This is an optimization exercise on Yosys and OpenROAD, whose aim is small area and a short achievable clock period, not a production implementation.
Where RTL was checked, it was by simulation tests only, not by an equivalence proof against the original.
Not every run is shown, and edits may drop behaviour that the tests do not exercise.
For run 2, only the layout was checked, not whether the RTL still works.

[flow/run.sh]
#!/bin/bash
# synth_recipe.tcl (not shown) runs the flow's synth.tcl, then flattens the netlist and writes it again
# the make line also repeats each setting of config.mk as NAME=value (left out here)
make -C /OpenROAD-flow-scripts/flow DESIGN_CONFIG=/design/flow/config.mk WORK_HOME=/design/flow/orfs CLKGATE_MAP_FILE= SYNTH_SCRIPT=/design/flow/synth_recipe.tcl finish
[flow/config.mk]
export PLATFORM = sky130hd
export DESIGN_NAME = intt4point
export DESIGN_NICKNAME = intt4point
export VERILOG_FILES = /design/flow/design.v
export SDC_FILE = /design/flow/constraint.sdc
export NUM_CORES = 4
export LEC_CHECK = 0
export CAP_MARGIN = 20
export CORE_MARGIN = 2
export CORE_UTILIZATION = 40
export SLEW_MARGIN = 20
[flow/constraint.sdc]
create_clock -name core_clock -period 95.0 [get_ports {clk}]
set_input_delay 19.0000 -clock core_clock [delete_from_list [all_inputs] [get_ports {clk}]]
set_output_delay 19.0000 -clock core_clock [all_outputs]
set_load 0.01 [all_outputs]
[flow/design.v]
module intt4point(
    input clk, rst,
    input [15:0] in0, in1, in2, in3,
    output reg [15:0] out0, out1, out2, out3
);
  wire s1 = in0[0] ^ in2[0];
  wire c2 = in0[0] & in2[0];
  wire s3 = in0[1] ^ in2[1] ^ c2;
  wire c4 = (in0[1] & in2[1]) | (in0[1] & c2) | (in2[1] & c2);
  wire s5 = in0[2] ^ in2[2] ^ c4;
  wire c6 = (in0[2] & in2[2]) | (in0[2] & c4) | (in2[2] & c4);
  wire s7 = in0[3] ^ in2[3] ^ c6;
  wire c8 = (in0[3] & in2[3]) | (in0[3] & c6) | (in2[3] & c6);
  wire s9 = in0[4] ^ in2[4] ^ c8;
  wire c10 = (in0[4] & in2[4]) | (in0[4] & c8) | (in2[4] & c8);
  wire s11 = in0[5] ^ in2[5] ^ c10;
  wire c12 = (in0[5] & in2[5]) | (in0[5] & c10) | (in2[5] & c10);
  wire s13 = in0[6] ^ in2[6] ^ c12;
  wire c14 = (in0[6] & in2[6]) | (in0[6] & c12) | (in2[6] & c12);
  wire s15 = in0[7] ^ in2[7] ^ c14;
  wire c16 = (in0[7] & in2[7]) | (in0[7] & c14) | (in2[7] & c14);
  wire s17 = in0[8] ^ in2[8] ^ c16;
  wire c18 = (in0[8] & in2[8]) | (in0[8] & c16) | (in2[8] & c16);
  wire s19 = in0[9] ^ in2[9] ^ c18;
  wire c20 = (in0[9] & in2[9]) | (in0[9] & c18) | (in2[9] & c18);
  wire s21 = in0[10] ^ in2[10] ^ c20;
  wire c22 = (in0[10] & in2[10]) | (in0[10] & c20) | (in2[10] & c20);
  wire s23 = in0[11] ^ in2[11] ^ c22;
  wire c24 = (in0[11] & in2[11]) | (in0[11] & c22) | (in2[11] & c22);
  wire s25 = in0[12] ^ in2[12] ^ c24;
  wire c26 = (in0[12] & in2[12]) | (in0[12] & c24) | (in2[12] & c24);
  wire s27 = in1[0] ^ in3[0];
  wire c28 = in1[0] & in3[0];
  wire s29 = in1[1] ^ in3[1] ^ c28;
  wire c30 = (in1[1] & in3[1]) | (in1[1] & c28) | (in3[1] & c28);
  wire s31 = in1[2] ^ in3[2] ^ c30;
  wire c32 = (in1[2] & in3[2]) | (in1[2] & c30) | (in3[2] & c30);
  wire s33 = in1[3] ^ in3[3] ^ c32;
  wire c34 = (in1[3] & in3[3]) | (in1[3] & c32) | (in3[3] & c32);
  wire s35 = in1[4] ^ in3[4] ^ c34;
  wire c36 = (in1[4] & in3[4]) | (in1[4] & c34) | (in3[4] & c34);
  wire s37 = in1[5] ^ in3[5] ^ c36;
  wire c38 = (in1[5] & in3[5]) | (in1[5] & c36) | (in3[5] & c36);
  wire s39 = in1[6] ^ in3[6] ^ c38;
  wire c40 = (in1[6] & in3[6]) | (in1[6] & c38) | (in3[6] & c38);
  wire s41 = in1[7] ^ in3[7] ^ c40;
  wire c42 = (in1[7] & in3[7]) | (in1[7] & c40) | (in3[7] & c40);
  wire s43 = in1[8] ^ in3[8] ^ c42;
  wire c44 = (in1[8] & in3[8]) | (in1[8] & c42) | (in3[8] & c42);
  wire s45 = in1[9] ^ in3[9] ^ c44;
  wire c46 = (in1[9] & in3[9]) | (in1[9] & c44) | (in3[9] & c44);
  wire s47 = in1[10] ^ in3[10] ^ c46;
  wire c48 = (in1[10] & in3[10]) | (in1[10] & c46) | (in3[10] & c46);
  wire s49 = in1[11] ^ in3[11] ^ c48;
  wire c50 = (in1[11] & in3[11]) | (in1[11] & c48) | (in3[11] & c48);
  wire s51 = in1[12] ^ in3[12] ^ c50;
  wire c52 = (in1[12] & in3[12]) | (in1[12] & c50) | (in3[12] & c50);
  wire n53 = ~in2[0];
  wire n54 = ~in2[1];
  wire n55 = ~in2[2];
  wire n56 = ~in2[3];
  wire n57 = ~in2[4];
  wire n58 = ~in2[5];
  wire n59 = ~in2[6];
  wire n60 = ~in2[7];
  wire n61 = ~in2[8];
  wire n62 = ~in2[9];
  wire n63 = ~in2[10];
  wire n64 = ~in2[11];
  wire n65 = ~in2[12];
  wire s66 = in0[0] ^ n53 ^ 1'b1;
  wire c67 = (in0[0] & n53) | (in0[0] & 1'b1) | (n53 & 1'b1);
  wire s68 = in0[1] ^ n54 ^ c67;
  wire c69 = (in0[1] & n54) | (in0[1] & c67) | (n54 & c67);
  wire s70 = in0[2] ^ n55 ^ c69;
  wire c71 = (in0[2] & n55) | (in0[2] & c69) | (n55 & c69);
  wire s72 = in0[3] ^ n56 ^ c71;
  wire c73 = (in0[3] & n56) | (in0[3] & c71) | (n56 & c71);
  wire s74 = in0[4] ^ n57 ^ c73;
  wire c75 = (in0[4] & n57) | (in0[4] & c73) | (n57 & c73);
  wire s76 = in0[5] ^ n58 ^ c75;
  wire c77 = (in0[5] & n58) | (in0[5] & c75) | (n58 & c75);
  wire s78 = in0[6] ^ n59 ^ c77;
  wire c79 = (in0[6] & n59) | (in0[6] & c77) | (n59 & c77);
  wire s80 = in0[7] ^ n60 ^ c79;
  wire c81 = (in0[7] & n60) | (in0[7] & c79) | (n60 & c79);
  wire s82 = in0[8] ^ n61 ^ c81;
  wire c83 = (in0[8] & n61) | (in0[8] & c81) | (n61 & c81);
  wire s84 = in0[9] ^ n62 ^ c83;
  wire c85 = (in0[9] & n62) | (in0[9] & c83) | (n62 & c83);
  wire s86 = in0[10] ^ n63 ^ c85;
  wire c87 = (in0[10] & n63) | (in0[10] & c85) | (n63 & c85);
  wire s88 = in0[11] ^ n64 ^ c87;
  wire c89 = (in0[11] & n64) | (in0[11] & c87) | (n64 & c87);
  wire s90 = in0[12] ^ n65 ^ c89;
  wire c91 = (in0[12] & n65) | (in0[12] & c89) | (n65 & c89);
  wire n92 = ~c91;
  wire n93 = ~in3[0];
  wire n94 = ~in3[1];
  wire n95 = ~in3[2];
  wire n96 = ~in3[3];
  wire n97 = ~in3[4];
  wire n98 = ~in3[5];
  wire n99 = ~in3[6];
  wire n100 = ~in3[7];
  wire n101 = ~in3[8];
  wire n102 = ~in3[9];
  wire n103 = ~in3[10];
  wire n104 = ~in3[11];
  wire n105 = ~in3[12];
  wire s106 = in1[0] ^ n93 ^ 1'b1;
  wire c107 = (in1[0] & n93) | (in1[0] & 1'b1) | (n93 & 1'b1);
  wire s108 = in1[1] ^ n94 ^ c107;
  wire c109 = (in1[1] & n94) | (in1[1] & c107) | (n94 & c107);
  wire s110 = in1[2] ^ n95 ^ c109;
  wire c111 = (in1[2] & n95) | (in1[2] & c109) | (n95 & c109);
  wire s112 = in1[3] ^ n96 ^ c111;
  wire c113 = (in1[3] & n96) | (in1[3] & c111) | (n96 & c111);
  wire s114 = in1[4] ^ n97 ^ c113;
  wire c115 = (in1[4] & n97) | (in1[4] & c113) | (n97 & c113);
  wire s116 = in1[5] ^ n98 ^ c115;
  wire c117 = (in1[5] & n98) | (in1[5] & c115) | (n98 & c115);
  wire s118 = in1[6] ^ n99 ^ c117;
  wire c119 = (in1[6] & n99) | (in1[6] & c117) | (n99 & c117);
  wire s120 = in1[7] ^ n100 ^ c119;
  wire c121 = (in1[7] & n100) | (in1[7] & c119) | (n100 & c119);
  wire s122 = in1[8] ^ n101 ^ c121;
  wire c123 = (in1[8] & n101) | (in1[8] & c121) | (n101 & c121);
  wire s124 = in1[9] ^ n102 ^ c123;
  wire c125 = (in1[9] & n102) | (in1[9] & c123) | (n102 & c123);
  wire s126 = in1[10] ^ n103 ^ c125;
  wire c127 = (in1[10] & n103) | (in1[10] & c125) | (n103 & c125);
  wire s128 = in1[11] ^ n104 ^ c127;
  wire c129 = (in1[11] & n104) | (in1[11] & c127) | (n104 & c127);
  wire s130 = in1[12] ^ n105 ^ c129;
  wire c131 = (in1[12] & n105) | (in1[12] & c129) | (n105 & c129);
  wire n132 = ~c131;
  wire n133 = ~s27;
  wire n134 = ~s29;
  wire n135 = ~s31;
  wire n136 = ~s33;
  wire n137 = ~s35;
  wire n138 = ~s37;
  wire n139 = ~s39;
  wire n140 = ~s41;
  wire n141 = ~s43;
  wire n142 = ~s45;
  wire n143 = ~s47;
  wire n144 = ~s49;
  wire n145 = ~s51;
  wire n146 = ~c52;
  wire s147 = s1 ^ n133 ^ 1'b1;
  wire c148 = (s1 & n133) | (s1 & 1'b1) | (n133 & 1'b1);
  wire s149 = s3 ^ n134 ^ c148;
  wire c150 = (s3 & n134) | (s3 & c148) | (n134 & c148);
  wire s151 = s5 ^ n135 ^ c150;
  wire c152 = (s5 & n135) | (s5 & c150) | (n135 & c150);
  wire s153 = s7 ^ n136 ^ c152;
  wire c154 = (s7 & n136) | (s7 & c152) | (n136 & c152);
  wire s155 = s9 ^ n137 ^ c154;
  wire c156 = (s9 & n137) | (s9 & c154) | (n137 & c154);
  wire s157 = s11 ^ n138 ^ c156;
  wire c158 = (s11 & n138) | (s11 & c156) | (n138 & c156);
  wire s159 = s13 ^ n139 ^ c158;
  wire c160 = (s13 & n139) | (s13 & c158) | (n139 & c158);
  wire s161 = s15 ^ n140 ^ c160;
  wire c162 = (s15 & n140) | (s15 & c160) | (n140 & c160);
  wire s163 = s17 ^ n141 ^ c162;
  wire c164 = (s17 & n141) | (s17 & c162) | (n141 & c162);
  wire s165 = s19 ^ n142 ^ c164;
  wire c166 = (s19 & n142) | (s19 & c164) | (n142 & c164);
  wire s167 = s21 ^ n143 ^ c166;
  wire c168 = (s21 & n143) | (s21 & c166) | (n143 & c166);
  wire s169 = s23 ^ n144 ^ c168;
  wire c170 = (s23 & n144) | (s23 & c168) | (n144 & c168);
  wire s171 = s25 ^ n145 ^ c170;
  wire c172 = (s25 & n145) | (s25 & c170) | (n145 & c170);
  wire s173 = c26 ^ n146 ^ c172;
  wire c174 = (c26 & n146) | (c26 & c172) | (n146 & c172);
  wire n175 = ~c174;
  wire n176 = ~s1;
  wire n177 = ~s3;
  wire n178 = ~s27;
  wire n179 = ~s29;
  wire s180 = 1'b1 ^ s5 ^ s31;
  wire c181 = (1'b1 & s5) | (1'b1 & s31) | (s5 & s31);
  wire s182 = 1'b1 ^ s7 ^ s33;
  wire c183 = (1'b1 & s7) | (1'b1 & s33) | (s7 & s33);
  wire s184 = 1'b1 ^ s9 ^ s35;
  wire c185 = (1'b1 & s9) | (1'b1 & s35) | (s9 & s35);
  wire s186 = 1'b1 ^ s11 ^ s37;
  wire c187 = (1'b1 & s11) | (1'b1 & s37) | (s11 & s37);
  wire s188 = 1'b1 ^ s13 ^ s39;
  wire c189 = (1'b1 & s13) | (1'b1 & s39) | (s13 & s39);
  wire s190 = 1'b1 ^ s15 ^ s41;
  wire c191 = (1'b1 & s15) | (1'b1 & s41) | (s15 & s41);
  wire s192 = 1'b1 ^ s17 ^ s43;
  wire c193 = (1'b1 & s17) | (1'b1 & s43) | (s17 & s43);
  wire s194 = 1'b1 ^ s1 ^ s27;
  wire c195 = (1'b1 & s1) | (1'b1 & s27) | (s1 & s27);
  wire s196 = s194 ^ s19 ^ s45;
  wire c197 = (s194 & s19) | (s194 & s45) | (s19 & s45);
  wire s198 = 1'b1 ^ s3 ^ s29;
  wire c199 = (1'b1 & s3) | (1'b1 & s29) | (s3 & s29);
  wire s200 = c195 ^ s198 ^ s21;
  wire c201 = (c195 & s198) | (c195 & s21) | (s198 & s21);
  wire s202 = s47 ^ c197 ^ s200;
  wire c203 = (s47 & c197) | (s47 & s200) | (c197 & s200);
  wire s204 = 1'b1 ^ c199 ^ s23;
  wire c205 = (1'b1 & c199) | (1'b1 & s23) | (c199 & s23);
  wire s206 = s49 ^ c201 ^ c203;
  wire c207 = (s49 & c201) | (s49 & c203) | (c201 & c203);
  wire s208 = s25 ^ s51 ^ c205;
  wire c209 = (s25 & s51) | (s25 & c205) | (s51 & c205);
  wire s210 = 1'b1 ^ n176 ^ n178;
  wire c211 = (1'b1 & n176) | (1'b1 & n178) | (n176 & n178);
  wire s212 = s210 ^ c26 ^ c52;
  wire c213 = (s210 & c26) | (s210 & c52) | (c26 & c52);
  wire s214 = n177 ^ n179 ^ c211;
  wire c215 = (n177 & n179) | (n177 & c211) | (n179 & c211);
  wire n216 = ~c215;
  wire s217 = s214 ^ c213;
  wire c218 = s214 & c213;
  wire n219 = ~c218;
  wire s220 = n216 ^ s180 ^ n219;
  wire c221 = (n216 & s180) | (n216 & n219) | (s180 & n219);
  wire s222 = c181 ^ s182 ^ c221;
  wire c223 = (c181 & s182) | (c181 & c221) | (s182 & c221);
  wire s224 = c183 ^ s184 ^ c223;
  wire c225 = (c183 & s184) | (c183 & c223) | (s184 & c223);
  wire s226 = c185 ^ s186 ^ c225;
  wire c227 = (c185 & s186) | (c185 & c225) | (s186 & c225);
  wire s228 = c187 ^ s188 ^ c227;
  wire c229 = (c187 & s188) | (c187 & c227) | (s188 & c227);
  wire s230 = c189 ^ s190 ^ c229;
  wire c231 = (c189 & s190) | (c189 & c229) | (s190 & c229);
  wire s232 = c191 ^ s192 ^ c231;
  wire c233 = (c191 & s192) | (c191 & c231) | (s192 & c231);
  wire s234 = c193 ^ s196 ^ c233;
  wire c235 = (c193 & s196) | (c193 & c233) | (s196 & c233);
  wire s236 = c215 ^ s204 ^ s206;
  wire c237 = (c215 & s204) | (c215 & s206) | (s204 & s206);
  wire s238 = c207 ^ s208 ^ c237;
  wire c239 = (c207 & s208) | (c207 & c237) | (s208 & c237);
  wire s240 = c209 ^ s212 ^ c239;
  wire c241 = (c209 & s212) | (c209 & c239) | (s212 & c239);
  wire s242 = s217 ^ c241;
  wire c243 = s217 & c241;
  wire n244 = ~c243;
  wire s245 = c218 ^ s236 ^ c243;
  wire c246 = (c218 & s236) | (c218 & c243) | (s236 & c243);
  wire s247 = s220 ^ n244;
  wire c248 = s220 & n244;
  wire s249 = s222 ^ 1'b0 ^ c248;
  wire c250 = (s222 & 1'b0) | (s222 & c248) | (1'b0 & c248);
  wire s251 = s224 ^ 1'b0 ^ c250;
  wire c252 = (s224 & 1'b0) | (s224 & c250) | (1'b0 & c250);
  wire s253 = s226 ^ 1'b0 ^ c252;
  wire c254 = (s226 & 1'b0) | (s226 & c252) | (1'b0 & c252);
  wire s255 = s228 ^ 1'b0 ^ c254;
  wire c256 = (s228 & 1'b0) | (s228 & c254) | (1'b0 & c254);
  wire s257 = s230 ^ 1'b0 ^ c256;
  wire c258 = (s230 & 1'b0) | (s230 & c256) | (1'b0 & c256);
  wire s259 = s232 ^ 1'b0 ^ c258;
  wire c260 = (s232 & 1'b0) | (s232 & c258) | (1'b0 & c258);
  wire s261 = s234 ^ 1'b0 ^ c260;
  wire c262 = (s234 & 1'b0) | (s234 & c260) | (1'b0 & c260);
  wire s263 = s202 ^ c235 ^ c262;
  wire c264 = (s202 & c235) | (s202 & c262) | (c235 & c262);
  wire s265 = s245 ^ 1'b0 ^ c264;
  wire c266 = (s245 & 1'b0) | (s245 & c264) | (1'b0 & c264);
  wire s267 = s238 ^ c246 ^ c266;
  wire c268 = (s238 & c246) | (s238 & c266) | (c246 & c266);
  wire s269 = s240 ^ 1'b0 ^ c268;
  wire c270 = (s240 & 1'b0) | (s240 & c268) | (1'b0 & c268);
  wire s271 = s242 ^ 1'b0 ^ c270;
  wire c272 = (s242 & 1'b0) | (s242 & c270) | (1'b0 & c270);
  wire [13:0] v0 = {c272, s271, s269, s267, s265, s263, s261, s259, s257, s255, s253, s251, s249, s247};
  wire [14:0] v0m = {1'b0, v0} - 15'd7681;
  wire [12:0] z0 = v0m[14] ? v0[12:0] : v0m[12:0];
  wire n273 = ~s66;
  wire n274 = ~s66;
  wire n275 = ~s66;
  wire n276 = ~s66;
  wire n277 = ~s68;
  wire n278 = ~s68;
  wire n279 = ~s68;
  wire n280 = ~s68;
  wire n281 = ~s70;
  wire n282 = ~s70;
  wire n283 = ~s72;
  wire n284 = ~s72;
  wire n285 = ~s74;
  wire n286 = ~s74;
  wire n287 = ~s76;
  wire n288 = ~s76;
  wire n289 = ~s78;
  wire n290 = ~s78;
  wire n291 = ~s80;
  wire n292 = ~s80;
  wire n293 = ~s80;
  wire n294 = ~s82;
  wire n295 = ~s82;
  wire n296 = ~s82;
  wire n297 = ~s84;
  wire n298 = ~s84;
  wire n299 = ~s84;
  wire n300 = ~s86;
  wire n301 = ~s86;
  wire n302 = ~s86;
  wire n303 = ~s88;
  wire n304 = ~s88;
  wire n305 = ~s88;
  wire n306 = ~s88;
  wire n307 = ~s90;
  wire n308 = ~s90;
  wire n309 = ~s90;
  wire n310 = ~s90;
  wire n311 = ~s106;
  wire n312 = ~s106;
  wire n313 = ~s106;
  wire n314 = ~s108;
  wire n315 = ~s108;
  wire n316 = ~s108;
  wire n317 = ~s110;
  wire n318 = ~s110;
  wire n319 = ~s110;
  wire n320 = ~s112;
  wire n321 = ~s112;
  wire n322 = ~s112;
  wire n323 = ~s114;
  wire n324 = ~s114;
  wire n325 = ~s116;
  wire n326 = ~s116;
  wire n327 = ~s118;
  wire n328 = ~s118;
  wire n329 = ~s120;
  wire n330 = ~s120;
  wire n331 = ~s122;
  wire n332 = ~s122;
  wire n333 = ~s124;
  wire n334 = ~s124;
  wire n335 = ~s126;
  wire n336 = ~s126;
  wire n337 = ~s128;
  wire n338 = ~s128;
  wire n339 = ~s130;
  wire n340 = ~s130;
  wire n341 = ~n132;
  wire s342 = 1'b1 ^ n273 ^ n311;
  wire c343 = (1'b1 & n273) | (1'b1 & n311) | (n273 & n311);
  wire s344 = s342 ^ s70 ^ n317;
  wire c345 = (s342 & s70) | (s342 & n317) | (s70 & n317);
  wire s346 = n320 ^ s344 ^ s114;
  wire c347 = (n320 & s344) | (n320 & s114) | (s344 & s114);
  wire s348 = n287 ^ s346 ^ n291;
  wire c349 = (n287 & s346) | (n287 & n291) | (s346 & n291);
  wire s350 = s348 ^ n303 ^ n341;
  wire c351 = (s348 & n303) | (s348 & n341) | (n303 & n341);
  wire s352 = n277 ^ n314 ^ c343;
  wire c353 = (n277 & n314) | (n277 & c343) | (n314 & c343);
  wire s354 = s352 ^ c345 ^ s72;
  wire c355 = (s352 & c345) | (s352 & s72) | (c345 & s72);
  wire s356 = s354 ^ s116 ^ c347;
  wire c357 = (s354 & s116) | (s354 & c347) | (s116 & c347);
  wire s358 = n289 ^ s356 ^ n294;
  wire c359 = (n289 & s356) | (n289 & n294) | (s356 & n294);
  wire s360 = c349 ^ s358 ^ n307;
  wire c361 = (c349 & s358) | (c349 & n307) | (s358 & n307);
  wire s362 = 1'b1 ^ n281 ^ n318;
  wire c363 = (1'b1 & n281) | (1'b1 & n318) | (n281 & n318);
  wire s364 = c353 ^ s362 ^ s74;
  wire c365 = (c353 & s362) | (c353 & s74) | (s362 & s74);
  wire s366 = n323 ^ c355 ^ s364;
  wire c367 = (n323 & c355) | (n323 & s364) | (c355 & s364);
  wire s368 = s118 ^ c357 ^ s366;
  wire c369 = (s118 & c357) | (s118 & s366) | (c357 & s366);
  wire s370 = n292 ^ s368 ^ n297;
  wire c371 = (n292 & s368) | (n292 & n297) | (s368 & n297);
  wire s372 = c359 ^ s370 ^ n92;
  wire c373 = (c359 & s370) | (c359 & n92) | (s370 & n92);
  wire s374 = 1'b1 ^ c363 ^ n283;
  wire c375 = (1'b1 & c363) | (1'b1 & n283) | (c363 & n283);
  wire s376 = n321 ^ s374 ^ s76;
  wire c377 = (n321 & s374) | (n321 & s76) | (s374 & s76);
  wire s378 = n325 ^ c365 ^ c367;
  wire c379 = (n325 & c365) | (n325 & c367) | (c365 & c367);
  wire s380 = s376 ^ s120 ^ c369;
  wire c381 = (s376 & s120) | (s376 & c369) | (s120 & c369);
  wire s382 = s378 ^ n295 ^ s380;
  wire c383 = (s378 & n295) | (s378 & s380) | (n295 & s380);
  wire s384 = s382 ^ n300 ^ c371;
  wire c385 = (s382 & n300) | (s382 & c371) | (n300 & c371);
  wire s386 = n274 ^ n285 ^ n324;
  wire c387 = (n274 & n285) | (n274 & n324) | (n285 & n324);
  wire s388 = c375 ^ s386 ^ s78;
  wire c389 = (c375 & s386) | (c375 & s78) | (s386 & s78);
  wire s390 = n327 ^ c377 ^ c379;
  wire c391 = (n327 & c377) | (n327 & c379) | (c377 & c379);
  wire s392 = s388 ^ s122 ^ c381;
  wire c393 = (s388 & s122) | (s388 & c381) | (s122 & c381);
  wire s394 = s390 ^ n298 ^ s392;
  wire c395 = (s390 & n298) | (s390 & s392) | (n298 & s392);
  wire s396 = c383 ^ s394 ^ n304;
  wire c397 = (c383 & s394) | (c383 & n304) | (s394 & n304);
  wire s398 = s106 ^ n278 ^ n288;
  wire c399 = (s106 & n278) | (s106 & n288) | (n278 & n288);
  wire s400 = n326 ^ c387 ^ s398;
  wire c401 = (n326 & c387) | (n326 & s398) | (c387 & s398);
  wire s402 = s80 ^ n329 ^ c389;
  wire c403 = (s80 & n329) | (s80 & c389) | (n329 & c389);
  wire s404 = s400 ^ c391 ^ s402;
  wire c405 = (s400 & c391) | (s400 & s402) | (c391 & s402);
  wire s406 = s124 ^ c393 ^ s404;
  wire c407 = (s124 & c393) | (s124 & s404) | (c393 & s404);
  wire s408 = n301 ^ c395 ^ s406;
  wire c409 = (n301 & c395) | (n301 & s406) | (c395 & s406);
  wire s410 = s408 ^ n308 ^ c397;
  wire c411 = (s408 & n308) | (s408 & c397) | (n308 & c397);
  wire s412 = n275 ^ s108 ^ n282;
  wire c413 = (n275 & s108) | (n275 & n282) | (s108 & n282);
  wire s414 = s412 ^ n290 ^ n328;
  wire c415 = (s412 & n290) | (s412 & n328) | (n290 & n328);
  wire s416 = c399 ^ c401 ^ s414;
  wire c417 = (c399 & c401) | (c399 & s414) | (c401 & s414);
  wire s418 = s82 ^ n331 ^ c403;
  wire c419 = (s82 & n331) | (s82 & c403) | (n331 & c403);
  wire s420 = s416 ^ s418 ^ c405;
  wire c421 = (s416 & s418) | (s416 & c405) | (s418 & c405);
  wire s422 = s126 ^ c407 ^ s420;
  wire c423 = (s126 & c407) | (s126 & s420) | (c407 & s420);
  wire s424 = n305 ^ c409 ^ s422;
  wire c425 = (n305 & c409) | (n305 & s422) | (c409 & s422);
  wire s426 = n92 ^ s424 ^ c411;
  wire c427 = (n92 & s424) | (n92 & c411) | (s424 & c411);
  wire s428 = 1'b1 ^ n312 ^ n279;
  wire c429 = (1'b1 & n312) | (1'b1 & n279) | (n312 & n279);
  wire s430 = s110 ^ s428 ^ c413;
  wire c431 = (s110 & s428) | (s110 & c413) | (s428 & c413);
  wire s432 = n284 ^ s430 ^ n293;
  wire c433 = (n284 & s430) | (n284 & n293) | (s430 & n293);
  wire s434 = n330 ^ c415 ^ c417;
  wire c435 = (n330 & c415) | (n330 & c417) | (c415 & c417);
  wire s436 = s432 ^ s84 ^ n333;
  wire c437 = (s432 & s84) | (s432 & n333) | (s84 & n333);
  wire s438 = c419 ^ s434 ^ s436;
  wire c439 = (c419 & s434) | (c419 & s436) | (s434 & s436);
  wire s440 = c421 ^ s128 ^ s438;
  wire c441 = (c421 & s128) | (c421 & s438) | (s128 & s438);
  wire s442 = c423 ^ n309 ^ s440;
  wire c443 = (c423 & n309) | (c423 & s440) | (n309 & s440);
  wire s444 = c425 ^ s442 ^ c427;
  wire c445 = (c425 & s442) | (c425 & c427) | (s442 & c427);
  wire s446 = 1'b1 ^ n315 ^ s70;
  wire c447 = (1'b1 & n315) | (1'b1 & s70) | (n315 & s70);
  wire s448 = c429 ^ n322 ^ s446;
  wire c449 = (c429 & n322) | (c429 & s446) | (n322 & s446);
  wire s450 = c431 ^ n286 ^ s448;
  wire c451 = (c431 & n286) | (c431 & s448) | (n286 & s448);
  wire s452 = s450 ^ n296 ^ n332;
  wire c453 = (s450 & n296) | (s450 & n332) | (n296 & n332);
  wire s454 = c433 ^ s452 ^ c435;
  wire c455 = (c433 & s452) | (c433 & c435) | (s452 & c435);
  wire s456 = s86 ^ n335 ^ c437;
  wire c457 = (s86 & n335) | (s86 & c437) | (n335 & c437);
  wire s458 = s454 ^ c439 ^ s456;
  wire c459 = (s454 & c439) | (s454 & s456) | (c439 & s456);
  wire s460 = n92 ^ s130 ^ c441;
  wire c461 = (n92 & s130) | (n92 & c441) | (s130 & c441);
  wire s462 = s458 ^ c443 ^ s460;
  wire c463 = (s458 & c443) | (s458 & s460) | (c443 & s460);
  wire s464 = 1'b1 ^ s66 ^ n313;
  wire c465 = (1'b1 & s66) | (1'b1 & n313) | (s66 & n313);
  wire s466 = s464 ^ c447 ^ s72;
  wire c467 = (s464 & c447) | (s464 & s72) | (c447 & s72);
  wire s468 = c449 ^ s466 ^ c451;
  wire c469 = (c449 & s466) | (c449 & c451) | (s466 & c451);
  wire s470 = s468 ^ s80 ^ n299;
  wire c471 = (s468 & s80) | (s468 & n299) | (s80 & n299);
  wire s472 = n334 ^ c453 ^ s470;
  wire c473 = (n334 & c453) | (n334 & s470) | (c453 & s470);
  wire s474 = c455 ^ n337 ^ c457;
  wire c475 = (c455 & n337) | (c455 & c457) | (n337 & c457);
  wire s476 = s472 ^ c459 ^ s474;
  wire c477 = (s472 & c459) | (s472 & s474) | (c459 & s474);
  wire s478 = c461 ^ s476 ^ c463;
  wire c479 = (c461 & s476) | (c461 & c463) | (s476 & c463);
  wire s480 = 1'b1 ^ s68 ^ n316;
  wire c481 = (1'b1 & s68) | (1'b1 & n316) | (s68 & n316);
  wire s482 = c465 ^ s70 ^ s480;
  wire c483 = (c465 & s70) | (c465 & s480) | (s70 & s480);
  wire s484 = s482 ^ s74 ^ c467;
  wire c485 = (s482 & s74) | (s482 & c467) | (s74 & c467);
  wire s486 = s484 ^ c469 ^ s82;
  wire c487 = (s484 & c469) | (s484 & s82) | (c469 & s82);
  wire s488 = s486 ^ n302 ^ n336;
  wire c489 = (s486 & n302) | (s486 & n336) | (n302 & n336);
  wire s490 = c471 ^ n306 ^ s488;
  wire c491 = (c471 & n306) | (c471 & s488) | (n306 & s488);
  wire s492 = c473 ^ n339 ^ c475;
  wire c493 = (c473 & n339) | (c473 & c475) | (n339 & c475);
  wire s494 = s490 ^ c477 ^ s492;
  wire c495 = (s490 & c477) | (s490 & s492) | (c477 & s492);
  wire s496 = 1'b1 ^ n276 ^ s106;
  wire c497 = (1'b1 & n276) | (1'b1 & s106) | (n276 & s106);
  wire s498 = s496 ^ n319 ^ c481;
  wire c499 = (s496 & n319) | (s496 & c481) | (n319 & c481);
  wire s500 = s72 ^ s498 ^ c483;
  wire c501 = (s72 & s498) | (s72 & c483) | (s498 & c483);
  wire s502 = s500 ^ s76 ^ c485;
  wire c503 = (s500 & s76) | (s500 & c485) | (s76 & c485);
  wire s504 = s502 ^ s84 ^ c487;
  wire c505 = (s502 & s84) | (s502 & c487) | (s84 & c487);
  wire s506 = s504 ^ n338 ^ c489;
  wire c507 = (s504 & n338) | (s504 & c489) | (n338 & c489);
  wire s508 = n132 ^ n310 ^ c491;
  wire c509 = (n132 & n310) | (n132 & c491) | (n310 & c491);
  wire s510 = s506 ^ c493 ^ s508;
  wire c511 = (s506 & c493) | (s506 & s508) | (c493 & s508);
  wire s512 = n280 ^ s108 ^ c497;
  wire c513 = (n280 & s108) | (n280 & c497) | (s108 & c497);
  wire n514 = ~c513;
  wire s515 = s512 ^ c499 ^ s112;
  wire c516 = (s512 & c499) | (s512 & s112) | (c499 & s112);
  wire n517 = ~c516;
  wire s518 = s74 ^ c501 ^ s515;
  wire c519 = (s74 & c501) | (s74 & s515) | (c501 & s515);
  wire n520 = ~c519;
  wire s521 = s518 ^ s78 ^ c503;
  wire c522 = (s518 & s78) | (s518 & c503) | (s78 & c503);
  wire n523 = ~c522;
  wire s524 = s521 ^ s86 ^ c505;
  wire c525 = (s521 & s86) | (s521 & c505) | (s86 & c505);
  wire n526 = ~c525;
  wire s527 = s524 ^ n92 ^ n340;
  wire c528 = (s524 & n92) | (s524 & n340) | (n92 & n340);
  wire n529 = ~c528;
  wire s530 = c507 ^ c509 ^ s527;
  wire c531 = (c507 & c509) | (c507 & s527) | (c509 & s527);
  wire n532 = ~c531;
  wire s533 = c511 ^ s530;
  wire c534 = c511 & s530;
  wire n535 = ~c534;
  wire s536 = n514 ^ n517 ^ n520;
  wire c537 = (n514 & n517) | (n514 & n520) | (n517 & n520);
  wire s538 = s536 ^ n523 ^ n526;
  wire c539 = (s536 & n523) | (s536 & n526) | (n523 & n526);
  wire s540 = s538 ^ s350 ^ n529;
  wire c541 = (s538 & s350) | (s538 & n529) | (s350 & n529);
  wire s542 = n532 ^ s540 ^ n535;
  wire c543 = (n532 & s540) | (n532 & n535) | (s540 & n535);
  wire s544 = c537 ^ c539 ^ c351;
  wire c545 = (c537 & c539) | (c537 & c351) | (c539 & c351);
  wire s546 = s360 ^ c541 ^ s544;
  wire c547 = (s360 & c541) | (s360 & s544) | (c541 & s544);
  wire s548 = c361 ^ s372 ^ c545;
  wire c549 = (c361 & s372) | (c361 & c545) | (s372 & c545);
  wire s550 = s384 ^ c373 ^ c549;
  wire c551 = (s384 & c373) | (s384 & c549) | (c373 & c549);
  wire s552 = c385 ^ s396 ^ c551;
  wire c553 = (c385 & s396) | (c385 & c551) | (s396 & c551);
  wire s554 = c513 ^ c516 ^ c519;
  wire c555 = (c513 & c516) | (c513 & c519) | (c516 & c519);
  wire s556 = s554 ^ c522 ^ c525;
  wire c557 = (s554 & c522) | (s554 & c525) | (c522 & c525);
  wire s558 = s556 ^ c528 ^ c531;
  wire c559 = (s556 & c528) | (s556 & c531) | (c528 & c531);
  wire s560 = c534 ^ s558 ^ s478;
  wire c561 = (c534 & s558) | (c534 & s478) | (s558 & s478);
  wire s562 = c555 ^ c557 ^ s494;
  wire c563 = (c555 & c557) | (c555 & s494) | (c557 & s494);
  wire s564 = c559 ^ c479 ^ s562;
  wire c565 = (c559 & c479) | (c559 & s562) | (c479 & s562);
  wire s566 = c495 ^ s510 ^ c563;
  wire c567 = (c495 & s510) | (c495 & c563) | (s510 & c563);
  wire s568 = s533 ^ c567;
  wire c569 = s533 & c567;
  wire n570 = ~c569;
  wire s571 = s542 ^ n570;
  wire c572 = s542 & n570;
  wire s573 = c543 ^ s546 ^ c572;
  wire c574 = (c543 & s546) | (c543 & c572) | (s546 & c572);
  wire s575 = c547 ^ s548 ^ c574;
  wire c576 = (c547 & s548) | (c547 & c574) | (s548 & c574);
  wire s577 = s550 ^ 1'b0 ^ c576;
  wire c578 = (s550 & 1'b0) | (s550 & c576) | (1'b0 & c576);
  wire s579 = s552 ^ 1'b0 ^ c578;
  wire c580 = (s552 & 1'b0) | (s552 & c578) | (1'b0 & c578);
  wire s581 = s410 ^ c553 ^ c580;
  wire c582 = (s410 & c553) | (s410 & c580) | (c553 & c580);
  wire s583 = s426 ^ 1'b0 ^ c582;
  wire c584 = (s426 & 1'b0) | (s426 & c582) | (1'b0 & c582);
  wire s585 = s444 ^ 1'b0 ^ c584;
  wire c586 = (s444 & 1'b0) | (s444 & c584) | (1'b0 & c584);
  wire s587 = c445 ^ s462 ^ c586;
  wire c588 = (c445 & s462) | (c445 & c586) | (s462 & c586);
  wire s589 = s560 ^ c569 ^ c588;
  wire c590 = (s560 & c569) | (s560 & c588) | (c569 & c588);
  wire s591 = c561 ^ s564 ^ c590;
  wire c592 = (c561 & s564) | (c561 & c590) | (s564 & c590);
  wire s593 = c565 ^ s566 ^ c592;
  wire c594 = (c565 & s566) | (c565 & c592) | (s566 & c592);
  wire s595 = s568 ^ 1'b0 ^ c594;
  wire c596 = (s568 & 1'b0) | (s568 & c594) | (1'b0 & c594);
  wire [13:0] v1 = {c596, s595, s593, s591, s589, s587, s585, s583, s581, s579, s577, s575, s573, s571};
  wire [14:0] v1m = {1'b0, v1} - 15'd7681;
  wire [12:0] z1 = v1m[14] ? v1[12:0] : v1m[12:0];
  wire n597 = ~s147;
  wire n598 = ~s147;
  wire n599 = ~s149;
  wire n600 = ~s151;
  wire n601 = ~s153;
  wire n602 = ~s153;
  wire n603 = ~s155;
  wire n604 = ~s155;
  wire n605 = ~s157;
  wire n606 = ~s157;
  wire n607 = ~s159;
  wire n608 = ~s159;
  wire n609 = ~s159;
  wire n610 = ~s161;
  wire n611 = ~s161;
  wire n612 = ~s161;
  wire n613 = ~s163;
  wire n614 = ~s163;
  wire n615 = ~s163;
  wire n616 = ~s165;
  wire n617 = ~s165;
  wire n618 = ~s165;
  wire n619 = ~s167;
  wire n620 = ~s167;
  wire n621 = ~s169;
  wire n622 = ~s169;
  wire n623 = ~s171;
  wire n624 = ~s171;
  wire n625 = ~s173;
  wire n626 = ~s173;
  wire n627 = ~n175;
  wire s628 = s149 ^ n601 ^ n607;
  wire c629 = (s149 & n601) | (s149 & n607) | (n601 & n607);
  wire s630 = s628 ^ s167 ^ n623;
  wire c631 = (s628 & s167) | (s628 & n623) | (s167 & n623);
  wire s632 = s147 ^ s151 ^ n603;
  wire c633 = (s147 & s151) | (s147 & n603) | (s151 & n603);
  wire s634 = s632 ^ n610 ^ c629;
  wire c635 = (s632 & n610) | (s632 & c629) | (n610 & c629);
  wire s636 = s634 ^ s169 ^ n625;
  wire c637 = (s634 & s169) | (s634 & n625) | (s169 & n625);
  wire s638 = 1'b1 ^ s149 ^ s153;
  wire c639 = (1'b1 & s149) | (1'b1 & s153) | (s149 & s153);
  wire s640 = s638 ^ n605 ^ c633;
  wire c641 = (s638 & n605) | (s638 & c633) | (n605 & c633);
  wire s642 = s640 ^ n613 ^ c635;
  wire c643 = (s640 & n613) | (s640 & c635) | (n613 & c635);
  wire s644 = s642 ^ s171 ^ n175;
  wire c645 = (s642 & s171) | (s642 & n175) | (s171 & n175);
  wire s646 = 1'b1 ^ s151 ^ s155;
  wire c647 = (1'b1 & s151) | (1'b1 & s155) | (s151 & s155);
  wire s648 = c639 ^ s646 ^ n608;
  wire c649 = (c639 & s646) | (c639 & n608) | (s646 & n608);
  wire s650 = c641 ^ s648 ^ n616;
  wire c651 = (c641 & s648) | (c641 & n616) | (s648 & n616);
  wire s652 = c643 ^ s650 ^ s173;
  wire c653 = (c643 & s650) | (c643 & s173) | (s650 & s173);
  wire s654 = 1'b1 ^ n597 ^ s153;
  wire c655 = (1'b1 & n597) | (1'b1 & s153) | (n597 & s153);
  wire s656 = s654 ^ s157 ^ c647;
  wire c657 = (s654 & s157) | (s654 & c647) | (s157 & c647);
  wire s658 = s656 ^ n611 ^ c649;
  wire c659 = (s656 & n611) | (s656 & c649) | (n611 & c649);
  wire s660 = s658 ^ n619 ^ c651;
  wire c661 = (s658 & n619) | (s658 & c651) | (n619 & c651);
  wire s662 = s660 ^ n627 ^ c653;
  wire c663 = (s660 & n627) | (s660 & c653) | (n627 & c653);
  wire s664 = 1'b1 ^ n599 ^ s155;
  wire c665 = (1'b1 & n599) | (1'b1 & s155) | (n599 & s155);
  wire s666 = c655 ^ s664 ^ s159;
  wire c667 = (c655 & s664) | (c655 & s159) | (s664 & s159);
  wire s668 = c657 ^ s666 ^ n614;
  wire c669 = (c657 & s666) | (c657 & n614) | (s666 & n614);
  wire s670 = c659 ^ s668 ^ n621;
  wire c671 = (c659 & s668) | (c659 & n621) | (s668 & n621);
  wire s672 = c661 ^ s670 ^ c663;
  wire c673 = (c661 & s670) | (c661 & c663) | (s670 & c663);
  wire s674 = 1'b1 ^ s147 ^ n600;
  wire c675 = (1'b1 & s147) | (1'b1 & n600) | (s147 & n600);
  wire s676 = s674 ^ s157 ^ c665;
  wire c677 = (s674 & s157) | (s674 & c665) | (s157 & c665);
  wire s678 = s676 ^ s161 ^ c667;
  wire c679 = (s676 & s161) | (s676 & c667) | (s161 & c667);
  wire s680 = s678 ^ n617 ^ c669;
  wire c681 = (s678 & n617) | (s678 & c669) | (n617 & c669);
  wire s682 = s680 ^ n624 ^ c671;
  wire c683 = (s680 & n624) | (s680 & c671) | (n624 & c671);
  wire s684 = 1'b1 ^ s149 ^ n602;
  wire c685 = (1'b1 & s149) | (1'b1 & n602) | (s149 & n602);
  wire s686 = c675 ^ s684 ^ s159;
  wire c687 = (c675 & s684) | (c675 & s159) | (s684 & s159);
  wire s688 = c677 ^ s686 ^ s163;
  wire c689 = (c677 & s686) | (c677 & s163) | (s686 & s163);
  wire s690 = c679 ^ s688 ^ n620;
  wire c691 = (c679 & s688) | (c679 & n620) | (s688 & n620);
  wire s692 = c681 ^ s690 ^ n626;
  wire c693 = (c681 & s690) | (c681 & n626) | (s690 & n626);
  wire s694 = s147 ^ s151 ^ n604;
  wire c695 = (s147 & s151) | (s147 & n604) | (s151 & n604);
  wire s696 = c685 ^ s694 ^ s161;
  wire c697 = (c685 & s694) | (c685 & s161) | (s694 & s161);
  wire s698 = c687 ^ s696 ^ s165;
  wire c699 = (c687 & s696) | (c687 & s165) | (s696 & s165);
  wire s700 = c689 ^ s698 ^ n622;
  wire c701 = (c689 & s698) | (c689 & n622) | (s698 & n622);
  wire s702 = c691 ^ s700 ^ n175;
  wire c703 = (c691 & s700) | (c691 & n175) | (s700 & n175);
  wire s704 = 1'b1 ^ n606 ^ c695;
  wire c705 = (1'b1 & n606) | (1'b1 & c695) | (n606 & c695);
  wire s706 = n609 ^ s704 ^ s163;
  wire c707 = (n609 & s704) | (n609 & s163) | (s704 & s163);
  wire s708 = c697 ^ s706 ^ c699;
  wire c709 = (c697 & s706) | (c697 & c699) | (s706 & c699);
  wire s710 = s708 ^ c701 ^ c703;
  wire c711 = (s708 & c701) | (s708 & c703) | (c701 & c703);
  wire s712 = 1'b1 ^ s147 ^ s153;
  wire c713 = (1'b1 & s147) | (1'b1 & s153) | (s147 & s153);
  wire s714 = s712 ^ c705 ^ n612;
  wire c715 = (s712 & c705) | (s712 & n612) | (c705 & n612);
  wire s716 = s714 ^ s165 ^ c707;
  wire c717 = (s714 & s165) | (s714 & c707) | (s165 & c707);
  wire s718 = s716 ^ c709 ^ c711;
  wire c719 = (s716 & c709) | (s716 & c711) | (c709 & c711);
  wire s720 = s149 ^ s155 ^ c713;
  wire c721 = (s149 & s155) | (s149 & c713) | (s155 & c713);
  wire s722 = s720 ^ n615 ^ c715;
  wire c723 = (s720 & n615) | (s720 & c715) | (n615 & c715);
  wire s724 = s722 ^ s167 ^ c717;
  wire c725 = (s722 & s167) | (s722 & c717) | (s167 & c717);
  wire s726 = n598 ^ s151 ^ s157;
  wire c727 = (n598 & s151) | (n598 & s157) | (s151 & s157);
  wire n728 = ~c727;
  wire s729 = c721 ^ s726 ^ n618;
  wire c730 = (c721 & s726) | (c721 & n618) | (s726 & n618);
  wire n731 = ~c730;
  wire s732 = c723 ^ s729 ^ s169;
  wire c733 = (c723 & s729) | (c723 & s169) | (s729 & s169);
  wire n734 = ~c733;
  wire s735 = c725 ^ s732;
  wire c736 = c725 & s732;
  wire n737 = ~c736;
  wire s738 = n728 ^ n731 ^ n734;
  wire c739 = (n728 & n731) | (n728 & n734) | (n731 & n734);
  wire s740 = n737 ^ s630 ^ s738;
  wire c741 = (n737 & s630) | (n737 & s738) | (s630 & s738);
  wire s742 = c631 ^ c739 ^ s636;
  wire c743 = (c631 & c739) | (c631 & s636) | (c739 & s636);
  wire s744 = c637 ^ s644 ^ c743;
  wire c745 = (c637 & s644) | (c637 & c743) | (s644 & c743);
  wire s746 = c645 ^ s652 ^ c745;
  wire c747 = (c645 & s652) | (c645 & c745) | (s652 & c745);
  wire s748 = c727 ^ c730 ^ c733;
  wire c749 = (c727 & c730) | (c727 & c733) | (c730 & c733);
  wire s750 = c736 ^ s748 ^ s710;
  wire c751 = (c736 & s748) | (c736 & s710) | (s748 & s710);
  wire s752 = c749 ^ s718 ^ c751;
  wire c753 = (c749 & s718) | (c749 & c751) | (s718 & c751);
  wire s754 = s724 ^ c719 ^ c753;
  wire c755 = (s724 & c719) | (s724 & c753) | (c719 & c753);
  wire s756 = s735 ^ c755;
  wire c757 = s735 & c755;
  wire n758 = ~c757;
  wire s759 = s740 ^ n758;
  wire c760 = s740 & n758;
  wire s761 = c741 ^ s742 ^ c760;
  wire c762 = (c741 & s742) | (c741 & c760) | (s742 & c760);
  wire s763 = s744 ^ 1'b0 ^ c762;
  wire c764 = (s744 & 1'b0) | (s744 & c762) | (1'b0 & c762);
  wire s765 = s746 ^ 1'b0 ^ c764;
  wire c766 = (s746 & 1'b0) | (s746 & c764) | (1'b0 & c764);
  wire s767 = s662 ^ c747 ^ c766;
  wire c768 = (s662 & c747) | (s662 & c766) | (c747 & c766);
  wire s769 = s672 ^ 1'b0 ^ c768;
  wire c770 = (s672 & 1'b0) | (s672 & c768) | (1'b0 & c768);
  wire s771 = c673 ^ s682 ^ c770;
  wire c772 = (c673 & s682) | (c673 & c770) | (s682 & c770);
  wire s773 = c683 ^ s692 ^ c772;
  wire c774 = (c683 & s692) | (c683 & c772) | (s692 & c772);
  wire s775 = c693 ^ s702 ^ c774;
  wire c776 = (c693 & s702) | (c693 & c774) | (s702 & c774);
  wire s777 = s750 ^ c757 ^ c776;
  wire c778 = (s750 & c757) | (s750 & c776) | (c757 & c776);
  wire s779 = s752 ^ 1'b0 ^ c778;
  wire c780 = (s752 & 1'b0) | (s752 & c778) | (1'b0 & c778);
  wire s781 = s754 ^ 1'b0 ^ c780;
  wire c782 = (s754 & 1'b0) | (s754 & c780) | (1'b0 & c780);
  wire s783 = s756 ^ 1'b0 ^ c782;
  wire c784 = (s756 & 1'b0) | (s756 & c782) | (1'b0 & c782);
  wire [13:0] v2 = {c784, s783, s781, s779, s777, s775, s773, s771, s769, s767, s765, s763, s761, s759};
  wire [14:0] v2m = {1'b0, v2} - 15'd7681;
  wire [12:0] z2 = v2m[14] ? v2[12:0] : v2m[12:0];
  wire n785 = ~s66;
  wire n786 = ~s66;
  wire n787 = ~s66;
  wire n788 = ~s68;
  wire n789 = ~s68;
  wire n790 = ~s68;
  wire n791 = ~s70;
  wire n792 = ~s70;
  wire n793 = ~s70;
  wire n794 = ~s72;
  wire n795 = ~s72;
  wire n796 = ~s72;
  wire n797 = ~s74;
  wire n798 = ~s74;
  wire n799 = ~s76;
  wire n800 = ~s76;
  wire n801 = ~s78;
  wire n802 = ~s78;
  wire n803 = ~s80;
  wire n804 = ~s80;
  wire n805 = ~s82;
  wire n806 = ~s82;
  wire n807 = ~s84;
  wire n808 = ~s84;
  wire n809 = ~s86;
  wire n810 = ~s86;
  wire n811 = ~s88;
  wire n812 = ~s88;
  wire n813 = ~s90;
  wire n814 = ~s90;
  wire n815 = ~n92;
  wire n816 = ~s106;
  wire n817 = ~s106;
  wire n818 = ~s106;
  wire n819 = ~s106;
  wire n820 = ~s108;
  wire n821 = ~s108;
  wire n822 = ~s108;
  wire n823 = ~s108;
  wire n824 = ~s110;
  wire n825 = ~s110;
  wire n826 = ~s112;
  wire n827 = ~s112;
  wire n828 = ~s114;
  wire n829 = ~s114;
  wire n830 = ~s116;
  wire n831 = ~s116;
  wire n832 = ~s118;
  wire n833 = ~s118;
  wire n834 = ~s120;
  wire n835 = ~s120;
  wire n836 = ~s120;
  wire n837 = ~s122;
  wire n838 = ~s122;
  wire n839 = ~s122;
  wire n840 = ~s124;
  wire n841 = ~s124;
  wire n842 = ~s124;
  wire n843 = ~s126;
  wire n844 = ~s126;
  wire n845 = ~s126;
  wire n846 = ~s128;
  wire n847 = ~s128;
  wire n848 = ~s128;
  wire n849 = ~s128;
  wire n850 = ~s130;
  wire n851 = ~s130;
  wire n852 = ~s130;
  wire n853 = ~s130;
  wire s854 = 1'b1 ^ n785 ^ n816;
  wire c855 = (1'b1 & n785) | (1'b1 & n816) | (n785 & n816);
  wire s856 = s854 ^ n791 ^ s110;
  wire c857 = (s854 & n791) | (s854 & s110) | (n791 & s110);
  wire s858 = n794 ^ s856 ^ s74;
  wire c859 = (n794 & s856) | (n794 & s74) | (s856 & s74);
  wire s860 = n830 ^ s858 ^ n834;
  wire c861 = (n830 & s858) | (n830 & n834) | (s858 & n834);
  wire s862 = s860 ^ n846 ^ n815;
  wire c863 = (s860 & n846) | (s860 & n815) | (n846 & n815);
  wire s864 = n788 ^ n820 ^ c855;
  wire c865 = (n788 & n820) | (n788 & c855) | (n820 & c855);
  wire s866 = s864 ^ c857 ^ s112;
  wire c867 = (s864 & c857) | (s864 & s112) | (c857 & s112);
  wire s868 = s866 ^ s76 ^ c859;
  wire c869 = (s866 & s76) | (s866 & c859) | (s76 & c859);
  wire s870 = n832 ^ s868 ^ n837;
  wire c871 = (n832 & s868) | (n832 & n837) | (s868 & n837);
  wire s872 = c861 ^ s870 ^ n850;
  wire c873 = (c861 & s870) | (c861 & n850) | (s870 & n850);
  wire s874 = 1'b1 ^ n792 ^ n824;
  wire c875 = (1'b1 & n792) | (1'b1 & n824) | (n792 & n824);
  wire s876 = c865 ^ s874 ^ n797;
  wire c877 = (c865 & s874) | (c865 & n797) | (s874 & n797);
  wire s878 = s114 ^ c867 ^ s876;
  wire c879 = (s114 & c867) | (s114 & s876) | (c867 & s876);
  wire s880 = s78 ^ c869 ^ s878;
  wire c881 = (s78 & c869) | (s78 & s878) | (c869 & s878);
  wire s882 = n835 ^ s880 ^ n840;
  wire c883 = (n835 & s880) | (n835 & n840) | (s880 & n840);
  wire s884 = c871 ^ s882 ^ n132;
  wire c885 = (c871 & s882) | (c871 & n132) | (s882 & n132);
  wire s886 = 1'b1 ^ c875 ^ n795;
  wire c887 = (1'b1 & c875) | (1'b1 & n795) | (c875 & n795);
  wire s888 = n826 ^ s886 ^ n799;
  wire c889 = (n826 & s886) | (n826 & n799) | (s886 & n799);
  wire s890 = s116 ^ c877 ^ c879;
  wire c891 = (s116 & c877) | (s116 & c879) | (c877 & c879);
  wire s892 = s888 ^ s80 ^ c881;
  wire c893 = (s888 & s80) | (s888 & c881) | (s80 & c881);
  wire s894 = s890 ^ n838 ^ s892;
  wire c895 = (s890 & n838) | (s890 & s892) | (n838 & s892);
  wire s896 = s894 ^ n843 ^ c883;
  wire c897 = (s894 & n843) | (s894 & c883) | (n843 & c883);
  wire s898 = n817 ^ n798 ^ n828;
  wire c899 = (n817 & n798) | (n817 & n828) | (n798 & n828);
  wire s900 = c887 ^ s898 ^ n801;
  wire c901 = (c887 & s898) | (c887 & n801) | (s898 & n801);
  wire s902 = s118 ^ c889 ^ c891;
  wire c903 = (s118 & c889) | (s118 & c891) | (c889 & c891);
  wire s904 = s900 ^ s82 ^ c893;
  wire c905 = (s900 & s82) | (s900 & c893) | (s82 & c893);
  wire s906 = s902 ^ n841 ^ s904;
  wire c907 = (s902 & n841) | (s902 & s904) | (n841 & s904);
  wire s908 = c895 ^ s906 ^ n847;
  wire c909 = (c895 & s906) | (c895 & n847) | (s906 & n847);
  wire s910 = s66 ^ n821 ^ n800;
  wire c911 = (s66 & n821) | (s66 & n800) | (n821 & n800);
  wire s912 = n831 ^ c899 ^ s910;
  wire c913 = (n831 & c899) | (n831 & s910) | (c899 & s910);
  wire s914 = n803 ^ s120 ^ c901;
  wire c915 = (n803 & s120) | (n803 & c901) | (s120 & c901);
  wire s916 = s912 ^ c903 ^ s914;
  wire c917 = (s912 & c903) | (s912 & s914) | (c903 & s914);
  wire s918 = s84 ^ c905 ^ s916;
  wire c919 = (s84 & c905) | (s84 & s916) | (c905 & s916);
  wire s920 = n844 ^ c907 ^ s918;
  wire c921 = (n844 & c907) | (n844 & s918) | (c907 & s918);
  wire s922 = s920 ^ n851 ^ c909;
  wire c923 = (s920 & n851) | (s920 & c909) | (n851 & c909);
  wire s924 = n818 ^ s68 ^ n825;
  wire c925 = (n818 & s68) | (n818 & n825) | (s68 & n825);
  wire s926 = s924 ^ n802 ^ n833;
  wire c927 = (s924 & n802) | (s924 & n833) | (n802 & n833);
  wire s928 = c911 ^ c913 ^ s926;
  wire c929 = (c911 & c913) | (c911 & s926) | (c913 & s926);
  wire s930 = n805 ^ s122 ^ c915;
  wire c931 = (n805 & s122) | (n805 & c915) | (s122 & c915);
  wire s932 = s928 ^ s930 ^ c917;
  wire c933 = (s928 & s930) | (s928 & c917) | (s930 & c917);
  wire s934 = s86 ^ c919 ^ s932;
  wire c935 = (s86 & c919) | (s86 & s932) | (c919 & s932);
  wire s936 = n848 ^ c921 ^ s934;
  wire c937 = (n848 & c921) | (n848 & s934) | (c921 & s934);
  wire s938 = n132 ^ s936 ^ c923;
  wire c939 = (n132 & s936) | (n132 & c923) | (s936 & c923);
  wire s940 = 1'b1 ^ n786 ^ n822;
  wire c941 = (1'b1 & n786) | (1'b1 & n822) | (n786 & n822);
  wire s942 = s70 ^ s940 ^ c925;
  wire c943 = (s70 & s940) | (s70 & c925) | (s940 & c925);
  wire s944 = n827 ^ s942 ^ n804;
  wire c945 = (n827 & s942) | (n827 & n804) | (s942 & n804);
  wire s946 = n836 ^ c927 ^ c929;
  wire c947 = (n836 & c927) | (n836 & c929) | (c927 & c929);
  wire s948 = s944 ^ n807 ^ s124;
  wire c949 = (s944 & n807) | (s944 & s124) | (n807 & s124);
  wire s950 = c931 ^ s946 ^ s948;
  wire c951 = (c931 & s946) | (c931 & s948) | (s946 & s948);
  wire s952 = c933 ^ s88 ^ s950;
  wire c953 = (c933 & s88) | (c933 & s950) | (s88 & s950);
  wire s954 = c935 ^ n852 ^ s952;
  wire c955 = (c935 & n852) | (c935 & s952) | (n852 & s952);
  wire s956 = c937 ^ s954 ^ c939;
  wire c957 = (c937 & s954) | (c937 & c939) | (s954 & c939);
  wire s958 = 1'b1 ^ n789 ^ s110;
  wire c959 = (1'b1 & n789) | (1'b1 & s110) | (n789 & s110);
  wire s960 = c941 ^ n796 ^ s958;
  wire c961 = (c941 & n796) | (c941 & s958) | (n796 & s958);
  wire s962 = c943 ^ n829 ^ s960;
  wire c963 = (c943 & n829) | (c943 & s960) | (n829 & s960);
  wire s964 = s962 ^ n806 ^ n839;
  wire c965 = (s962 & n806) | (s962 & n839) | (n806 & n839);
  wire s966 = c945 ^ s964 ^ c947;
  wire c967 = (c945 & s964) | (c945 & c947) | (s964 & c947);
  wire s968 = n809 ^ s126 ^ c949;
  wire c969 = (n809 & s126) | (n809 & c949) | (s126 & c949);
  wire s970 = s966 ^ c951 ^ s968;
  wire c971 = (s966 & c951) | (s966 & s968) | (c951 & s968);
  wire s972 = n132 ^ s90 ^ c953;
  wire c973 = (n132 & s90) | (n132 & c953) | (s90 & c953);
  wire s974 = s970 ^ c955 ^ s972;
  wire c975 = (s970 & c955) | (s970 & s972) | (c955 & s972);
  wire s976 = 1'b1 ^ n787 ^ s106;
  wire c977 = (1'b1 & n787) | (1'b1 & s106) | (n787 & s106);
  wire s978 = s976 ^ c959 ^ s112;
  wire c979 = (s976 & c959) | (s976 & s112) | (c959 & s112);
  wire s980 = c961 ^ s978 ^ c963;
  wire c981 = (c961 & s978) | (c961 & c963) | (s978 & c963);
  wire s982 = s980 ^ s120 ^ n808;
  wire c983 = (s980 & s120) | (s980 & n808) | (s120 & n808);
  wire s984 = n842 ^ c965 ^ s982;
  wire c985 = (n842 & c965) | (n842 & s982) | (c965 & s982);
  wire s986 = c967 ^ n811 ^ c969;
  wire c987 = (c967 & n811) | (c967 & c969) | (n811 & c969);
  wire s988 = s984 ^ c971 ^ s986;
  wire c989 = (s984 & c971) | (s984 & s986) | (c971 & s986);
  wire s990 = c973 ^ s988 ^ c975;
  wire c991 = (c973 & s988) | (c973 & c975) | (s988 & c975);
  wire s992 = 1'b1 ^ n790 ^ s108;
  wire c993 = (1'b1 & n790) | (1'b1 & s108) | (n790 & s108);
  wire s994 = c977 ^ s110 ^ s992;
  wire c995 = (c977 & s110) | (c977 & s992) | (s110 & s992);
  wire s996 = s994 ^ s114 ^ c979;
  wire c997 = (s994 & s114) | (s994 & c979) | (s114 & c979);
  wire s998 = s996 ^ c981 ^ s122;
  wire c999 = (s996 & c981) | (s996 & s122) | (c981 & s122);
  wire s1000 = s998 ^ n810 ^ n845;
  wire c1001 = (s998 & n810) | (s998 & n845) | (n810 & n845);
  wire s1002 = c983 ^ n849 ^ s1000;
  wire c1003 = (c983 & n849) | (c983 & s1000) | (n849 & s1000);
  wire s1004 = c985 ^ n813 ^ c987;
  wire c1005 = (c985 & n813) | (c985 & c987) | (n813 & c987);
  wire s1006 = s1002 ^ c989 ^ s1004;
  wire c1007 = (s1002 & c989) | (s1002 & s1004) | (c989 & s1004);
  wire s1008 = 1'b1 ^ s66 ^ n819;
  wire c1009 = (1'b1 & s66) | (1'b1 & n819) | (s66 & n819);
  wire s1010 = s1008 ^ n793 ^ c993;
  wire c1011 = (s1008 & n793) | (s1008 & c993) | (n793 & c993);
  wire s1012 = s112 ^ s1010 ^ c995;
  wire c1013 = (s112 & s1010) | (s112 & c995) | (s1010 & c995);
  wire s1014 = s1012 ^ s116 ^ c997;
  wire c1015 = (s1012 & s116) | (s1012 & c997) | (s116 & c997);
  wire s1016 = s1014 ^ s124 ^ c999;
  wire c1017 = (s1014 & s124) | (s1014 & c999) | (s124 & c999);
  wire s1018 = s1016 ^ n812 ^ c1001;
  wire c1019 = (s1016 & n812) | (s1016 & c1001) | (n812 & c1001);
  wire s1020 = n92 ^ n853 ^ c1003;
  wire c1021 = (n92 & n853) | (n92 & c1003) | (n853 & c1003);
  wire s1022 = s1018 ^ c1005 ^ s1020;
  wire c1023 = (s1018 & c1005) | (s1018 & s1020) | (c1005 & s1020);
  wire s1024 = s68 ^ n823 ^ c1009;
  wire c1025 = (s68 & n823) | (s68 & c1009) | (n823 & c1009);
  wire n1026 = ~c1025;
  wire s1027 = s1024 ^ c1011 ^ s72;
  wire c1028 = (s1024 & c1011) | (s1024 & s72) | (c1011 & s72);
  wire n1029 = ~c1028;
  wire s1030 = s114 ^ c1013 ^ s1027;
  wire c1031 = (s114 & c1013) | (s114 & s1027) | (c1013 & s1027);
  wire n1032 = ~c1031;
  wire s1033 = s1030 ^ s118 ^ c1015;
  wire c1034 = (s1030 & s118) | (s1030 & c1015) | (s118 & c1015);
  wire n1035 = ~c1034;
  wire s1036 = s1033 ^ s126 ^ c1017;
  wire c1037 = (s1033 & s126) | (s1033 & c1017) | (s126 & c1017);
  wire n1038 = ~c1037;
  wire s1039 = s1036 ^ n132 ^ n814;
  wire c1040 = (s1036 & n132) | (s1036 & n814) | (n132 & n814);
  wire n1041 = ~c1040;
  wire s1042 = c1019 ^ c1021 ^ s1039;
  wire c1043 = (c1019 & c1021) | (c1019 & s1039) | (c1021 & s1039);
  wire n1044 = ~c1043;
  wire s1045 = c1023 ^ s1042;
  wire c1046 = c1023 & s1042;
  wire n1047 = ~c1046;
  wire s1048 = n1026 ^ n1029 ^ n1032;
  wire c1049 = (n1026 & n1029) | (n1026 & n1032) | (n1029 & n1032);
  wire s1050 = s1048 ^ n1035 ^ n1038;
  wire c1051 = (s1048 & n1035) | (s1048 & n1038) | (n1035 & n1038);
  wire s1052 = s1050 ^ s862 ^ n1041;
  wire c1053 = (s1050 & s862) | (s1050 & n1041) | (s862 & n1041);
  wire s1054 = n1044 ^ s1052 ^ n1047;
  wire c1055 = (n1044 & s1052) | (n1044 & n1047) | (s1052 & n1047);
  wire s1056 = c1049 ^ c1051 ^ c863;
  wire c1057 = (c1049 & c1051) | (c1049 & c863) | (c1051 & c863);
  wire s1058 = s872 ^ c1053 ^ s1056;
  wire c1059 = (s872 & c1053) | (s872 & s1056) | (c1053 & s1056);
  wire s1060 = c873 ^ s884 ^ c1057;
  wire c1061 = (c873 & s884) | (c873 & c1057) | (s884 & c1057);
  wire s1062 = s896 ^ c885 ^ c1061;
  wire c1063 = (s896 & c885) | (s896 & c1061) | (c885 & c1061);
  wire s1064 = c897 ^ s908 ^ c1063;
  wire c1065 = (c897 & s908) | (c897 & c1063) | (s908 & c1063);
  wire s1066 = c1025 ^ c1028 ^ c1031;
  wire c1067 = (c1025 & c1028) | (c1025 & c1031) | (c1028 & c1031);
  wire s1068 = s1066 ^ c1034 ^ c1037;
  wire c1069 = (s1066 & c1034) | (s1066 & c1037) | (c1034 & c1037);
  wire s1070 = s1068 ^ c1040 ^ c1043;
  wire c1071 = (s1068 & c1040) | (s1068 & c1043) | (c1040 & c1043);
  wire s1072 = c1046 ^ s1070 ^ s990;
  wire c1073 = (c1046 & s1070) | (c1046 & s990) | (s1070 & s990);
  wire s1074 = c1067 ^ c1069 ^ s1006;
  wire c1075 = (c1067 & c1069) | (c1067 & s1006) | (c1069 & s1006);
  wire s1076 = c1071 ^ c991 ^ s1074;
  wire c1077 = (c1071 & c991) | (c1071 & s1074) | (c991 & s1074);
  wire s1078 = c1007 ^ s1022 ^ c1075;
  wire c1079 = (c1007 & s1022) | (c1007 & c1075) | (s1022 & c1075);
  wire s1080 = s1045 ^ c1079;
  wire c1081 = s1045 & c1079;
  wire n1082 = ~c1081;
  wire s1083 = s1054 ^ n1082;
  wire c1084 = s1054 & n1082;
  wire s1085 = c1055 ^ s1058 ^ c1084;
  wire c1086 = (c1055 & s1058) | (c1055 & c1084) | (s1058 & c1084);
  wire s1087 = c1059 ^ s1060 ^ c1086;
  wire c1088 = (c1059 & s1060) | (c1059 & c1086) | (s1060 & c1086);
  wire s1089 = s1062 ^ 1'b0 ^ c1088;
  wire c1090 = (s1062 & 1'b0) | (s1062 & c1088) | (1'b0 & c1088);
  wire s1091 = s1064 ^ 1'b0 ^ c1090;
  wire c1092 = (s1064 & 1'b0) | (s1064 & c1090) | (1'b0 & c1090);
  wire s1093 = s922 ^ c1065 ^ c1092;
  wire c1094 = (s922 & c1065) | (s922 & c1092) | (c1065 & c1092);
  wire s1095 = s938 ^ 1'b0 ^ c1094;
  wire c1096 = (s938 & 1'b0) | (s938 & c1094) | (1'b0 & c1094);
  wire s1097 = s956 ^ 1'b0 ^ c1096;
  wire c1098 = (s956 & 1'b0) | (s956 & c1096) | (1'b0 & c1096);
  wire s1099 = c957 ^ s974 ^ c1098;
  wire c1100 = (c957 & s974) | (c957 & c1098) | (s974 & c1098);
  wire s1101 = s1072 ^ c1081 ^ c1100;
  wire c1102 = (s1072 & c1081) | (s1072 & c1100) | (c1081 & c1100);
  wire s1103 = c1073 ^ s1076 ^ c1102;
  wire c1104 = (c1073 & s1076) | (c1073 & c1102) | (s1076 & c1102);
  wire s1105 = c1077 ^ s1078 ^ c1104;
  wire c1106 = (c1077 & s1078) | (c1077 & c1104) | (s1078 & c1104);
  wire s1107 = s1080 ^ 1'b0 ^ c1106;
  wire c1108 = (s1080 & 1'b0) | (s1080 & c1106) | (1'b0 & c1106);
  wire [13:0] v3 = {c1108, s1107, s1105, s1103, s1101, s1099, s1097, s1095, s1093, s1091, s1089, s1087, s1085, s1083};
  wire [14:0] v3m = {1'b0, v3} - 15'd7681;
  wire [12:0] z3 = v3m[14] ? v3[12:0] : v3m[12:0];
  always @(posedge clk) begin
    if (rst) begin
      out0 <= 16'd0;
      out1 <= 16'd0;
      out2 <= 16'd0;
      out3 <= 16'd0;
    end else begin
      out0 <= {3'b000, z0};
      out1 <= {3'b000, z1};
      out2 <= {3'b000, z2};
      out3 <= {3'b000, z3};
    end
  end
endmodule
Run 1, pin map:
Pins as bars across the die edge, other pins in gray.
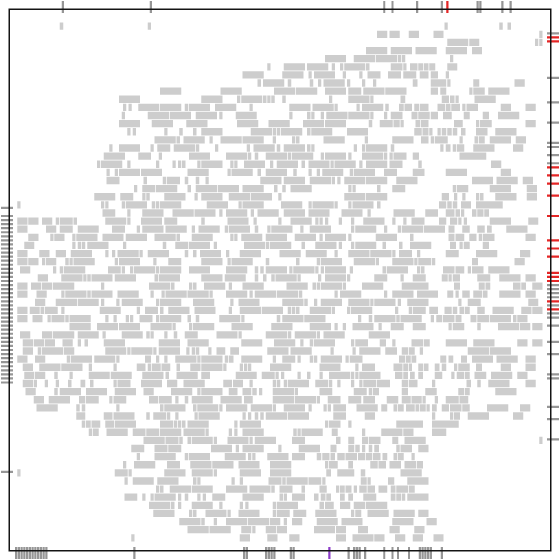
| port | color | pins | direction | edge |
|---|---|---|---|---|
| `out3` | red | 16 | output | 15 right, 1 top |
| `clk` | purple | 1 | input | bottom |
all pins by edge: 44 left, 38 right, 37 bottom, 11 top
die outline width: 181 um
DIE HEIGHT: 181 um
# port buffers: 105

Run 1, M4 wires:
Supply wires on this layer in gray. Cells faint in the background.
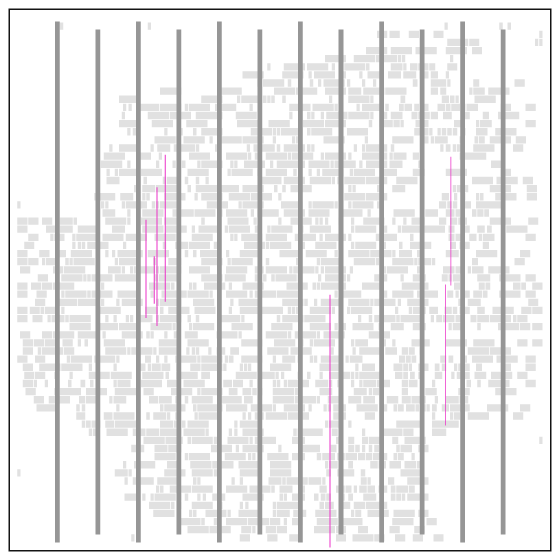
longest straight run: 84.3 um
main direction: vertical
share of all routed wire: 1.2%
wire length on this layer: 318 um
nets with wire on the layer: 6
total routed wirelength: 27,500 um
routed via count: 7,845

Run 1, cell area per tile:
Bar = 50 um. 18 x 18 tiles, from black (low) to pale yellow (high), 0 to 100% covered.
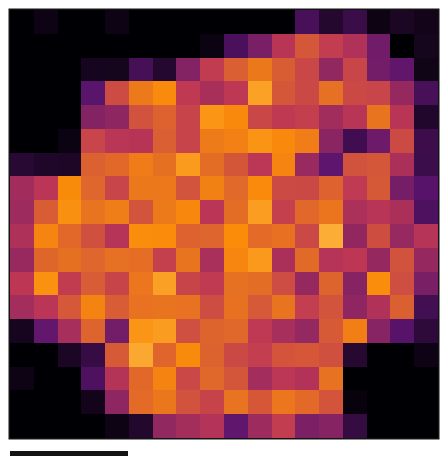
nearly empty tiles: 17%
tiles over 75% full: 4.6%
mean over tiles: 42%
post-route core utilization: 45.9%
initial core utilization: 40.8%
Core Region: 30,700 sq um

==> results_tabular.tex, run 1 <==
\begin{tabular}{lr}
\hline
Metric & Value \\
\hline
\multicolumn{2}{l}{\textbf{Clocking}} \\
Root buffer cell & clkbuf\_16 \\
Clock Sinks & 52 \\
Total of cells resized after clock tree synthesis & 0 \\
Number of buffers inserted to repair setup after CTS & 0 \\
Clock Pin Slew Worst Setup and Hold Paths & 0.06 ns \\
CTS tree & yes \\
H-tree levels & 2 \\
Maximum root-to-sink buffer count & 2 \\
Number of buffers inserted during clock tree synthesis & 5 \\
Hold-fix buffers, CTS & 0 \\
\multicolumn{2}{l}{\textbf{Synthesis}} \\
Post-synthesis xor/xnor area fraction & between 1 and 1.5\% \\
Top cells by instance count after synthesis & inv\_1 (419), fa\_1 (340), ha\_1 (77) \\
Mean Syn Cell Area & roughly 10 sq um \\
Number of warnings issued by yosys & 1 \\
Async S/R FF share, synth & 0\% \\
Count of unique library cells instantiated by Yosys & 60 \\
Number of standard cells after synthesis & $\sim$1,200 \\
Flop and latch count out of synthesis & between 50 and 60 \\
Cell area after technology mapping & about 13,000 sq um \\
Mux share of post-synthesis cell area & 2.86\% \\
Part of the Yosys area used for sequential elements & around 8.3\% \\
Dominant combinational cell family by area after synthesis & adder cells \\
Cell with the most instances after synthesis & inv\_1 \\
Number of flops mapped to enable cells by yosys & 0 \\
Synth Area in Simple Gates & about 6.6\% \\
Share of the synthesized area in the top cell type & a little over half \\
\multicolumn{2}{l}{\textbf{Placement}} \\
Post-Place Cells & 1,695 \\
Worst slack at placement & between 60 and 70 ns \\
Post-placement cell area & between 10,000 and 15,000 sq um \\
Half-perimeter wire length of the detailed placement result & $\sim$25,000 um \\
Placer Congestion & 0.910 \\
\multicolumn{2}{l}{\textbf{GRT}} \\
Maximum number of pins on one net before global-route repair & 83 \\
Overall Global Routing Usage & between 10\% and 20\% \\
Grt total ovfl & 0 \\
Vias in the first global route & approximately 8,400 \\
Antenna violations before repair & 0 \\
Met1 Usage GRT & between 20\% and 30\% \\
Busiest grt layer & met2 \\
Global-route wire length before repair & approximately 45,000 um \\
\multicolumn{2}{l}{\textbf{Layout}} \\
Number of signal-net inverters in the final layout & 419 \\
Multi-input combinational gate total & 722 \\
Final cell count without fillers & around 1,700 \\
Commonest non-fill, non-tap cells in the layout & inv\_1 (419), fa\_1 (340), clkdlybuf4s50\_1 (104) \\
Clock buffer and inverter area fraction after layout & 1.04\% \\
Layout filler cell count & 2,954 \\
Clock buffer count in the final layout & 8 \\
Most common cell after layout, fill and taps aside & inv\_1 \\
Sequential cell area share & 7.39\% \\
Synth-to-layout area growth & 12.5\% \\
Share of the final layout cell area in multi-input gates & roughly 70\% \\
Reg area & 1040 sq um \\
Footprint of the multi-input gates & between 9000 and 10,000 sq um \\
Share of cells above drive strength 1 & under 10\% \\
Count of plain and timing-repair buffers in the layout & 106 \\
Relative area of non-clock buffer cells in the final design & under 10\% \\
Count of antenna diodes in the layout & 0 \\
Post-route cell area & around 14,000 sq um \\
\multicolumn{2}{l}{\textbf{Setup path}} \\
Number of logic stages on the critical path including buffering & between 40 and 50 \\
Endpoint of the worst setup timing path & out3[5] \\
Cell with the biggest individual delay on the critical path & fa\_1 \\
Family with the most delay on the worst path & adder cells \\
Endpoint kind of the worst setup timing path & register \\
Max FO, Critical Path & 11 \\
Cell with the most instances on the worst path & fa\_1 \\
Required time of the worst setup path & around 95 ns \\
Buffers and inverters on the worst path & 11 \\
CP max stage delay & roughly 0.66 ns \\
Launching element type of the critical path & primary input \\
Origin of the worst setup path & in0[0] \\
WP data arrival & $\sim$33 ns \\
\multicolumn{2}{l}{\textbf{Floorplan}} \\
Die area & 32,700 sq um \\
Number of top-level pins & 130 \\
Tap cell count & slightly below 400 \\
Row Count & 64 \\
\multicolumn{2}{l}{\textbf{Drt}} \\
Number of antenna-violating nets in the routed design & 0 \\
Drt first-iter violations & between 400 and 500 \\
Drt via density & around 4.6 \\
Met3 wire length & 1170 um \\
Average wire per cell in the routed design & 16.2 um \\
Routed length on met1 & roughly 14,000 um \\
Top routing layer in use & met4 \\
Drt pass-1 iters & 4 \\
DRC errors left & 0 \\
Met2 wire length & between 10,000 and 15,000 um \\
\multicolumn{2}{l}{\textbf{STA}} \\
Final setup violating endpoints & 0 \\
Unrepaired setup endpoints after global routing & false \\
Measured slew at the worst slew-check pin & between 0.7 and 0.8 ns \\
Maximum clock frequency & about 31 MHz \\
Count of final hold-check violations & 0 \\
\multicolumn{2}{l}{\textbf{Worst hold path}} \\
HP Start & rst \\
Worst Hold Path Cells & 3 \\
Type of the most critical hold path & primary input to register \\
\multicolumn{2}{l}{\textbf{Run status}} \\
Status & no timing/DRC/antenna violations \\
\hline
\end{tabular}
Run 1, routed metal, one color a layer:
Only two layers are drawn.
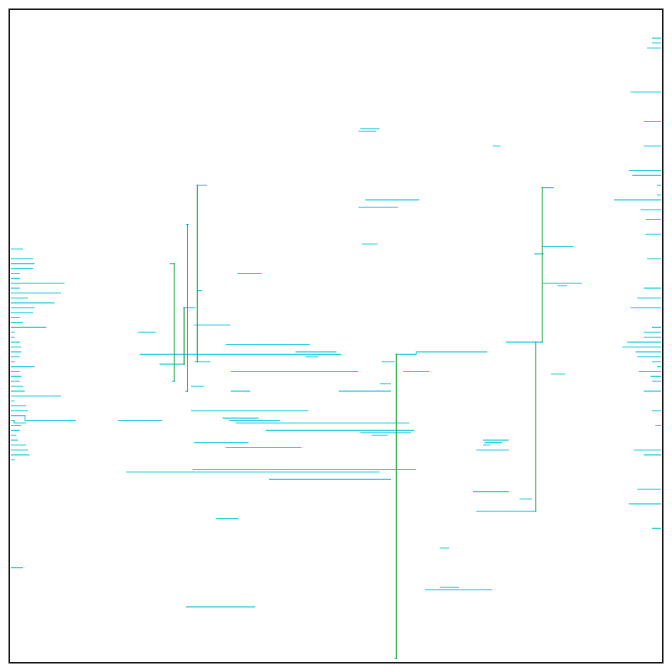

==> run 2: a larger rewrite; changed files in full <==
==> flow/design.v <==
module intt4point(
    input clk, rst,
    input [15:0] in0, in1, in2, in3,
    output reg [15:0] out0, out1, out2, out3
);
    wire [15:0] q_val = 16'd7681;
    wire [15:0] phim1 = 16'd1213;
    wire [15:0] phim2 = 16'd4298;
    wire [15:0] phim3 = 16'd5756;
    wire [15:0] temp0, temp1, temp2, temp3;
    wire [15:0] y0, y1, y2, y3;
    gsbf u0(.in_up(in0), .in_down(in2), .twf(phim1), .q(q_val), .out_up(temp0), .out_down(temp1)); 
    gsbf u1(.in_up(in1), .in_down(in3), .twf(phim3), .q(q_val), .out_up(temp2), .out_down(temp3)); 
    gsbf u2(.in_up(temp0), .in_down(temp2), .twf(phim2), .q(q_val), .out_up(y0), .out_down(y2));
    gsbf u3(.in_up(temp1), .in_down(temp3), .twf(phim2), .q(q_val), .out_up(y1), .out_down(y3));
    wire [15:0] n_inv = 16'd5761;
    wire [15:0] z0, z1, z2, z3;
    modmul s0(.a(y0), .b(n_inv), .q(q_val), .y(z0));
    modmul s1(.a(y1), .b(n_inv), .q(q_val), .y(z1));
    modmul s2(.a(y2), .b(n_inv), .q(q_val), .y(z2));
    modmul s3(.a(y3), .b(n_inv), .q(q_val), .y(z3));
    always @(posedge clk) begin
      if (rst) begin
        out0 <= 0;
        out1 <= 0;
        out2 <= 0;
        out3 <= 0;
      end else begin
        out0 <= z0;  
        out1 <= z1;
        out2 <= z2;
        out3 <= z3;
      end
    end
endmodule
module gsbf(
  input [15:0] in_up, in_down, twf, q,
  output [15:0] out_up, out_down
);
  wire [15:0] temp;
  modadd ma(.a(in_up), .b(in_down), .q(q), .y(out_up));
  modsub ms(.a(in_up), .b(in_down), .q(q), .y(temp));
  modmul mm(.a(temp), .b(twf), .q(q), .y(out_down));
endmodule
module modadd(
    input [15:0] a, b, q,
    output [15:0] y
);
    wire [16:0] sum;
    assign sum = a + b;
    assign y = (sum >= q) ? sum - q : sum;
endmodule
module modsub(
    input [15:0] a, b, q,
    output [15:0] y
);
    wire [16:0] qplusa;
    assign qplusa = q + a;
    assign y = (a >= b) ? (a - b) : (qplusa - b);
endmodule
module modmul(
    input [15:0] a, b, q,
    output [15:0] y
);
    wire [31:0] result;
    assign result = a * b;
    assign y = result % q;
endmodule
Run 2, routed metal, one color a layer:
Only two layers are drawn.
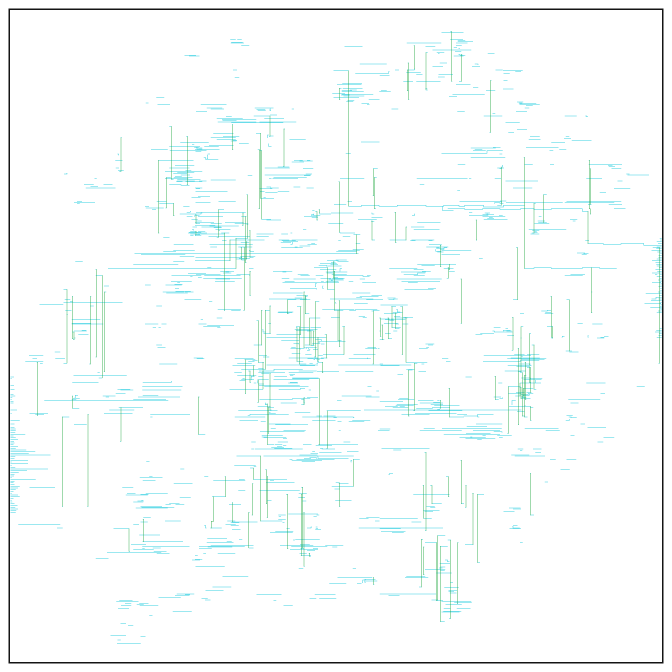
| layer | color | wire length |
|---|---|---|
| met4 | green | 4,990 um |
| met3 | cyan | 13,200 um |
average wire per cell in the routed design: 17.5 um
Overall Global Routing Usage: 22.7%
routed via count: 104,595

==> run 2 against run 1 <==
Net effect: still clean; critical path depth grew 306; maximum frequency shrank 65%; setup slack lost 60 ns; routed wire length grew to 12 times the previous value; flip-flop and latch count grew 12; area after synthesis grew to 8.2 times the previous value; first-iteration DRC count grew to 17 times the previous value; critical endpoint is now out3[15].
==> results_tabular.tex, run 2 <==
\begin{tabular}{lr}
\hline
Metric & Value \\
\hline
\multicolumn{2}{l}{\textbf{Clocking}} \\
Number of buffers inserted to repair setup after CTS & 22 (+22) \\
Number of buffers inserted during clock tree synthesis & 9 (+4) \\
Root buffer cell & clkbuf\_16 \\
Hold-fix buffers, CTS & 0 (unchanged) \\
Total of cells resized after clock tree synthesis & 55 (+55) \\
H-tree levels & 3 (+1) \\
CTS tree & yes \\
Clock Sinks & 64 (+23\%) \\
Clock Pin Slew Worst Setup and Hold Paths & 0.11 ns (+0.05 ns) \\
\multicolumn{2}{l}{\textbf{Drt}} \\
Met2 wire length & 150,000 um (+1100\%) \\
Drt pass-1 iters & 6 (+2) \\
Top routing layer in use & met4 \\
Met3 wire length & 13,200 um (+1000\%) \\
Drt via density & 5.75 (+25\%) \\
DRC errors left & 0 (unchanged) \\
Number of antenna-violating nets in the routed design & 0 (unchanged) \\
Routed length on met1 & 151,000 um (+1000\%) \\
Drt first-iter violations & 7,350 (+1600\%) \\
\multicolumn{2}{l}{\textbf{Layout}} \\
Relative area of non-clock buffer cells in the final design & 10.0\% (+2.5 points) \\
Commonest non-fill, non-tap cells in the layout & buf\_4 (1,318), nor2\_1 (1,258), inv\_1 (1,210) \\
Count of antenna diodes in the layout & 1 (+1) \\
Layout filler cell count & 25,406 (+760\%) \\
Post-route cell area & 122,000 sq um (+770\%) \\
Most common cell after layout, fill and taps aside & buf\_4 \\
Share of the final layout cell area in multi-input gates & 81.4\% (+12 points) \\
Synth-to-layout area growth & 18.8\% \\
Post-route core utilization & 47.7\% (+1.8 points) \\
Clock buffer and inverter area fraction after layout & 0.251\% (-0.79 points) \\
Multi-input combinational gate total & 11,957 (+1600\%) \\
Share of cells above drive strength 1 & 25.1\% (+22 points) \\
Footprint of the multi-input gates & 99,400 sq um (+920\%) \\
Count of plain and timing-repair buffers in the layout & 1,520 (+1300\%) \\
Reg area & 1280 sq um (+23\%) \\
Final cell count without fillers & 18,183 (+970\%) \\
Clock buffer count in the final layout & 11 (+3) \\
\multicolumn{2}{l}{\textbf{Synthesis}} \\
Post-synthesis xor/xnor area fraction & 14.8\% (+14 points) \\
Dominant combinational cell family by area after synthesis & compound AO/OA/AOI/OAI gates \\
Mux share of post-synthesis cell area & 2.55\% (-0.31 points) \\
Cell area after technology mapping & 103,000 sq um (+720\%) \\
Mean Syn Cell Area & 7.55 sq um (-27\%) \\
Top post-synthesis cells by area & ha\_1 (11\%), xnor2\_1 (9.4\%), fa\_1 (7.2\%) \\
Number of standard cells after synthesis & 13,620 (+1000\%) \\
Top cells by instance count after synthesis & nor2\_1 (1,295), inv\_1 (1,228), xnor2\_1 (1,103) \\
Part of the Yosys area used for sequential elements & 1.25\% (-7.1 points) \\
Share of the synthesized area in the top cell type & 11.3\% (-43 points) \\
Number of flops mapped to enable cells by yosys & 0 (unchanged) \\
Number of warnings issued by yosys & 1 (unchanged) \\
Flop and latch count out of synthesis & 64 (+23\%) \\
Synth Area in Simple Gates & 27.4\% (+21 points) \\
Async S/R FF share, synth & 0\% (unchanged) \\
\multicolumn{2}{l}{\textbf{Setup path}} \\
Endpoint of the worst setup timing path & out3[15] \\
WP data arrival & 92.92 ns (+60.20 ns) \\
CP max stage delay & 0.63 ns (-0.03 ns) \\
Max FO, Critical Path & 9 (-2) \\
Launching element type of the critical path & primary input \\
Number of logic stages on the critical path including buffering & 352 (+670\%) \\
Cell with the most instances on the worst path & buf\_4 \\
Cell with the biggest individual delay on the critical path & or4\_4 \\
Family with the most delay on the worst path & compound AO/OA/AOI/OAI gates \\
Endpoint kind of the worst setup timing path & register \\
Buffers and inverters on the worst path & 52 (+41) \\
\multicolumn{2}{l}{\textbf{Placement}} \\
Post-Place Cells & 17,822 (+950\%) \\
Placer Congestion & 0.950 (+4.4\%) \\
Half-perimeter wire length of the detailed placement result & 265,000 um (+940\%) \\
Worst slack at placement & -1.26 ns (-63.29 ns) \\
Post-placement cell area & 114,000 sq um (+720\%) \\
\multicolumn{2}{l}{\textbf{Run status}} \\
Status & no timing/DRC/antenna violations \\
\multicolumn{2}{l}{\textbf{GRT}} \\
Grt total ovfl & 0 (unchanged) \\
Met1 Usage GRT & 32.0\% (+5.7 points) \\
Antenna violations before repair & 3 (+3) \\
Global-route wire length before repair & 509,000 um (+1000\%) \\
\multicolumn{2}{l}{\textbf{Floorplan}} \\
Tap cell count & 3,384 (+750\%) \\
Core Region & 256,000 sq um (+740\%) \\
Die area & 261,000 sq um (+700\%) \\
Number of top-level pins & 130 (unchanged) \\
Row Count & 186 (+190\%) \\
\multicolumn{2}{l}{\textbf{STA}} \\
Count of final hold-check violations & 0 (unchanged) \\
Measured slew at the worst slew-check pin & 1.19 ns (+0.413 ns) \\
Maximum clock frequency & 10.8 MHz (-65\%) \\
Final setup violating endpoints & 0 (unchanged) \\
\multicolumn{2}{l}{\textbf{Worst hold path}} \\
HP Start & rst \\
Worst Hold Path Cells & 3 (unchanged) \\
Type of the most critical hold path & primary input to register \\
\hline
\end{tabular}
Run 2, pin map:
Pins as bars across the die edge, other pins in gray.
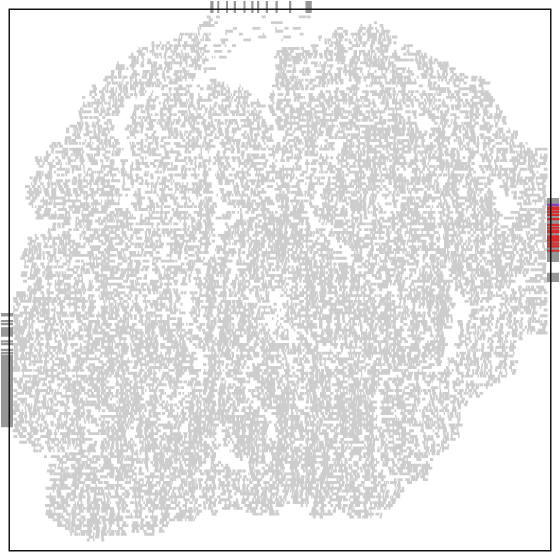
| port | color | pins | direction | edge |
|---|---|---|---|---|
| `out3` | red | 16 | output | right |
| `clk` | purple | 1 | input | right |
all pins by edge: 64 left, 50 right, 16 top
# port buffers: 129
DIE HEIGHT: 511 um
die outline width: 511 um

==> run 3: a larger rewrite; changed files in full <==
==> flow/design.v <==
module intt4point(
    input clk, rst,
    input [15:0] in0, in1, in2, in3,
    output [15:0] out0, out1, out2, out3
);
  wire s1 = in0[0] ^ in2[0];
  wire c2 = in0[0] & in2[0];
  wire s3 = in0[1] ^ in2[1] ^ c2;
  wire c4 = (in0[1] & in2[1]) | (in0[1] & c2) | (in2[1] & c2);
  wire s5 = in0[2] ^ in2[2] ^ c4;
  wire c6 = (in0[2] & in2[2]) | (in0[2] & c4) | (in2[2] & c4);
  wire s7 = in0[3] ^ in2[3] ^ c6;
  wire c8 = (in0[3] & in2[3]) | (in0[3] & c6) | (in2[3] & c6);
  wire s9 = in0[4] ^ in2[4] ^ c8;
  wire c10 = (in0[4] & in2[4]) | (in0[4] & c8) | (in2[4] & c8);
  wire s11 = in0[5] ^ in2[5] ^ c10;
  wire c12 = (in0[5] & in2[5]) | (in0[5] & c10) | (in2[5] & c10);
  wire s13 = in0[6] ^ in2[6] ^ c12;
  wire c14 = (in0[6] & in2[6]) | (in0[6] & c12) | (in2[6] & c12);
  wire s15 = in0[7] ^ in2[7] ^ c14;
  wire c16 = (in0[7] & in2[7]) | (in0[7] & c14) | (in2[7] & c14);
  wire s17 = in0[8] ^ in2[8] ^ c16;
  wire c18 = (in0[8] & in2[8]) | (in0[8] & c16) | (in2[8] & c16);
  wire s19 = in0[9] ^ in2[9] ^ c18;
  wire c20 = (in0[9] & in2[9]) | (in0[9] & c18) | (in2[9] & c18);
  wire s21 = in0[10] ^ in2[10] ^ c20;
  wire c22 = (in0[10] & in2[10]) | (in0[10] & c20) | (in2[10] & c20);
  wire s23 = in0[11] ^ in2[11] ^ c22;
  wire c24 = (in0[11] & in2[11]) | (in0[11] & c22) | (in2[11] & c22);
  wire s25 = in0[12] ^ in2[12] ^ c24;
  wire c26 = (in0[12] & in2[12]) | (in0[12] & c24) | (in2[12] & c24);
  wire s27 = in1[0] ^ in3[0];
  wire c28 = in1[0] & in3[0];
  wire s29 = in1[1] ^ in3[1] ^ c28;
  wire c30 = (in1[1] & in3[1]) | (in1[1] & c28) | (in3[1] & c28);
  wire s31 = in1[2] ^ in3[2] ^ c30;
  wire c32 = (in1[2] & in3[2]) | (in1[2] & c30) | (in3[2] & c30);
  wire s33 = in1[3] ^ in3[3] ^ c32;
  wire c34 = (in1[3] & in3[3]) | (in1[3] & c32) | (in3[3] & c32);
  wire s35 = in1[4] ^ in3[4] ^ c34;
  wire c36 = (in1[4] & in3[4]) | (in1[4] & c34) | (in3[4] & c34);
  wire s37 = in1[5] ^ in3[5] ^ c36;
  wire c38 = (in1[5] & in3[5]) | (in1[5] & c36) | (in3[5] & c36);
  wire s39 = in1[6] ^ in3[6] ^ c38;
  wire c40 = (in1[6] & in3[6]) | (in1[6] & c38) | (in3[6] & c38);
  wire s41 = in1[7] ^ in3[7] ^ c40;
  wire c42 = (in1[7] & in3[7]) | (in1[7] & c40) | (in3[7] & c40);
  wire s43 = in1[8] ^ in3[8] ^ c42;
  wire c44 = (in1[8] & in3[8]) | (in1[8] & c42) | (in3[8] & c42);
  wire s45 = in1[9] ^ in3[9] ^ c44;
  wire c46 = (in1[9] & in3[9]) | (in1[9] & c44) | (in3[9] & c44);
  wire s47 = in1[10] ^ in3[10] ^ c46;
  wire c48 = (in1[10] & in3[10]) | (in1[10] & c46) | (in3[10] & c46);
  wire s49 = in1[11] ^ in3[11] ^ c48;
  wire c50 = (in1[11] & in3[11]) | (in1[11] & c48) | (in3[11] & c48);
  wire s51 = in1[12] ^ in3[12] ^ c50;
  wire c52 = (in1[12] & in3[12]) | (in1[12] & c50) | (in3[12] & c50);
  wire n53 = ~in2[0];
  wire n54 = ~in2[1];
  wire n55 = ~in2[2];
  wire n56 = ~in2[3];
  wire n57 = ~in2[4];
  wire n58 = ~in2[5];
  wire n59 = ~in2[6];
  wire n60 = ~in2[7];
  wire n61 = ~in2[8];
  wire n62 = ~in2[9];
  wire n63 = ~in2[10];
  wire n64 = ~in2[11];
  wire n65 = ~in2[12];
  wire s66 = in0[0] ^ n53 ^ 1'b1;
  wire c67 = (in0[0] & n53) | (in0[0] & 1'b1) | (n53 & 1'b1);
  wire s68 = in0[1] ^ n54 ^ c67;
  wire c69 = (in0[1] & n54) | (in0[1] & c67) | (n54 & c67);
  wire s70 = in0[2] ^ n55 ^ c69;
  wire c71 = (in0[2] & n55) | (in0[2] & c69) | (n55 & c69);
  wire s72 = in0[3] ^ n56 ^ c71;
  wire c73 = (in0[3] & n56) | (in0[3] & c71) | (n56 & c71);
  wire s74 = in0[4] ^ n57 ^ c73;
  wire c75 = (in0[4] & n57) | (in0[4] & c73) | (n57 & c73);
  wire s76 = in0[5] ^ n58 ^ c75;
  wire c77 = (in0[5] & n58) | (in0[5] & c75) | (n58 & c75);
  wire s78 = in0[6] ^ n59 ^ c77;
  wire c79 = (in0[6] & n59) | (in0[6] & c77) | (n59 & c77);
  wire s80 = in0[7] ^ n60 ^ c79;
  wire c81 = (in0[7] & n60) | (in0[7] & c79) | (n60 & c79);
  wire s82 = in0[8] ^ n61 ^ c81;
  wire c83 = (in0[8] & n61) | (in0[8] & c81) | (n61 & c81);
  wire s84 = in0[9] ^ n62 ^ c83;
  wire c85 = (in0[9] & n62) | (in0[9] & c83) | (n62 & c83);
  wire s86 = in0[10] ^ n63 ^ c85;
  wire c87 = (in0[10] & n63) | (in0[10] & c85) | (n63 & c85);
  wire s88 = in0[11] ^ n64 ^ c87;
  wire c89 = (in0[11] & n64) | (in0[11] & c87) | (n64 & c87);
  wire s90 = in0[12] ^ n65 ^ c89;
  wire c91 = (in0[12] & n65) | (in0[12] & c89) | (n65 & c89);
  wire n92 = ~c91;
  wire n93 = ~in3[0];
  wire n94 = ~in3[1];
  wire n95 = ~in3[2];
  wire n96 = ~in3[3];
  wire n97 = ~in3[4];
  wire n98 = ~in3[5];
  wire n99 = ~in3[6];
  wire n100 = ~in3[7];
  wire n101 = ~in3[8];
  wire n102 = ~in3[9];
  wire n103 = ~in3[10];
  wire n104 = ~in3[11];
  wire n105 = ~in3[12];
  wire s106 = in1[0] ^ n93 ^ 1'b1;
  wire c107 = (in1[0] & n93) | (in1[0] & 1'b1) | (n93 & 1'b1);
  wire s108 = in1[1] ^ n94 ^ c107;
  wire c109 = (in1[1] & n94) | (in1[1] & c107) | (n94 & c107);
  wire s110 = in1[2] ^ n95 ^ c109;
  wire c111 = (in1[2] & n95) | (in1[2] & c109) | (n95 & c109);
  wire s112 = in1[3] ^ n96 ^ c111;
  wire c113 = (in1[3] & n96) | (in1[3] & c111) | (n96 & c111);
  wire s114 = in1[4] ^ n97 ^ c113;
  wire c115 = (in1[4] & n97) | (in1[4] & c113) | (n97 & c113);
  wire s116 = in1[5] ^ n98 ^ c115;
  wire c117 = (in1[5] & n98) | (in1[5] & c115) | (n98 & c115);
  wire s118 = in1[6] ^ n99 ^ c117;
  wire c119 = (in1[6] & n99) | (in1[6] & c117) | (n99 & c117);
  wire s120 = in1[7] ^ n100 ^ c119;
  wire c121 = (in1[7] & n100) | (in1[7] & c119) | (n100 & c119);
  wire s122 = in1[8] ^ n101 ^ c121;
  wire c123 = (in1[8] & n101) | (in1[8] & c121) | (n101 & c121);
  wire s124 = in1[9] ^ n102 ^ c123;
  wire c125 = (in1[9] & n102) | (in1[9] & c123) | (n102 & c123);
  wire s126 = in1[10] ^ n103 ^ c125;
  wire c127 = (in1[10] & n103) | (in1[10] & c125) | (n103 & c125);
  wire s128 = in1[11] ^ n104 ^ c127;
  wire c129 = (in1[11] & n104) | (in1[11] & c127) | (n104 & c127);
  wire s130 = in1[12] ^ n105 ^ c129;
  wire c131 = (in1[12] & n105) | (in1[12] & c129) | (n105 & c129);
  wire n132 = ~c131;
  wire n133 = ~s27;
  wire n134 = ~s29;
  wire n135 = ~s31;
  wire n136 = ~s33;
  wire n137 = ~s35;
  wire n138 = ~s37;
  wire n139 = ~s39;
  wire n140 = ~s41;
  wire n141 = ~s43;
  wire n142 = ~s45;
  wire n143 = ~s47;
  wire n144 = ~s49;
  wire n145 = ~s51;
  wire n146 = ~c52;
  wire s147 = s1 ^ n133 ^ 1'b1;
  wire c148 = (s1 & n133) | (s1 & 1'b1) | (n133 & 1'b1);
  wire s149 = s3 ^ n134 ^ c148;
  wire c150 = (s3 & n134) | (s3 & c148) | (n134 & c148);
  wire s151 = s5 ^ n135 ^ c150;
  wire c152 = (s5 & n135) | (s5 & c150) | (n135 & c150);
  wire s153 = s7 ^ n136 ^ c152;
  wire c154 = (s7 & n136) | (s7 & c152) | (n136 & c152);
  wire s155 = s9 ^ n137 ^ c154;
  wire c156 = (s9 & n137) | (s9 & c154) | (n137 & c154);
  wire s157 = s11 ^ n138 ^ c156;
  wire c158 = (s11 & n138) | (s11 & c156) | (n138 & c156);
  wire s159 = s13 ^ n139 ^ c158;
  wire c160 = (s13 & n139) | (s13 & c158) | (n139 & c158);
  wire s161 = s15 ^ n140 ^ c160;
  wire c162 = (s15 & n140) | (s15 & c160) | (n140 & c160);
  wire s163 = s17 ^ n141 ^ c162;
  wire c164 = (s17 & n141) | (s17 & c162) | (n141 & c162);
  wire s165 = s19 ^ n142 ^ c164;
  wire c166 = (s19 & n142) | (s19 & c164) | (n142 & c164);
  wire s167 = s21 ^ n143 ^ c166;
  wire c168 = (s21 & n143) | (s21 & c166) | (n143 & c166);
  wire s169 = s23 ^ n144 ^ c168;
  wire c170 = (s23 & n144) | (s23 & c168) | (n144 & c168);
  wire s171 = s25 ^ n145 ^ c170;
  wire c172 = (s25 & n145) | (s25 & c170) | (n145 & c170);
  wire s173 = c26 ^ n146 ^ c172;
  wire c174 = (c26 & n146) | (c26 & c172) | (n146 & c172);
  wire n175 = ~c174;
  wire s176 = s1 ^ s27;
  wire c177 = s1 & s27;
  wire s178 = s3 ^ s29 ^ c177;
  wire c179 = (s3 & s29) | (s3 & c177) | (s29 & c177);
  wire s180 = s5 ^ s31 ^ c179;
  wire c181 = (s5 & s31) | (s5 & c179) | (s31 & c179);
  wire s182 = s7 ^ s33 ^ c181;
  wire c183 = (s7 & s33) | (s7 & c181) | (s33 & c181);
  wire s184 = s9 ^ s35 ^ c183;
  wire c185 = (s9 & s35) | (s9 & c183) | (s35 & c183);
  wire s186 = s11 ^ s37 ^ c185;
  wire c187 = (s11 & s37) | (s11 & c185) | (s37 & c185);
  wire s188 = s13 ^ s39 ^ c187;
  wire c189 = (s13 & s39) | (s13 & c187) | (s39 & c187);
  wire s190 = s15 ^ s41 ^ c189;
  wire c191 = (s15 & s41) | (s15 & c189) | (s41 & c189);
  wire s192 = s17 ^ s43 ^ c191;
  wire c193 = (s17 & s43) | (s17 & c191) | (s43 & c191);
  wire s194 = s19 ^ s45 ^ c193;
  wire c195 = (s19 & s45) | (s19 & c193) | (s45 & c193);
  wire s196 = s21 ^ s47 ^ c195;
  wire c197 = (s21 & s47) | (s21 & c195) | (s47 & c195);
  wire s198 = s23 ^ s49 ^ c197;
  wire c199 = (s23 & s49) | (s23 & c197) | (s49 & c197);
  wire s200 = s25 ^ s51 ^ c199;
  wire c201 = (s25 & s51) | (s25 & c199) | (s51 & c199);
  wire s202 = c26 ^ c52 ^ c201;
  wire c203 = (c26 & c52) | (c26 & c201) | (c52 & c201);
  wire [13:0] ra_d = {n92, s90, s88, s86, s84, s82, s80, s78, s76, s74, s72, s70, s68, s66};
  reg [13:0] ra;
  wire [13:0] rb_d = {n132, s130, s128, s126, s124, s122, s120, s118, s116, s114, s112, s110, s108, s106};
  reg [13:0] rb;
  wire [14:0] rs_d = {c203, s202, s200, s198, s196, s194, s192, s190, s188, s186, s184, s182, s180, s178, s176};
  reg [14:0] rs;
  wire [14:0] rd_d = {n175, s173, s171, s169, s167, s165, s163, s161, s159, s157, s155, s153, s151, s149, s147};
  reg [14:0] rd;
  wire s204 = rs[0] ^ rs[9] ^ 1'b1;
  wire c205 = (rs[0] & rs[9]) | (rs[0] & 1'b1) | (rs[9] & 1'b1);
  wire s206 = rs[1] ^ rs[10] ^ 1'b1;
  wire c207 = (rs[1] & rs[10]) | (rs[1] & 1'b1) | (rs[10] & 1'b1);
  wire n208 = ~rs[1];
  wire s209 = n208 ^ rs[14];
  wire c210 = n208 & rs[14];
  wire n211 = ~c210;
  wire s212 = rs[2] ^ 1'b1 ^ n211;
  wire c213 = (rs[2] & 1'b1) | (rs[2] & n211) | (1'b1 & n211);
  wire s214 = rs[3] ^ 1'b1 ^ c213;
  wire c215 = (rs[3] & 1'b1) | (rs[3] & c213) | (1'b1 & c213);
  wire s216 = rs[4] ^ 1'b1 ^ c215;
  wire c217 = (rs[4] & 1'b1) | (rs[4] & c215) | (1'b1 & c215);
  wire s218 = rs[5] ^ 1'b1 ^ c217;
  wire c219 = (rs[5] & 1'b1) | (rs[5] & c217) | (1'b1 & c217);
  wire s220 = rs[6] ^ 1'b1 ^ c219;
  wire c221 = (rs[6] & 1'b1) | (rs[6] & c219) | (1'b1 & c219);
  wire s222 = rs[7] ^ 1'b1 ^ c221;
  wire c223 = (rs[7] & 1'b1) | (rs[7] & c221) | (1'b1 & c221);
  wire s224 = rs[8] ^ 1'b1 ^ c223;
  wire c225 = (rs[8] & 1'b1) | (rs[8] & c223) | (1'b1 & c223);
  wire s226 = rs[11] ^ c210 ^ c207;
  wire c227 = (rs[11] & c210) | (rs[11] & c207) | (c210 & c207);
  wire s228 = rs[12] ^ 1'b1 ^ c227;
  wire c229 = (rs[12] & 1'b1) | (rs[12] & c227) | (1'b1 & c227);
  wire n230 = ~rs[0];
  wire s231 = n230 ^ rs[13] ^ c229;
  wire c232 = (n230 & rs[13]) | (n230 & c229) | (rs[13] & c229);
  wire s233 = s209 ^ c232;
  wire c234 = s209 & c232;
  wire n235 = ~c234;
  wire [13:0] v0 = {1'b0, s233, s231, s228, s226, c205, s204, s224, s222, s220, s218, s216, s214, s212} + {1'b0, 1'b0, 1'b0, 1'b0, c234, s206, c225, 1'b0, 1'b0, 1'b0, 1'b0, 1'b0, 1'b0, n235};
  wire [14:0] v0m = {1'b0, v0} - 15'd7681;
  wire [12:0] z0 = v0m[14] ? v0[12:0] : v0m[12:0];
  wire n236 = ~ra[2];
  wire s237 = ra[0] ^ n236 ^ ra[5];
  wire c238 = (ra[0] & n236) | (ra[0] & ra[5]) | (n236 & ra[5]);
  wire s239 = ra[7] ^ ra[11] ^ rb[0];
  wire c240 = (ra[7] & ra[11]) | (ra[7] & rb[0]) | (ra[11] & rb[0]);
  wire n241 = ~rb[4];
  wire s242 = rb[2] ^ rb[3] ^ n241;
  wire c243 = (rb[2] & rb[3]) | (rb[2] & n241) | (rb[3] & n241);
  wire n244 = ~1'b1;
  wire s245 = rb[13] ^ n244 ^ s237;
  wire c246 = (rb[13] & n244) | (rb[13] & s237) | (n244 & s237);
  wire s247 = s239 ^ s242 ^ s245;
  wire c248 = (s239 & s242) | (s239 & s245) | (s242 & s245);
  wire n249 = ~ra[3];
  wire s250 = ra[1] ^ n249 ^ ra[6];
  wire c251 = (ra[1] & n249) | (ra[1] & ra[6]) | (n249 & ra[6]);
  wire s252 = ra[8] ^ ra[12] ^ rb[1];
  wire c253 = (ra[8] & ra[12]) | (ra[8] & rb[1]) | (ra[12] & rb[1]);
  wire n254 = ~rb[5];
  wire s255 = n254 ^ c238 ^ c240;
  wire c256 = (n254 & c238) | (n254 & c240) | (c238 & c240);
  wire s257 = c243 ^ s250 ^ s252;
  wire c258 = (c243 & s250) | (c243 & s252) | (s250 & s252);
  wire s259 = c246 ^ s255 ^ s257;
  wire c260 = (c246 & s255) | (c246 & s257) | (s255 & s257);
  wire n261 = ~ra[4];
  wire s262 = ra[2] ^ n261 ^ ra[7];
  wire c263 = (ra[2] & n261) | (ra[2] & ra[7]) | (n261 & ra[7]);
  wire n264 = ~ra[13];
  wire s265 = ra[9] ^ n264 ^ rb[2];
  wire c266 = (ra[9] & n264) | (ra[9] & rb[2]) | (n264 & rb[2]);
  wire s267 = n241 ^ rb[6] ^ 1'b1;
  wire c268 = (n241 & rb[6]) | (n241 & 1'b1) | (rb[6] & 1'b1);
  wire s269 = c251 ^ c253 ^ s262;
  wire c270 = (c251 & c253) | (c251 & s262) | (c253 & s262);
  wire n271 = ~s267;
  wire s272 = s265 ^ n271 ^ c256;
  wire c273 = (s265 & n271) | (s265 & c256) | (n271 & c256);
  wire s274 = c258 ^ s269 ^ s272;
  wire c275 = (c258 & s269) | (c258 & s272) | (s269 & s272);
  wire n276 = ~ra[5];
  wire s277 = ra[3] ^ n276 ^ ra[8];
  wire c278 = (ra[3] & n276) | (ra[3] & ra[8]) | (n276 & ra[8]);
  wire s279 = ra[10] ^ rb[3] ^ rb[5];
  wire c280 = (ra[10] & rb[3]) | (ra[10] & rb[5]) | (rb[3] & rb[5]);
  wire n281 = ~c263;
  wire s282 = rb[7] ^ 1'b1 ^ n281;
  wire c283 = (rb[7] & 1'b1) | (rb[7] & n281) | (1'b1 & n281);
  wire n284 = ~c268;
  wire s285 = c266 ^ n284 ^ s277;
  wire c286 = (c266 & n284) | (c266 & s277) | (n284 & s277);
  wire n287 = ~s282;
  wire s288 = s279 ^ c270 ^ n287;
  wire c289 = (s279 & c270) | (s279 & n287) | (c270 & n287);
  wire s290 = s285 ^ c273 ^ s288;
  wire c291 = (s285 & c273) | (s285 & s288) | (c273 & s288);
  wire n292 = ~ra[6];
  wire s293 = ra[0] ^ ra[4] ^ n292;
  wire c294 = (ra[0] & ra[4]) | (ra[0] & n292) | (ra[4] & n292);
  wire s295 = ra[9] ^ ra[11] ^ rb[4];
  wire c296 = (ra[9] & ra[11]) | (ra[9] & rb[4]) | (ra[11] & rb[4]);
  wire n297 = ~rb[8];
  wire s298 = rb[6] ^ n297 ^ c278;
  wire c299 = (rb[6] & n297) | (rb[6] & c278) | (n297 & c278);
  wire s300 = c280 ^ s293 ^ s295;
  wire c301 = (c280 & s293) | (c280 & s295) | (s293 & s295);
  wire n302 = ~c283;
  wire s303 = n302 ^ c286 ^ s298;
  wire c304 = (n302 & c286) | (n302 & s298) | (c286 & s298);
  wire s305 = s300 ^ c289 ^ s303;
  wire c306 = (s300 & c289) | (s300 & s303) | (c289 & s303);
  wire n307 = ~ra[7];
  wire s308 = ra[1] ^ ra[5] ^ n307;
  wire c309 = (ra[1] & ra[5]) | (ra[1] & n307) | (ra[5] & n307);
  wire n310 = ~rb[0];
  wire s311 = ra[10] ^ ra[12] ^ n310;
  wire c312 = (ra[10] & ra[12]) | (ra[10] & n310) | (ra[12] & n310);
  wire n313 = ~rb[9];
  wire s314 = rb[5] ^ rb[7] ^ n313;
  wire c315 = (rb[5] & rb[7]) | (rb[5] & n313) | (rb[7] & n313);
  wire s316 = c294 ^ c296 ^ s308;
  wire c317 = (c294 & c296) | (c294 & s308) | (c296 & s308);
  wire s318 = s311 ^ s314 ^ c299;
  wire c319 = (s311 & s314) | (s311 & c299) | (s314 & c299);
  wire s320 = c301 ^ s316 ^ c304;
  wire c321 = (c301 & s316) | (c301 & c304) | (s316 & c304);
  wire s322 = s318 ^ s320 ^ c306;
  wire c323 = (s318 & s320) | (s318 & c306) | (s320 & c306);
  wire s324 = ra[0] ^ ra[2] ^ ra[6];
  wire c325 = (ra[0] & ra[2]) | (ra[0] & ra[6]) | (ra[2] & ra[6]);
  wire n326 = ~ra[11];
  wire s327 = ra[8] ^ n326 ^ ra[13];
  wire c328 = (ra[8] & n326) | (ra[8] & ra[13]) | (n326 & ra[13]);
  wire n329 = ~rb[1];
  wire s330 = n329 ^ rb[6] ^ rb[8];
  wire c331 = (n329 & rb[6]) | (n329 & rb[8]) | (rb[6] & rb[8]);
  wire n332 = ~rb[10];
  wire s333 = n332 ^ c309 ^ c312;
  wire c334 = (n332 & c309) | (n332 & c312) | (c309 & c312);
  wire n335 = ~s327;
  wire s336 = c315 ^ s324 ^ n335;
  wire c337 = (c315 & s324) | (c315 & n335) | (s324 & n335);
  wire s338 = s330 ^ c317 ^ s333;
  wire c339 = (s330 & c317) | (s330 & s333) | (c317 & s333);
  wire s340 = s336 ^ c319 ^ s338;
  wire c341 = (s336 & c319) | (s336 & s338) | (c319 & s338);
  wire s342 = c321 ^ s340 ^ c323;
  wire c343 = (c321 & s340) | (c321 & c323) | (s340 & c323);
  wire s344 = ra[1] ^ ra[3] ^ ra[7];
  wire c345 = (ra[1] & ra[3]) | (ra[1] & ra[7]) | (ra[3] & ra[7]);
  wire n346 = ~ra[9];
  wire s347 = n346 ^ ra[12] ^ rb[0];
  wire c348 = (n346 & ra[12]) | (n346 & rb[0]) | (ra[12] & rb[0]);
  wire n349 = ~rb[2];
  wire s350 = n349 ^ rb[7] ^ rb[9];
  wire c351 = (n349 & rb[7]) | (n349 & rb[9]) | (rb[7] & rb[9]);
  wire n352 = ~c325;
  wire s353 = rb[11] ^ 1'b1 ^ n352;
  wire c354 = (rb[11] & 1'b1) | (rb[11] & n352) | (1'b1 & n352);
  wire n355 = ~c328;
  wire s356 = n355 ^ c331 ^ s344;
  wire c357 = (n355 & c331) | (n355 & s344) | (c331 & s344);
  wire s358 = s347 ^ s350 ^ c334;
  wire c359 = (s347 & s350) | (s347 & c334) | (s350 & c334);
  wire n360 = ~s353;
  wire s361 = c337 ^ n360 ^ s356;
  wire c362 = (c337 & n360) | (c337 & s356) | (n360 & s356);
  wire s363 = c339 ^ s358 ^ s361;
  wire c364 = (c339 & s358) | (c339 & s361) | (s358 & s361);
  wire s365 = c341 ^ s363 ^ c343;
  wire c366 = (c341 & s363) | (c341 & c343) | (s363 & c343);
  wire s367 = n236 ^ ra[4] ^ ra[8];
  wire c368 = (n236 & ra[4]) | (n236 & ra[8]) | (ra[4] & ra[8]);
  wire s369 = ra[10] ^ ra[13] ^ n329;
  wire c370 = (ra[10] & ra[13]) | (ra[10] & n329) | (ra[13] & n329);
  wire s371 = rb[3] ^ rb[8] ^ rb[10];
  wire c372 = (rb[3] & rb[8]) | (rb[3] & rb[10]) | (rb[8] & rb[10]);
  wire n373 = ~c345;
  wire s374 = rb[12] ^ 1'b1 ^ n373;
  wire c375 = (rb[12] & 1'b1) | (rb[12] & n373) | (1'b1 & n373);
  wire s376 = c348 ^ c351 ^ s367;
  wire c377 = (c348 & c351) | (c348 & s367) | (c351 & s367);
  wire n378 = ~s371;
  wire s379 = s369 ^ n378 ^ c354;
  wire c380 = (s369 & n378) | (s369 & c354) | (n378 & c354);
  wire n381 = ~s374;
  wire s382 = c357 ^ n381 ^ s376;
  wire c383 = (c357 & n381) | (c357 & s376) | (n381 & s376);
  wire n384 = ~s379;
  wire s385 = c359 ^ n384 ^ c362;
  wire c386 = (c359 & n384) | (c359 & c362) | (n384 & c362);
  wire s387 = s382 ^ c364 ^ s385;
  wire c388 = (s382 & c364) | (s382 & s385) | (c364 & s385);
  wire s389 = ra[0] ^ ra[3] ^ ra[7];
  wire c390 = (ra[0] & ra[3]) | (ra[0] & ra[7]) | (ra[3] & ra[7]);
  wire s391 = ra[9] ^ rb[0] ^ rb[9];
  wire c392 = (ra[9] & rb[0]) | (ra[9] & rb[9]) | (rb[0] & rb[9]);
  wire s393 = rb[11] ^ n244 ^ c368;
  wire c394 = (rb[11] & n244) | (rb[11] & c368) | (n244 & c368);
  wire n395 = ~c372;
  wire s396 = c370 ^ n395 ^ s389;
  wire c397 = (c370 & n395) | (c370 & s389) | (n395 & s389);
  wire n398 = ~c375;
  wire s399 = s391 ^ n398 ^ c377;
  wire c400 = (s391 & n398) | (s391 & c377) | (n398 & c377);
  wire n401 = ~s393;
  wire s402 = n401 ^ s396 ^ c380;
  wire c403 = (n401 & s396) | (n401 & c380) | (s396 & c380);
  wire n404 = ~s402;
  wire s405 = c383 ^ s399 ^ n404;
  wire c406 = (c383 & s399) | (c383 & n404) | (s399 & n404);
  wire s407 = c386 ^ s405 ^ c388;
  wire c408 = (c386 & s405) | (c386 & c388) | (s405 & c388);
  wire s409 = ra[1] ^ ra[2] ^ ra[4];
  wire c410 = (ra[1] & ra[2]) | (ra[1] & ra[4]) | (ra[2] & ra[4]);
  wire n411 = ~ra[8];
  wire s412 = n411 ^ ra[10] ^ ra[11];
  wire c413 = (n411 & ra[10]) | (n411 & ra[11]) | (ra[10] & ra[11]);
  wire s414 = rb[1] ^ rb[10] ^ rb[12];
  wire c415 = (rb[1] & rb[10]) | (rb[1] & rb[12]) | (rb[10] & rb[12]);
  wire n416 = ~c392;
  wire s417 = 1'b1 ^ c390 ^ n416;
  wire c418 = (1'b1 & c390) | (1'b1 & n416) | (c390 & n416);
  wire n419 = ~s409;
  wire s420 = n419 ^ s412 ^ s414;
  wire c421 = (n419 & s412) | (n419 & s414) | (s412 & s414);
  wire n422 = ~c394;
  wire s423 = n422 ^ c397 ^ s417;
  wire c424 = (n422 & c397) | (n422 & s417) | (c397 & s417);
  wire n425 = ~s423;
  wire s426 = s420 ^ c400 ^ n425;
  wire c427 = (s420 & c400) | (s420 & n425) | (c400 & n425);
  wire n428 = ~c403;
  wire s429 = n428 ^ s426 ^ c406;
  wire c430 = (n428 & s426) | (n428 & c406) | (s426 & c406);
  wire n431 = ~ra[0];
  wire s432 = n431 ^ ra[3] ^ ra[5];
  wire c433 = (n431 & ra[3]) | (n431 & ra[5]) | (ra[3] & ra[5]);
  wire n434 = ~ra[12];
  wire s435 = ra[9] ^ n434 ^ rb[0];
  wire c436 = (ra[9] & n434) | (ra[9] & rb[0]) | (n434 & rb[0]);
  wire n437 = ~rb[13];
  wire s438 = rb[2] ^ rb[11] ^ n437;
  wire c439 = (rb[2] & rb[11]) | (rb[2] & n437) | (rb[11] & n437);
  wire n440 = ~c413;
  wire s441 = 1'b1 ^ c410 ^ n440;
  wire c442 = (1'b1 & c410) | (1'b1 & n440) | (c410 & n440);
  wire n443 = ~c415;
  wire s444 = n443 ^ s432 ^ s435;
  wire c445 = (n443 & s432) | (n443 & s435) | (s432 & s435);
  wire n446 = ~c418;
  wire s447 = s438 ^ n446 ^ c421;
  wire c448 = (s438 & n446) | (s438 & c421) | (n446 & c421);
  wire s449 = s441 ^ s444 ^ c424;
  wire c450 = (s441 & s444) | (s441 & c424) | (s444 & c424);
  wire n451 = ~s449;
  wire s452 = s447 ^ n451 ^ c427;
  wire c453 = (s447 & n451) | (s447 & c427) | (n451 & c427);
  wire n454 = ~ra[1];
  wire s455 = n454 ^ ra[4] ^ ra[6];
  wire c456 = (n454 & ra[4]) | (n454 & ra[6]) | (ra[4] & ra[6]);
  wire s457 = ra[10] ^ ra[13] ^ rb[1];
  wire c458 = (ra[10] & ra[13]) | (ra[10] & rb[1]) | (ra[13] & rb[1]);
  wire n459 = ~rb[12];
  wire s460 = rb[3] ^ n459 ^ c433;
  wire c461 = (rb[3] & n459) | (rb[3] & c433) | (n459 & c433);
  wire n462 = ~c439;
  wire s463 = c436 ^ n462 ^ s455;
  wire c464 = (c436 & n462) | (c436 & s455) | (n462 & s455);
  wire s465 = s457 ^ c442 ^ c445;
  wire c466 = (s457 & c442) | (s457 & c445) | (c442 & c445);
  wire n467 = ~c448;
  wire s468 = s460 ^ s463 ^ n467;
  wire c469 = (s460 & s463) | (s460 & n467) | (s463 & n467);
  wire s470 = s465 ^ c450 ^ s468;
  wire c471 = (s465 & c450) | (s465 & s468) | (c450 & s468);
  wire n472 = ~c453;
  wire s473 = n472 ^ s470;
  wire c474 = n472 & s470;
  wire s475 = c456 ^ c458 ^ c461;
  wire c476 = (c456 & c458) | (c456 & c461) | (c458 & c461);
  wire s477 = c464 ^ c466 ^ s475;
  wire c478 = (c464 & c466) | (c464 & s475) | (c466 & s475);
  wire s479 = s247 ^ c469 ^ s477;
  wire c480 = (s247 & c469) | (s247 & s477) | (c469 & s477);
  wire s481 = c471 ^ s479 ^ c474;
  wire c482 = (c471 & s479) | (c471 & c474) | (s479 & c474);
  wire s483 = c476 ^ c248 ^ s259;
  wire c484 = (c476 & c248) | (c476 & s259) | (c248 & s259);
  wire s485 = c478 ^ s483 ^ c480;
  wire c486 = (c478 & s483) | (c478 & c480) | (s483 & c480);
  wire s487 = c260 ^ s274 ^ c484;
  wire c488 = (c260 & s274) | (c260 & c484) | (s274 & c484);
  wire s489 = c275 ^ s290 ^ c488;
  wire c490 = (c275 & s290) | (c275 & c488) | (s290 & c488);
  wire s491 = c291 ^ s305 ^ c490;
  wire c492 = (c291 & s305) | (c291 & c490) | (s305 & c490);
  wire s493 = c456 ^ c458 ^ c461;
  wire c494 = (c456 & c458) | (c456 & c461) | (c458 & c461);
  wire s495 = c464 ^ c466 ^ s493;
  wire c496 = (c464 & c466) | (c464 & s493) | (c466 & s493);
  wire s497 = c469 ^ s495 ^ c471;
  wire c498 = (c469 & s495) | (c469 & c471) | (s495 & c471);
  wire n499 = ~s407;
  wire s500 = c474 ^ s497 ^ n499;
  wire c501 = (c474 & s497) | (c474 & n499) | (s497 & n499);
  wire s502 = c494 ^ c496 ^ c498;
  wire c503 = (c494 & c496) | (c494 & c498) | (c496 & c498);
  wire n504 = ~s502;
  wire s505 = s429 ^ c408 ^ n504;
  wire c506 = (s429 & c408) | (s429 & n504) | (c408 & n504);
  wire n507 = ~c503;
  wire s508 = s452 ^ c430 ^ n507;
  wire c509 = (s452 & c430) | (s452 & n507) | (c430 & n507);
  wire n510 = ~c509;
  wire s511 = s473 ^ n510;
  wire c512 = s473 & n510;
  wire n513 = ~s481;
  wire n514 = ~c512;
  wire n515 = ~c482;
  wire n516 = ~s485;
  wire n517 = ~c486;
  wire n518 = ~s487;
  wire n519 = ~s489;
  wire n520 = ~s491;
  wire n521 = ~s322;
  wire n522 = ~c492;
  wire n523 = ~s342;
  wire n524 = ~s365;
  wire n525 = ~c366;
  wire n526 = ~s387;
  wire n527 = ~s505;
  wire n528 = ~c506;
  wire n529 = ~s508;
  wire [13:0] v1 = {1'b0, s511, n528, c501, s500, n525, n524, n523, n521, n520, n519, n517, n515, n513} + {1'b0, 1'b0, n529, n527, c512, n526, 1'b0, 1'b0, n522, 1'b0, 1'b0, n518, n516, n514};
  wire [14:0] v1m = {1'b0, v1} - 15'd7681;
  wire [12:0] z1 = v1m[14] ? v1[12:0] : v1m[12:0];
  wire n530 = ~rd[1];
  wire s531 = n530 ^ rd[3] ^ rd[6];
  wire c532 = (n530 & rd[3]) | (n530 & rd[6]) | (rd[3] & rd[6]);
  wire n533 = ~rd[10];
  wire s534 = n533 ^ rd[12] ^ s531;
  wire c535 = (n533 & rd[12]) | (n533 & s531) | (rd[12] & s531);
  wire n536 = ~rd[4];
  wire s537 = rd[0] ^ rd[2] ^ n536;
  wire c538 = (rd[0] & rd[2]) | (rd[0] & n536) | (rd[2] & n536);
  wire n539 = ~rd[11];
  wire s540 = rd[7] ^ n539 ^ rd[13];
  wire c541 = (rd[7] & n539) | (rd[7] & rd[13]) | (n539 & rd[13]);
  wire n542 = ~s537;
  wire s543 = c532 ^ n542 ^ s540;
  wire c544 = (c532 & n542) | (c532 & s540) | (n542 & s540);
  wire n545 = ~rd[5];
  wire s546 = rd[1] ^ rd[3] ^ n545;
  wire c547 = (rd[1] & rd[3]) | (rd[1] & n545) | (rd[3] & n545);
  wire n548 = ~rd[8];
  wire s549 = n548 ^ rd[12] ^ rd[14];
  wire c550 = (n548 & rd[12]) | (n548 & rd[14]) | (rd[12] & rd[14]);
  wire n551 = ~c541;
  wire s552 = 1'b1 ^ c538 ^ n551;
  wire c553 = (1'b1 & c538) | (1'b1 & n551) | (c538 & n551);
  wire n554 = ~c544;
  wire s555 = s546 ^ s549 ^ n554;
  wire c556 = (s546 & s549) | (s546 & n554) | (s549 & n554);
  wire n557 = ~rd[6];
  wire s558 = rd[2] ^ rd[4] ^ n557;
  wire c559 = (rd[2] & rd[4]) | (rd[2] & n557) | (rd[4] & n557);
  wire n560 = ~rd[9];
  wire s561 = n560 ^ rd[13] ^ 1'b1;
  wire c562 = (n560 & rd[13]) | (n560 & 1'b1) | (rd[13] & 1'b1);
  wire s563 = c547 ^ c550 ^ s558;
  wire c564 = (c547 & c550) | (c547 & s558) | (c550 & s558);
  wire s565 = s561 ^ c553 ^ s563;
  wire c566 = (s561 & c553) | (s561 & s563) | (c553 & s563);
  wire n567 = ~rd[0];
  wire s568 = n567 ^ rd[3] ^ rd[5];
  wire c569 = (n567 & rd[3]) | (n567 & rd[5]) | (rd[3] & rd[5]);
  wire s570 = rd[7] ^ rd[10] ^ rd[14];
  wire c571 = (rd[7] & rd[10]) | (rd[7] & rd[14]) | (rd[10] & rd[14]);
  wire s572 = 1'b1 ^ c559 ^ c562;
  wire c573 = (1'b1 & c559) | (1'b1 & c562) | (c559 & c562);
  wire n574 = ~s570;
  wire s575 = s568 ^ n574 ^ c564;
  wire c576 = (s568 & n574) | (s568 & c564) | (n574 & c564);
  wire s577 = s572 ^ c566 ^ s575;
  wire c578 = (s572 & c566) | (s572 & s575) | (c566 & s575);
  wire s579 = n530 ^ rd[4] ^ rd[6];
  wire c580 = (n530 & rd[4]) | (n530 & rd[6]) | (rd[4] & rd[6]);
  wire n581 = ~1'b1;
  wire s582 = rd[8] ^ rd[11] ^ n581;
  wire c583 = (rd[8] & rd[11]) | (rd[8] & n581) | (rd[11] & n581);
  wire n584 = ~c571;
  wire s585 = c569 ^ n584 ^ s579;
  wire c586 = (c569 & n584) | (c569 & s579) | (n584 & s579);
  wire n587 = ~s582;
  wire s588 = n587 ^ c573 ^ s585;
  wire c589 = (n587 & c573) | (n587 & s585) | (c573 & s585);
  wire s590 = c576 ^ s588 ^ c578;
  wire c591 = (c576 & s588) | (c576 & c578) | (s588 & c578);
  wire n592 = ~rd[2];
  wire s593 = rd[0] ^ n592 ^ rd[5];
  wire c594 = (rd[0] & n592) | (rd[0] & rd[5]) | (n592 & rd[5]);
  wire n595 = ~rd[7];
  wire s596 = n595 ^ rd[9] ^ rd[12];
  wire c597 = (n595 & rd[9]) | (n595 & rd[12]) | (rd[9] & rd[12]);
  wire n598 = ~c583;
  wire s599 = 1'b1 ^ c580 ^ n598;
  wire c600 = (1'b1 & c580) | (1'b1 & n598) | (c580 & n598);
  wire n601 = ~s596;
  wire s602 = s593 ^ n601 ^ c586;
  wire c603 = (s593 & n601) | (s593 & c586) | (n601 & c586);
  wire s604 = s599 ^ c589 ^ s602;
  wire c605 = (s599 & c589) | (s599 & s602) | (c589 & s602);
  wire n606 = ~rd[3];
  wire s607 = rd[1] ^ n606 ^ rd[6];
  wire c608 = (rd[1] & n606) | (rd[1] & rd[6]) | (n606 & rd[6]);
  wire s609 = n548 ^ rd[10] ^ rd[13];
  wire c610 = (n548 & rd[10]) | (n548 & rd[13]) | (rd[10] & rd[13]);
  wire n611 = ~c597;
  wire s612 = 1'b1 ^ c594 ^ n611;
  wire c613 = (1'b1 & c594) | (1'b1 & n611) | (c594 & n611);
  wire n614 = ~s609;
  wire s615 = s607 ^ n614 ^ c600;
  wire c616 = (s607 & n614) | (s607 & c600) | (n614 & c600);
  wire s617 = s612 ^ c603 ^ s615;
  wire c618 = (s612 & c603) | (s612 & s615) | (c603 & s615);
  wire s619 = rd[0] ^ rd[2] ^ n536;
  wire c620 = (rd[0] & rd[2]) | (rd[0] & n536) | (rd[2] & n536);
  wire s621 = rd[7] ^ rd[9] ^ n539;
  wire c622 = (rd[7] & rd[9]) | (rd[7] & n539) | (rd[9] & n539);
  wire n623 = ~c610;
  wire s624 = rd[14] ^ c608 ^ n623;
  wire c625 = (rd[14] & c608) | (rd[14] & n623) | (c608 & n623);
  wire s626 = s619 ^ s621 ^ c613;
  wire c627 = (s619 & s621) | (s619 & c613) | (s621 & c613);
  wire s628 = s624 ^ c616 ^ s626;
  wire c629 = (s624 & c616) | (s624 & s626) | (c616 & s626);
  wire s630 = rd[5] ^ rd[6] ^ n548;
  wire c631 = (rd[5] & rd[6]) | (rd[5] & n548) | (rd[6] & n548);
  wire s632 = 1'b1 ^ c620 ^ c622;
  wire c633 = (1'b1 & c620) | (1'b1 & c622) | (c620 & c622);
  wire n634 = ~s630;
  wire s635 = n634 ^ c625 ^ s632;
  wire c636 = (n634 & c625) | (n634 & s632) | (c625 & s632);
  wire s637 = c627 ^ s635 ^ c629;
  wire c638 = (c627 & s635) | (c627 & c629) | (s635 & c629);
  wire s639 = rd[0] ^ rd[3] ^ n595;
  wire c640 = (rd[0] & rd[3]) | (rd[0] & n595) | (rd[3] & n595);
  wire n641 = ~c631;
  wire s642 = rd[9] ^ 1'b1 ^ n641;
  wire c643 = (rd[9] & 1'b1) | (rd[9] & n641) | (1'b1 & n641);
  wire s644 = s639 ^ c633 ^ s642;
  wire c645 = (s639 & c633) | (s639 & s642) | (c633 & s642);
  wire s646 = c636 ^ s644 ^ c638;
  wire c647 = (c636 & s644) | (c636 & c638) | (s644 & c638);
  wire s648 = rd[1] ^ rd[4] ^ n548;
  wire c649 = (rd[1] & rd[4]) | (rd[1] & n548) | (rd[4] & n548);
  wire s650 = rd[10] ^ c640 ^ s648;
  wire c651 = (rd[10] & c640) | (rd[10] & s648) | (c640 & s648);
  wire s652 = c643 ^ s650 ^ c645;
  wire c653 = (c643 & s650) | (c643 & c645) | (s650 & c645);
  wire s654 = n567 ^ rd[2] ^ rd[5];
  wire c655 = (n567 & rd[2]) | (n567 & rd[5]) | (rd[2] & rd[5]);
  wire s656 = n560 ^ rd[11] ^ c649;
  wire c657 = (n560 & rd[11]) | (n560 & c649) | (rd[11] & c649);
  wire s658 = s654 ^ c651 ^ s656;
  wire c659 = (s654 & c651) | (s654 & s656) | (c651 & s656);
  wire s660 = s658 ^ c653;
  wire c661 = s658 & c653;
  wire s662 = c655 ^ c657 ^ s534;
  wire c663 = (c655 & c657) | (c655 & s534) | (c657 & s534);
  wire s664 = c659 ^ s662 ^ c661;
  wire c665 = (c659 & s662) | (c659 & c661) | (s662 & c661);
  wire s666 = c535 ^ s543 ^ c663;
  wire c667 = (c535 & s543) | (c535 & c663) | (s543 & c663);
  wire n668 = ~c667;
  wire s669 = s552 ^ s555 ^ n668;
  wire c670 = (s552 & s555) | (s552 & n668) | (s555 & n668);
  wire s671 = c556 ^ s565 ^ c670;
  wire c672 = (c556 & s565) | (c556 & c670) | (s565 & c670);
  wire s673 = c655 ^ c657 ^ c659;
  wire c674 = (c655 & c657) | (c655 & c659) | (c657 & c659);
  wire s675 = s673 ^ c661 ^ s637;
  wire c676 = (s673 & c661) | (s673 & s637) | (c661 & s637);
  wire s677 = c674 ^ s646 ^ c676;
  wire c678 = (c674 & s646) | (c674 & c676) | (s646 & c676);
  wire s679 = s652 ^ c647 ^ c678;
  wire c680 = (s652 & c647) | (s652 & c678) | (c647 & c678);
  wire s681 = s660 ^ c680;
  wire c682 = s660 & c680;
  wire n683 = ~s664;
  wire n684 = ~c682;
  wire n685 = ~c665;
  wire n686 = ~s666;
  wire [13:0] v2 = {1'b0, s681, s679, s677, s675, c618, c605, c591, s590, s577, s671, s669, n685, n683} + {1'b0, 1'b0, 1'b0, 1'b0, c682, s628, s617, s604, 1'b0, c672, 1'b0, 1'b0, n686, n684};
  wire [14:0] v2m = {1'b0, v2} - 15'd7681;
  wire [12:0] z2 = v2m[14] ? v2[12:0] : v2m[12:0];
  wire s687 = ra[0] ^ ra[2] ^ ra[3];
  wire c688 = (ra[0] & ra[2]) | (ra[0] & ra[3]) | (ra[2] & ra[3]);
  wire n689 = ~ra[4];
  wire s690 = n689 ^ ra[13] ^ rb[0];
  wire c691 = (n689 & ra[13]) | (n689 & rb[0]) | (ra[13] & rb[0]);
  wire n692 = ~rb[2];
  wire s693 = n692 ^ rb[5] ^ rb[7];
  wire c694 = (n692 & rb[5]) | (n692 & rb[7]) | (rb[5] & rb[7]);
  wire n695 = ~1'b1;
  wire s696 = rb[11] ^ n695 ^ s687;
  wire c697 = (rb[11] & n695) | (rb[11] & s687) | (n695 & s687);
  wire s698 = s690 ^ s693 ^ s696;
  wire c699 = (s690 & s693) | (s690 & s696) | (s693 & s696);
  wire n700 = ~ra[5];
  wire s701 = ra[1] ^ n700 ^ rb[1];
  wire c702 = (ra[1] & n700) | (ra[1] & rb[1]) | (n700 & rb[1]);
  wire n703 = ~rb[3];
  wire s704 = n703 ^ rb[6] ^ rb[8];
  wire c705 = (n703 & rb[6]) | (n703 & rb[8]) | (rb[6] & rb[8]);
  wire s706 = rb[12] ^ c688 ^ c691;
  wire c707 = (rb[12] & c688) | (rb[12] & c691) | (c688 & c691);
  wire s708 = c694 ^ s701 ^ s704;
  wire c709 = (c694 & s701) | (c694 & s704) | (s701 & s704);
  wire s710 = c697 ^ s706 ^ s708;
  wire c711 = (c697 & s706) | (c697 & s708) | (s706 & s708);
  wire n712 = ~ra[6];
  wire s713 = ra[2] ^ ra[4] ^ n712;
  wire c714 = (ra[2] & ra[4]) | (ra[2] & n712) | (ra[4] & n712);
  wire n715 = ~rb[4];
  wire s716 = rb[2] ^ n715 ^ rb[7];
  wire c717 = (rb[2] & n715) | (rb[2] & rb[7]) | (n715 & rb[7]);
  wire n718 = ~rb[9];
  wire s719 = n718 ^ rb[13] ^ 1'b1;
  wire c720 = (n718 & rb[13]) | (n718 & 1'b1) | (rb[13] & 1'b1);
  wire s721 = c702 ^ c705 ^ s713;
  wire c722 = (c702 & c705) | (c702 & s713) | (c705 & s713);
  wire n723 = ~s719;
  wire s724 = s716 ^ n723 ^ c707;
  wire c725 = (s716 & n723) | (s716 & c707) | (n723 & c707);
  wire s726 = c709 ^ s721 ^ s724;
  wire c727 = (c709 & s721) | (c709 & s724) | (s721 & s724);
  wire n728 = ~ra[7];
  wire s729 = ra[3] ^ ra[5] ^ n728;
  wire c730 = (ra[3] & ra[5]) | (ra[3] & n728) | (ra[5] & n728);
  wire n731 = ~rb[5];
  wire s732 = rb[3] ^ n731 ^ rb[8];
  wire c733 = (rb[3] & n731) | (rb[3] & rb[8]) | (n731 & rb[8]);
  wire s734 = rb[10] ^ n695 ^ c714;
  wire c735 = (rb[10] & n695) | (rb[10] & c714) | (n695 & c714);
  wire n736 = ~c720;
  wire s737 = c717 ^ n736 ^ s729;
  wire c738 = (c717 & n736) | (c717 & s729) | (n736 & s729);
  wire s739 = s732 ^ c722 ^ s734;
  wire c740 = (s732 & c722) | (s732 & s734) | (c722 & s734);
  wire s741 = s737 ^ c725 ^ s739;
  wire c742 = (s737 & c725) | (s737 & s739) | (c725 & s739);
  wire n743 = ~ra[8];
  wire s744 = ra[4] ^ ra[6] ^ n743;
  wire c745 = (ra[4] & ra[6]) | (ra[4] & n743) | (ra[6] & n743);
  wire n746 = ~rb[6];
  wire s747 = rb[0] ^ rb[4] ^ n746;
  wire c748 = (rb[0] & rb[4]) | (rb[0] & n746) | (rb[4] & n746);
  wire s749 = rb[9] ^ rb[11] ^ c730;
  wire c750 = (rb[9] & rb[11]) | (rb[9] & c730) | (rb[11] & c730);
  wire s751 = c733 ^ s744 ^ s747;
  wire c752 = (c733 & s744) | (c733 & s747) | (s744 & s747);
  wire s753 = c735 ^ c738 ^ s749;
  wire c754 = (c735 & c738) | (c735 & s749) | (c738 & s749);
  wire s755 = s751 ^ c740 ^ s753;
  wire c756 = (s751 & c740) | (s751 & s753) | (c740 & s753);
  wire n757 = ~ra[0];
  wire s758 = n757 ^ ra[5] ^ ra[7];
  wire c759 = (n757 & ra[5]) | (n757 & ra[7]) | (ra[5] & ra[7]);
  wire n760 = ~ra[9];
  wire s761 = n760 ^ rb[1] ^ rb[5];
  wire c762 = (n760 & rb[1]) | (n760 & rb[5]) | (rb[1] & rb[5]);
  wire n763 = ~rb[7];
  wire s764 = n763 ^ rb[10] ^ rb[12];
  wire c765 = (n763 & rb[10]) | (n763 & rb[12]) | (rb[10] & rb[12]);
  wire s766 = c745 ^ c748 ^ s758;
  wire c767 = (c745 & c748) | (c745 & s758) | (c748 & s758);
  wire s768 = s761 ^ s764 ^ c750;
  wire c769 = (s761 & s764) | (s761 & c750) | (s764 & c750);
  wire s770 = c752 ^ s766 ^ c754;
  wire c771 = (c752 & s766) | (c752 & c754) | (s766 & c754);
  wire s772 = s768 ^ s770 ^ c756;
  wire c773 = (s768 & s770) | (s768 & c756) | (s770 & c756);
  wire n774 = ~ra[1];
  wire s775 = n774 ^ ra[6] ^ ra[8];
  wire c776 = (n774 & ra[6]) | (n774 & ra[8]) | (ra[6] & ra[8]);
  wire n777 = ~ra[10];
  wire s778 = n777 ^ rb[0] ^ rb[2];
  wire c779 = (n777 & rb[0]) | (n777 & rb[2]) | (rb[0] & rb[2]);
  wire n780 = ~rb[8];
  wire s781 = rb[6] ^ n780 ^ rb[11];
  wire c782 = (rb[6] & n780) | (rb[6] & rb[11]) | (n780 & rb[11]);
  wire n783 = ~rb[13];
  wire s784 = n783 ^ c759 ^ c762;
  wire c785 = (n783 & c759) | (n783 & c762) | (c759 & c762);
  wire s786 = c765 ^ s775 ^ s778;
  wire c787 = (c765 & s775) | (c765 & s778) | (s775 & s778);
  wire s788 = s781 ^ c767 ^ s784;
  wire c789 = (s781 & c767) | (s781 & s784) | (c767 & s784);
  wire s790 = s786 ^ c769 ^ s788;
  wire c791 = (s786 & c769) | (s786 & s788) | (c769 & s788);
  wire s792 = c771 ^ s790 ^ c773;
  wire c793 = (c771 & s790) | (c771 & c773) | (s790 & c773);
  wire n794 = ~ra[2];
  wire s795 = ra[0] ^ n794 ^ ra[7];
  wire c796 = (ra[0] & n794) | (ra[0] & ra[7]) | (n794 & ra[7]);
  wire n797 = ~ra[11];
  wire s798 = ra[9] ^ n797 ^ rb[1];
  wire c799 = (ra[9] & n797) | (ra[9] & rb[1]) | (n797 & rb[1]);
  wire s800 = rb[3] ^ rb[7] ^ n718;
  wire c801 = (rb[3] & rb[7]) | (rb[3] & n718) | (rb[7] & n718);
  wire s802 = rb[12] ^ n695 ^ c776;
  wire c803 = (rb[12] & n695) | (rb[12] & c776) | (n695 & c776);
  wire s804 = c779 ^ c782 ^ s795;
  wire c805 = (c779 & c782) | (c779 & s795) | (c782 & s795);
  wire s806 = s798 ^ s800 ^ c785;
  wire c807 = (s798 & s800) | (s798 & c785) | (s800 & c785);
  wire s808 = c787 ^ s802 ^ s804;
  wire c809 = (c787 & s802) | (c787 & s804) | (s802 & s804);
  wire s810 = c789 ^ s806 ^ s808;
  wire c811 = (c789 & s806) | (c789 & s808) | (s806 & s808);
  wire s812 = c791 ^ s810 ^ c793;
  wire c813 = (c791 & s810) | (c791 & c793) | (s810 & c793);
  wire s814 = ra[1] ^ ra[3] ^ ra[8];
  wire c815 = (ra[1] & ra[3]) | (ra[1] & ra[8]) | (ra[3] & ra[8]);
  wire s816 = n777 ^ ra[12] ^ rb[2];
  wire c817 = (n777 & ra[12]) | (n777 & rb[2]) | (ra[12] & rb[2]);
  wire n818 = ~rb[10];
  wire s819 = rb[4] ^ rb[8] ^ n818;
  wire c820 = (rb[4] & rb[8]) | (rb[4] & n818) | (rb[8] & n818);
  wire n821 = ~c796;
  wire s822 = rb[13] ^ 1'b1 ^ n821;
  wire c823 = (rb[13] & 1'b1) | (rb[13] & n821) | (1'b1 & n821);
  wire s824 = c799 ^ c801 ^ s814;
  wire c825 = (c799 & c801) | (c799 & s814) | (c801 & s814);
  wire n826 = ~s816;
  wire s827 = n826 ^ s819 ^ c803;
  wire c828 = (n826 & s819) | (n826 & c803) | (s819 & c803);
  wire n829 = ~s822;
  wire s830 = c805 ^ n829 ^ s824;
  wire c831 = (c805 & n829) | (c805 & s824) | (n829 & s824);
  wire s832 = c807 ^ s827 ^ c809;
  wire c833 = (c807 & s827) | (c807 & c809) | (s827 & c809);
  wire s834 = s830 ^ c811 ^ s832;
  wire c835 = (s830 & c811) | (s830 & s832) | (c811 & s832);
  wire s836 = ra[0] ^ ra[9] ^ ra[11];
  wire c837 = (ra[0] & ra[9]) | (ra[0] & ra[11]) | (ra[9] & ra[11]);
  wire s838 = rb[0] ^ rb[3] ^ rb[7];
  wire c839 = (rb[0] & rb[3]) | (rb[0] & rb[7]) | (rb[3] & rb[7]);
  wire s840 = rb[9] ^ n695 ^ c815;
  wire c841 = (rb[9] & n695) | (rb[9] & c815) | (n695 & c815);
  wire n842 = ~c817;
  wire s843 = n842 ^ c820 ^ s836;
  wire c844 = (n842 & c820) | (n842 & s836) | (c820 & s836);
  wire n845 = ~c825;
  wire s846 = s838 ^ c823 ^ n845;
  wire c847 = (s838 & c823) | (s838 & n845) | (c823 & n845);
  wire s848 = s840 ^ s843 ^ c828;
  wire c849 = (s840 & s843) | (s840 & c828) | (s843 & c828);
  wire n850 = ~s846;
  wire s851 = c831 ^ n850 ^ s848;
  wire c852 = (c831 & n850) | (c831 & s848) | (n850 & s848);
  wire s853 = c833 ^ s851 ^ c835;
  wire c854 = (c833 & s851) | (c833 & c835) | (s851 & c835);
  wire s855 = ra[1] ^ ra[10] ^ ra[12];
  wire c856 = (ra[1] & ra[10]) | (ra[1] & ra[12]) | (ra[10] & ra[12]);
  wire s857 = rb[1] ^ rb[2] ^ rb[4];
  wire c858 = (rb[1] & rb[2]) | (rb[1] & rb[4]) | (rb[2] & rb[4]);
  wire s859 = n780 ^ rb[10] ^ rb[11];
  wire c860 = (n780 & rb[10]) | (n780 & rb[11]) | (rb[10] & rb[11]);
  wire n861 = ~c837;
  wire s862 = 1'b1 ^ n861 ^ c839;
  wire c863 = (1'b1 & n861) | (1'b1 & c839) | (n861 & c839);
  wire n864 = ~s857;
  wire s865 = s855 ^ n864 ^ s859;
  wire c866 = (s855 & n864) | (s855 & s859) | (n864 & s859);
  wire n867 = ~s862;
  wire s868 = c841 ^ c844 ^ n867;
  wire c869 = (c841 & c844) | (c841 & n867) | (c844 & n867);
  wire n870 = ~c847;
  wire s871 = s865 ^ n870 ^ s868;
  wire c872 = (s865 & n870) | (s865 & s868) | (n870 & s868);
  wire s873 = c849 ^ s871 ^ c852;
  wire c874 = (c849 & s871) | (c849 & c852) | (s871 & c852);
  wire s875 = n757 ^ ra[2] ^ ra[11];
  wire c876 = (n757 & ra[2]) | (n757 & ra[11]) | (ra[2] & ra[11]);
  wire n877 = ~rb[0];
  wire s878 = ra[13] ^ n877 ^ rb[3];
  wire c879 = (ra[13] & n877) | (ra[13] & rb[3]) | (n877 & rb[3]);
  wire n880 = ~rb[12];
  wire s881 = rb[5] ^ rb[9] ^ n880;
  wire c882 = (rb[5] & rb[9]) | (rb[5] & n880) | (rb[9] & n880);
  wire n883 = ~c856;
  wire s884 = 1'b1 ^ n883 ^ c858;
  wire c885 = (1'b1 & n883) | (1'b1 & c858) | (n883 & c858);
  wire n886 = ~s878;
  wire s887 = c860 ^ s875 ^ n886;
  wire c888 = (c860 & s875) | (c860 & n886) | (s875 & n886);
  wire n889 = ~c866;
  wire s890 = s881 ^ c863 ^ n889;
  wire c891 = (s881 & c863) | (s881 & n889) | (c863 & n889);
  wire n892 = ~s884;
  wire s893 = n892 ^ s887 ^ c869;
  wire c894 = (n892 & s887) | (n892 & c869) | (s887 & c869);
  wire n895 = ~s890;
  wire s896 = n895 ^ s893 ^ c872;
  wire c897 = (n895 & s893) | (n895 & c872) | (s893 & c872);
  wire n898 = ~ra[12];
  wire s899 = ra[1] ^ ra[3] ^ n898;
  wire c900 = (ra[1] & ra[3]) | (ra[1] & n898) | (ra[3] & n898);
  wire n901 = ~rb[1];
  wire s902 = n901 ^ rb[4] ^ rb[6];
  wire c903 = (n901 & rb[4]) | (n901 & rb[6]) | (rb[4] & rb[6]);
  wire n904 = ~c876;
  wire s905 = rb[10] ^ rb[13] ^ n904;
  wire c906 = (rb[10] & rb[13]) | (rb[10] & n904) | (rb[13] & n904);
  wire s907 = c879 ^ c882 ^ s899;
  wire c908 = (c879 & c882) | (c879 & s899) | (c882 & s899);
  wire n909 = ~c888;
  wire s910 = s902 ^ c885 ^ n909;
  wire c911 = (s902 & c885) | (s902 & n909) | (c885 & n909);
  wire s912 = s905 ^ s907 ^ c891;
  wire c913 = (s905 & s907) | (s905 & c891) | (s907 & c891);
  wire n914 = ~c894;
  wire s915 = s910 ^ n914 ^ s912;
  wire c916 = (s910 & n914) | (s910 & s912) | (n914 & s912);
  wire n917 = ~c897;
  wire s918 = n917 ^ s915;
  wire c919 = n917 & s915;
  wire s920 = c900 ^ c903 ^ c906;
  wire c921 = (c900 & c903) | (c900 & c906) | (c903 & c906);
  wire s922 = c908 ^ c911 ^ s920;
  wire c923 = (c908 & c911) | (c908 & s920) | (c911 & s920);
  wire s924 = s698 ^ c913 ^ s922;
  wire c925 = (s698 & c913) | (s698 & s922) | (c913 & s922);
  wire s926 = c916 ^ s924 ^ c919;
  wire c927 = (c916 & s924) | (c916 & c919) | (s924 & c919);
  wire s928 = c921 ^ c699 ^ s710;
  wire c929 = (c921 & c699) | (c921 & s710) | (c699 & s710);
  wire s930 = c923 ^ s928 ^ c925;
  wire c931 = (c923 & s928) | (c923 & c925) | (s928 & c925);
  wire s932 = c711 ^ s726 ^ c929;
  wire c933 = (c711 & s726) | (c711 & c929) | (s726 & c929);
  wire s934 = c727 ^ s741 ^ c933;
  wire c935 = (c727 & s741) | (c727 & c933) | (s741 & c933);
  wire s936 = c742 ^ s755 ^ c935;
  wire c937 = (c742 & s755) | (c742 & c935) | (s755 & c935);
  wire s938 = c900 ^ c903 ^ c906;
  wire c939 = (c900 & c903) | (c900 & c906) | (c903 & c906);
  wire s940 = c908 ^ c911 ^ s938;
  wire c941 = (c908 & c911) | (c908 & s938) | (c911 & s938);
  wire s942 = c913 ^ s940 ^ c916;
  wire c943 = (c913 & s940) | (c913 & c916) | (s940 & c916);
  wire n944 = ~s853;
  wire s945 = c919 ^ s942 ^ n944;
  wire c946 = (c919 & s942) | (c919 & n944) | (s942 & n944);
  wire s947 = c939 ^ c941 ^ c943;
  wire c948 = (c939 & c941) | (c939 & c943) | (c941 & c943);
  wire n949 = ~s947;
  wire s950 = s873 ^ c854 ^ n949;
  wire c951 = (s873 & c854) | (s873 & n949) | (c854 & n949);
  wire n952 = ~c948;
  wire s953 = s896 ^ c874 ^ n952;
  wire c954 = (s896 & c874) | (s896 & n952) | (c874 & n952);
  wire n955 = ~c954;
  wire s956 = s918 ^ n955;
  wire c957 = s918 & n955;
  wire n958 = ~s926;
  wire n959 = ~c957;
  wire n960 = ~c927;
  wire n961 = ~s930;
  wire n962 = ~c931;
  wire n963 = ~s932;
  wire n964 = ~s934;
  wire n965 = ~s936;
  wire n966 = ~s772;
  wire n967 = ~c937;
  wire n968 = ~s792;
  wire n969 = ~s812;
  wire n970 = ~c813;
  wire n971 = ~s834;
  wire n972 = ~s950;
  wire n973 = ~c951;
  wire n974 = ~s953;
  wire [13:0] v3 = {1'b0, s956, n973, c946, s945, n970, n969, n968, n966, n965, n964, n962, n960, n958} + {1'b0, 1'b0, n974, n972, c957, n971, 1'b0, 1'b0, n967, 1'b0, 1'b0, n963, n961, n959};
  wire [14:0] v3m = {1'b0, v3} - 15'd7681;
  wire [12:0] z3 = v3m[14] ? v3[12:0] : v3m[12:0];
  always @(posedge clk) begin
    if (rst) begin
      ra <= 14'd0;
      rb <= 14'd0;
      rs <= 15'd0;
      rd <= 15'd0;
    end else begin
      ra <= ra_d;
      rb <= rb_d;
      rs <= rs_d;
      rd <= rd_d;
    end
  end
  assign out0 = {3'b000, z0};
  assign out1 = {3'b000, z1};
  assign out2 = {3'b000, z2};
  assign out3 = {3'b000, z3};
endmodule
==> run 3 against run 2 <==
Net effect: still clean; flip-flop and latch count is 7 lower; sequential share of layout area is 6.5 points higher; first-iteration DRC count is 95% lower; non-clock buffer count is 1415 lower; global-route usage is 4.5 points lower; critical path type is now register to output port; highest routed layer unchanged.
==> results_tabular.tex, run 3 <==
\begin{tabular}{lr}
\hline
Metric & Value \\
\hline
\multicolumn{2}{l}{\textbf{Drt}} \\
Met3 wire length & 1250 um (-91\%) \\
Drt first-iter violations & 364 (-95\%) \\
Drt via density & 4.71 (-18\%) \\
Routed length on met1 & 13,500 um (-91\%) \\
Top routing layer in use & met4 \\
DRC errors left & 0 (unchanged) \\
Met2 wire length & 14,900 um (-90\%) \\
Drt pass-1 iters & 5 (-1) \\
Average wire per cell in the routed design & 15.5 um (-12\%) \\
Number of antenna-violating nets in the routed design & 0 (unchanged) \\
\multicolumn{2}{l}{\textbf{Clocking}} \\
Clock Pin Slew Worst Setup and Hold Paths & 0.05 ns (-0.06 ns) \\
Root buffer cell & clkbuf\_16 \\
Clock Sinks & 57 (-11\%) \\
Total of cells resized after clock tree synthesis & 0 (-100\%) \\
H-tree levels & 3 (unchanged) \\
CTS tree & yes \\
Number of buffers inserted during clock tree synthesis & 9 (unchanged) \\
Number of buffers inserted to repair setup after CTS & 0 (-100\%) \\
Hold-fix buffers, CTS & 0 (unchanged) \\
\multicolumn{2}{l}{\textbf{Placement}} \\
Worst slack at placement & 67.43 ns (+68.69 ns) \\
\# port buffers & 105 (-19\%) \\
Half-perimeter wire length of the detailed placement result & 26,400 um (-90\%) \\
Placer Congestion & 0.896 (-5.7\%) \\
Post-placement cell area & 14,800 sq um (-87\%) \\
Post-Place Cells & 1,930 (-89\%) \\
\multicolumn{2}{l}{\textbf{Synthesis}} \\
Synth Area in Simple Gates & 9.63\% (-18 points) \\
Mux share of post-synthesis cell area & 0.814\% (-1.7 points) \\
Dominant combinational cell family by area after synthesis & adder cells \\
Number of warnings issued by yosys & 1 (unchanged) \\
Async S/R FF share, synth & 0\% (unchanged) \\
Number of flops mapped to enable cells by yosys & 0 (unchanged) \\
Share of the synthesized area in the top cell type & 45.7\% (+34 points) \\
Mean Syn Cell Area & 9.57 sq um (+27\%) \\
Flop and latch count out of synthesis & 57 (-11\%) \\
Top post-synthesis cells by area & fa\_1 (46\%), inv\_1 (12\%), dfxtp\_1 (8.5\%) \\
Top cells by instance count after synthesis & inv\_1 (425), fa\_1 (305), nor2\_1 (95) \\
Number of standard cells after synthesis & 1,397 (-90\%) \\
Predominant post-synthesis flop cell & dfxtp\_1 \\
Post-synthesis xor/xnor area fraction & 5.90\% (-8.9 points) \\
Cell area after technology mapping & 13,400 sq um (-87\%) \\
Part of the Yosys area used for sequential elements & 8.54\% (+7.3 points) \\
\multicolumn{2}{l}{\textbf{Setup path}} \\
Cell with the most instances on the worst path & fa\_1 \\
Number of logic stages on the critical path including buffering & 28 (-92\%) \\
CP max stage delay & 0.84 ns (+0.21 ns) \\
Endpoint kind of the worst setup timing path & output port \\
Buffers and inverters on the worst path & 8 (-85\%) \\
Launching element type of the critical path & register \\
Family with the most delay on the worst path & adder cells \\
Max FO, Critical Path & 14 (+5) \\
WP data arrival & 8.90 ns (-84.02 ns) \\
Endpoint of the worst setup timing path & out3[11] \\
Critical path start-end classification & register to output port \\
Cell with the biggest individual delay on the critical path & dfxtp\_1 \\
\multicolumn{2}{l}{\textbf{Layout}} \\
Synth-to-layout area growth & 13.2\% \\
Multi-input combinational gate total & 900 (-92\%) \\
Post-route core utilization & 46.3\% (-1.4 points) \\
Share of the final layout cell area in multi-input gates & 69.4\% (-12 points) \\
Clock buffer and inverter area fraction after layout & 1.87\% (+1.6 points) \\
Reg area & 1140 sq um (-11\%) \\
Final cell count without fillers & 1,945 (-89\%) \\
Commonest non-fill, non-tap cells in the layout & inv\_1 (425), fa\_1 (305), clkdlybuf4s50\_1 (104) \\
Footprint of the multi-input gates & 10,500 sq um (-89\%) \\
Count of plain and timing-repair buffers in the layout & 105 (-93\%) \\
Post-route cell area & 15,100 sq um (-88\%) \\
Biggest register & rd \\
Share of cells above drive strength 1 & 2.93\% (-22 points) \\
Count of antenna diodes in the layout & 0 (-1) \\
Most common cell after layout, fill and taps aside & inv\_1 \\
Clock buffer count in the final layout & 13 (+2) \\
Relative area of non-clock buffer cells in the final design & 6.91\% (-3.1 points) \\
\multicolumn{2}{l}{\textbf{Worst hold path}} \\
Type of the most critical hold path & primary input to register \\
HP Start & rst \\
Worst Hold Path Cells & 2 (-1) \\
\multicolumn{2}{l}{\textbf{STA}} \\
Measured slew at the worst slew-check pin & 1.06 ns (-0.129 ns) \\
Final setup violating endpoints & 0 (unchanged) \\
Count of final hold-check violations & 0 (unchanged) \\
Maximum clock frequency & 35.8 MHz (+230\%) \\
Max-slew violation total from the final report & 0 \\
\multicolumn{2}{l}{\textbf{Floorplan}} \\
Core Region & 32,700 sq um (-87\%) \\
Tap cell count & 442 (-87\%) \\
Die outline width & 187 um (-63\%) \\
Number of top-level pins & 130 (unchanged) \\
DIE HEIGHT & 187 um (-63\%) \\
Row Count & 66 (-65\%) \\
Die area & 34,900 sq um (-87\%) \\
\multicolumn{2}{l}{\textbf{Run status}} \\
Status & no timing/DRC/antenna violations \\
\multicolumn{2}{l}{\textbf{GRT}} \\
Grt total ovfl & 0 (unchanged) \\
Global-route wire length before repair & 50,200 um (-90\%) \\
Antenna violations before repair & 0 (-3) \\
Overall Global Routing Usage & 18.2\% (-4.5 points) \\
Met1 Usage GRT & 24.1\% (-7.9 points) \\
\hline
\end{tabular}
Run 3, M4 wires:
Supply wires on this layer in gray. Cells faint in the background.
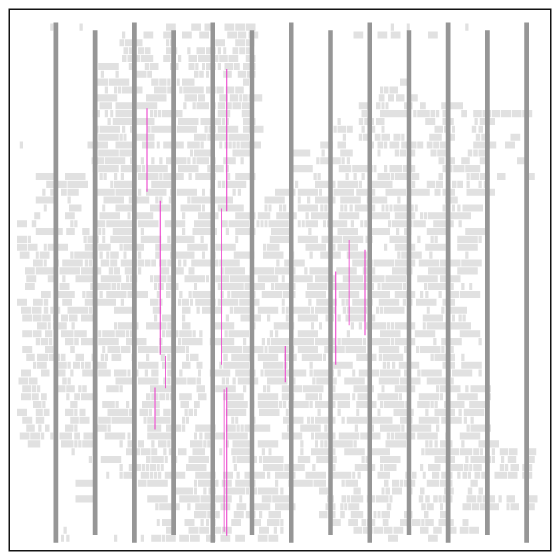
nets with wire on the layer: 10
longest straight run: 53.7 um
share of all routed wire: 1.4%
main direction: vertical
wire length on this layer: 412 um
routed via count: 9,164
total routed wirelength: 30,100 um

Run 3, cell outlines without signal wires:
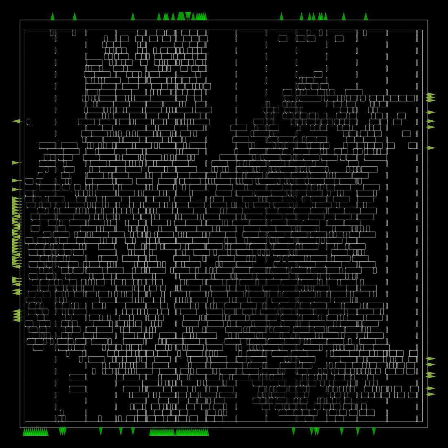
sequential cell count: 57
layout filler cell count: 3,196

==> run 4, diff against run 3 <==
==> flow/flow/run.sh (new file) <==
#!/bin/bash
# Standard ORFS layout, with one extra step between synthesis and floorplan:
# flow/fixinv.py removes inverters between full adders by flipping the
# polarity of self-dual full-adder cells (registers and ports untouched).
set -euo pipefail
cd "$(dirname "$0")/.."
R=orfs/results/${FLOW_PLATFORM:-sky130hd}/intt4point/base
bash standard.sh synth > synth.log 2>&1
cp $R/1_2_yosys.v 1_2_yosys.orig.v
python3 flow/fixinv.py 1_2_yosys.orig.v $R/1_2_yosys.v > fixinv.log 2>&1
rm -f $R/1_synth.odb $R/1_synth.sdc
bash standard.sh > layout.log 2>&1
==> flow/flow/fixinv.py (new file) <==
#!/usr/bin/env python3
"""Remove inverters between full adders by flipping full-adder polarity.

A full adder is self-dual: FA(~a, ~b, ~c) = (~sum, ~cout). This pass
collapses inverter chains, chooses for every sky130 fa cell whether it
computes the true or the complemented function, and re-inserts only the
inverters the chosen polarities need. Registers, ports and all other cells
are left as they are. usage: fixinv.py IN.v OUT.v
"""
import re, sys
from collections import defaultdict

OUTPINS = {'X', 'Y', 'Q', 'Q_N', 'SUM', 'COUT', 'HI', 'LO'}
src = open(sys.argv[1]).read()
inst_re = re.compile(r'^  (sky130_fd_sc_hd__\w+) (\S+(?: )?) \(\n(.*?)\n  \);\n', re.S | re.M)
pin_re = re.compile(r'\.(\w+)\((.*?)\)(?:,)?$')

cells = []
first = None; last = None
for m in inst_re.finditer(src):
    if first is None: first = m.start()
    last = m.end()
    pins = []
    for line in m.group(3).split('\n'):
        pm = pin_re.match(line.strip())
        if not pm: raise SystemExit('cannot parse pin line: ' + line)
        pins.append([pm.group(1), pm.group(2)])
    cells.append({'type': m.group(1), 'name': m.group(2), 'pins': pins})
head = src[:first]; tail = src[last:]
if inst_re.sub('', src[first:last]).strip():
    raise SystemExit('unparsed text between instances')

ports = set()
for m in re.finditer(r'^\s*(input|output)\s+(?:\[(\d+):(\d+)\]\s+)?(\w+);', head, re.M):
    if m.group(2):
        for i in range(int(m.group(3)), int(m.group(2)) + 1): ports.add(f'{m.group(4)}[{i}]')
    else:
        ports.add(m.group(4))

def is_inv(c):
    return re.match(r'sky130_fd_sc_hd__(clk)?inv_\d+$', c['type']) is not None

driver = {}
for c in cells:
    for p, n in c['pins']:
        if p in OUTPINS: driver[n] = (c, p)

removable = []
for c in cells:
    if is_inv(c):
        pd = dict(c['pins'])
        if pd['Y'] not in ports and pd['A'] != 'clk':
            c['rm'] = True; removable.append(c)

def root(n):
    par = 0
    while n in driver and driver[n][0].get('rm'):
        n = dict(driver[n][0]['pins'])['A']; par ^= 1
    return n, par

fa = [c for c in cells if c['type'].startswith('sky130_fd_sc_hd__fa_')]
for c in fa:
    c['flip'] = 0
    c['can'] = all(n not in ports for p, n in c['pins'] if p in OUTPINS)

# loads: (cell, pin index, root, parity)
loads = defaultdict(list)
for c in cells:
    if c.get('rm'): continue
    for i, (p, n) in enumerate(c['pins']):
        if p in OUTPINS: continue
        r, par = root(n)
        loads[r].append((c, i, par))
# roots whose logical value is required at a port through a removed inverter chain cannot happen
# (inverters driving ports are kept).

def rootflip(r):
    d = driver.get(r)
    return d[0].get('flip', 0) if d else 0

def need(r):
    f = rootflip(r)
    return any((par ^ f ^ c.get('flip', 0)) for c, i, par in loads[r])

fa_roots = defaultdict(set)   # fa cell -> roots it touches
for r, ls in loads.items():
    for c, i, par in ls:
        if c in fa: fa_roots[id(c)].add(r)
for c in fa:
    for p, n in c['pins']:
        if p in OUTPINS: fa_roots[id(c)].add(n)

before = sum(1 for r in loads if need(r))
import random, math
rng = random.Random(1)
flippable = [c for c in fa if c['can']]
def total(): return sum(1 for r in loads if need(r))
def greedy():
    improved = True
    while improved:
        improved = False
        for c in flippable:
            rs = fa_roots[id(c)]
            old = sum(1 for r in rs if need(r))
            c['flip'] ^= 1
            new = sum(1 for r in rs if need(r))
            if new < old: improved = True
            else: c['flip'] ^= 1
greedy()
cur = total(); best = cur; bestf = [c['flip'] for c in flippable]
T = 2.0
steps = 400000 if flippable else 0
for it in range(steps):
    c = rng.choice(flippable)
    rs = fa_roots[id(c)]
    old = sum(1 for r in rs if need(r))
    c['flip'] ^= 1
    new = sum(1 for r in rs if need(r))
    dlt = new - old
    if dlt <= 0 or rng.random() < math.exp(-dlt / T):
        cur += dlt
        if cur < best:
            best = cur; bestf = [x['flip'] for x in flippable]
    else:
        c['flip'] ^= 1
    T = max(0.05, 2.0 * (1 - it / steps))
for c, f in zip(flippable, bestf): c['flip'] = f
greedy()
after = total()

newwires = []; newcells = []
invnet = {}
k = 0
for r, ls in loads.items():
    f = rootflip(r)
    for c, i, par in ls:
        if par ^ f ^ c.get('flip', 0):
            if r not in invnet:
                k += 1
                nn = f'_fixinv_n{k}_'
                invnet[r] = nn; newwires.append(nn)
                newcells.append({'type': 'sky130_fd_sc_hd__inv_1', 'name': f'_fixinv_c{k}_',
                                 'pins': [['A', r], ['Y', nn]]})
            c['pins'][i][1] = invnet[r]
        else:
            c['pins'][i][1] = r

def emit(c):
    body = ',\n'.join(f'    .{p}({n})' for p, n in c['pins'])
    return f'  {c["type"]} {c["name"]} (\n{body}\n  );\n'

out = head.rstrip('\n') + '\n' + ''.join(f'  wire {w};\n' for w in newwires)
out += ''.join(emit(c) for c in cells if not c.get('rm')) + ''.join(emit(c) for c in newcells) + tail
open(sys.argv[2], 'w').write(out)
print(f'fixinv: {len(removable)} inverters removed, {len(newcells)} added; '
      f'{sum(c["flip"] for c in fa)} of {len(fa)} full adders flipped; roots needing inverter {before} -> {after}',
      file=sys.stderr)
==> flow/standard.sh (new file) <==
#!/bin/bash
# synth_recipe.tcl (not shown) runs the flow's synth.tcl, then flattens the netlist and writes it again
# the make line also repeats each setting of config.mk as NAME=value (left out here)
make -C /OpenROAD-flow-scripts/flow DESIGN_CONFIG=/design/flow/config.mk WORK_HOME=/design/flow/orfs CLKGATE_MAP_FILE= SYNTH_SCRIPT=/design/flow/synth_recipe.tcl "${@:-finish}"
removed: flow/run.sh
Run 4, cell outlines without signal wires:
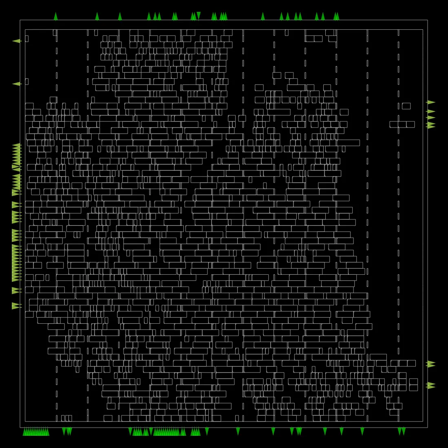
post-route core utilization: 46.5%
layout filler cell count: 2,896
sequential cell area share: 7.97%
Row Count: 64

==> run 4 against run 3 <==
Net effect: area after synthesis down 6.2%; final area down 5.4%; non-clock buffer count unchanged; maximum frequency down 1.6%; hold slack better by 0.011 ns; clock-buffer cell count down 3; via count down 7.8%; utilization up 0.26 points; global-route usage up 0.50 points; largest cell class unchanged; highest routed layer unchanged.
==> results_tabular.tex, run 4 <==
\begin{tabular}{lr}
\hline
Metric & Value \\
\hline
\multicolumn{2}{l}{\textbf{Drt}} \\
Met2 wire length & 14,800 um (-0.64\%) \\
Top routing layer in use & met4 \\
Routed via count & 8,451 (-7.8\%) \\
Average wire per cell in the routed design & 17.1 um (+11\%) \\
Met3 wire length & 1130 um (-9.4\%) \\
Drt first-iter violations & 400 (+9.9\%) \\
Drt via density & 5.03 (+6.7\%) \\
\multicolumn{2}{l}{\textbf{Placement}} \\
Worst slack at placement & 66.90 ns (-0.534 ns) \\
\multicolumn{2}{l}{\textbf{Layout}} \\
Count of plain and timing-repair buffers in the layout & 105 (unchanged) \\
Footprint of the multi-input gates & 10,500 sq um (unchanged) \\
Synth-to-layout area growth & 14.1\% \\
Multi-input combinational gate total & 900 (unchanged) \\
Post-route cell area & 14,300 sq um (-5.4\%) \\
Clock buffer and inverter area fraction after layout & 2.40\% (+0.54 points) \\
Biggest register & rd \\
Commonest non-fill, non-tap cells in the layout & fa\_1 (305), inv\_1 (207), clkdlybuf4s50\_1 (104) \\
Count of antenna diodes in the layout & 0 (unchanged) \\
Relative area of non-clock buffer cells in the final design & 7.31\% (+0.40 points) \\
Most common cell after layout, fill and taps aside & fa\_1 \\
\multicolumn{2}{l}{\textbf{Clocking}} \\
Number of buffers inserted to repair setup after CTS & 0 (unchanged) \\
Clock Sinks & 57 (unchanged) \\
Root buffer cell & clkbuf\_16 \\
Hold-fix buffers, CTS & 0 (unchanged) \\
Clock Pin Slew Worst Setup and Hold Paths & 0.05 ns (about the same) \\
Number of buffers inserted during clock tree synthesis & 9 (unchanged) \\
H-tree levels & 3 (unchanged) \\
\multicolumn{2}{l}{\textbf{Synthesis}} \\
Number of standard cells after synthesis & 1,178 (-16\%) \\
Number of warnings issued by yosys & 1 (unchanged) \\
Mean Syn Cell Area & 10.6 sq um (+11\%) \\
\multicolumn{2}{l}{\textbf{Setup path}} \\
Endpoint of the worst setup timing path & out3[11] \\
Cell with the most instances on the worst path & fa\_1 \\
CP max stage delay & 0.80 ns (-0.04 ns) \\
Max FO, Critical Path & 14 (unchanged) \\
Critical path start-end classification & register to output port \\
\multicolumn{2}{l}{\textbf{Floorplan}} \\
Tap cell count & 396 (-10\%) \\
Core Region & 30,700 sq um (-6.0\%) \\
Number of top-level pins & 130 (unchanged) \\
Die area & 32,800 sq um (-6.1\%) \\
\multicolumn{2}{l}{\textbf{STA}} \\
Measured slew at the worst slew-check pin & 1.06 ns (-0.00165 ns) \\
Count of final hold-check violations & 0 (unchanged) \\
Max-slew violation total from the final report & 0 (unchanged) \\
\multicolumn{2}{l}{\textbf{GRT}} \\
Antenna violations before repair & 0 (unchanged) \\
Grt total ovfl & 0 (unchanged) \\
\multicolumn{2}{l}{\textbf{Run status}} \\
Status & no timing/DRC/antenna violations \\
\hline
\end{tabular}
Run 4, pin map:
Pins as bars across the die edge, other pins in gray.
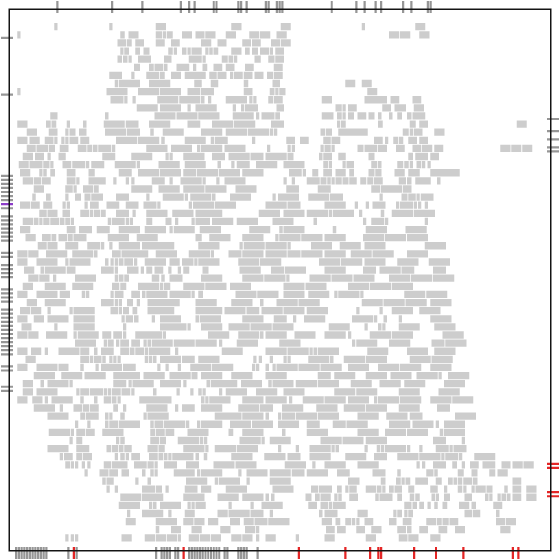
| port | color | pins | direction | edge |
|---|---|---|---|---|
| `clk` | purple | 1 | input | left |
| `out3` | red | 16 | output | 12 bottom, 4 right |
all pins by edge: 52 bottom, 44 left, 25 top, 9 right
die outline width: 181 um
# port buffers: 105
DIE HEIGHT: 181 um

==> run 5, diff against run 4 <==
--- a/flow/config.mk
+++ b/flow/config.mk
@@ -8,4 +8,4 @@
 export CAP_MARGIN = 20
 export CORE_MARGIN = 2
 export CORE_UTILIZATION = 40
-export SLEW_MARGIN = 20
+export SLEW_MARGIN = 90
Run 5, cell area per tile:
Bar = 50 um. 18 x 18 tiles, from black (low) to pale yellow (high), 0 to 100% covered.
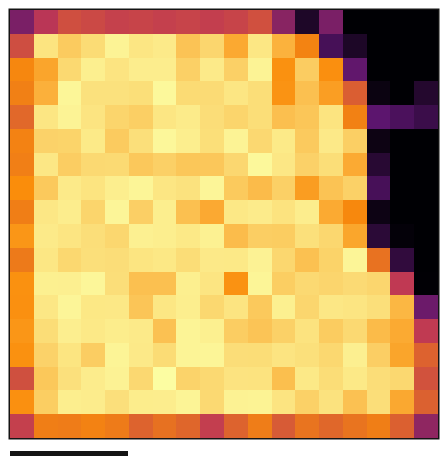
emptiest ninth of the die: top right
nearly empty tiles: 7.1%
fullest tile: 100%
mean over tiles: 76%
tiles over 75% full: 73%
Core Region: 30,700 sq um
initial core utilization: 40.8%

==> run 5 against run 4 <==
Net effect: still clean; clock-buffer cell count down 1; via count up 74%.
==> results_tabular.tex, run 5 <==
\begin{tabular}{lr}
\hline
Metric & Value \\
\hline
\multicolumn{2}{l}{\textbf{Run status}} \\
Status & no timing/DRC/antenna violations \\
\multicolumn{2}{l}{\textbf{Floorplan}} \\
Number of top-level pins & 130 (unchanged) \\
Die outline width & 181 um (unchanged) \\
Row Count & 64 (unchanged) \\
\multicolumn{2}{l}{\textbf{Layout}} \\
Relative area of non-clock buffer cells in the final design & 31.3\% (+24 points) \\
Biggest register & rd \\
Synth-to-layout area growth & 104\% \\
Post-route cell area & 25,600 sq um (+79\%) \\
Sequential cell area share & 5.02\% (-3.0 points) \\
Multi-input combinational gate total & 900 (unchanged) \\
Commonest non-fill, non-tap cells in the layout & clkdlybuf4s50\_1 (608), fa\_1 (226), inv\_1 (138) \\
Footprint of the multi-input gates & 14,600 sq um (+39\%) \\
Most common cell after layout, fill and taps aside & clkdlybuf4s50\_1 \\
Count of antenna diodes in the layout & 5 (+5) \\
Post-route core utilization & 83.1\% (+37 points) \\
Clock buffer and inverter area fraction after layout & 1.31\% (-1.1 points) \\
\multicolumn{2}{l}{\textbf{Drt}} \\
Average wire per cell in the routed design & 29.3 um (+71\%) \\
Met2 wire length & 34,600 um (+130\%) \\
Drt first-iter violations & 1,278 (+220\%) \\
Met3 wire length & 7370 um (+550\%) \\
Top routing layer in use & met5 \\
\multicolumn{2}{l}{\textbf{Setup path}} \\
CP max stage delay & 0.69 ns (-0.11 ns) \\
Cell with the most instances on the worst path & clkdlybuf4s50\_1 \\
Endpoint of the worst setup timing path & out3[0] \\
\multicolumn{2}{l}{\textbf{STA}} \\
Count of final hold-check violations & 0 (unchanged) \\
Max-slew violation total from the final report & 0 (unchanged) \\
\multicolumn{2}{l}{\textbf{Clocking}} \\
Clock Sinks & 57 (unchanged) \\
Number of buffers inserted during clock tree synthesis & 9 (unchanged) \\
Number of buffers inserted to repair setup after CTS & 0 (unchanged) \\
Hold-fix buffers, CTS & 0 (unchanged) \\
\multicolumn{2}{l}{\textbf{Synthesis}} \\
Mean Syn Cell Area & 10.6 sq um (unchanged) \\
Number of warnings issued by yosys & 1 (unchanged) \\
Number of standard cells after synthesis & 1,178 (unchanged) \\
\multicolumn{2}{l}{\textbf{GRT}} \\
Grt total ovfl & 0 (unchanged) \\
Antenna violations before repair & 6 (+6) \\
\multicolumn{2}{l}{\textbf{Placement}} \\
Worst slack at placement & 32.19 ns (-34.71 ns) \\
\# port buffers & 105 (unchanged) \\
\hline
\end{tabular}
Run 5, M4 wires:
Supply wires on this layer in gray. Cells faint in the background.
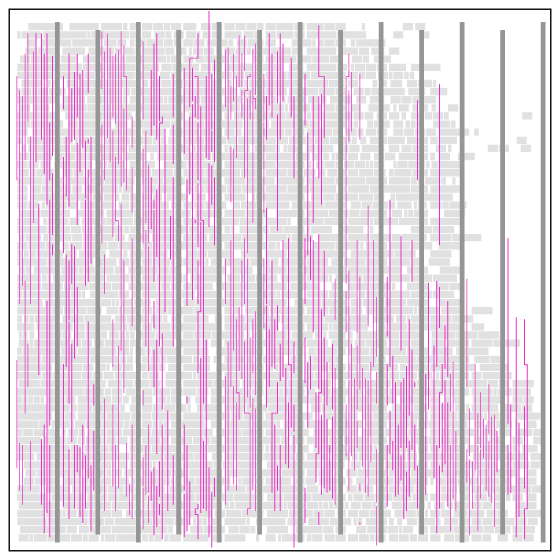
longest straight run: 75.5 um
wire length on this layer: 9,400 um
routed via count: 14,745
total routed wirelength: 73,100 um

==> run 6, diff against run 5 <==
--- a/flow/config.mk
+++ b/flow/config.mk
@@ -8,4 +8,4 @@
 export CAP_MARGIN = 20
 export CORE_MARGIN = 2
 export CORE_UTILIZATION = 40
-export SLEW_MARGIN = 90
+export SLEW_MARGIN = 60
Run 6, cell outlines without signal wires:
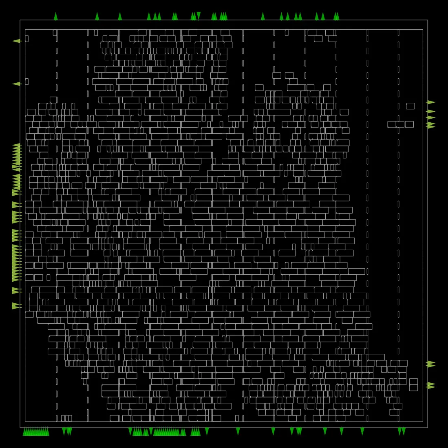
final cell count without fillers: 1,683
tap cell count: 396

==> run 6 against run 5 <==
Net effect: maximum frequency rose to 2.8 times the previous value; largest cell class unchanged; area after synthesis unchanged; final cell count is 33% lower.
==> results_tabular.tex, run 6 <==
\begin{tabular}{lr}
\hline
Metric & Value \\
\hline
\multicolumn{2}{l}{\textbf{Clocking}} \\
Hold-fix buffers, CTS & 0 (unchanged) \\
Number of buffers inserted to repair setup after CTS & 0 (unchanged) \\
CTS tree & yes \\
Number of buffers inserted during clock tree synthesis & 9 (unchanged) \\
H-tree levels & 3 \\
Clock Sinks & 57 (unchanged) \\
Root buffer cell & clkbuf\_16 \\
\multicolumn{2}{l}{\textbf{Layout}} \\
Layout filler cell count & slightly below 3,000 \\
Relative area of non-clock buffer cells in the final design & 7.44\% (-24 points) \\
Synth-to-layout area growth & 14.1\% \\
Multi-input combinational gate total & 900 (unchanged) \\
Count of plain and timing-repair buffers in the layout & roughly 110 \\
Count of antenna diodes in the layout & 0 (-5) \\
Commonest non-fill, non-tap cells in the layout & fa\_1 (305), inv\_1 (207), clkdlybuf4s50\_1 (104) \\
Biggest register & rd \\
Post-route core utilization & 46.5\% (-37 points) \\
Net count of the finished layout & around 1,700 \\
Footprint of the multi-input gates & 10,500 sq um (-28\%) \\
Clock buffer and inverter area fraction after layout & 1.92\% (+0.62 points) \\
Cell group occupying the most layout area & multi-input gates \\
Post-route cell area & 14,300 sq um (-44\%) \\
Most common cell after layout, fill and taps aside & fa\_1 \\
Clock buffer count in the final layout & 13 \\
Max reg flops & 15 \\
Sequential cell area share & 8.04\% (+3.0 points) \\
\multicolumn{2}{l}{\textbf{GRT}} \\
Global-route wire length before repair & 47,900 um \\
Busiest grt layer & met2 \\
Maximum number of pins on one net before global-route repair & 60 \\
Grt total ovfl & 0 (unchanged) \\
Met1 Usage GRT & approximately a quarter \\
Global Route met3 Usage & 2.02\% \\
Antenna violations before repair & 0 (-6) \\
\multicolumn{2}{l}{\textbf{STA}} \\
Unrepaired setup endpoints after global routing & false \\
Count of final hold-check violations & 0 (unchanged) \\
Final worst hold slack & about 19 ns \\
Final critical-path required period & approximately 28 ns \\
Max-slew violation total from the final report & 0 (unchanged) \\
Share of the clock period used by the worst path & between 20\% and 30\% \\
Total Negative Setup Slacks & 0 ns \\
\multicolumn{2}{l}{\textbf{Setup path}} \\
Critical path start-end classification & register to output port \\
Cell with the most instances on the worst path & fa\_1 \\
Endpoint of the worst setup timing path & out3[7] \\
Number of logic stages on the critical path including buffering & 26 \\
Launching element type of the critical path & register \\
WP data arrival & 8.99 ns \\
CP max stage delay & 0.67 ns (-0.02 ns) \\
Family with the most delay on the worst path & adder cells \\
Cell with the biggest individual delay on the critical path & dfxtp\_1 \\
Endpoint kind of the worst setup timing path & output port \\
Buffers and inverters on the worst path & 6 \\
\multicolumn{2}{l}{\textbf{Run status}} \\
Status & no timing/DRC/antenna violations \\
\multicolumn{2}{l}{\textbf{Synthesis}} \\
Cell area after technology mapping & around 13,000 sq um \\
Number of warnings issued by yosys & 1 (unchanged) \\
Mean Syn Cell Area & 10.6 sq um (unchanged) \\
Number of standard cells after synthesis & 1,178 (unchanged) \\
\multicolumn{2}{l}{\textbf{Floorplan}} \\
Initial core utilization & 40.8\% (unchanged) \\
Die outline width & 181 um (unchanged) \\
Row Count & 64 (unchanged) \\
Core Region & 30,700 sq um (unchanged) \\
Number of top-level pins & 130 (unchanged) \\
\multicolumn{2}{l}{\textbf{Drt}} \\
Met2 wire length & 14,700 um (-57\%) \\
Met3 wire length & 915 um (-88\%) \\
Drt first-iter violations & 434 (-66\%) \\
Drt pass-1 iters & 4 \\
Top routing layer in use & met4 \\
DRC errors left & 0 \\
\multicolumn{2}{l}{\textbf{Worst hold path}} \\
Hold path endpoint & rs[9] \\
Worst Hold Path Cells & 2 \\
\multicolumn{2}{l}{\textbf{Placement}} \\
Worst slack at placement & 67.21 ns (+35.02 ns) \\
\# port buffers & 105 (unchanged) \\
Half-perimeter wire length of the detailed placement result & about 26,000 um \\
Post-placement cell area & between 10,000 and 15,000 sq um \\
Placer Congestion & 0.892 \\
\hline
\end{tabular}
Run 6, routed metal, one color a layer:
Only two layers are drawn.
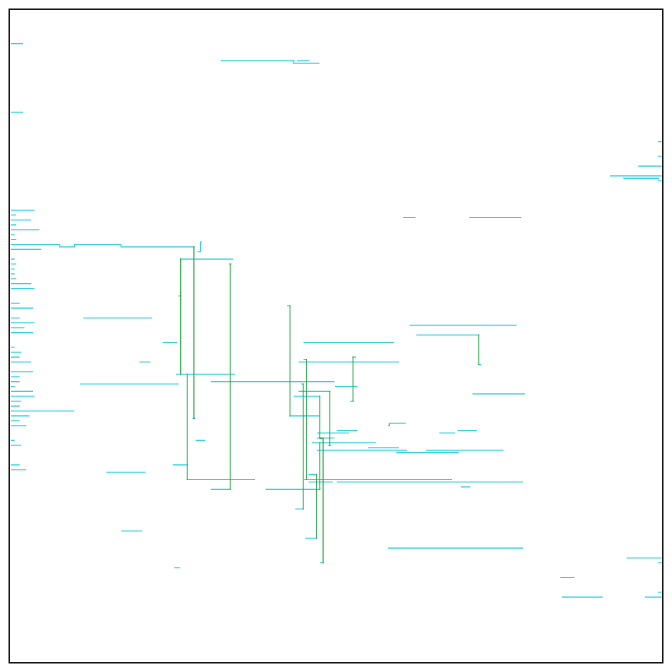
| layer | color | wire length |
|---|---|---|
| met4 | green | 383 um |
| met3 | cyan | 915 um |
average wire per cell in the routed design: 17.1 um
Overall Global Routing Usage: 18.6%
routed via count: 8,457
total routed wirelength: 28,800 um

==> run 7, diff against run 6 <==
--- a/flow/flow/run.sh
+++ b/flow/flow/run.sh
@@ -2,7 +2,10 @@
 # Standard ORFS layout, with one extra step between synthesis and floorplan:
 # flow/fixinv.py removes inverters between full adders by flipping the
 # polarity of self-dual full-adder cells (registers and ports untouched).
+# Port buffers are plain sky130 buf_2 cells instead of the delay buffer that
+# buffer_ports picks by default; every input and output still gets its buffer.
 set -euo pipefail
+export BUFFER_PORTS_ARGS="-buffer_cell sky130_fd_sc_hd__buf_2"
 cd "$(dirname "$0")/.."
 R=orfs/results/${FLOW_PLATFORM:-sky130hd}/intt4point/base
 bash standard.sh synth > synth.log 2>&1
--- a/flow/config.mk
+++ b/flow/config.mk
@@ -7,5 +7,5 @@
 export LEC_CHECK = 0
 export CAP_MARGIN = 20
 export CORE_MARGIN = 2
-export CORE_UTILIZATION = 40
-export SLEW_MARGIN = 60
+export CORE_UTILIZATION = 60
+export SLEW_MARGIN = 20
Run 7, cell outlines without signal wires:
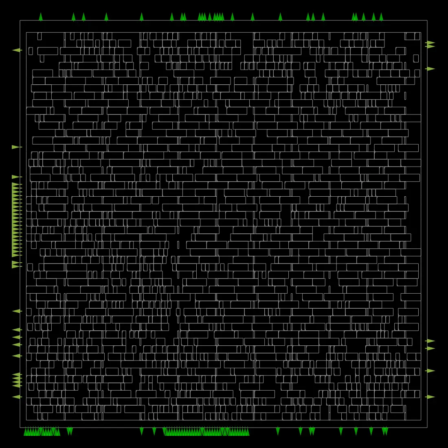
final cell count without fillers: 1,555
Row Count: 52
Core Region: 20,400 sq um
tap cell count: 270
sequential cell area share: 8.38%

==> run 7 against run 6 <==
Net effect: still clean; maximum frequency up 1.1%; synthesized cell count unchanged; final area down 4.9%; routed wire length down 6.9%; via count unchanged; non-clock buffer count down 2; final cell count down 7.6%; first-iteration DRC count down 11%; global-route usage up 7.9 points; critical endpoint is now out3[11]; highest routed layer unchanged.
==> results_tabular.tex, run 7 <==
\begin{tabular}{lr}
\hline
Metric & Value \\
\hline
\multicolumn{2}{l}{\textbf{Setup path}} \\
Number of logic stages on the critical path including buffering & 25 (-3.8\%) \\
Cell with the most instances on the worst path & fa\_1 \\
Cell with the biggest individual delay on the critical path & o31ai\_2 \\
Critical path start-end classification & register to output port \\
Endpoint kind of the worst setup timing path & output port \\
\multicolumn{2}{l}{\textbf{Drt}} \\
Total routed wirelength & 26,800 um (-6.9\%) \\
DRC errors left & 0 (unchanged) \\
Met3 wire length & 1250 um (+36\%) \\
Drt first-iter violations & 385 (-11\%) \\
Met2 wire length & 13,400 um (-9.4\%) \\
\multicolumn{2}{l}{\textbf{Clocking}} \\
Number of buffers inserted to repair setup after CTS & 0 (unchanged) \\
Number of buffers inserted during clock tree synthesis & 9 (unchanged) \\
Hold-fix buffers, CTS & 0 (unchanged) \\
\multicolumn{2}{l}{\textbf{Layout}} \\
Layout filler cell count & 1,705 (-41\%) \\
Relative area of non-clock buffer cells in the final design & 3.86\% (-3.6 points) \\
Footprint of the multi-input gates & 10,500 sq um (-0.38\%) \\
Synth-to-layout area growth & 8.58\% \\
Most common cell after layout, fill and taps aside & fa\_1 \\
Count of plain and timing-repair buffers in the layout & 105 (-1.9\%) \\
Commonest non-fill, non-tap cells in the layout & fa\_1 (305), inv\_1 (207), buf\_2 (105) \\
Biggest register & rd \\
Clock buffer and inverter area fraction after layout & 2.41\% (+0.48 points) \\
\multicolumn{2}{l}{\textbf{Placement}} \\
Placer Congestion & 0.929 (+4.2\%) \\
Post-placement cell area & 13,300 sq um (-5.1\%) \\
Worst slack at placement & 67.62 ns (+0.409 ns) \\
\multicolumn{2}{l}{\textbf{Worst hold path}} \\
Worst Hold Path Cells & 3 (+1) \\
\multicolumn{2}{l}{\textbf{Synthesis}} \\
Number of warnings issued by yosys & 1 (unchanged) \\
Mean Syn Cell Area & 10.6 sq um (unchanged) \\
\multicolumn{2}{l}{\textbf{GRT}} \\
Maximum number of pins on one net before global-route repair & 60 (unchanged) \\
Global-route wire length before repair & 45,100 um (-5.8\%) \\
Grt total ovfl & 0 (unchanged) \\
Overall Global Routing Usage & 26.5\% (+7.9 points) \\
Met1 Usage GRT & 36.8\% (+12 points) \\
Busiest grt layer & met2 \\
\multicolumn{2}{l}{\textbf{Floorplan}} \\
Initial core utilization & 61.6\% (+21 points) \\
\multicolumn{2}{l}{\textbf{STA}} \\
Total Negative Setup Slacks & 0 ns (unchanged) \\
Count of final hold-check violations & 0 (unchanged) \\
Max-slew violation total from the final report & 0 (unchanged) \\
Unrepaired setup endpoints after global routing & false \\
Final worst hold slack & 19.04 ns (-0.0265 ns) \\
Share of the clock period used by the worst path & 29.1\% (-0.31 points) \\
\multicolumn{2}{l}{\textbf{Run status}} \\
Status & no timing/DRC/antenna violations \\
\hline
\end{tabular}
Run 7, pin map:
Pins as bars across the die edge, other pins in gray.
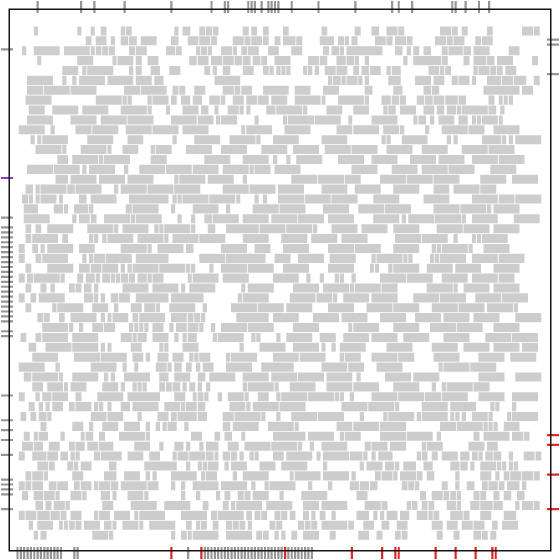
| port | color | pins | direction | edge |
|---|---|---|---|---|
| `clk` | purple | 1 | input | left |
| `out3` | red | 16 | output | 12 bottom, 4 right |
DIE HEIGHT: 149 um
die outline width: 149 um

==> run 8, diff against run 7 <==
--- a/flow/config.mk
+++ b/flow/config.mk
@@ -8,4 +8,6 @@
 export CAP_MARGIN = 20
 export CORE_MARGIN = 2
 export CORE_UTILIZATION = 60
+export CTS_BUF_LIST = sky130_fd_sc_hd__clkbuf_4
+export CTS_CLUSTER_SIZE = 30
 export SLEW_MARGIN = 20
==> run 8 against run 7 <==
Net effect: still clean; non-clock buffer count did not move; maximum frequency fell by 0.40%; routed wire length fell by 0.23%; utilization fell by 0.77 points; sequential share of layout area rose by 0.098 points; first-iteration DRC count fell by 12%; via count fell by 0.35%; critical endpoint unchanged.
==> results_tabular.tex, run 8 <==
\begin{tabular}{lr}
\hline
Metric & Value \\
\hline
\multicolumn{2}{l}{\textbf{Run status}} \\
Status & no timing/DRC/antenna violations \\
\multicolumn{2}{l}{\textbf{STA}} \\
Post-route setup slack & roughly 67 ns \\
Measured slew at the worst slew-check pin & a little over 1 ns \\
Final worst hold slack & 18.93 ns (-0.103 ns) \\
Relative slew slack & between 30\% and 40\% \\
Unrepaired setup endpoints after global routing & false \\
Max-slew violation total from the final report & 0 (unchanged) \\
Maximum clock frequency & 36.0 MHz \\
Total Negative Setup Slacks & 0 ns (unchanged) \\
Share of the clock period used by the worst path & 29.3\% (+0.12 points) \\
Count of final hold-check violations & 0 (unchanged) \\
\multicolumn{2}{l}{\textbf{Drt}} \\
Drt via density & about 5.4 \\
DRC errors left & 0 (unchanged) \\
Drt first-iter violations & 338 (-12\%) \\
Met2 wire length & 13,400 um (about the same) \\
Total routed wirelength & 26,700 um (-0.23\%) \\
Met3 wire length & 1290 um (+3.9\%) \\
\multicolumn{2}{l}{\textbf{Setup path}} \\
Endpoint kind of the worst setup timing path & output port \\
Cell with the biggest individual delay on the critical path & o31ai\_2 \\
Number of logic stages on the critical path including buffering & 25 (unchanged) \\
Critical path start-end classification & register to output port \\
Cell with the most instances on the worst path & fa\_1 \\
\multicolumn{2}{l}{\textbf{Worst hold path}} \\
Type of the most critical hold path & primary input to register \\
Worst Hold Path Cells & 3 (unchanged) \\
\multicolumn{2}{l}{\textbf{Layout}} \\
Footprint of the multi-input gates & 10,500 sq um (unchanged) \\
Relative area of non-clock buffer cells in the final design & 3.91\% (+0.045 points) \\
Count of antenna diodes in the layout & 0 \\
Count of plain and timing-repair buffers in the layout & 105 (unchanged) \\
Final cell count without fillers & 1,555 (unchanged) \\
Synth-to-layout area growth & 7.32\% \\
Reg area & 1140 sq um \\
Clock buffer and inverter area fraction after layout & 1.26\% (-1.1 points) \\
Number of signal-net inverters in the final layout & 207 \\
Most common cell after layout, fill and taps aside & fa\_1 \\
Biggest register & rd \\
Commonest non-fill, non-tap cells in the layout & fa\_1 (305), inv\_1 (207), buf\_2 (105) \\
\multicolumn{2}{l}{\textbf{GRT}} \\
Global-route wire length before repair & 45,100 um (about the same) \\
Overall Global Routing Usage & 26.5\% (+0.035 points) \\
Met1 Usage GRT & 36.8\% (about the same) \\
Maximum number of pins on one net before global-route repair & 60 (unchanged) \\
Busiest grt layer & met2 \\
Grt total ovfl & 0 (unchanged) \\
\multicolumn{2}{l}{\textbf{Floorplan}} \\
Initial core utilization & 61.6\% (unchanged) \\
Row Count & 52 (unchanged) \\
Core Region & 20,400 sq um (unchanged) \\
Tap cell count & 270 (unchanged) \\
Die outline width & 149 um (unchanged) \\
DIE HEIGHT & 149 um (unchanged) \\
Number of top-level pins & 130 \\
\multicolumn{2}{l}{\textbf{Placement}} \\
Worst slack at placement & 67.62 ns (unchanged) \\
\# port buffers & about 110 \\
Post-placement cell area & 13,300 sq um (unchanged) \\
Placer Congestion & 0.929 (unchanged) \\
\multicolumn{2}{l}{\textbf{Synthesis}} \\
Mean Syn Cell Area & 10.6 sq um (unchanged) \\
Number of warnings issued by yosys & 1 (unchanged) \\
Number of standard cells after synthesis & 1,178 \\
\multicolumn{2}{l}{\textbf{Clocking}} \\
Number of buffers inserted to repair setup after CTS & 0 (unchanged) \\
Hold-fix buffers, CTS & 0 (unchanged) \\
Clock Sinks & 57 \\
Number of buffers inserted during clock tree synthesis & 9 (unchanged) \\
Maximum root-to-sink buffer count & 2 \\
\hline
\end{tabular}
Run 8, cell outlines without signal wires:
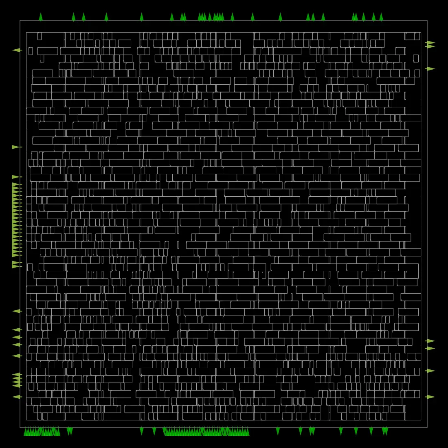
post-route core utilization: 66.1%
layout filler cell count: 1,728
sequential cell area share: 8.48%

Run 8, pin map:
Pins as bars across the die edge, other pins in gray.
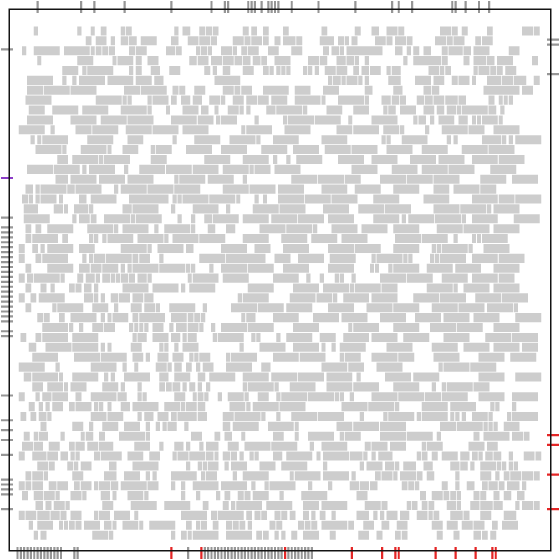
| port | color | pins | direction | edge |
|---|---|---|---|---|
| `out3` | red | 16 | output | 12 bottom, 4 right |
| `clk` | purple | 1 | input | left |
all pins by edge: 61 bottom, 35 left, 27 top, 7 right

==> run 9, diff against run 8 <==
--- a/flow/config.mk
+++ b/flow/config.mk
@@ -8,6 +8,5 @@
 export CAP_MARGIN = 20
 export CORE_MARGIN = 2
 export CORE_UTILIZATION = 60
-export CTS_BUF_LIST = sky130_fd_sc_hd__clkbuf_4
-export CTS_CLUSTER_SIZE = 30
-export SLEW_MARGIN = 20
+export CTS_BUF_LIST = sky130_fd_sc_hd__clkbuf_8
+export SLEW_MARGIN = 60
==> run 9 against run 8 <==
Net effect: area after synthesis stayed put; utilization increased by 0.54 points; first-iteration DRC count grew 23%; sequential share of layout area barely moved; maximum frequency up 1.3%; highest routed layer unchanged.
==> results_tabular.tex, run 9 <==
\begin{tabular}{lr}
\hline
Metric & Value \\
\hline
\multicolumn{2}{l}{\textbf{Setup path}} \\
Endpoint kind of the worst setup timing path & output port \\
Critical path start-end classification & register to output port \\
Cell with the most instances on the worst path & fa\_1 \\
Max FO, Critical Path & 10 \\
Family with the most delay on the worst path & adder cells \\
WP data arrival & 8.45 ns \\
Number of logic stages on the critical path including buffering & 26 (+4.0\%) \\
Origin of the worst setup path & rb[1] \\
Cell with the biggest individual delay on the critical path & dfxtp\_1 \\
\multicolumn{2}{l}{\textbf{STA}} \\
Final setup violating endpoints & 0 \\
Maximum clock frequency & 36.4 MHz (+1.3\%) \\
Final worst hold slack & 18.99 ns (+0.0551 ns) \\
Relative slew slack & 63.8\% (+33 points) \\
Total Negative Setup Slacks & 0 ns (unchanged) \\
Share of the clock period used by the worst path & 28.9\% (-0.37 points) \\
Count of final hold-check violations & 0 (unchanged) \\
Max-slew violation total from the final report & 0 (unchanged) \\
Unrepaired setup endpoints after global routing & false \\
Post-route setup slack & 67.55 ns (+0.351 ns) \\
Measured slew at the worst slew-check pin & 0.539 ns (-0.496 ns) \\
\multicolumn{2}{l}{\textbf{Placement}} \\
Half-perimeter wire length of the detailed placement result & about 24,000 um \\
Post-placement cell area & 13,300 sq um (+0.25\%) \\
Worst slack at placement & 67.84 ns (+0.216 ns) \\
\# port buffers & 105 (unchanged) \\
Placer Congestion & 0.929 (unchanged) \\
\multicolumn{2}{l}{\textbf{Layout}} \\
Reg area & 1150 sq um (+0.99\%) \\
Synth-to-layout area growth & 8.20\% \\
Count of antenna diodes in the layout & 0 (unchanged) \\
Multi-input combinational gate total & 900 \\
Relative area of non-clock buffer cells in the final design & 4.01\% (+0.11 points) \\
Most common cell after layout, fill and taps aside & fa\_1 \\
Commonest non-fill, non-tap cells in the layout & fa\_1 (305), inv\_1 (207), buf\_2 (104) \\
Final cell count without fillers & 1,557 (+0.13\%) \\
Number of signal-net inverters in the final layout & 207 (unchanged) \\
Biggest register & rd \\
Footprint of the multi-input gates & 10,500 sq um (+0.24\%) \\
Count of plain and timing-repair buffers in the layout & 107 (+1.9\%) \\
Sequential cell area share & 8.49\% (+0.014 points) \\
Layout filler cell count & 1,668 (-3.5\%) \\
Clock buffer and inverter area fraction after layout & 1.66\% (+0.40 points) \\
\multicolumn{2}{l}{\textbf{Floorplan}} \\
Die area & about 22,000 sq um \\
Core Region & 20,400 sq um (unchanged) \\
Tap cell count & 270 (unchanged) \\
Die outline width & 149 um (unchanged) \\
Row Count & 52 (unchanged) \\
Number of top-level pins & 130 (unchanged) \\
DIE HEIGHT & 149 um (unchanged) \\
\multicolumn{2}{l}{\textbf{Worst hold path}} \\
Type of the most critical hold path & primary input to register \\
Worst Hold Path Cells & 3 (unchanged) \\
Hold path endpoint & rb[0] \\
\multicolumn{2}{l}{\textbf{GRT}} \\
Grt total ovfl & 0 (unchanged) \\
Met1 Usage GRT & 36.5\% (-0.20 points) \\
Antenna violations before repair & 0 \\
Global-route wire length before repair & 45,500 um (+0.98\%) \\
Overall Global Routing Usage & 26.8\% (+0.25 points) \\
Maximum number of pins on one net before global-route repair & 60 (unchanged) \\
Busiest grt layer & met2 \\
\multicolumn{2}{l}{\textbf{Synthesis}} \\
Cell area after technology mapping & between 10,000 and 15,000 sq um \\
Number of standard cells after synthesis & 1,178 (unchanged) \\
Mean Syn Cell Area & 10.6 sq um (unchanged) \\
Number of warnings issued by yosys & 1 (unchanged) \\
\multicolumn{2}{l}{\textbf{Clocking}} \\
Number of buffers inserted during clock tree synthesis & 9 (unchanged) \\
Hold-fix buffers, CTS & 0 (unchanged) \\
Clock Sinks & 57 (unchanged) \\
Maximum root-to-sink buffer count & 2 (unchanged) \\
Number of buffers inserted to repair setup after CTS & 0 (unchanged) \\
\multicolumn{2}{l}{\textbf{Drt}} \\
DRC errors left & 0 (unchanged) \\
Drt first-iter violations & 416 (+23\%) \\
Met2 wire length & 13,400 um (+0.36\%) \\
Routed length on met1 & $\sim$12,000 um \\
Met3 wire length & 1430 um (+10\%) \\
Drt via density & 5.43 (+0.14\%) \\
Top routing layer in use & met4 \\
\multicolumn{2}{l}{\textbf{Run status}} \\
Status & no timing/DRC/antenna violations \\
\hline
\end{tabular}
Run 9, routed metal, one color a layer:
Only two layers are drawn.
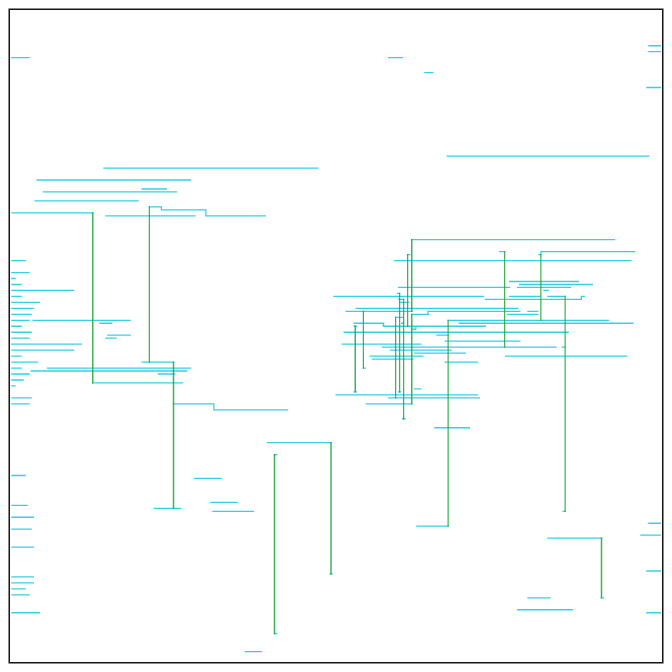
| layer | color | wire length |
|---|---|---|
| met4 | green | 473 um |
| met3 | cyan | 1,430 um |
routed via count: 8,450
total routed wirelength: 26,900 um

Run 9, cell area per tile:
Bar = 50 um. 15 x 15 tiles, from black (low) to pale yellow (high), 0 to 100% covered.
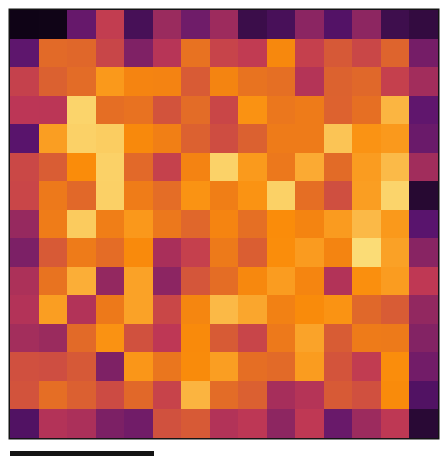
tiles over 75% full: 22%
mean over tiles: 60%
fullest tile: 92%
initial core utilization: 61.6%
post-route core utilization: 66.6%

==> run 10, diff against run 9 <==
--- a/flow/config.mk
+++ b/flow/config.mk
@@ -8,5 +8,4 @@
 export CAP_MARGIN = 20
 export CORE_MARGIN = 2
 export CORE_UTILIZATION = 60
-export CTS_BUF_LIST = sky130_fd_sc_hd__clkbuf_8
 export SLEW_MARGIN = 60
Run 10, M4 wires:
Supply wires on this layer in gray. Cells faint in the background.
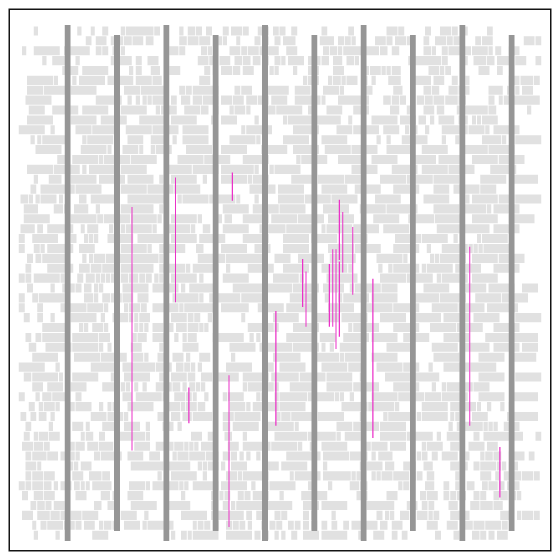
main direction: vertical
share of all routed wire: 1.7%
total routed wirelength: 26,900 um
routed via count: 8,489

Run 10, cell outlines without signal wires:
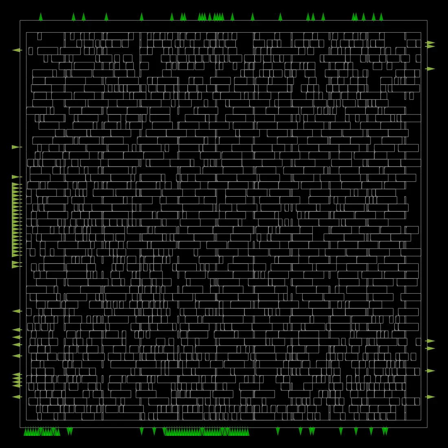
layout filler cell count: 1,652
final cell count without fillers: 1,557
post-route core utilization: 67.1%
sequential cell area share: 8.43%

==> run 10 against run 9 <==
Net effect: flip-flop and latch count unchanged; synthesized cell count is the same; hold slack improved by 0.027 ns; critical path depth unchanged; area after synthesis stayed put; first-iteration DRC count is 5.5% lower; die area is the same; global-route usage decreased by 0.12 points; clock-buffer cell count unchanged; critical path type unchanged; critical endpoint unchanged.
==> results_tabular.tex, run 10 <==
\begin{tabular}{lr}
\hline
Metric & Value \\
\hline
\multicolumn{2}{l}{\textbf{Run status}} \\
Status & no timing/DRC/antenna violations \\
\multicolumn{2}{l}{\textbf{Setup path}} \\
Cell with the most instances on the worst path & fa\_1 \\
Origin of the worst setup path & rb[1] \\
Endpoint kind of the worst setup timing path & output port \\
\multicolumn{2}{l}{\textbf{Clocking}} \\
Maximum root-to-sink buffer count & 2 (unchanged) \\
Hold-fix buffers, CTS & 0 (unchanged) \\
Clock Sinks & 57 (unchanged) \\
Number of buffers inserted to repair setup after CTS & 0 (unchanged) \\
\multicolumn{2}{l}{\textbf{Layout}} \\
Most common cell after layout, fill and taps aside & fa\_1 \\
Biggest register & rd \\
Count of plain and timing-repair buffers in the layout & 107 (unchanged) \\
Reg area & 1150 sq um (unchanged) \\
Synth-to-layout area growth & 9.01\% \\
Relative area of non-clock buffer cells in the final design & 3.98\% (-0.030 points) \\
Number of signal-net inverters in the final layout & 207 (unchanged) \\
\multicolumn{2}{l}{\textbf{Floorplan}} \\
Row Count & 52 (unchanged) \\
DIE HEIGHT & 149 um (unchanged) \\
\multicolumn{2}{l}{\textbf{Drt}} \\
Routed length on met1 & 11,400 um (-1.2\%) \\
Met3 wire length & 1510 um (+6.0\%) \\
Drt via density & 5.45 (+0.46\%) \\
DRC errors left & 0 (unchanged) \\
Drt first-iter violations & 393 (-5.5\%) \\
\multicolumn{2}{l}{\textbf{Placement}} \\
Post-placement cell area & 13,300 sq um (unchanged) \\
Half-perimeter wire length of the detailed placement result & 24,000 um (unchanged) \\
Worst slack at placement & 67.84 ns (unchanged) \\
\# port buffers & 105 (unchanged) \\
\multicolumn{2}{l}{\textbf{GRT}} \\
Antenna violations before repair & 0 (unchanged) \\
Grt total ovfl & 0 (unchanged) \\
Maximum number of pins on one net before global-route repair & 60 (unchanged) \\
Overall Global Routing Usage & 26.7\% (-0.12 points) \\
Global-route wire length before repair & 45,400 um (-0.36\%) \\
\multicolumn{2}{l}{\textbf{STA}} \\
Final worst hold slack & 19.02 ns (+0.0270 ns) \\
Measured slew at the worst slew-check pin & 0.544 ns (+0.00452 ns) \\
Total Negative Setup Slacks & 0 ns (unchanged) \\
Count of final hold-check violations & 0 (unchanged) \\
Final setup violating endpoints & 0 (unchanged) \\
\multicolumn{2}{l}{\textbf{Synthesis}} \\
Number of standard cells after synthesis & 1,178 (unchanged) \\
\hline
\end{tabular}
==> run 11, diff against run 10 <==
--- a/flow/flow/fixinv.py
+++ b/flow/flow/fixinv.py
@@ -74,13 +74,33 @@
 # roots whose logical value is required at a port through a removed inverter chain cannot happen
 # (inverters driving ports are kept).
 
+ha_in = {}   # id(ha) -> {'A': (root, par), 'B': (root, par)}
+for c in cells:
+    if c.get('rm') or not c['type'].startswith('sky130_fd_sc_hd__ha_'): continue
+    d = {}
+    for p, n in c['pins']:
+        if p in ('A', 'B'): d[p] = root(n)
+    ha_in[id(c)] = d
+partner = defaultdict(set)
+for d in ha_in.values():
+    partner[d['A'][0]].add(d['B'][0]); partner[d['B'][0]].add(d['A'][0])
+
 def rootflip(r):
     d = driver.get(r)
     return d[0].get('flip', 0) if d else 0
 
+def is_ha(c): return c['type'].startswith('sky130_fd_sc_hd__ha_')
+def pinneed(c, i, par, r):
+    """1 if this load pin needs the complement of root r's physical net."""
+    n = par ^ rootflip(r) ^ c.get('flip', 0)
+    if n and is_ha(c):
+        pa = ha_in[id(c)]
+        other = pa['B'] if c['pins'][i][0] == 'A' else pa['A']
+        if other[1] ^ rootflip(other[0]):
+            return 0     # both inputs complemented: becomes xor2 + nor2
+    return n
 def need(r):
-    f = rootflip(r)
-    return any((par ^ f ^ c.get('flip', 0)) for c, i, par in loads[r])
+    return any(pinneed(c, i, par, r) for c, i, par in loads[r])
 
 fa_roots = defaultdict(set)   # fa cell -> roots it touches
 for r, ls in loads.items():
@@ -89,6 +109,10 @@
 for c in fa:
     for p, n in c['pins']:
         if p in OUTPINS: fa_roots[id(c)].add(n)
+for c in fa:
+    extra_r = set()
+    for r in fa_roots[id(c)]: extra_r |= partner.get(r, set())
+    fa_roots[id(c)] |= extra_r
 
 before = sum(1 for r in loads if need(r))
 import random, math
@@ -131,9 +155,18 @@
 newwires = []; newcells = []
 invnet = {}
 k = 0
+nconv = 0
+for c in cells:
+    if c.get('rm') or not is_ha(c): continue
+    d = ha_in[id(c)]
+    if (d['A'][1] ^ rootflip(d['A'][0])) and (d['B'][1] ^ rootflip(d['B'][0])):
+        c['conv'] = True; nconv += 1
 for r, ls in loads.items():
     f = rootflip(r)
     for c, i, par in ls:
+        if c.get('conv'):
+            c['pins'][i][1] = r
+            continue
         if par ^ f ^ c.get('flip', 0):
             if r not in invnet:
                 k += 1
@@ -146,6 +179,10 @@
             c['pins'][i][1] = r
 
 def emit(c):
+    if c.get('conv'):
+        d = dict(c['pins'])
+        return (f'  sky130_fd_sc_hd__xor2_1 {c["name"]}_x (\n    .A({d["A"]}),\n    .B({d["B"]}),\n    .X({d["SUM"]})\n  );\n'
+                f'  sky130_fd_sc_hd__nor2_1 {c["name"]}_n (\n    .A({d["A"]}),\n    .B({d["B"]}),\n    .Y({d["COUT"]})\n  );\n')
     body = ',\n'.join(f'    .{p}({n})' for p, n in c['pins'])
     return f'  {c["type"]} {c["name"]} (\n{body}\n  );\n'
 
@@ -153,5 +190,5 @@
 out += ''.join(emit(c) for c in cells if not c.get('rm')) + ''.join(emit(c) for c in newcells) + tail
 open(sys.argv[2], 'w').write(out)
 print(f'fixinv: {len(removable)} inverters removed, {len(newcells)} added; '
-      f'{sum(c["flip"] for c in fa)} of {len(fa)} full adders flipped; roots needing inverter {before} -> {after}',
+      f'{sum(c["flip"] for c in fa)} of {len(fa)} full adders flipped; {nconv} half adders to xor2+nor2; roots needing inverter {before} -> {after}',
       file=sys.stderr)
--- a/flow/config.mk
+++ b/flow/config.mk
@@ -8,4 +8,5 @@
 export CAP_MARGIN = 20
 export CORE_MARGIN = 2
 export CORE_UTILIZATION = 60
+export CTS_BUF_LIST = sky130_fd_sc_hd__clkbuf_8
 export SLEW_MARGIN = 60
Run 11, cell area per tile:
Bar = 50 um. 15 x 15 tiles, from black (low) to pale yellow (high), 0 to 100% covered.
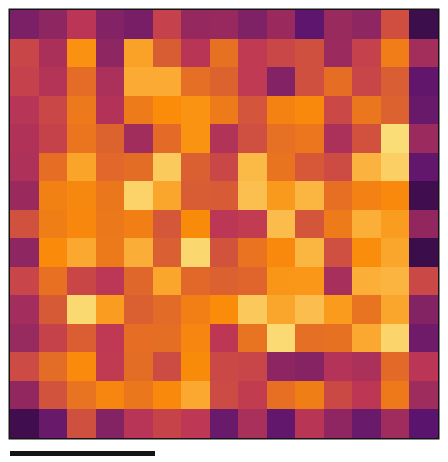
tiles over 75% full: 20%
fullest tile: 93%
mean over tiles: 60%
post-route core utilization: 66.0%
Core Region: 20,200 sq um
initial core utilization: 61.1%

Run 11, cell outlines without signal wires:
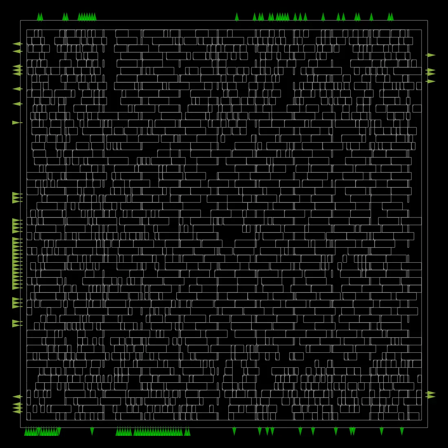
layout filler cell count: 1,691
sequential cell area share: 8.64%
final cell count without fillers: 1,539

==> run 11 against run 10 <==
Net effect: first-iteration DRC count rose by 0.76%; final cell count down 1.2%; hold slack worse by 0.0024 ns; area after synthesis is 1.4% lower; global-route usage is 0.73 points higher; via count fell by 0.37%.
==> results_tabular.tex, run 11 <==
\begin{tabular}{lr}
\hline
Metric & Value \\
\hline
\multicolumn{2}{l}{\textbf{Synthesis}} \\
Cell area after technology mapping & between 10,000 and 15,000 sq um \\
Number of standard cells after synthesis & 1,160 (-1.5\%) \\
\multicolumn{2}{l}{\textbf{Setup path}} \\
Endpoint kind of the worst setup timing path & output port \\
Cell with the most instances on the worst path & fa\_1 \\
\multicolumn{2}{l}{\textbf{Layout}} \\
Footprint of the multi-input gates & roughly 11,000 sq um \\
Number of signal-net inverters in the final layout & 161 (-22\%) \\
Reg area & 1150 sq um (+0.11\%) \\
Most common cell after layout, fill and taps aside & fa\_1 \\
Biggest register & rd \\
Relative area of non-clock buffer cells in the final design & 4.06\% (+0.075 points) \\
Synth-to-layout area growth & 7.99\% \\
Count of plain and timing-repair buffers in the layout & 107 (unchanged) \\
\multicolumn{2}{l}{\textbf{STA}} \\
Measured slew at the worst slew-check pin & 0.539 ns (-0.00470 ns) \\
Count of final hold-check violations & 0 (unchanged) \\
Total Negative Setup Slacks & 0 ns (unchanged) \\
Final setup violating endpoints & 0 (unchanged) \\
Final worst hold slack & 19.01 ns (-0.00240 ns) \\
\multicolumn{2}{l}{\textbf{Placement}} \\
Half-perimeter wire length of the detailed placement result & 24,400 um (+1.9\%) \\
Post-placement cell area & 13,200 sq um (-1.3\%) \\
Placer Congestion & about 0.98 \\
\# port buffers & 105 (unchanged) \\
Worst slack at placement & 67.97 ns (+0.135 ns) \\
\multicolumn{2}{l}{\textbf{Run status}} \\
Status & no timing/DRC/antenna violations \\
\multicolumn{2}{l}{\textbf{Clocking}} \\
Number of buffers inserted to repair setup after CTS & 0 (unchanged) \\
Maximum root-to-sink buffer count & 2 (unchanged) \\
Clock Sinks & 57 (unchanged) \\
Hold-fix buffers, CTS & 0 (unchanged) \\
\multicolumn{2}{l}{\textbf{Drt}} \\
DRC errors left & 0 (unchanged) \\
Routed length on met1 & 11,800 um (+2.7\%) \\
Drt first-iter violations & 396 (+0.76\%) \\
Routed via count & 8,458 (-0.37\%) \\
Met3 wire length & 1290 um (-15\%) \\
Total routed wirelength & 27,500 um (+2.3\%) \\
Drt via density & 5.50 (+0.80\%) \\
\multicolumn{2}{l}{\textbf{Floorplan}} \\
Row Count & 52 (unchanged) \\
DIE HEIGHT & 148 um (-0.67\%) \\
\multicolumn{2}{l}{\textbf{GRT}} \\
Maximum number of pins on one net before global-route repair & 60 (unchanged) \\
Global-route wire length before repair & 46,400 um (+2.2\%) \\
Grt total ovfl & 0 (unchanged) \\
Overall Global Routing Usage & 27.4\% (+0.73 points) \\
\hline
\end{tabular}
Run 11, M4 wires:
Supply wires on this layer in gray. Cells faint in the background.
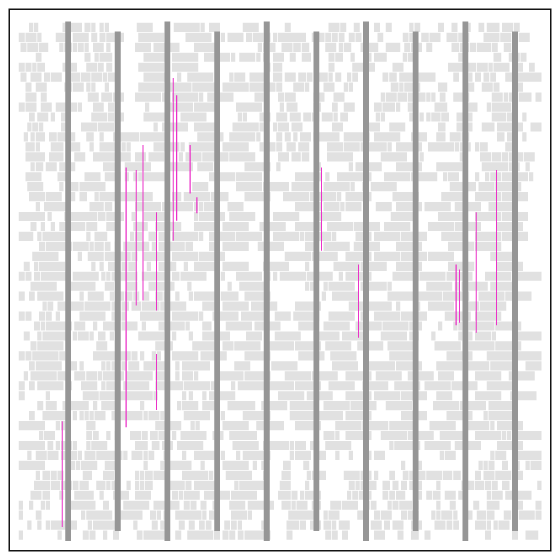

## Run 12: large edit since run 11, in outline
flow/design.v: 1017 -> 1043 lines; modules unchanged: 0
  intt4point: edited, 1017 -> 1043 lines
Run 12, M4 wires:
Supply wires on this layer in gray. Cells faint in the background.
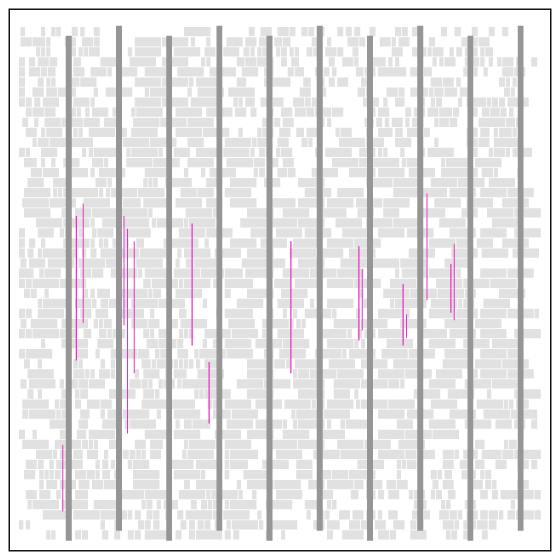
wire length on this layer: 418 um
longest straight run: 55.1 um
total routed wirelength: 26,400 um
routed via count: 7,939

Run 12, cell outlines without signal wires:
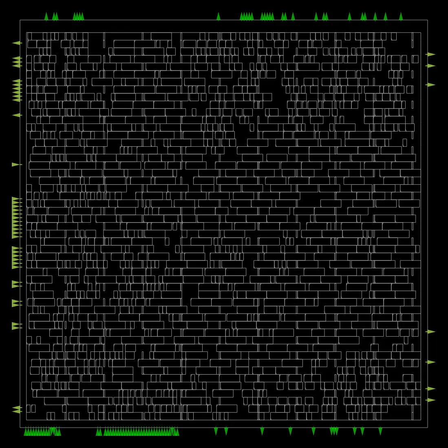
Row Count: 51
sequential cell area share: 8.78%
layout filler cell count: 1,659
Core Region: 19,600 sq um

==> run 12 against run 11 <==
Net effect: still clean on timing, DRC and antenna; synthesized cell count shrank 3.8%; setup slack improved by 0.10 ns; global-route usage fell by 0.92 points; final cell count fell by 3.1%; sequential share of layout area rose by 0.14 points; critical endpoint unchanged.
==> results_tabular.tex, run 12 <==
\begin{tabular}{lr}
\hline
Metric & Value \\
\hline
\multicolumn{2}{l}{\textbf{Layout}} \\
Number of signal-net inverters in the final layout & 173 (+7.5\%) \\
Post-route core utilization & 66.7\% (+0.75 points) \\
Final cell count without fillers & 1,491 (-3.1\%) \\
Count of plain and timing-repair buffers in the layout & 105 (-1.9\%) \\
Relative area of non-clock buffer cells in the final design & 4.07\% (+0.010 points) \\
Cell group occupying the most layout area & multi-input gates \\
Synth-to-layout area growth & 8.16\% \\
Footprint of the multi-input gates & 10,200 sq um (-3.0\%) \\
Sequential cell count & between 50 and 60 \\
Post-route cell area & approximately 13,000 sq um \\
Share of the final layout cell area in multi-input gates & about four fifths \\
Most common cell after layout, fill and taps aside & fa\_1 \\
Net count of the finished layout & around 1,700 \\
Biggest register & rd \\
Multi-input combinational gate total & about 880 \\
Clock buffer count in the final layout & 10 \\
Reg area & 1150 sq um (-0.54\%) \\
Share of cells above drive strength 1 & a little under an eighth \\
\multicolumn{2}{l}{\textbf{Clocking}} \\
Hold-fix buffers, CTS & 0 (unchanged) \\
Clock Sinks & 57 (unchanged) \\
Maximum root-to-sink buffer count & 2 (unchanged) \\
Number of buffers inserted during clock tree synthesis & 9 \\
Total of cells resized after clock tree synthesis & 0 \\
Number of buffers inserted to repair setup after CTS & 0 (unchanged) \\
Clock Pin Slew Worst Setup and Hold Paths & roughly 0.06 ns \\
\multicolumn{2}{l}{\textbf{Floorplan}} \\
Tap cell count & 265 \\
Initial core utilization & 61.7\% (+0.60 points) \\
DIE HEIGHT & 146 um (-1.1\%) \\
Number of top-level pins & 130 \\
Die outline width & around 150 um \\
\multicolumn{2}{l}{\textbf{Setup path}} \\
WP data arrival & between 8 and 9 ns \\
CP max stage delay & between 0.6 and 0.7 ns \\
Endpoint kind of the worst setup timing path & output port \\
Cell with the most instances on the worst path & fa\_1 \\
Endpoint of the worst setup timing path & out3[7] \\
Number of logic stages on the critical path including buffering & 25 \\
Origin of the worst setup path & rb[8] \\
Launching element type of the critical path & register \\
Buffers and inverters on the worst path & 4 \\
Family with the most delay on the worst path & adder cells \\
\multicolumn{2}{l}{\textbf{Drt}} \\
Routed length on met1 & 11,100 um (-5.9\%) \\
DRC errors left & 0 (unchanged) \\
Drt pass-1 iters & 4 \\
Met2 wire length & 13,700 um \\
Average wire per cell in the routed design & between 15 and 20 um \\
Met3 wire length & 1210 um (-5.8\%) \\
Drt first-iter violations & 351 (-11\%) \\
Drt via density & 5.32 (-3.1\%) \\
\multicolumn{2}{l}{\textbf{STA}} \\
Final worst hold slack & 19.02 ns (+0.00670 ns) \\
Count of final hold-check violations & 0 (unchanged) \\
Final critical-path required period & 27.18 ns \\
Post-route setup slack & $\sim$68 ns \\
Final setup violating endpoints & 0 (unchanged) \\
Total Negative Setup Slacks & 0 ns (unchanged) \\
Maximum clock frequency & about 37 MHz \\
Measured slew at the worst slew-check pin & 0.554 ns (+0.0150 ns) \\
Max-slew violation total from the final report & 0 \\
\multicolumn{2}{l}{\textbf{Placement}} \\
Post-placement cell area & 12,900 sq um (-2.1\%) \\
\# port buffers & 105 (unchanged) \\
Half-perimeter wire length of the detailed placement result & 23,700 um (-2.8\%) \\
Post-Place Cells & between 1,000 and 1,500 \\
Worst slack at placement & 68.13 ns (+0.158 ns) \\
Placer Congestion & 0.913 (-6.5\%) \\
\multicolumn{2}{l}{\textbf{GRT}} \\
Global-route wire length before repair & 44,000 um (-5.2\%) \\
Vias in the first global route & $\sim$8,700 \\
Global Route met3 Usage & 4.14\% \\
Overall Global Routing Usage & 26.5\% (-0.92 points) \\
Met2 routing resource usage after global routing & a little under half \\
Antenna violations before repair & 0 \\
Met1 Usage GRT & 34.8\% \\
Grt total ovfl & 0 (unchanged) \\
Maximum number of pins on one net before global-route repair & 58 (-3.3\%) \\
\multicolumn{2}{l}{\textbf{Synthesis}} \\
Number of standard cells after synthesis & 1,116 (-3.8\%) \\
Number of warnings issued by yosys & 1 \\
Mean Syn Cell Area & approximately 11 sq um \\
Cell area after technology mapping & 12,100 sq um (-2.2\%) \\
\multicolumn{2}{l}{\textbf{Run status}} \\
Status & no timing/DRC/antenna violations \\
\multicolumn{2}{l}{\textbf{Worst hold path}} \\
HP Start & in2[5] \\
Worst Hold Path Cells & 3 \\
Type of the most critical hold path & primary input to register \\
\multicolumn{2}{l}{\textbf{Flow run}} \\
Max-cap check violation count & 0 \\
\hline
\end{tabular}
==> run 13, diff against run 12 <==
==> flow/flow/run.sh (replaced) <==
#!/bin/bash
# Standard ORFS layout, with one extra step between synthesis and floorplan:
# flow/fixinv.py removes inverters between full adders by flipping the
# polarity of self-dual full-adder cells (registers and ports untouched).
# Port buffers are plain sky130 buf_1 cells instead of the delay buffer that
# buffer_ports picks by default; every input and output still gets its buffer.
set -euo pipefail
export BUFFER_PORTS_ARGS="-buffer_cell sky130_fd_sc_hd__buf_1"
cd "$(dirname "$0")/.."
R=orfs/results/${FLOW_PLATFORM:-sky130hd}/intt4point/base
bash standard.sh synth > synth.log 2>&1
cp $R/1_2_yosys.v 1_2_yosys.orig.v
python3 flow/fixinv.py 1_2_yosys.orig.v $R/1_2_yosys.v > fixinv.log 2>&1
rm -f $R/1_synth.odb $R/1_synth.sdc
bash standard.sh > layout.log 2>&1
--- a/flow/config.mk
+++ b/flow/config.mk
@@ -7,6 +7,6 @@
 export LEC_CHECK = 0
 export CAP_MARGIN = 20
 export CORE_MARGIN = 2
-export CORE_UTILIZATION = 60
+export CORE_UTILIZATION = 75
 export CTS_BUF_LIST = sky130_fd_sc_hd__clkbuf_8
 export SLEW_MARGIN = 60
Run 13, cell outlines without signal wires:
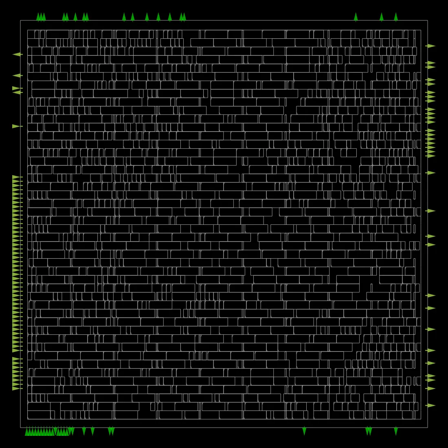
sequential cell area share: 8.88%
Core Region: 15,800 sq um
final cell count without fillers: 1,443
layout filler cell count: 1,005

==> run 13 against run 12 <==
Net effect: routed wire length increased by 6.2%; via count increased by 4.5%; global-route usage increased by 8.8 points; clock-buffer cell count decreased by 1; critical path type unchanged; area after synthesis unchanged; critical path depth unchanged; largest cell class unchanged; maximum frequency decreased by 0.31%; first-iteration DRC count increased by 56%; hold slack got worse by 0.022 ns; final area decreased by 1.2%.
==> results_tabular.tex, run 13 <==
\begin{tabular}{lr}
\hline
Metric & Value \\
\hline
\multicolumn{2}{l}{\textbf{Layout}} \\
Clock buffer and inverter area fraction after layout & approximately 1.8\% \\
Net count of the finished layout & 1,665 (unchanged) \\
Most common cell after layout, fill and taps aside & fa\_1 \\
Post-route cell area & 12,900 sq um (-1.2\%) \\
Share of cells above drive strength 1 & 3.34\% (-8.3 points) \\
Sequential cell count & 57 (unchanged) \\
Reg area & 1150 sq um (unchanged) \\
Synth-to-layout area growth & 6.89\% \\
Count of plain and timing-repair buffers in the layout & 105 (unchanged) \\
Post-route core utilization & 81.6\% (+15 points) \\
Cell group occupying the most layout area & multi-input gates \\
Share of the final layout cell area in multi-input gates & 79.1\% (+0.97 points) \\
Clock buffer count in the final layout & 9 (-1) \\
Biggest register & rd \\
Footprint of the multi-input gates & 10,200 sq um (about the same) \\
Relative area of non-clock buffer cells in the final design & 3.11\% (-0.96 points) \\
Multi-input combinational gate total & 876 (unchanged) \\
\multicolumn{2}{l}{\textbf{STA}} \\
Final worst hold slack & 19.00 ns (-0.0223 ns) \\
Count of final hold-check violations & 0 (unchanged) \\
Total Negative Setup Slacks & 0 ns (unchanged) \\
Measured slew at the worst slew-check pin & 0.605 ns (+0.0514 ns) \\
Post-route setup slack & 67.74 ns (-0.0842 ns) \\
Maximum clock frequency & 36.7 MHz (-0.31\%) \\
Max-slew violation total from the final report & 0 (unchanged) \\
\multicolumn{2}{l}{\textbf{Drt}} \\
Average wire per cell in the routed design & 19.4 um (+9.8\%) \\
Drt pass-1 iters & 5 (+1) \\
Routed length on met1 & 11,100 um (+0.34\%) \\
DRC errors left & 0 (unchanged) \\
Met3 wire length & 2190 um (+81\%) \\
Drt via density & 5.75 (+8.0\%) \\
Met2 wire length & 13,600 um (-0.77\%) \\
Routed via count & 8,299 (+4.5\%) \\
Total routed wirelength & 28,000 um (+6.2\%) \\
\multicolumn{2}{l}{\textbf{Synthesis}} \\
Cell area after technology mapping & 12,100 sq um (unchanged) \\
Number of standard cells after synthesis & 1,116 (unchanged) \\
Number of warnings issued by yosys & 1 (unchanged) \\
Mean Syn Cell Area & 10.8 sq um (unchanged) \\
\multicolumn{2}{l}{\textbf{GRT}} \\
Maximum number of pins on one net before global-route repair & 58 (unchanged) \\
Overall Global Routing Usage & 35.2\% (+8.8 points) \\
Met2 routing resource usage after global routing & 58.0\% (+11 points) \\
Global-route wire length before repair & 44,200 um (+0.58\%) \\
Antenna violations before repair & 0 (unchanged) \\
Grt total ovfl & 0 (unchanged) \\
Vias in the first global route & 8,718 (-0.17\%) \\
Global Route met3 Usage & 7.86\% (+3.7 points) \\
Met1 Usage GRT & 47.0\% (+12 points) \\
\multicolumn{2}{l}{\textbf{Setup path}} \\
Number of logic stages on the critical path including buffering & 25 (unchanged) \\
Buffers and inverters on the worst path & 4 (unchanged) \\
Endpoint kind of the worst setup timing path & output port \\
Required time of the worst setup path & around 76 ns \\
Origin of the worst setup path & rb[2] \\
Cell with the most instances on the worst path & fa\_1 \\
WP data arrival & 8.26 ns (+0.08 ns) \\
Endpoint of the worst setup timing path & out3[7] \\
\multicolumn{2}{l}{\textbf{Worst hold path}} \\
Type of the most critical hold path & primary input to register \\
Worst Hold Path Cells & 2 (-1) \\
HP Start & rst \\
\multicolumn{2}{l}{\textbf{Clocking}} \\
Clock Sinks & 57 (unchanged) \\
CTS tree & yes \\
Hold-fix buffers, CTS & 0 (unchanged) \\
Number of buffers inserted during clock tree synthesis & 9 (unchanged) \\
Clock Pin Slew Worst Setup and Hold Paths & 0.08 ns (+0.02 ns) \\
Maximum root-to-sink buffer count & 2 (unchanged) \\
Total of cells resized after clock tree synthesis & 0 (unchanged) \\
\multicolumn{2}{l}{\textbf{Placement}} \\
Post-Place Cells & 1,427 (-3.3\%) \\
Half-perimeter wire length of the detailed placement result & 24,400 um (+3.0\%) \\
\# port buffers & 105 (unchanged) \\
Post-placement cell area & 12,700 sq um (-1.5\%) \\
Placer Congestion & 1.00 (+9.5\%) \\
Worst slack at placement & 68.11 ns (-0.0222 ns) \\
\multicolumn{2}{l}{\textbf{Floorplan}} \\
Initial core utilization & 76.4\% (+15 points) \\
Row Count & 46 (-9.8\%) \\
Number of top-level pins & 130 (unchanged) \\
Tap cell count & 216 (-18\%) \\
\multicolumn{2}{l}{\textbf{Run status}} \\
Status & no timing/DRC/antenna violations \\
\hline
\end{tabular}
Run 13, pin map:
Pins as bars across the die edge, other pins in gray.
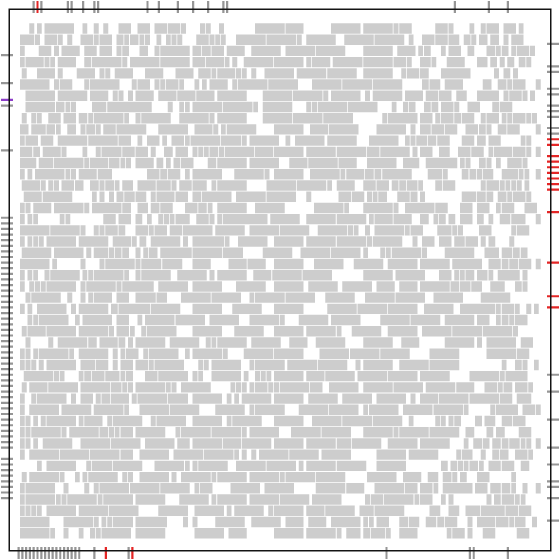
| port | color | pins | direction | edge |
|---|---|---|---|---|
| `out3` | red | 16 | output | 13 right, 2 bottom, 1 top |
| `clk` | purple | 1 | input | left |
DIE HEIGHT: 131 um
die outline width: 131 um

==> run 14, diff against run 13 <==
--- a/flow/flow/run.sh
+++ b/flow/flow/run.sh
@@ -1,7 +1,8 @@
 #!/bin/bash
 # Standard ORFS layout, with one extra step between synthesis and floorplan:
 # flow/fixinv.py removes inverters between full adders by flipping the
-# polarity of self-dual full-adder cells (registers and ports untouched).
+# polarity of self-dual full-adder cells (registers and ports untouched)
+# and gives the latest-arriving input of each full adder its fastest pin.
 # Port buffers are plain sky130 buf_1 cells instead of the delay buffer that
 # buffer_ports picks by default; every input and output still gets its buffer.
 set -euo pipefail
--- a/flow/flow/fixinv.py
+++ b/flow/flow/fixinv.py
@@ -178,6 +178,54 @@
         else:
             c['pins'][i][1] = r
 
+# Full-adder inputs are interchangeable: give the latest-arriving net the CIN
+# pin (the fastest one) and the earliest the A pin (the slowest), using a
+# rough unit-delay estimate of arrival times.
+def swap_fa_pins(allcells):
+    drv = {}
+    for c in allcells:
+        for p, n in c['pins']:
+            if p in OUTPINS: drv[n] = c
+    arr = {}
+    busy = set()
+    def cell_in(c):
+        return [n for p, n in c['pins'] if p not in OUTPINS and p != 'CLK']
+    def arrival(n):
+        if n in arr: return arr[n]
+        c = drv.get(n)
+        if c is None: arr[n] = 0.0; return 0.0
+        t = c['type']
+        if 'dfxtp' in t: arr[n] = 0.5; return 0.5
+        if id(c) in busy: return 0.0
+        busy.add(id(c))
+        ins = [arrival(x) for x in cell_in(c)]
+        busy.discard(id(c))
+        m = max(ins) if ins else 0.0
+        if '__fa_' in t:
+            pd = dict(c['pins']); pin = [p for p, x in c['pins'] if x == n][0]
+            ta, tb, tc = arrival(pd['A']), arrival(pd['B']), arrival(pd['CIN'])
+            if pin == 'COUT': d = max(ta + 0.40, tb + 0.37, tc + 0.34)
+            else: d = max(ta + 0.50, tb + 0.47, tc + 0.45)
+        elif '__ha_' in t: d = m + 0.25
+        elif 'inv' in t: d = m + 0.08
+        else: d = m + 0.2
+        arr[n] = d
+        return d
+    import sys
+    sys.setrecursionlimit(100000)
+    nsw = 0
+    order = sorted([c for c in allcells if '__fa_' in c['type']], key=lambda c: max(arrival(n) for p, n in c['pins'] if p in ('A','B','CIN')))
+    for c in order:
+        idx = {p: i for i, (p, n) in enumerate(c['pins'])}
+        ins = sorted([c['pins'][idx[p]][1] for p in ('A', 'B', 'CIN')], key=arrival)
+        old = [c['pins'][idx[p]][1] for p in ('A', 'B', 'CIN')]
+        if old != ins:
+            nsw += 1
+            for p, n in zip(('A', 'B', 'CIN'), ins): c['pins'][idx[p]][1] = n
+            for p, n in c['pins']:
+                if p in OUTPINS: arr.pop(n, None)
+    return nsw
+
 def emit(c):
     if c.get('conv'):
         d = dict(c['pins'])
@@ -186,9 +234,10 @@
     body = ',\n'.join(f'    .{p}({n})' for p, n in c['pins'])
     return f'  {c["type"]} {c["name"]} (\n{body}\n  );\n'
 
+nswap = swap_fa_pins([c for c in cells if not c.get('rm')] + newcells)
 out = head.rstrip('\n') + '\n' + ''.join(f'  wire {w};\n' for w in newwires)
 out += ''.join(emit(c) for c in cells if not c.get('rm')) + ''.join(emit(c) for c in newcells) + tail
 open(sys.argv[2], 'w').write(out)
 print(f'fixinv: {len(removable)} inverters removed, {len(newcells)} added; '
-      f'{sum(c["flip"] for c in fa)} of {len(fa)} full adders flipped; {nconv} half adders to xor2+nor2; roots needing inverter {before} -> {after}',
+      f'{nswap} full adders with inputs reordered; {sum(c["flip"] for c in fa)} of {len(fa)} full adders flipped; {nconv} half adders to xor2+nor2; roots needing inverter {before} -> {after}',
       file=sys.stderr)
==> run 14 against run 13 <==
Net effect: highest routed layer unchanged; area after synthesis unchanged; flip-flop and latch count unchanged; final area decreased by 0.13%.
==> results_tabular.tex, run 14 <==
\begin{tabular}{lr}
\hline
Metric & Value \\
\hline
\multicolumn{2}{l}{\textbf{Synthesis}} \\
Mean Syn Cell Area & 10.8 sq um (unchanged) \\
Number of standard cells after synthesis & 1,116 (unchanged) \\
Number of warnings issued by yosys & 1 (unchanged) \\
Cell area after technology mapping & 12,100 sq um (unchanged) \\
\multicolumn{2}{l}{\textbf{GRT}} \\
Maximum number of pins on one net before global-route repair & 58 (unchanged) \\
Antenna violations before repair & 0 (unchanged) \\
Met2 routing resource usage after global routing & 57.2\% (-0.76 points) \\
Global Route met3 Usage & 6.64\% (-1.2 points) \\
Vias in the first global route & 8,898 (+2.1\%) \\
Met1 Usage GRT & 44.1\% (-2.9 points) \\
Global-route wire length before repair & 42,700 um (-3.5\%) \\
\multicolumn{2}{l}{\textbf{Layout}} \\
Final cell count without fillers & 1,443 (unchanged) \\
Most common cell after layout, fill and taps aside & fa\_1 \\
Footprint of the multi-input gates & 10,200 sq um (about the same) \\
Synth-to-layout area growth & 6.76\% \\
Net count of the finished layout & 1,665 (unchanged) \\
Post-route core utilization & 81.5\% (-0.10 points) \\
Share of cells above drive strength 1 & 3.42\% (+0.081 points) \\
Relative area of non-clock buffer cells in the final design & 3.13\% (+0.023 points) \\
Clock buffer and inverter area fraction after layout & 1.63\% (-0.12 points) \\
Post-route cell area & 12,900 sq um (-0.13\%) \\
Multi-input combinational gate total & 876 (unchanged) \\
Clock buffer count in the final layout & 9 (unchanged) \\
Share of the final layout cell area in multi-input gates & 79.2\% (about the same) \\
Biggest register & rd \\
Sequential cell count & 57 (unchanged) \\
Number of signal-net inverters in the final layout & $\sim$170 \\
Count of plain and timing-repair buffers in the layout & 105 (unchanged) \\
Sequential cell area share & 8.92\% (+0.040 points) \\
\multicolumn{2}{l}{\textbf{Drt}} \\
Met3 wire length & 1830 um (-17\%) \\
DRC errors left & 0 (unchanged) \\
Drt via density & 5.75 (about the same) \\
Met2 wire length & 13,500 um (-0.78\%) \\
Routed length on met1 & 10,500 um (-5.5\%) \\
Drt pass-1 iters & 5 (unchanged) \\
Drt first-iter violations & 412 \\
Total routed wirelength & 26,500 um (-5.3\%) \\
\multicolumn{2}{l}{\textbf{Setup path}} \\
Number of logic stages on the critical path including buffering & 25 (unchanged) \\
Launching element type of the critical path & register \\
CP max stage delay & 0.65 ns \\
Required time of the worst setup path & 76.00 ns (about the same) \\
Buffers and inverters on the worst path & 4 (unchanged) \\
Cell with the most instances on the worst path & fa\_1 \\
WP data arrival & 7.92 ns (-0.34 ns) \\
Origin of the worst setup path & rb[2] \\
Endpoint kind of the worst setup timing path & output port \\
Endpoint of the worst setup timing path & out3[7] \\
\multicolumn{2}{l}{\textbf{Worst hold path}} \\
HP Start & in1[1] \\
Type of the most critical hold path & primary input to register \\
Worst Hold Path Cells & 4 (+2) \\
\multicolumn{2}{l}{\textbf{Placement}} \\
Placer Congestion & 0.967 (-3.3\%) \\
\# port buffers & 105 (unchanged) \\
Post-Place Cells & 1,427 (unchanged) \\
Half-perimeter wire length of the detailed placement result & 23,300 um (-4.7\%) \\
Post-placement cell area & 12,700 sq um (about the same) \\
Worst slack at placement & 68.51 ns (+0.405 ns) \\
\multicolumn{2}{l}{\textbf{STA}} \\
Total Negative Setup Slacks & 0 ns (unchanged) \\
Maximum clock frequency & 37.2 MHz (+1.3\%) \\
Relative slew slack & 62.6\% \\
Post-route setup slack & 68.08 ns (+0.349 ns) \\
Count of final hold-check violations & 0 (unchanged) \\
Measured slew at the worst slew-check pin & 0.560 ns (-0.0457 ns) \\
Max-slew violation total from the final report & 0 (unchanged) \\
Final worst hold slack & 19.07 ns (+0.0728 ns) \\
\multicolumn{2}{l}{\textbf{Clocking}} \\
Clock Pin Slew Worst Setup and Hold Paths & 0.06 ns (-0.02 ns) \\
Hold-fix buffers, CTS & 0 (unchanged) \\
Total of cells resized after clock tree synthesis & 0 (unchanged) \\
Clock Sinks & 57 (unchanged) \\
Maximum root-to-sink buffer count & 2 (unchanged) \\
Number of buffers inserted during clock tree synthesis & 9 (unchanged) \\
\multicolumn{2}{l}{\textbf{Floorplan}} \\
DIE HEIGHT & 131 um (unchanged) \\
Number of top-level pins & 130 (unchanged) \\
Die outline width & 131 um (unchanged) \\
Tap cell count & 216 (unchanged) \\
Core Region & 15,800 sq um (unchanged) \\
Initial core utilization & 76.4\% (unchanged) \\
\multicolumn{2}{l}{\textbf{Run status}} \\
Status & no timing/DRC/antenna violations \\
\hline
\end{tabular}
Run 14, cell outlines without signal wires:
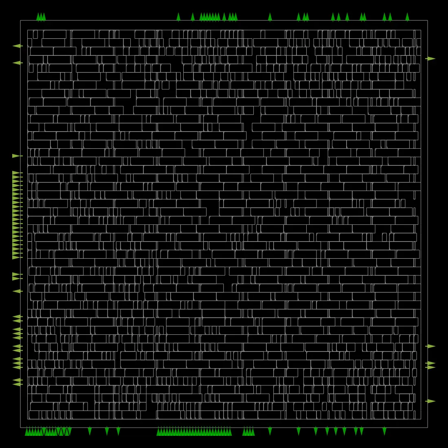
Row Count: 46
layout filler cell count: 1,029

Run 14, routed metal, one color a layer:
Only two layers are drawn.
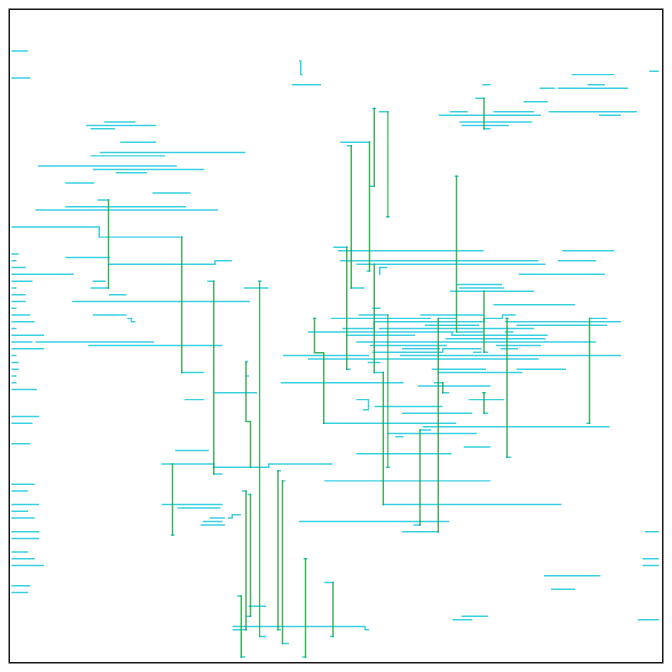
| layer | color | wire length |
|---|---|---|
| met3 | cyan | 1,830 um |
| met4 | green | 735 um |
average wire per cell in the routed design: 18.4 um
routed via count: 8,304
Overall Global Routing Usage: 33.5%

==> run 15, diff against run 14 <==
--- a/flow/config.mk
+++ b/flow/config.mk
@@ -5,6 +5,7 @@
 export SDC_FILE = /design/flow/constraint.sdc
 export NUM_CORES = 4
 export LEC_CHECK = 0
+export ABC_AREA = 1
 export CAP_MARGIN = 20
 export CORE_MARGIN = 2
 export CORE_UTILIZATION = 75
Run 15, pin map:
Pins as bars across the die edge, other pins in gray.
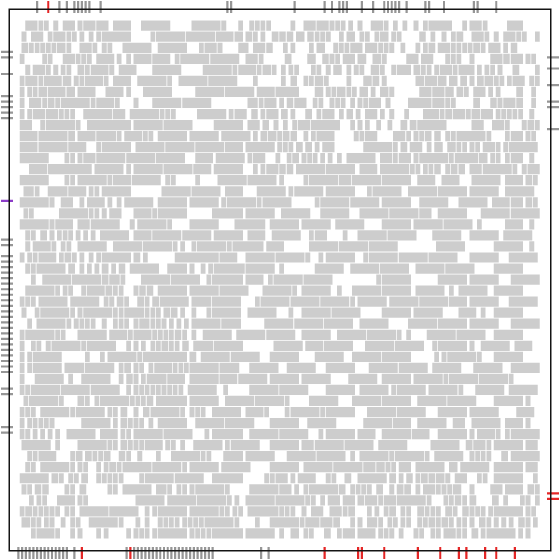
| port | color | pins | direction | edge |
|---|---|---|---|---|
| `out3` | red | 16 | output | 13 bottom, 2 right, 1 top |
| `clk` | purple | 1 | input | left |
all pins by edge: 53 bottom, 37 left, 32 top, 8 right
die outline width: 133 um
DIE HEIGHT: 133 um

Run 15, routed metal, one color a layer:
Only two layers are drawn.
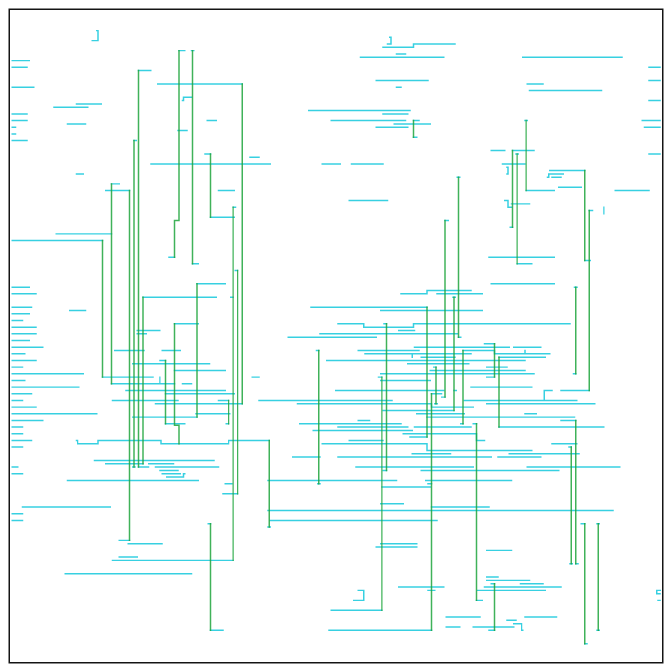
| layer | color | wire length |
|---|---|---|
| met3 | cyan | 2,180 um |
| met4 | green | 1,300 um |
average wire per cell in the routed design: 17.9 um
routed via count: 9,406

==> run 15 against run 14 <==
Net effect: hold slack improved by 0.0035 ns; routed wire length rose by 13%; global-route usage rose by 3.5 points; flip-flop and latch count did not move; first-iteration DRC count rose by 40%; sequential share of layout area fell by 0.27 points; setup slack got worse by 0.084 ns; highest routed layer unchanged.
==> results_tabular.tex, run 15 <==
\begin{tabular}{lr}
\hline
Metric & Value \\
\hline
\multicolumn{2}{l}{\textbf{Run status}} \\
Status & no timing/DRC/antenna violations \\
\multicolumn{2}{l}{\textbf{Layout}} \\
Net count of the finished layout & 1,891 (+14\%) \\
Final cell count without fillers & 1,672 (+16\%) \\
Post-route core utilization & 81.3\% (-0.24 points) \\
Multi-input combinational gate total & 1,013 (+16\%) \\
Clock buffer and inverter area fraction after layout & 2.07\% (+0.44 points) \\
Clock buffer count in the final layout & 11 (+2) \\
Number of signal-net inverters in the final layout & 261 (+51\%) \\
Sequential cell count & 57 (unchanged) \\
Most common cell after layout, fill and taps aside & fa\_1 \\
Sequential cell area share & 8.65\% (-0.27 points) \\
Biggest register & rd \\
\multicolumn{2}{l}{\textbf{Worst hold path}} \\
HP Start & in2[10] \\
Worst Hold Path Cells & 3 (-1) \\
Type of the most critical hold path & primary input to register \\
\multicolumn{2}{l}{\textbf{Setup path}} \\
Buffers and inverters on the worst path & 5 (+1) \\
Cell with the most instances on the worst path & fa\_1 \\
CP max stage delay & 0.65 ns (about the same) \\
WP data arrival & 8.00 ns (+0.08 ns) \\
Endpoint of the worst setup timing path & out3[9] \\
Launching element type of the critical path & register \\
Required time of the worst setup path & 76.00 ns (about the same) \\
Origin of the worst setup path & rb[3] \\
\multicolumn{2}{l}{\textbf{Drt}} \\
Drt via density & 5.63 (-2.2\%) \\
Total routed wirelength & 30,000 um (+13\%) \\
Routed length on met1 & 11,200 um (+6.7\%) \\
Drt first-iter violations & 577 (+40\%) \\
Drt pass-1 iters & 5 (unchanged) \\
DRC errors left & 0 (unchanged) \\
\multicolumn{2}{l}{\textbf{Floorplan}} \\
Tap cell count & 220 (+1.9\%) \\
Row Count & 47 (+2.2\%) \\
\multicolumn{2}{l}{\textbf{Placement}} \\
Post-placement cell area & 13,000 sq um (+2.9\%) \\
Placer Congestion & 0.968 (+0.12\%) \\
Worst slack at placement & 68.39 ns (-0.127 ns) \\
Half-perimeter wire length of the detailed placement result & 26,000 um (+12\%) \\
\multicolumn{2}{l}{\textbf{STA}} \\
Measured slew at the worst slew-check pin & 0.537 ns (-0.0229 ns) \\
Relative slew slack & 64.2\% (+1.6 points) \\
Maximum clock frequency & 37.0 MHz (-0.31\%) \\
Total Negative Setup Slacks & 0 ns (unchanged) \\
Count of final hold-check violations & 0 (unchanged) \\
Post-route setup slack & 68.00 ns (-0.0837 ns) \\
\multicolumn{2}{l}{\textbf{Synthesis}} \\
Mean Syn Cell Area & 9.29 sq um (-14\%) \\
Number of warnings issued by yosys & 1 (unchanged) \\
\multicolumn{2}{l}{\textbf{GRT}} \\
Vias in the first global route & 10,123 (+14\%) \\
Antenna violations before repair & 0 (unchanged) \\
Met2 routing resource usage after global routing & 63.9\% (+6.7 points) \\
Maximum number of pins on one net before global-route repair & 42 (-28\%) \\
\multicolumn{2}{l}{\textbf{Clocking}} \\
Number of buffers inserted during clock tree synthesis & 9 (unchanged) \\
Maximum root-to-sink buffer count & 2 (unchanged) \\
Total of cells resized after clock tree synthesis & 0 (unchanged) \\
\hline
\end{tabular}
==> run 16, diff against run 15 <==
--- a/flow/flow/fixinv.py
+++ b/flow/flow/fixinv.py
@@ -90,9 +90,14 @@
     return d[0].get('flip', 0) if d else 0
 
 def is_ha(c): return c['type'].startswith('sky130_fd_sc_hd__ha_')
+XTOG = {'sky130_fd_sc_hd__xor2_1': 'sky130_fd_sc_hd__xnor2_1', 'sky130_fd_sc_hd__xnor2_1': 'sky130_fd_sc_hd__xor2_1',
+        'sky130_fd_sc_hd__xor2_2': 'sky130_fd_sc_hd__xnor2_2', 'sky130_fd_sc_hd__xnor2_2': 'sky130_fd_sc_hd__xor2_2'}
+def is_x(c): return c['type'] in XTOG
 def pinneed(c, i, par, r):
     """1 if this load pin needs the complement of root r's physical net."""
     n = par ^ rootflip(r) ^ c.get('flip', 0)
+    if n and is_x(c):
+        return 0         # an xor/xnor input of the other polarity: swap xor2 <-> xnor2
     if n and is_ha(c):
         pa = ha_in[id(c)]
         other = pa['B'] if c['pins'][i][0] == 'A' else pa['A']
@@ -165,6 +170,11 @@
     f = rootflip(r)
     for c, i, par in ls:
         if c.get('conv'):
+            c['pins'][i][1] = r
+            continue
+        if is_x(c):
+            if par ^ f ^ c.get('flip', 0):
+                c['xtog'] = c.get('xtog', 0) ^ 1
             c['pins'][i][1] = r
             continue
         if par ^ f ^ c.get('flip', 0):
@@ -227,6 +237,9 @@
     return nsw
 
 def emit(c):
+    if c.get('xtog'):
+        c = dict(c); c['type'] = XTOG[c['type']]
+        c['pins'] = [[{'X': 'Y', 'Y': 'X'}.get(p, p), n] for p, n in c['pins']]
     if c.get('conv'):
         d = dict(c['pins'])
         return (f'  sky130_fd_sc_hd__xor2_1 {c["name"]}_x (\n    .A({d["A"]}),\n    .B({d["B"]}),\n    .X({d["SUM"]})\n  );\n'
--- a/flow/config.mk
+++ b/flow/config.mk
@@ -5,7 +5,6 @@
 export SDC_FILE = /design/flow/constraint.sdc
 export NUM_CORES = 4
 export LEC_CHECK = 0
-export ABC_AREA = 1
 export CAP_MARGIN = 20
 export CORE_MARGIN = 2
 export CORE_UTILIZATION = 75
==> run 16 against run 15 <==
Net effect: critical path depth decreased by 5; maximum frequency increased by 0.57%; hold slack got worse by 0.0012 ns; setup slack improved by 0.15 ns; highest routed layer unchanged; largest cell class unchanged; area after synthesis decreased by 3.5%.
==> results_tabular.tex, run 16 <==
\begin{tabular}{lr}
\hline
Metric & Value \\
\hline
\multicolumn{2}{l}{\textbf{Run status}} \\
Status & no timing/DRC/antenna violations \\
\multicolumn{2}{l}{\textbf{Setup path}} \\
Cell with the most instances on the worst path & fa\_1 \\
Endpoint of the worst setup timing path & out3[7] \\
WP data arrival & 7.85 ns (-0.15 ns) \\
Launching element type of the critical path & register \\
Critical path start-end classification & register to output port \\
Buffers and inverters on the worst path & 4 (-1) \\
CP max stage delay & 0.69 ns (+0.04 ns) \\
Family with the most delay on the worst path & adder cells \\
Origin of the worst setup path & rb[2] \\
Endpoint kind of the worst setup timing path & output port \\
Required time of the worst setup path & 76.00 ns (about the same) \\
\multicolumn{2}{l}{\textbf{Placement}} \\
Post-Place Cells & 1,421 \\
\# port buffers & between 100 and 150 \\
Half-perimeter wire length of the detailed placement result & 23,400 um (-10\%) \\
Post-placement cell area & 12,700 sq um (-3.0\%) \\
Worst slack at placement & 68.50 ns (+0.119 ns) \\
Placer Congestion & 0.968 (about the same) \\
\multicolumn{2}{l}{\textbf{STA}} \\
Count of final hold-check violations & 0 (unchanged) \\
Relative slew slack & 60.9\% (-3.3 points) \\
Post-route setup slack & 68.15 ns (+0.152 ns) \\
Measured slew at the worst slew-check pin & 0.586 ns (+0.0491 ns) \\
Maximum clock frequency & 37.2 MHz (+0.57\%) \\
Total Negative Setup Slacks & 0 ns (unchanged) \\
\multicolumn{2}{l}{\textbf{Drt}} \\
Drt pass-1 iters & 5 (unchanged) \\
Met2 wire length & roughly 14,000 um \\
Routed length on met1 & 10,400 um (-7.4\%) \\
Total routed wirelength & 26,700 um (-11\%) \\
DRC errors left & 0 (unchanged) \\
Drt via density & 5.77 (+2.5\%) \\
Met3 wire length & roughly 1800 um \\
Average wire per cell in the routed design & 18.6 um (+3.6\%) \\
Routed via count & 8,290 (-12\%) \\
Drt first-iter violations & 480 (-17\%) \\
\multicolumn{2}{l}{\textbf{Layout}} \\
Cell group occupying the most layout area & multi-input gates \\
Net count of the finished layout & 1,657 (-12\%) \\
Clock buffer and inverter area fraction after layout & 1.71\% (-0.36 points) \\
Sequential cell count & 57 (unchanged) \\
Biggest register & rd \\
Reg area & around 1200 sq um \\
Count of antenna diodes in the layout & 0 \\
Count of plain and timing-repair buffers in the layout & between 100 and 150 \\
Multi-input combinational gate total & 878 (-13\%) \\
Share of the final layout cell area in multi-input gates & around four fifths \\
Number of signal-net inverters in the final layout & 165 (-37\%) \\
Most common cell after layout, fill and taps aside & fa\_1 \\
Synth-to-layout area growth & 6.91\% \\
Clock buffer count in the final layout & 10 (-1) \\
\multicolumn{2}{l}{\textbf{Floorplan}} \\
Row Count & 46 (-2.1\%) \\
Die area & between 15,000 and 20,000 sq um \\
\multicolumn{2}{l}{\textbf{Flow run}} \\
Max-cap check violation count & 0 \\
\multicolumn{2}{l}{\textbf{GRT}} \\
Busiest grt layer & met2 \\
Vias in the first global route & 8,761 (-13\%) \\
Maximum number of pins on one net before global-route repair & 58 (+38\%) \\
Met2 routing resource usage after global routing & 58.6\% (-5.3 points) \\
Antenna violations before repair & 0 (unchanged) \\
\multicolumn{2}{l}{\textbf{Worst hold path}} \\
Worst Hold Path Cells & 4 (+1) \\
Type of the most critical hold path & primary input to register \\
HP Start & in0[1] \\
\multicolumn{2}{l}{\textbf{Synthesis}} \\
Number of warnings issued by yosys & 1 (unchanged) \\
Mean Syn Cell Area & 10.9 sq um (+17\%) \\
\multicolumn{2}{l}{\textbf{Clocking}} \\
Root buffer cell & clkbuf\_8 \\
Number of buffers inserted during clock tree synthesis & 9 (unchanged) \\
H-tree levels & 3 \\
Total of cells resized after clock tree synthesis & 0 (unchanged) \\
Maximum root-to-sink buffer count & 2 (unchanged) \\
\hline
\end{tabular}
Run 16, pin map:
Pins as bars across the die edge, other pins in gray.
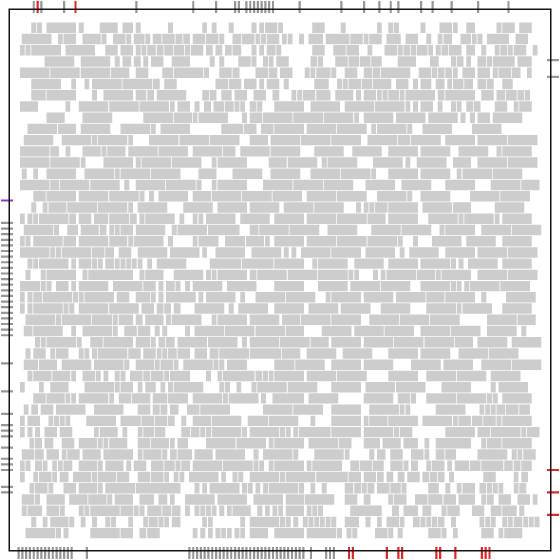
| port | color | pins | direction | edge |
|---|---|---|---|---|
| `clk` | purple | 1 | input | left |
| `out3` | red | 16 | output | 11 bottom, 3 right, 2 top |
DIE HEIGHT: 131 um
die outline width: 131 um

Run 16, cell outlines without signal wires:
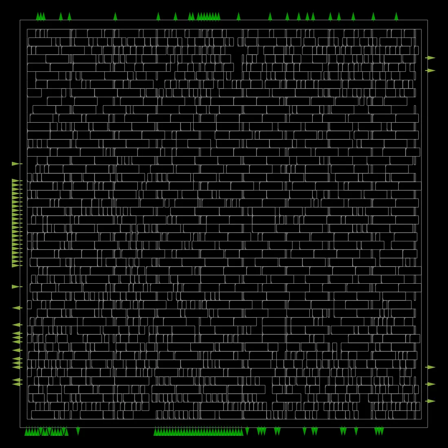
layout filler cell count: 981
final cell count without fillers: 1,437
tap cell count: 216
post-route core utilization: 81.5%
sequential cell area share: 8.93%

==> run 17: too many edits to list; what changed since run 16 <==
flow/design.v: 1043 -> 1271 lines; modules unchanged: 0
  intt4point: edited, 1043 -> 1271 lines
--- a/flow/config.mk
+++ b/flow/config.mk
@@ -10,3 +10,3 @@
 export CORE_UTILIZATION = 75
 export CTS_BUF_LIST = sky130_fd_sc_hd__clkbuf_8
-export SLEW_MARGIN = 60
+export SLEW_MARGIN = 70
==> run 17 against run 16 <==
Net effect: via count fell by 13%; non-clock buffer count rose by 1; synthesized cell count fell by 14%; setup slack got worse by 0.25 ns; clock-buffer cell count fell by 1; maximum frequency fell by 0.91%; first-iteration DRC count fell by 25%; global-route usage rose by 0.83 points; final cell count fell by 13%; highest routed layer unchanged.
==> results_tabular.tex, run 17 <==
\begin{tabular}{lr}
\hline
Metric & Value \\
\hline
\multicolumn{2}{l}{\textbf{Layout}} \\
Biggest register & rd \\
Count of antenna diodes in the layout & 0 (unchanged) \\
Net count of the finished layout & 1,529 (-7.7\%) \\
Most common cell after layout, fill and taps aside & fa\_1 \\
Reg area & 1170 sq um (+1.3\%) \\
Number of signal-net inverters in the final layout & 152 (-7.9\%) \\
Cell group occupying the most layout area & multi-input gates \\
Count of plain and timing-repair buffers in the layout & 106 (+0.95\%) \\
Post-route core utilization & 82.5\% (+1.0 points) \\
Clock buffer count in the final layout & 9 (-1) \\
Clock buffer and inverter area fraction after layout & 2.00\% (+0.29 points) \\
Sequential cell count & 57 (unchanged) \\
Layout filler cell count & 900 (-8.3\%) \\
Multi-input combinational gate total & 735 (-16\%) \\
Share of the final layout cell area in multi-input gates & 78.9\% (-0.46 points) \\
\multicolumn{2}{l}{\textbf{Setup path}} \\
CP max stage delay & 0.59 ns (-0.10 ns) \\
Critical path start-end classification & register to output port \\
Origin of the worst setup path & ra[3] \\
Cell with the most instances on the worst path & fa\_1 \\
Endpoint kind of the worst setup timing path & output port \\
Endpoint of the worst setup timing path & out1[4] \\
Family with the most delay on the worst path & adder cells \\
Required time of the worst setup path & 76.00 ns (about the same) \\
Buffers and inverters on the worst path & 4 (unchanged) \\
WP data arrival & 8.09 ns (+0.24 ns) \\
\multicolumn{2}{l}{\textbf{Clocking}} \\
Total of cells resized after clock tree synthesis & 0 (unchanged) \\
Number of buffers inserted during clock tree synthesis & 9 (unchanged) \\
Root buffer cell & clkbuf\_8 \\
H-tree levels & 3 (unchanged) \\
Maximum root-to-sink buffer count & 2 (unchanged) \\
\multicolumn{2}{l}{\textbf{Placement}} \\
Post-Place Cells & 1,237 (-13\%) \\
Placer Congestion & 0.999 (+3.1\%) \\
\# port buffers & 105 (unchanged) \\
Half-perimeter wire length of the detailed placement result & 21,600 um (-7.7\%) \\
Worst slack at placement & 68.31 ns (-0.192 ns) \\
Post-placement cell area & 12,100 sq um (-4.1\%) \\
\multicolumn{2}{l}{\textbf{Floorplan}} \\
Die outline width & 128 um (-2.2\%) \\
DIE HEIGHT & 128 um (-2.2\%) \\
\multicolumn{2}{l}{\textbf{Drt}} \\
DRC errors left & 0 (unchanged) \\
Routed length on met1 & 9410 um (-9.1\%) \\
Met3 wire length & 1690 um (-6.9\%) \\
Drt first-iter violations & 359 (-25\%) \\
Drt pass-1 iters & 5 (unchanged) \\
Met2 wire length & 13,100 um (-5.7\%) \\
\multicolumn{2}{l}{\textbf{GRT}} \\
Vias in the first global route & 8,214 (-6.2\%) \\
Antenna violations before repair & 0 (unchanged) \\
Busiest grt layer & met2 \\
\multicolumn{2}{l}{\textbf{Worst hold path}} \\
Worst Hold Path Cells & 4 (unchanged) \\
HP Start & in0[11] \\
Type of the most critical hold path & primary input to register \\
\multicolumn{2}{l}{\textbf{STA}} \\
Total Negative Setup Slacks & 0 ns (unchanged) \\
Count of final hold-check violations & 0 (unchanged) \\
Post-route setup slack & 67.91 ns (-0.246 ns) \\
Maximum clock frequency & 36.9 MHz (-0.91\%) \\
\multicolumn{2}{l}{\textbf{Flow run}} \\
Max-cap check violation count & 0 (unchanged) \\
\multicolumn{2}{l}{\textbf{Run status}} \\
Status & no timing/DRC/antenna violations \\
\hline
\end{tabular}
Run 17, cell outlines without signal wires:
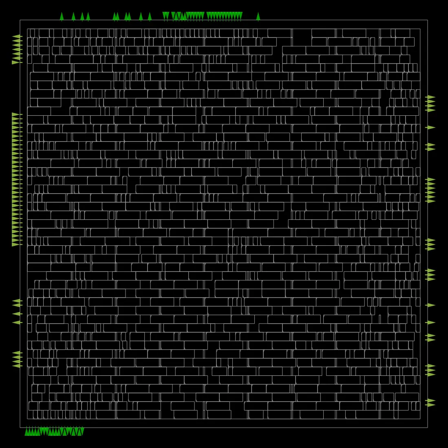
sequential cell area share: 9.37%
Core Region: 15,100 sq um
Row Count: 45
final cell count without fillers: 1,254
tap cell count: 188

Run 17, M4 wires:
Supply wires on this layer in gray. Cells faint in the background.
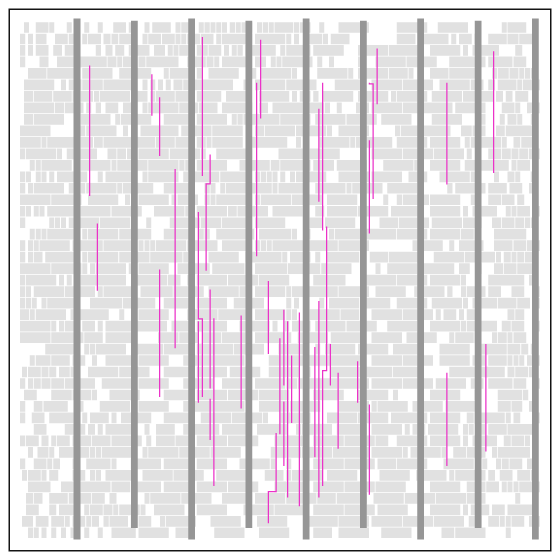
share of all routed wire: 4.1%
nets with wire on the layer: 36
longest straight run: 46.2 um
total routed wirelength: 25,200 um
routed via count: 7,228

Run 17, cell area per tile:
Bar = 50 um. 13 x 13 tiles, from black (low) to pale yellow (high), 0 to 100% covered.
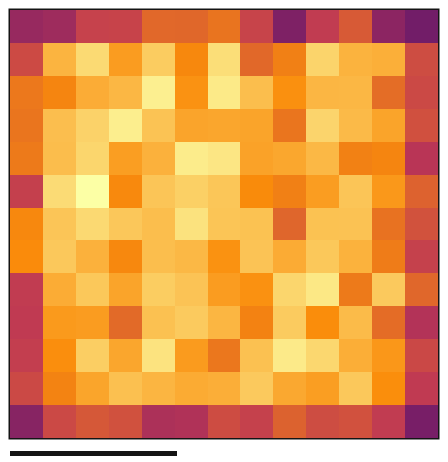

==> run 18, diff against run 17 <==
--- a/flow/config.mk
+++ b/flow/config.mk
@@ -9,4 +9,4 @@
 export CORE_MARGIN = 2
 export CORE_UTILIZATION = 75
 export CTS_BUF_LIST = sky130_fd_sc_hd__clkbuf_8
-export SLEW_MARGIN = 70
+export SLEW_MARGIN = 60
Run 18, cell area per tile:
Bar = 50 um. 13 x 13 tiles, from black (low) to pale yellow (high), 0 to 100% covered.
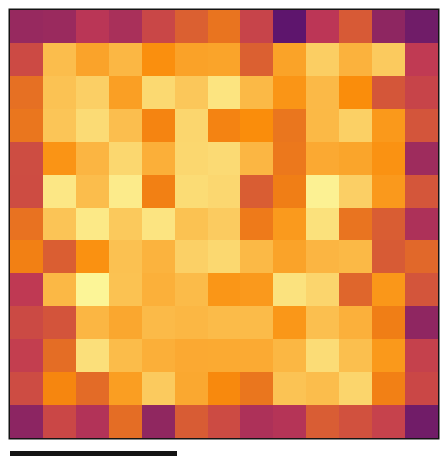
mean over tiles: 74%
tiles over 75% full: 58%
fullest tile: 98%
initial core utilization: 76.3%
post-route core utilization: 81.2%

==> run 18 against run 17 <==
Net effect: highest routed layer unchanged; largest cell class unchanged; routed wire length down 2.0%; setup slack got worse by 0.051 ns; maximum frequency down 0.19%; non-clock buffer count shrank 1; final cell count about the same; die area unchanged; via count decreased by 1.1%; still clean on timing, DRC and antenna.
==> results_tabular.tex, run 18 <==
\begin{tabular}{lr}
\hline
Metric & Value \\
\hline
\multicolumn{2}{l}{\textbf{Placement}} \\
Half-perimeter wire length of the detailed placement result & 21,800 um (+1.0\%) \\
Post-placement cell area & 12,100 sq um (-0.48\%) \\
Worst slack at placement & 68.18 ns (-0.131 ns) \\
\# port buffers & 105 (unchanged) \\
Post-Place Cells & 1,237 (unchanged) \\
Placer Congestion & 0.999 (unchanged) \\
\multicolumn{2}{l}{\textbf{Run status}} \\
Status & no timing/DRC/antenna violations \\
\multicolumn{2}{l}{\textbf{Floorplan}} \\
Row Count & 45 (unchanged) \\
Tap cell count & 188 (unchanged) \\
Core Region & 15,100 sq um (unchanged) \\
\multicolumn{2}{l}{\textbf{Layout}} \\
Cell group occupying the most layout area & multi-input gates \\
Share of the final layout cell area in multi-input gates & 79.3\% (+0.47 points) \\
Clock buffer and inverter area fraction after layout & 1.40\% (-0.60 points) \\
Multi-input combinational gate total & 735 (unchanged) \\
Layout filler cell count & 971 (+7.9\%) \\
Biggest register & rd \\
Count of plain and timing-repair buffers in the layout & 105 (-0.94\%) \\
Most common cell after layout, fill and taps aside & fa\_1 \\
Net count of the finished layout & 1,528 (-0.065\%) \\
Number of signal-net inverters in the final layout & 152 (unchanged) \\
Clock buffer count in the final layout & 9 (unchanged) \\
Sequential cell area share & 9.39\% (+0.015 points) \\
Reg area & 1150 sq um (-1.4\%) \\
Count of antenna diodes in the layout & 0 (unchanged) \\
Sequential cell count & 57 (unchanged) \\
\multicolumn{2}{l}{\textbf{Drt}} \\
Met3 wire length & 1800 um (+6.8\%) \\
Met2 wire length & 12,500 um (-4.1\%) \\
Top routing layer in use & met4 \\
Total routed wirelength & 24,700 um (-2.0\%) \\
Drt first-iter violations & 358 (-0.28\%) \\
Routed via count & 7,146 (-1.1\%) \\
Drt pass-1 iters & 4 (-1) \\
Routed length on met1 & 9280 um (-1.4\%) \\
DRC errors left & 0 (unchanged) \\
\multicolumn{2}{l}{\textbf{Worst hold path}} \\
Hold path endpoint & ra[11] \\
HP Start & in0[11] \\
Worst Hold Path Cells & 4 (unchanged) \\
Type of the most critical hold path & primary input to register \\
\multicolumn{2}{l}{\textbf{Clocking}} \\
Root buffer cell & clkbuf\_8 \\
H-tree levels & 3 (unchanged) \\
Total of cells resized after clock tree synthesis & 0 (unchanged) \\
Hold-fix buffers, CTS & 0 \\
Maximum root-to-sink buffer count & 2 (unchanged) \\
\multicolumn{2}{l}{\textbf{GRT}} \\
Vias in the first global route & 8,205 (-0.11\%) \\
Busiest grt layer & met2 \\
Antenna violations before repair & 0 (unchanged) \\
\multicolumn{2}{l}{\textbf{Setup path}} \\
Cell with the most instances on the worst path & fa\_1 \\
Origin of the worst setup path & ra[2] \\
Endpoint of the worst setup timing path & out1[4] \\
Number of logic stages on the critical path including buffering & 24 \\
Required time of the worst setup path & 76.00 ns (about the same) \\
Endpoint kind of the worst setup timing path & output port \\
CP max stage delay & 0.63 ns (+0.04 ns) \\
Family with the most delay on the worst path & adder cells \\
WP data arrival & 8.14 ns (+0.05 ns) \\
\multicolumn{2}{l}{\textbf{STA}} \\
Post-route setup slack & 67.86 ns (-0.0511 ns) \\
Count of final hold-check violations & 0 (unchanged) \\
Total Negative Setup Slacks & 0 ns (unchanged) \\
Max-slew violation total from the final report & 0 \\
Share of the clock period used by the worst path & $\sim$29\% \\
Maximum clock frequency & 36.8 MHz (-0.19\%) \\
\multicolumn{2}{l}{\textbf{Flow run}} \\
Max-cap check violation count & 0 (unchanged) \\
\hline
\end{tabular}
Run 18, pin map:
Pins as bars across the die edge, other pins in gray.
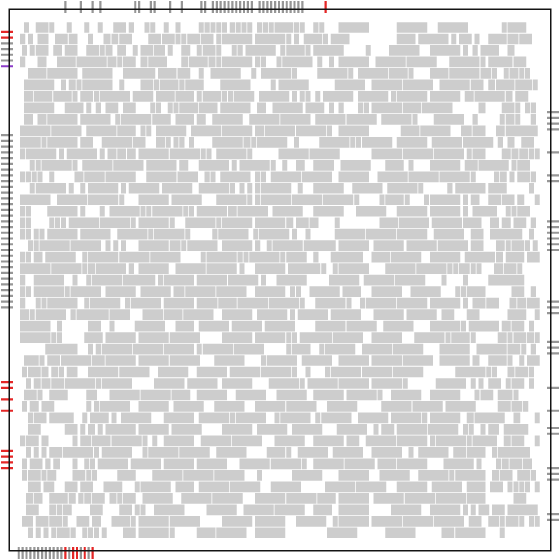
| port | color | pins | direction | edge |
|---|---|---|---|---|
| `out3` | red | 16 | output | 10 left, 5 bottom, 1 top |
| `clk` | purple | 1 | input | left |
all pins by edge: 46 left, 36 top, 28 right, 20 bottom
DIE HEIGHT: 128 um
die outline width: 128 um

afterwards: timing with drivers on the ports:
Ports are ideal in the flow. The routed layouts listed here were re-timed in OpenROAD.
Step 1 (the two cells are an assumption about what drives the block):
set clk [get_ports {clk}]
set_driving_cell -lib_cell sky130_fd_sc_hd__clkbuf_16 $clk
set_driving_cell -lib_cell sky130_fd_sc_hd__buf_2 [delete_from_list [all_inputs] $clk]
Step 2 adds t to the input delays and takes it off the output delays; t is the mean of the earliest and latest rising clock arrival at the registers after step 1. Input paths then give back, and output paths get back, about the clock's delay inside the block.
Three values: no drivers, after step 1, after step 2; two values: the first two.
run	t (ns)	slack for setup (ns)	worst register clock-pin slew, ns
run 1	0.332	62.455 / 62.477 / 62.146	0.06 / 0.06
run 2	0.462	2.312 / 2.353 / 1.891	0.11 / 0.11
run 3	0.365	67.095 / 67.055 / 67.420	0.05 / 0.05
run 4	0.356	66.630 / 66.592 / 66.948	0.05 / 0.05
run 5	0.388	17.919 / 17.874 / 18.262	0.07 / 0.07
run 6	0.359	67.012 / 66.971 / 67.330	0.05 / 0.05
run 7	0.357	67.309 / 67.274 / 67.631	0.06 / 0.06
run 8	0.453	67.196 / 67.163 / 67.615	0.12 / 0.12
run 9	0.387	67.547 / 67.515 / 67.902	0.08 / 0.08
run 10	0.366	67.575 / 67.538 / 67.904	0.06 / 0.06
run 11	0.363	67.716 / 67.685 / 68.048	0.07 / 0.07
run 12	0.361	67.819 / 67.787 / 68.149	0.07 / 0.07
run 13	0.373	67.735 / 67.704 / 68.077	0.08 / 0.08
run 14	0.371	68.085 / 68.055 / 68.426	0.08 / 0.08
run 15	0.374	68.001 / 67.972 / 68.347	0.07 / 0.07
run 16	0.371	68.153 / 68.116 / 68.487	0.07 / 0.07
run 17	0.393	67.907 / 67.877 / 68.270	0.07 / 0.07
run 18	0.373	67.856 / 67.827 / 68.200	0.07 / 0.07
After both steps every run listed still meets setup and hold. For run 2, which loses most, drivers alone change the setup slack by +0.041 ns; drivers and shift together by -0.421 ns.
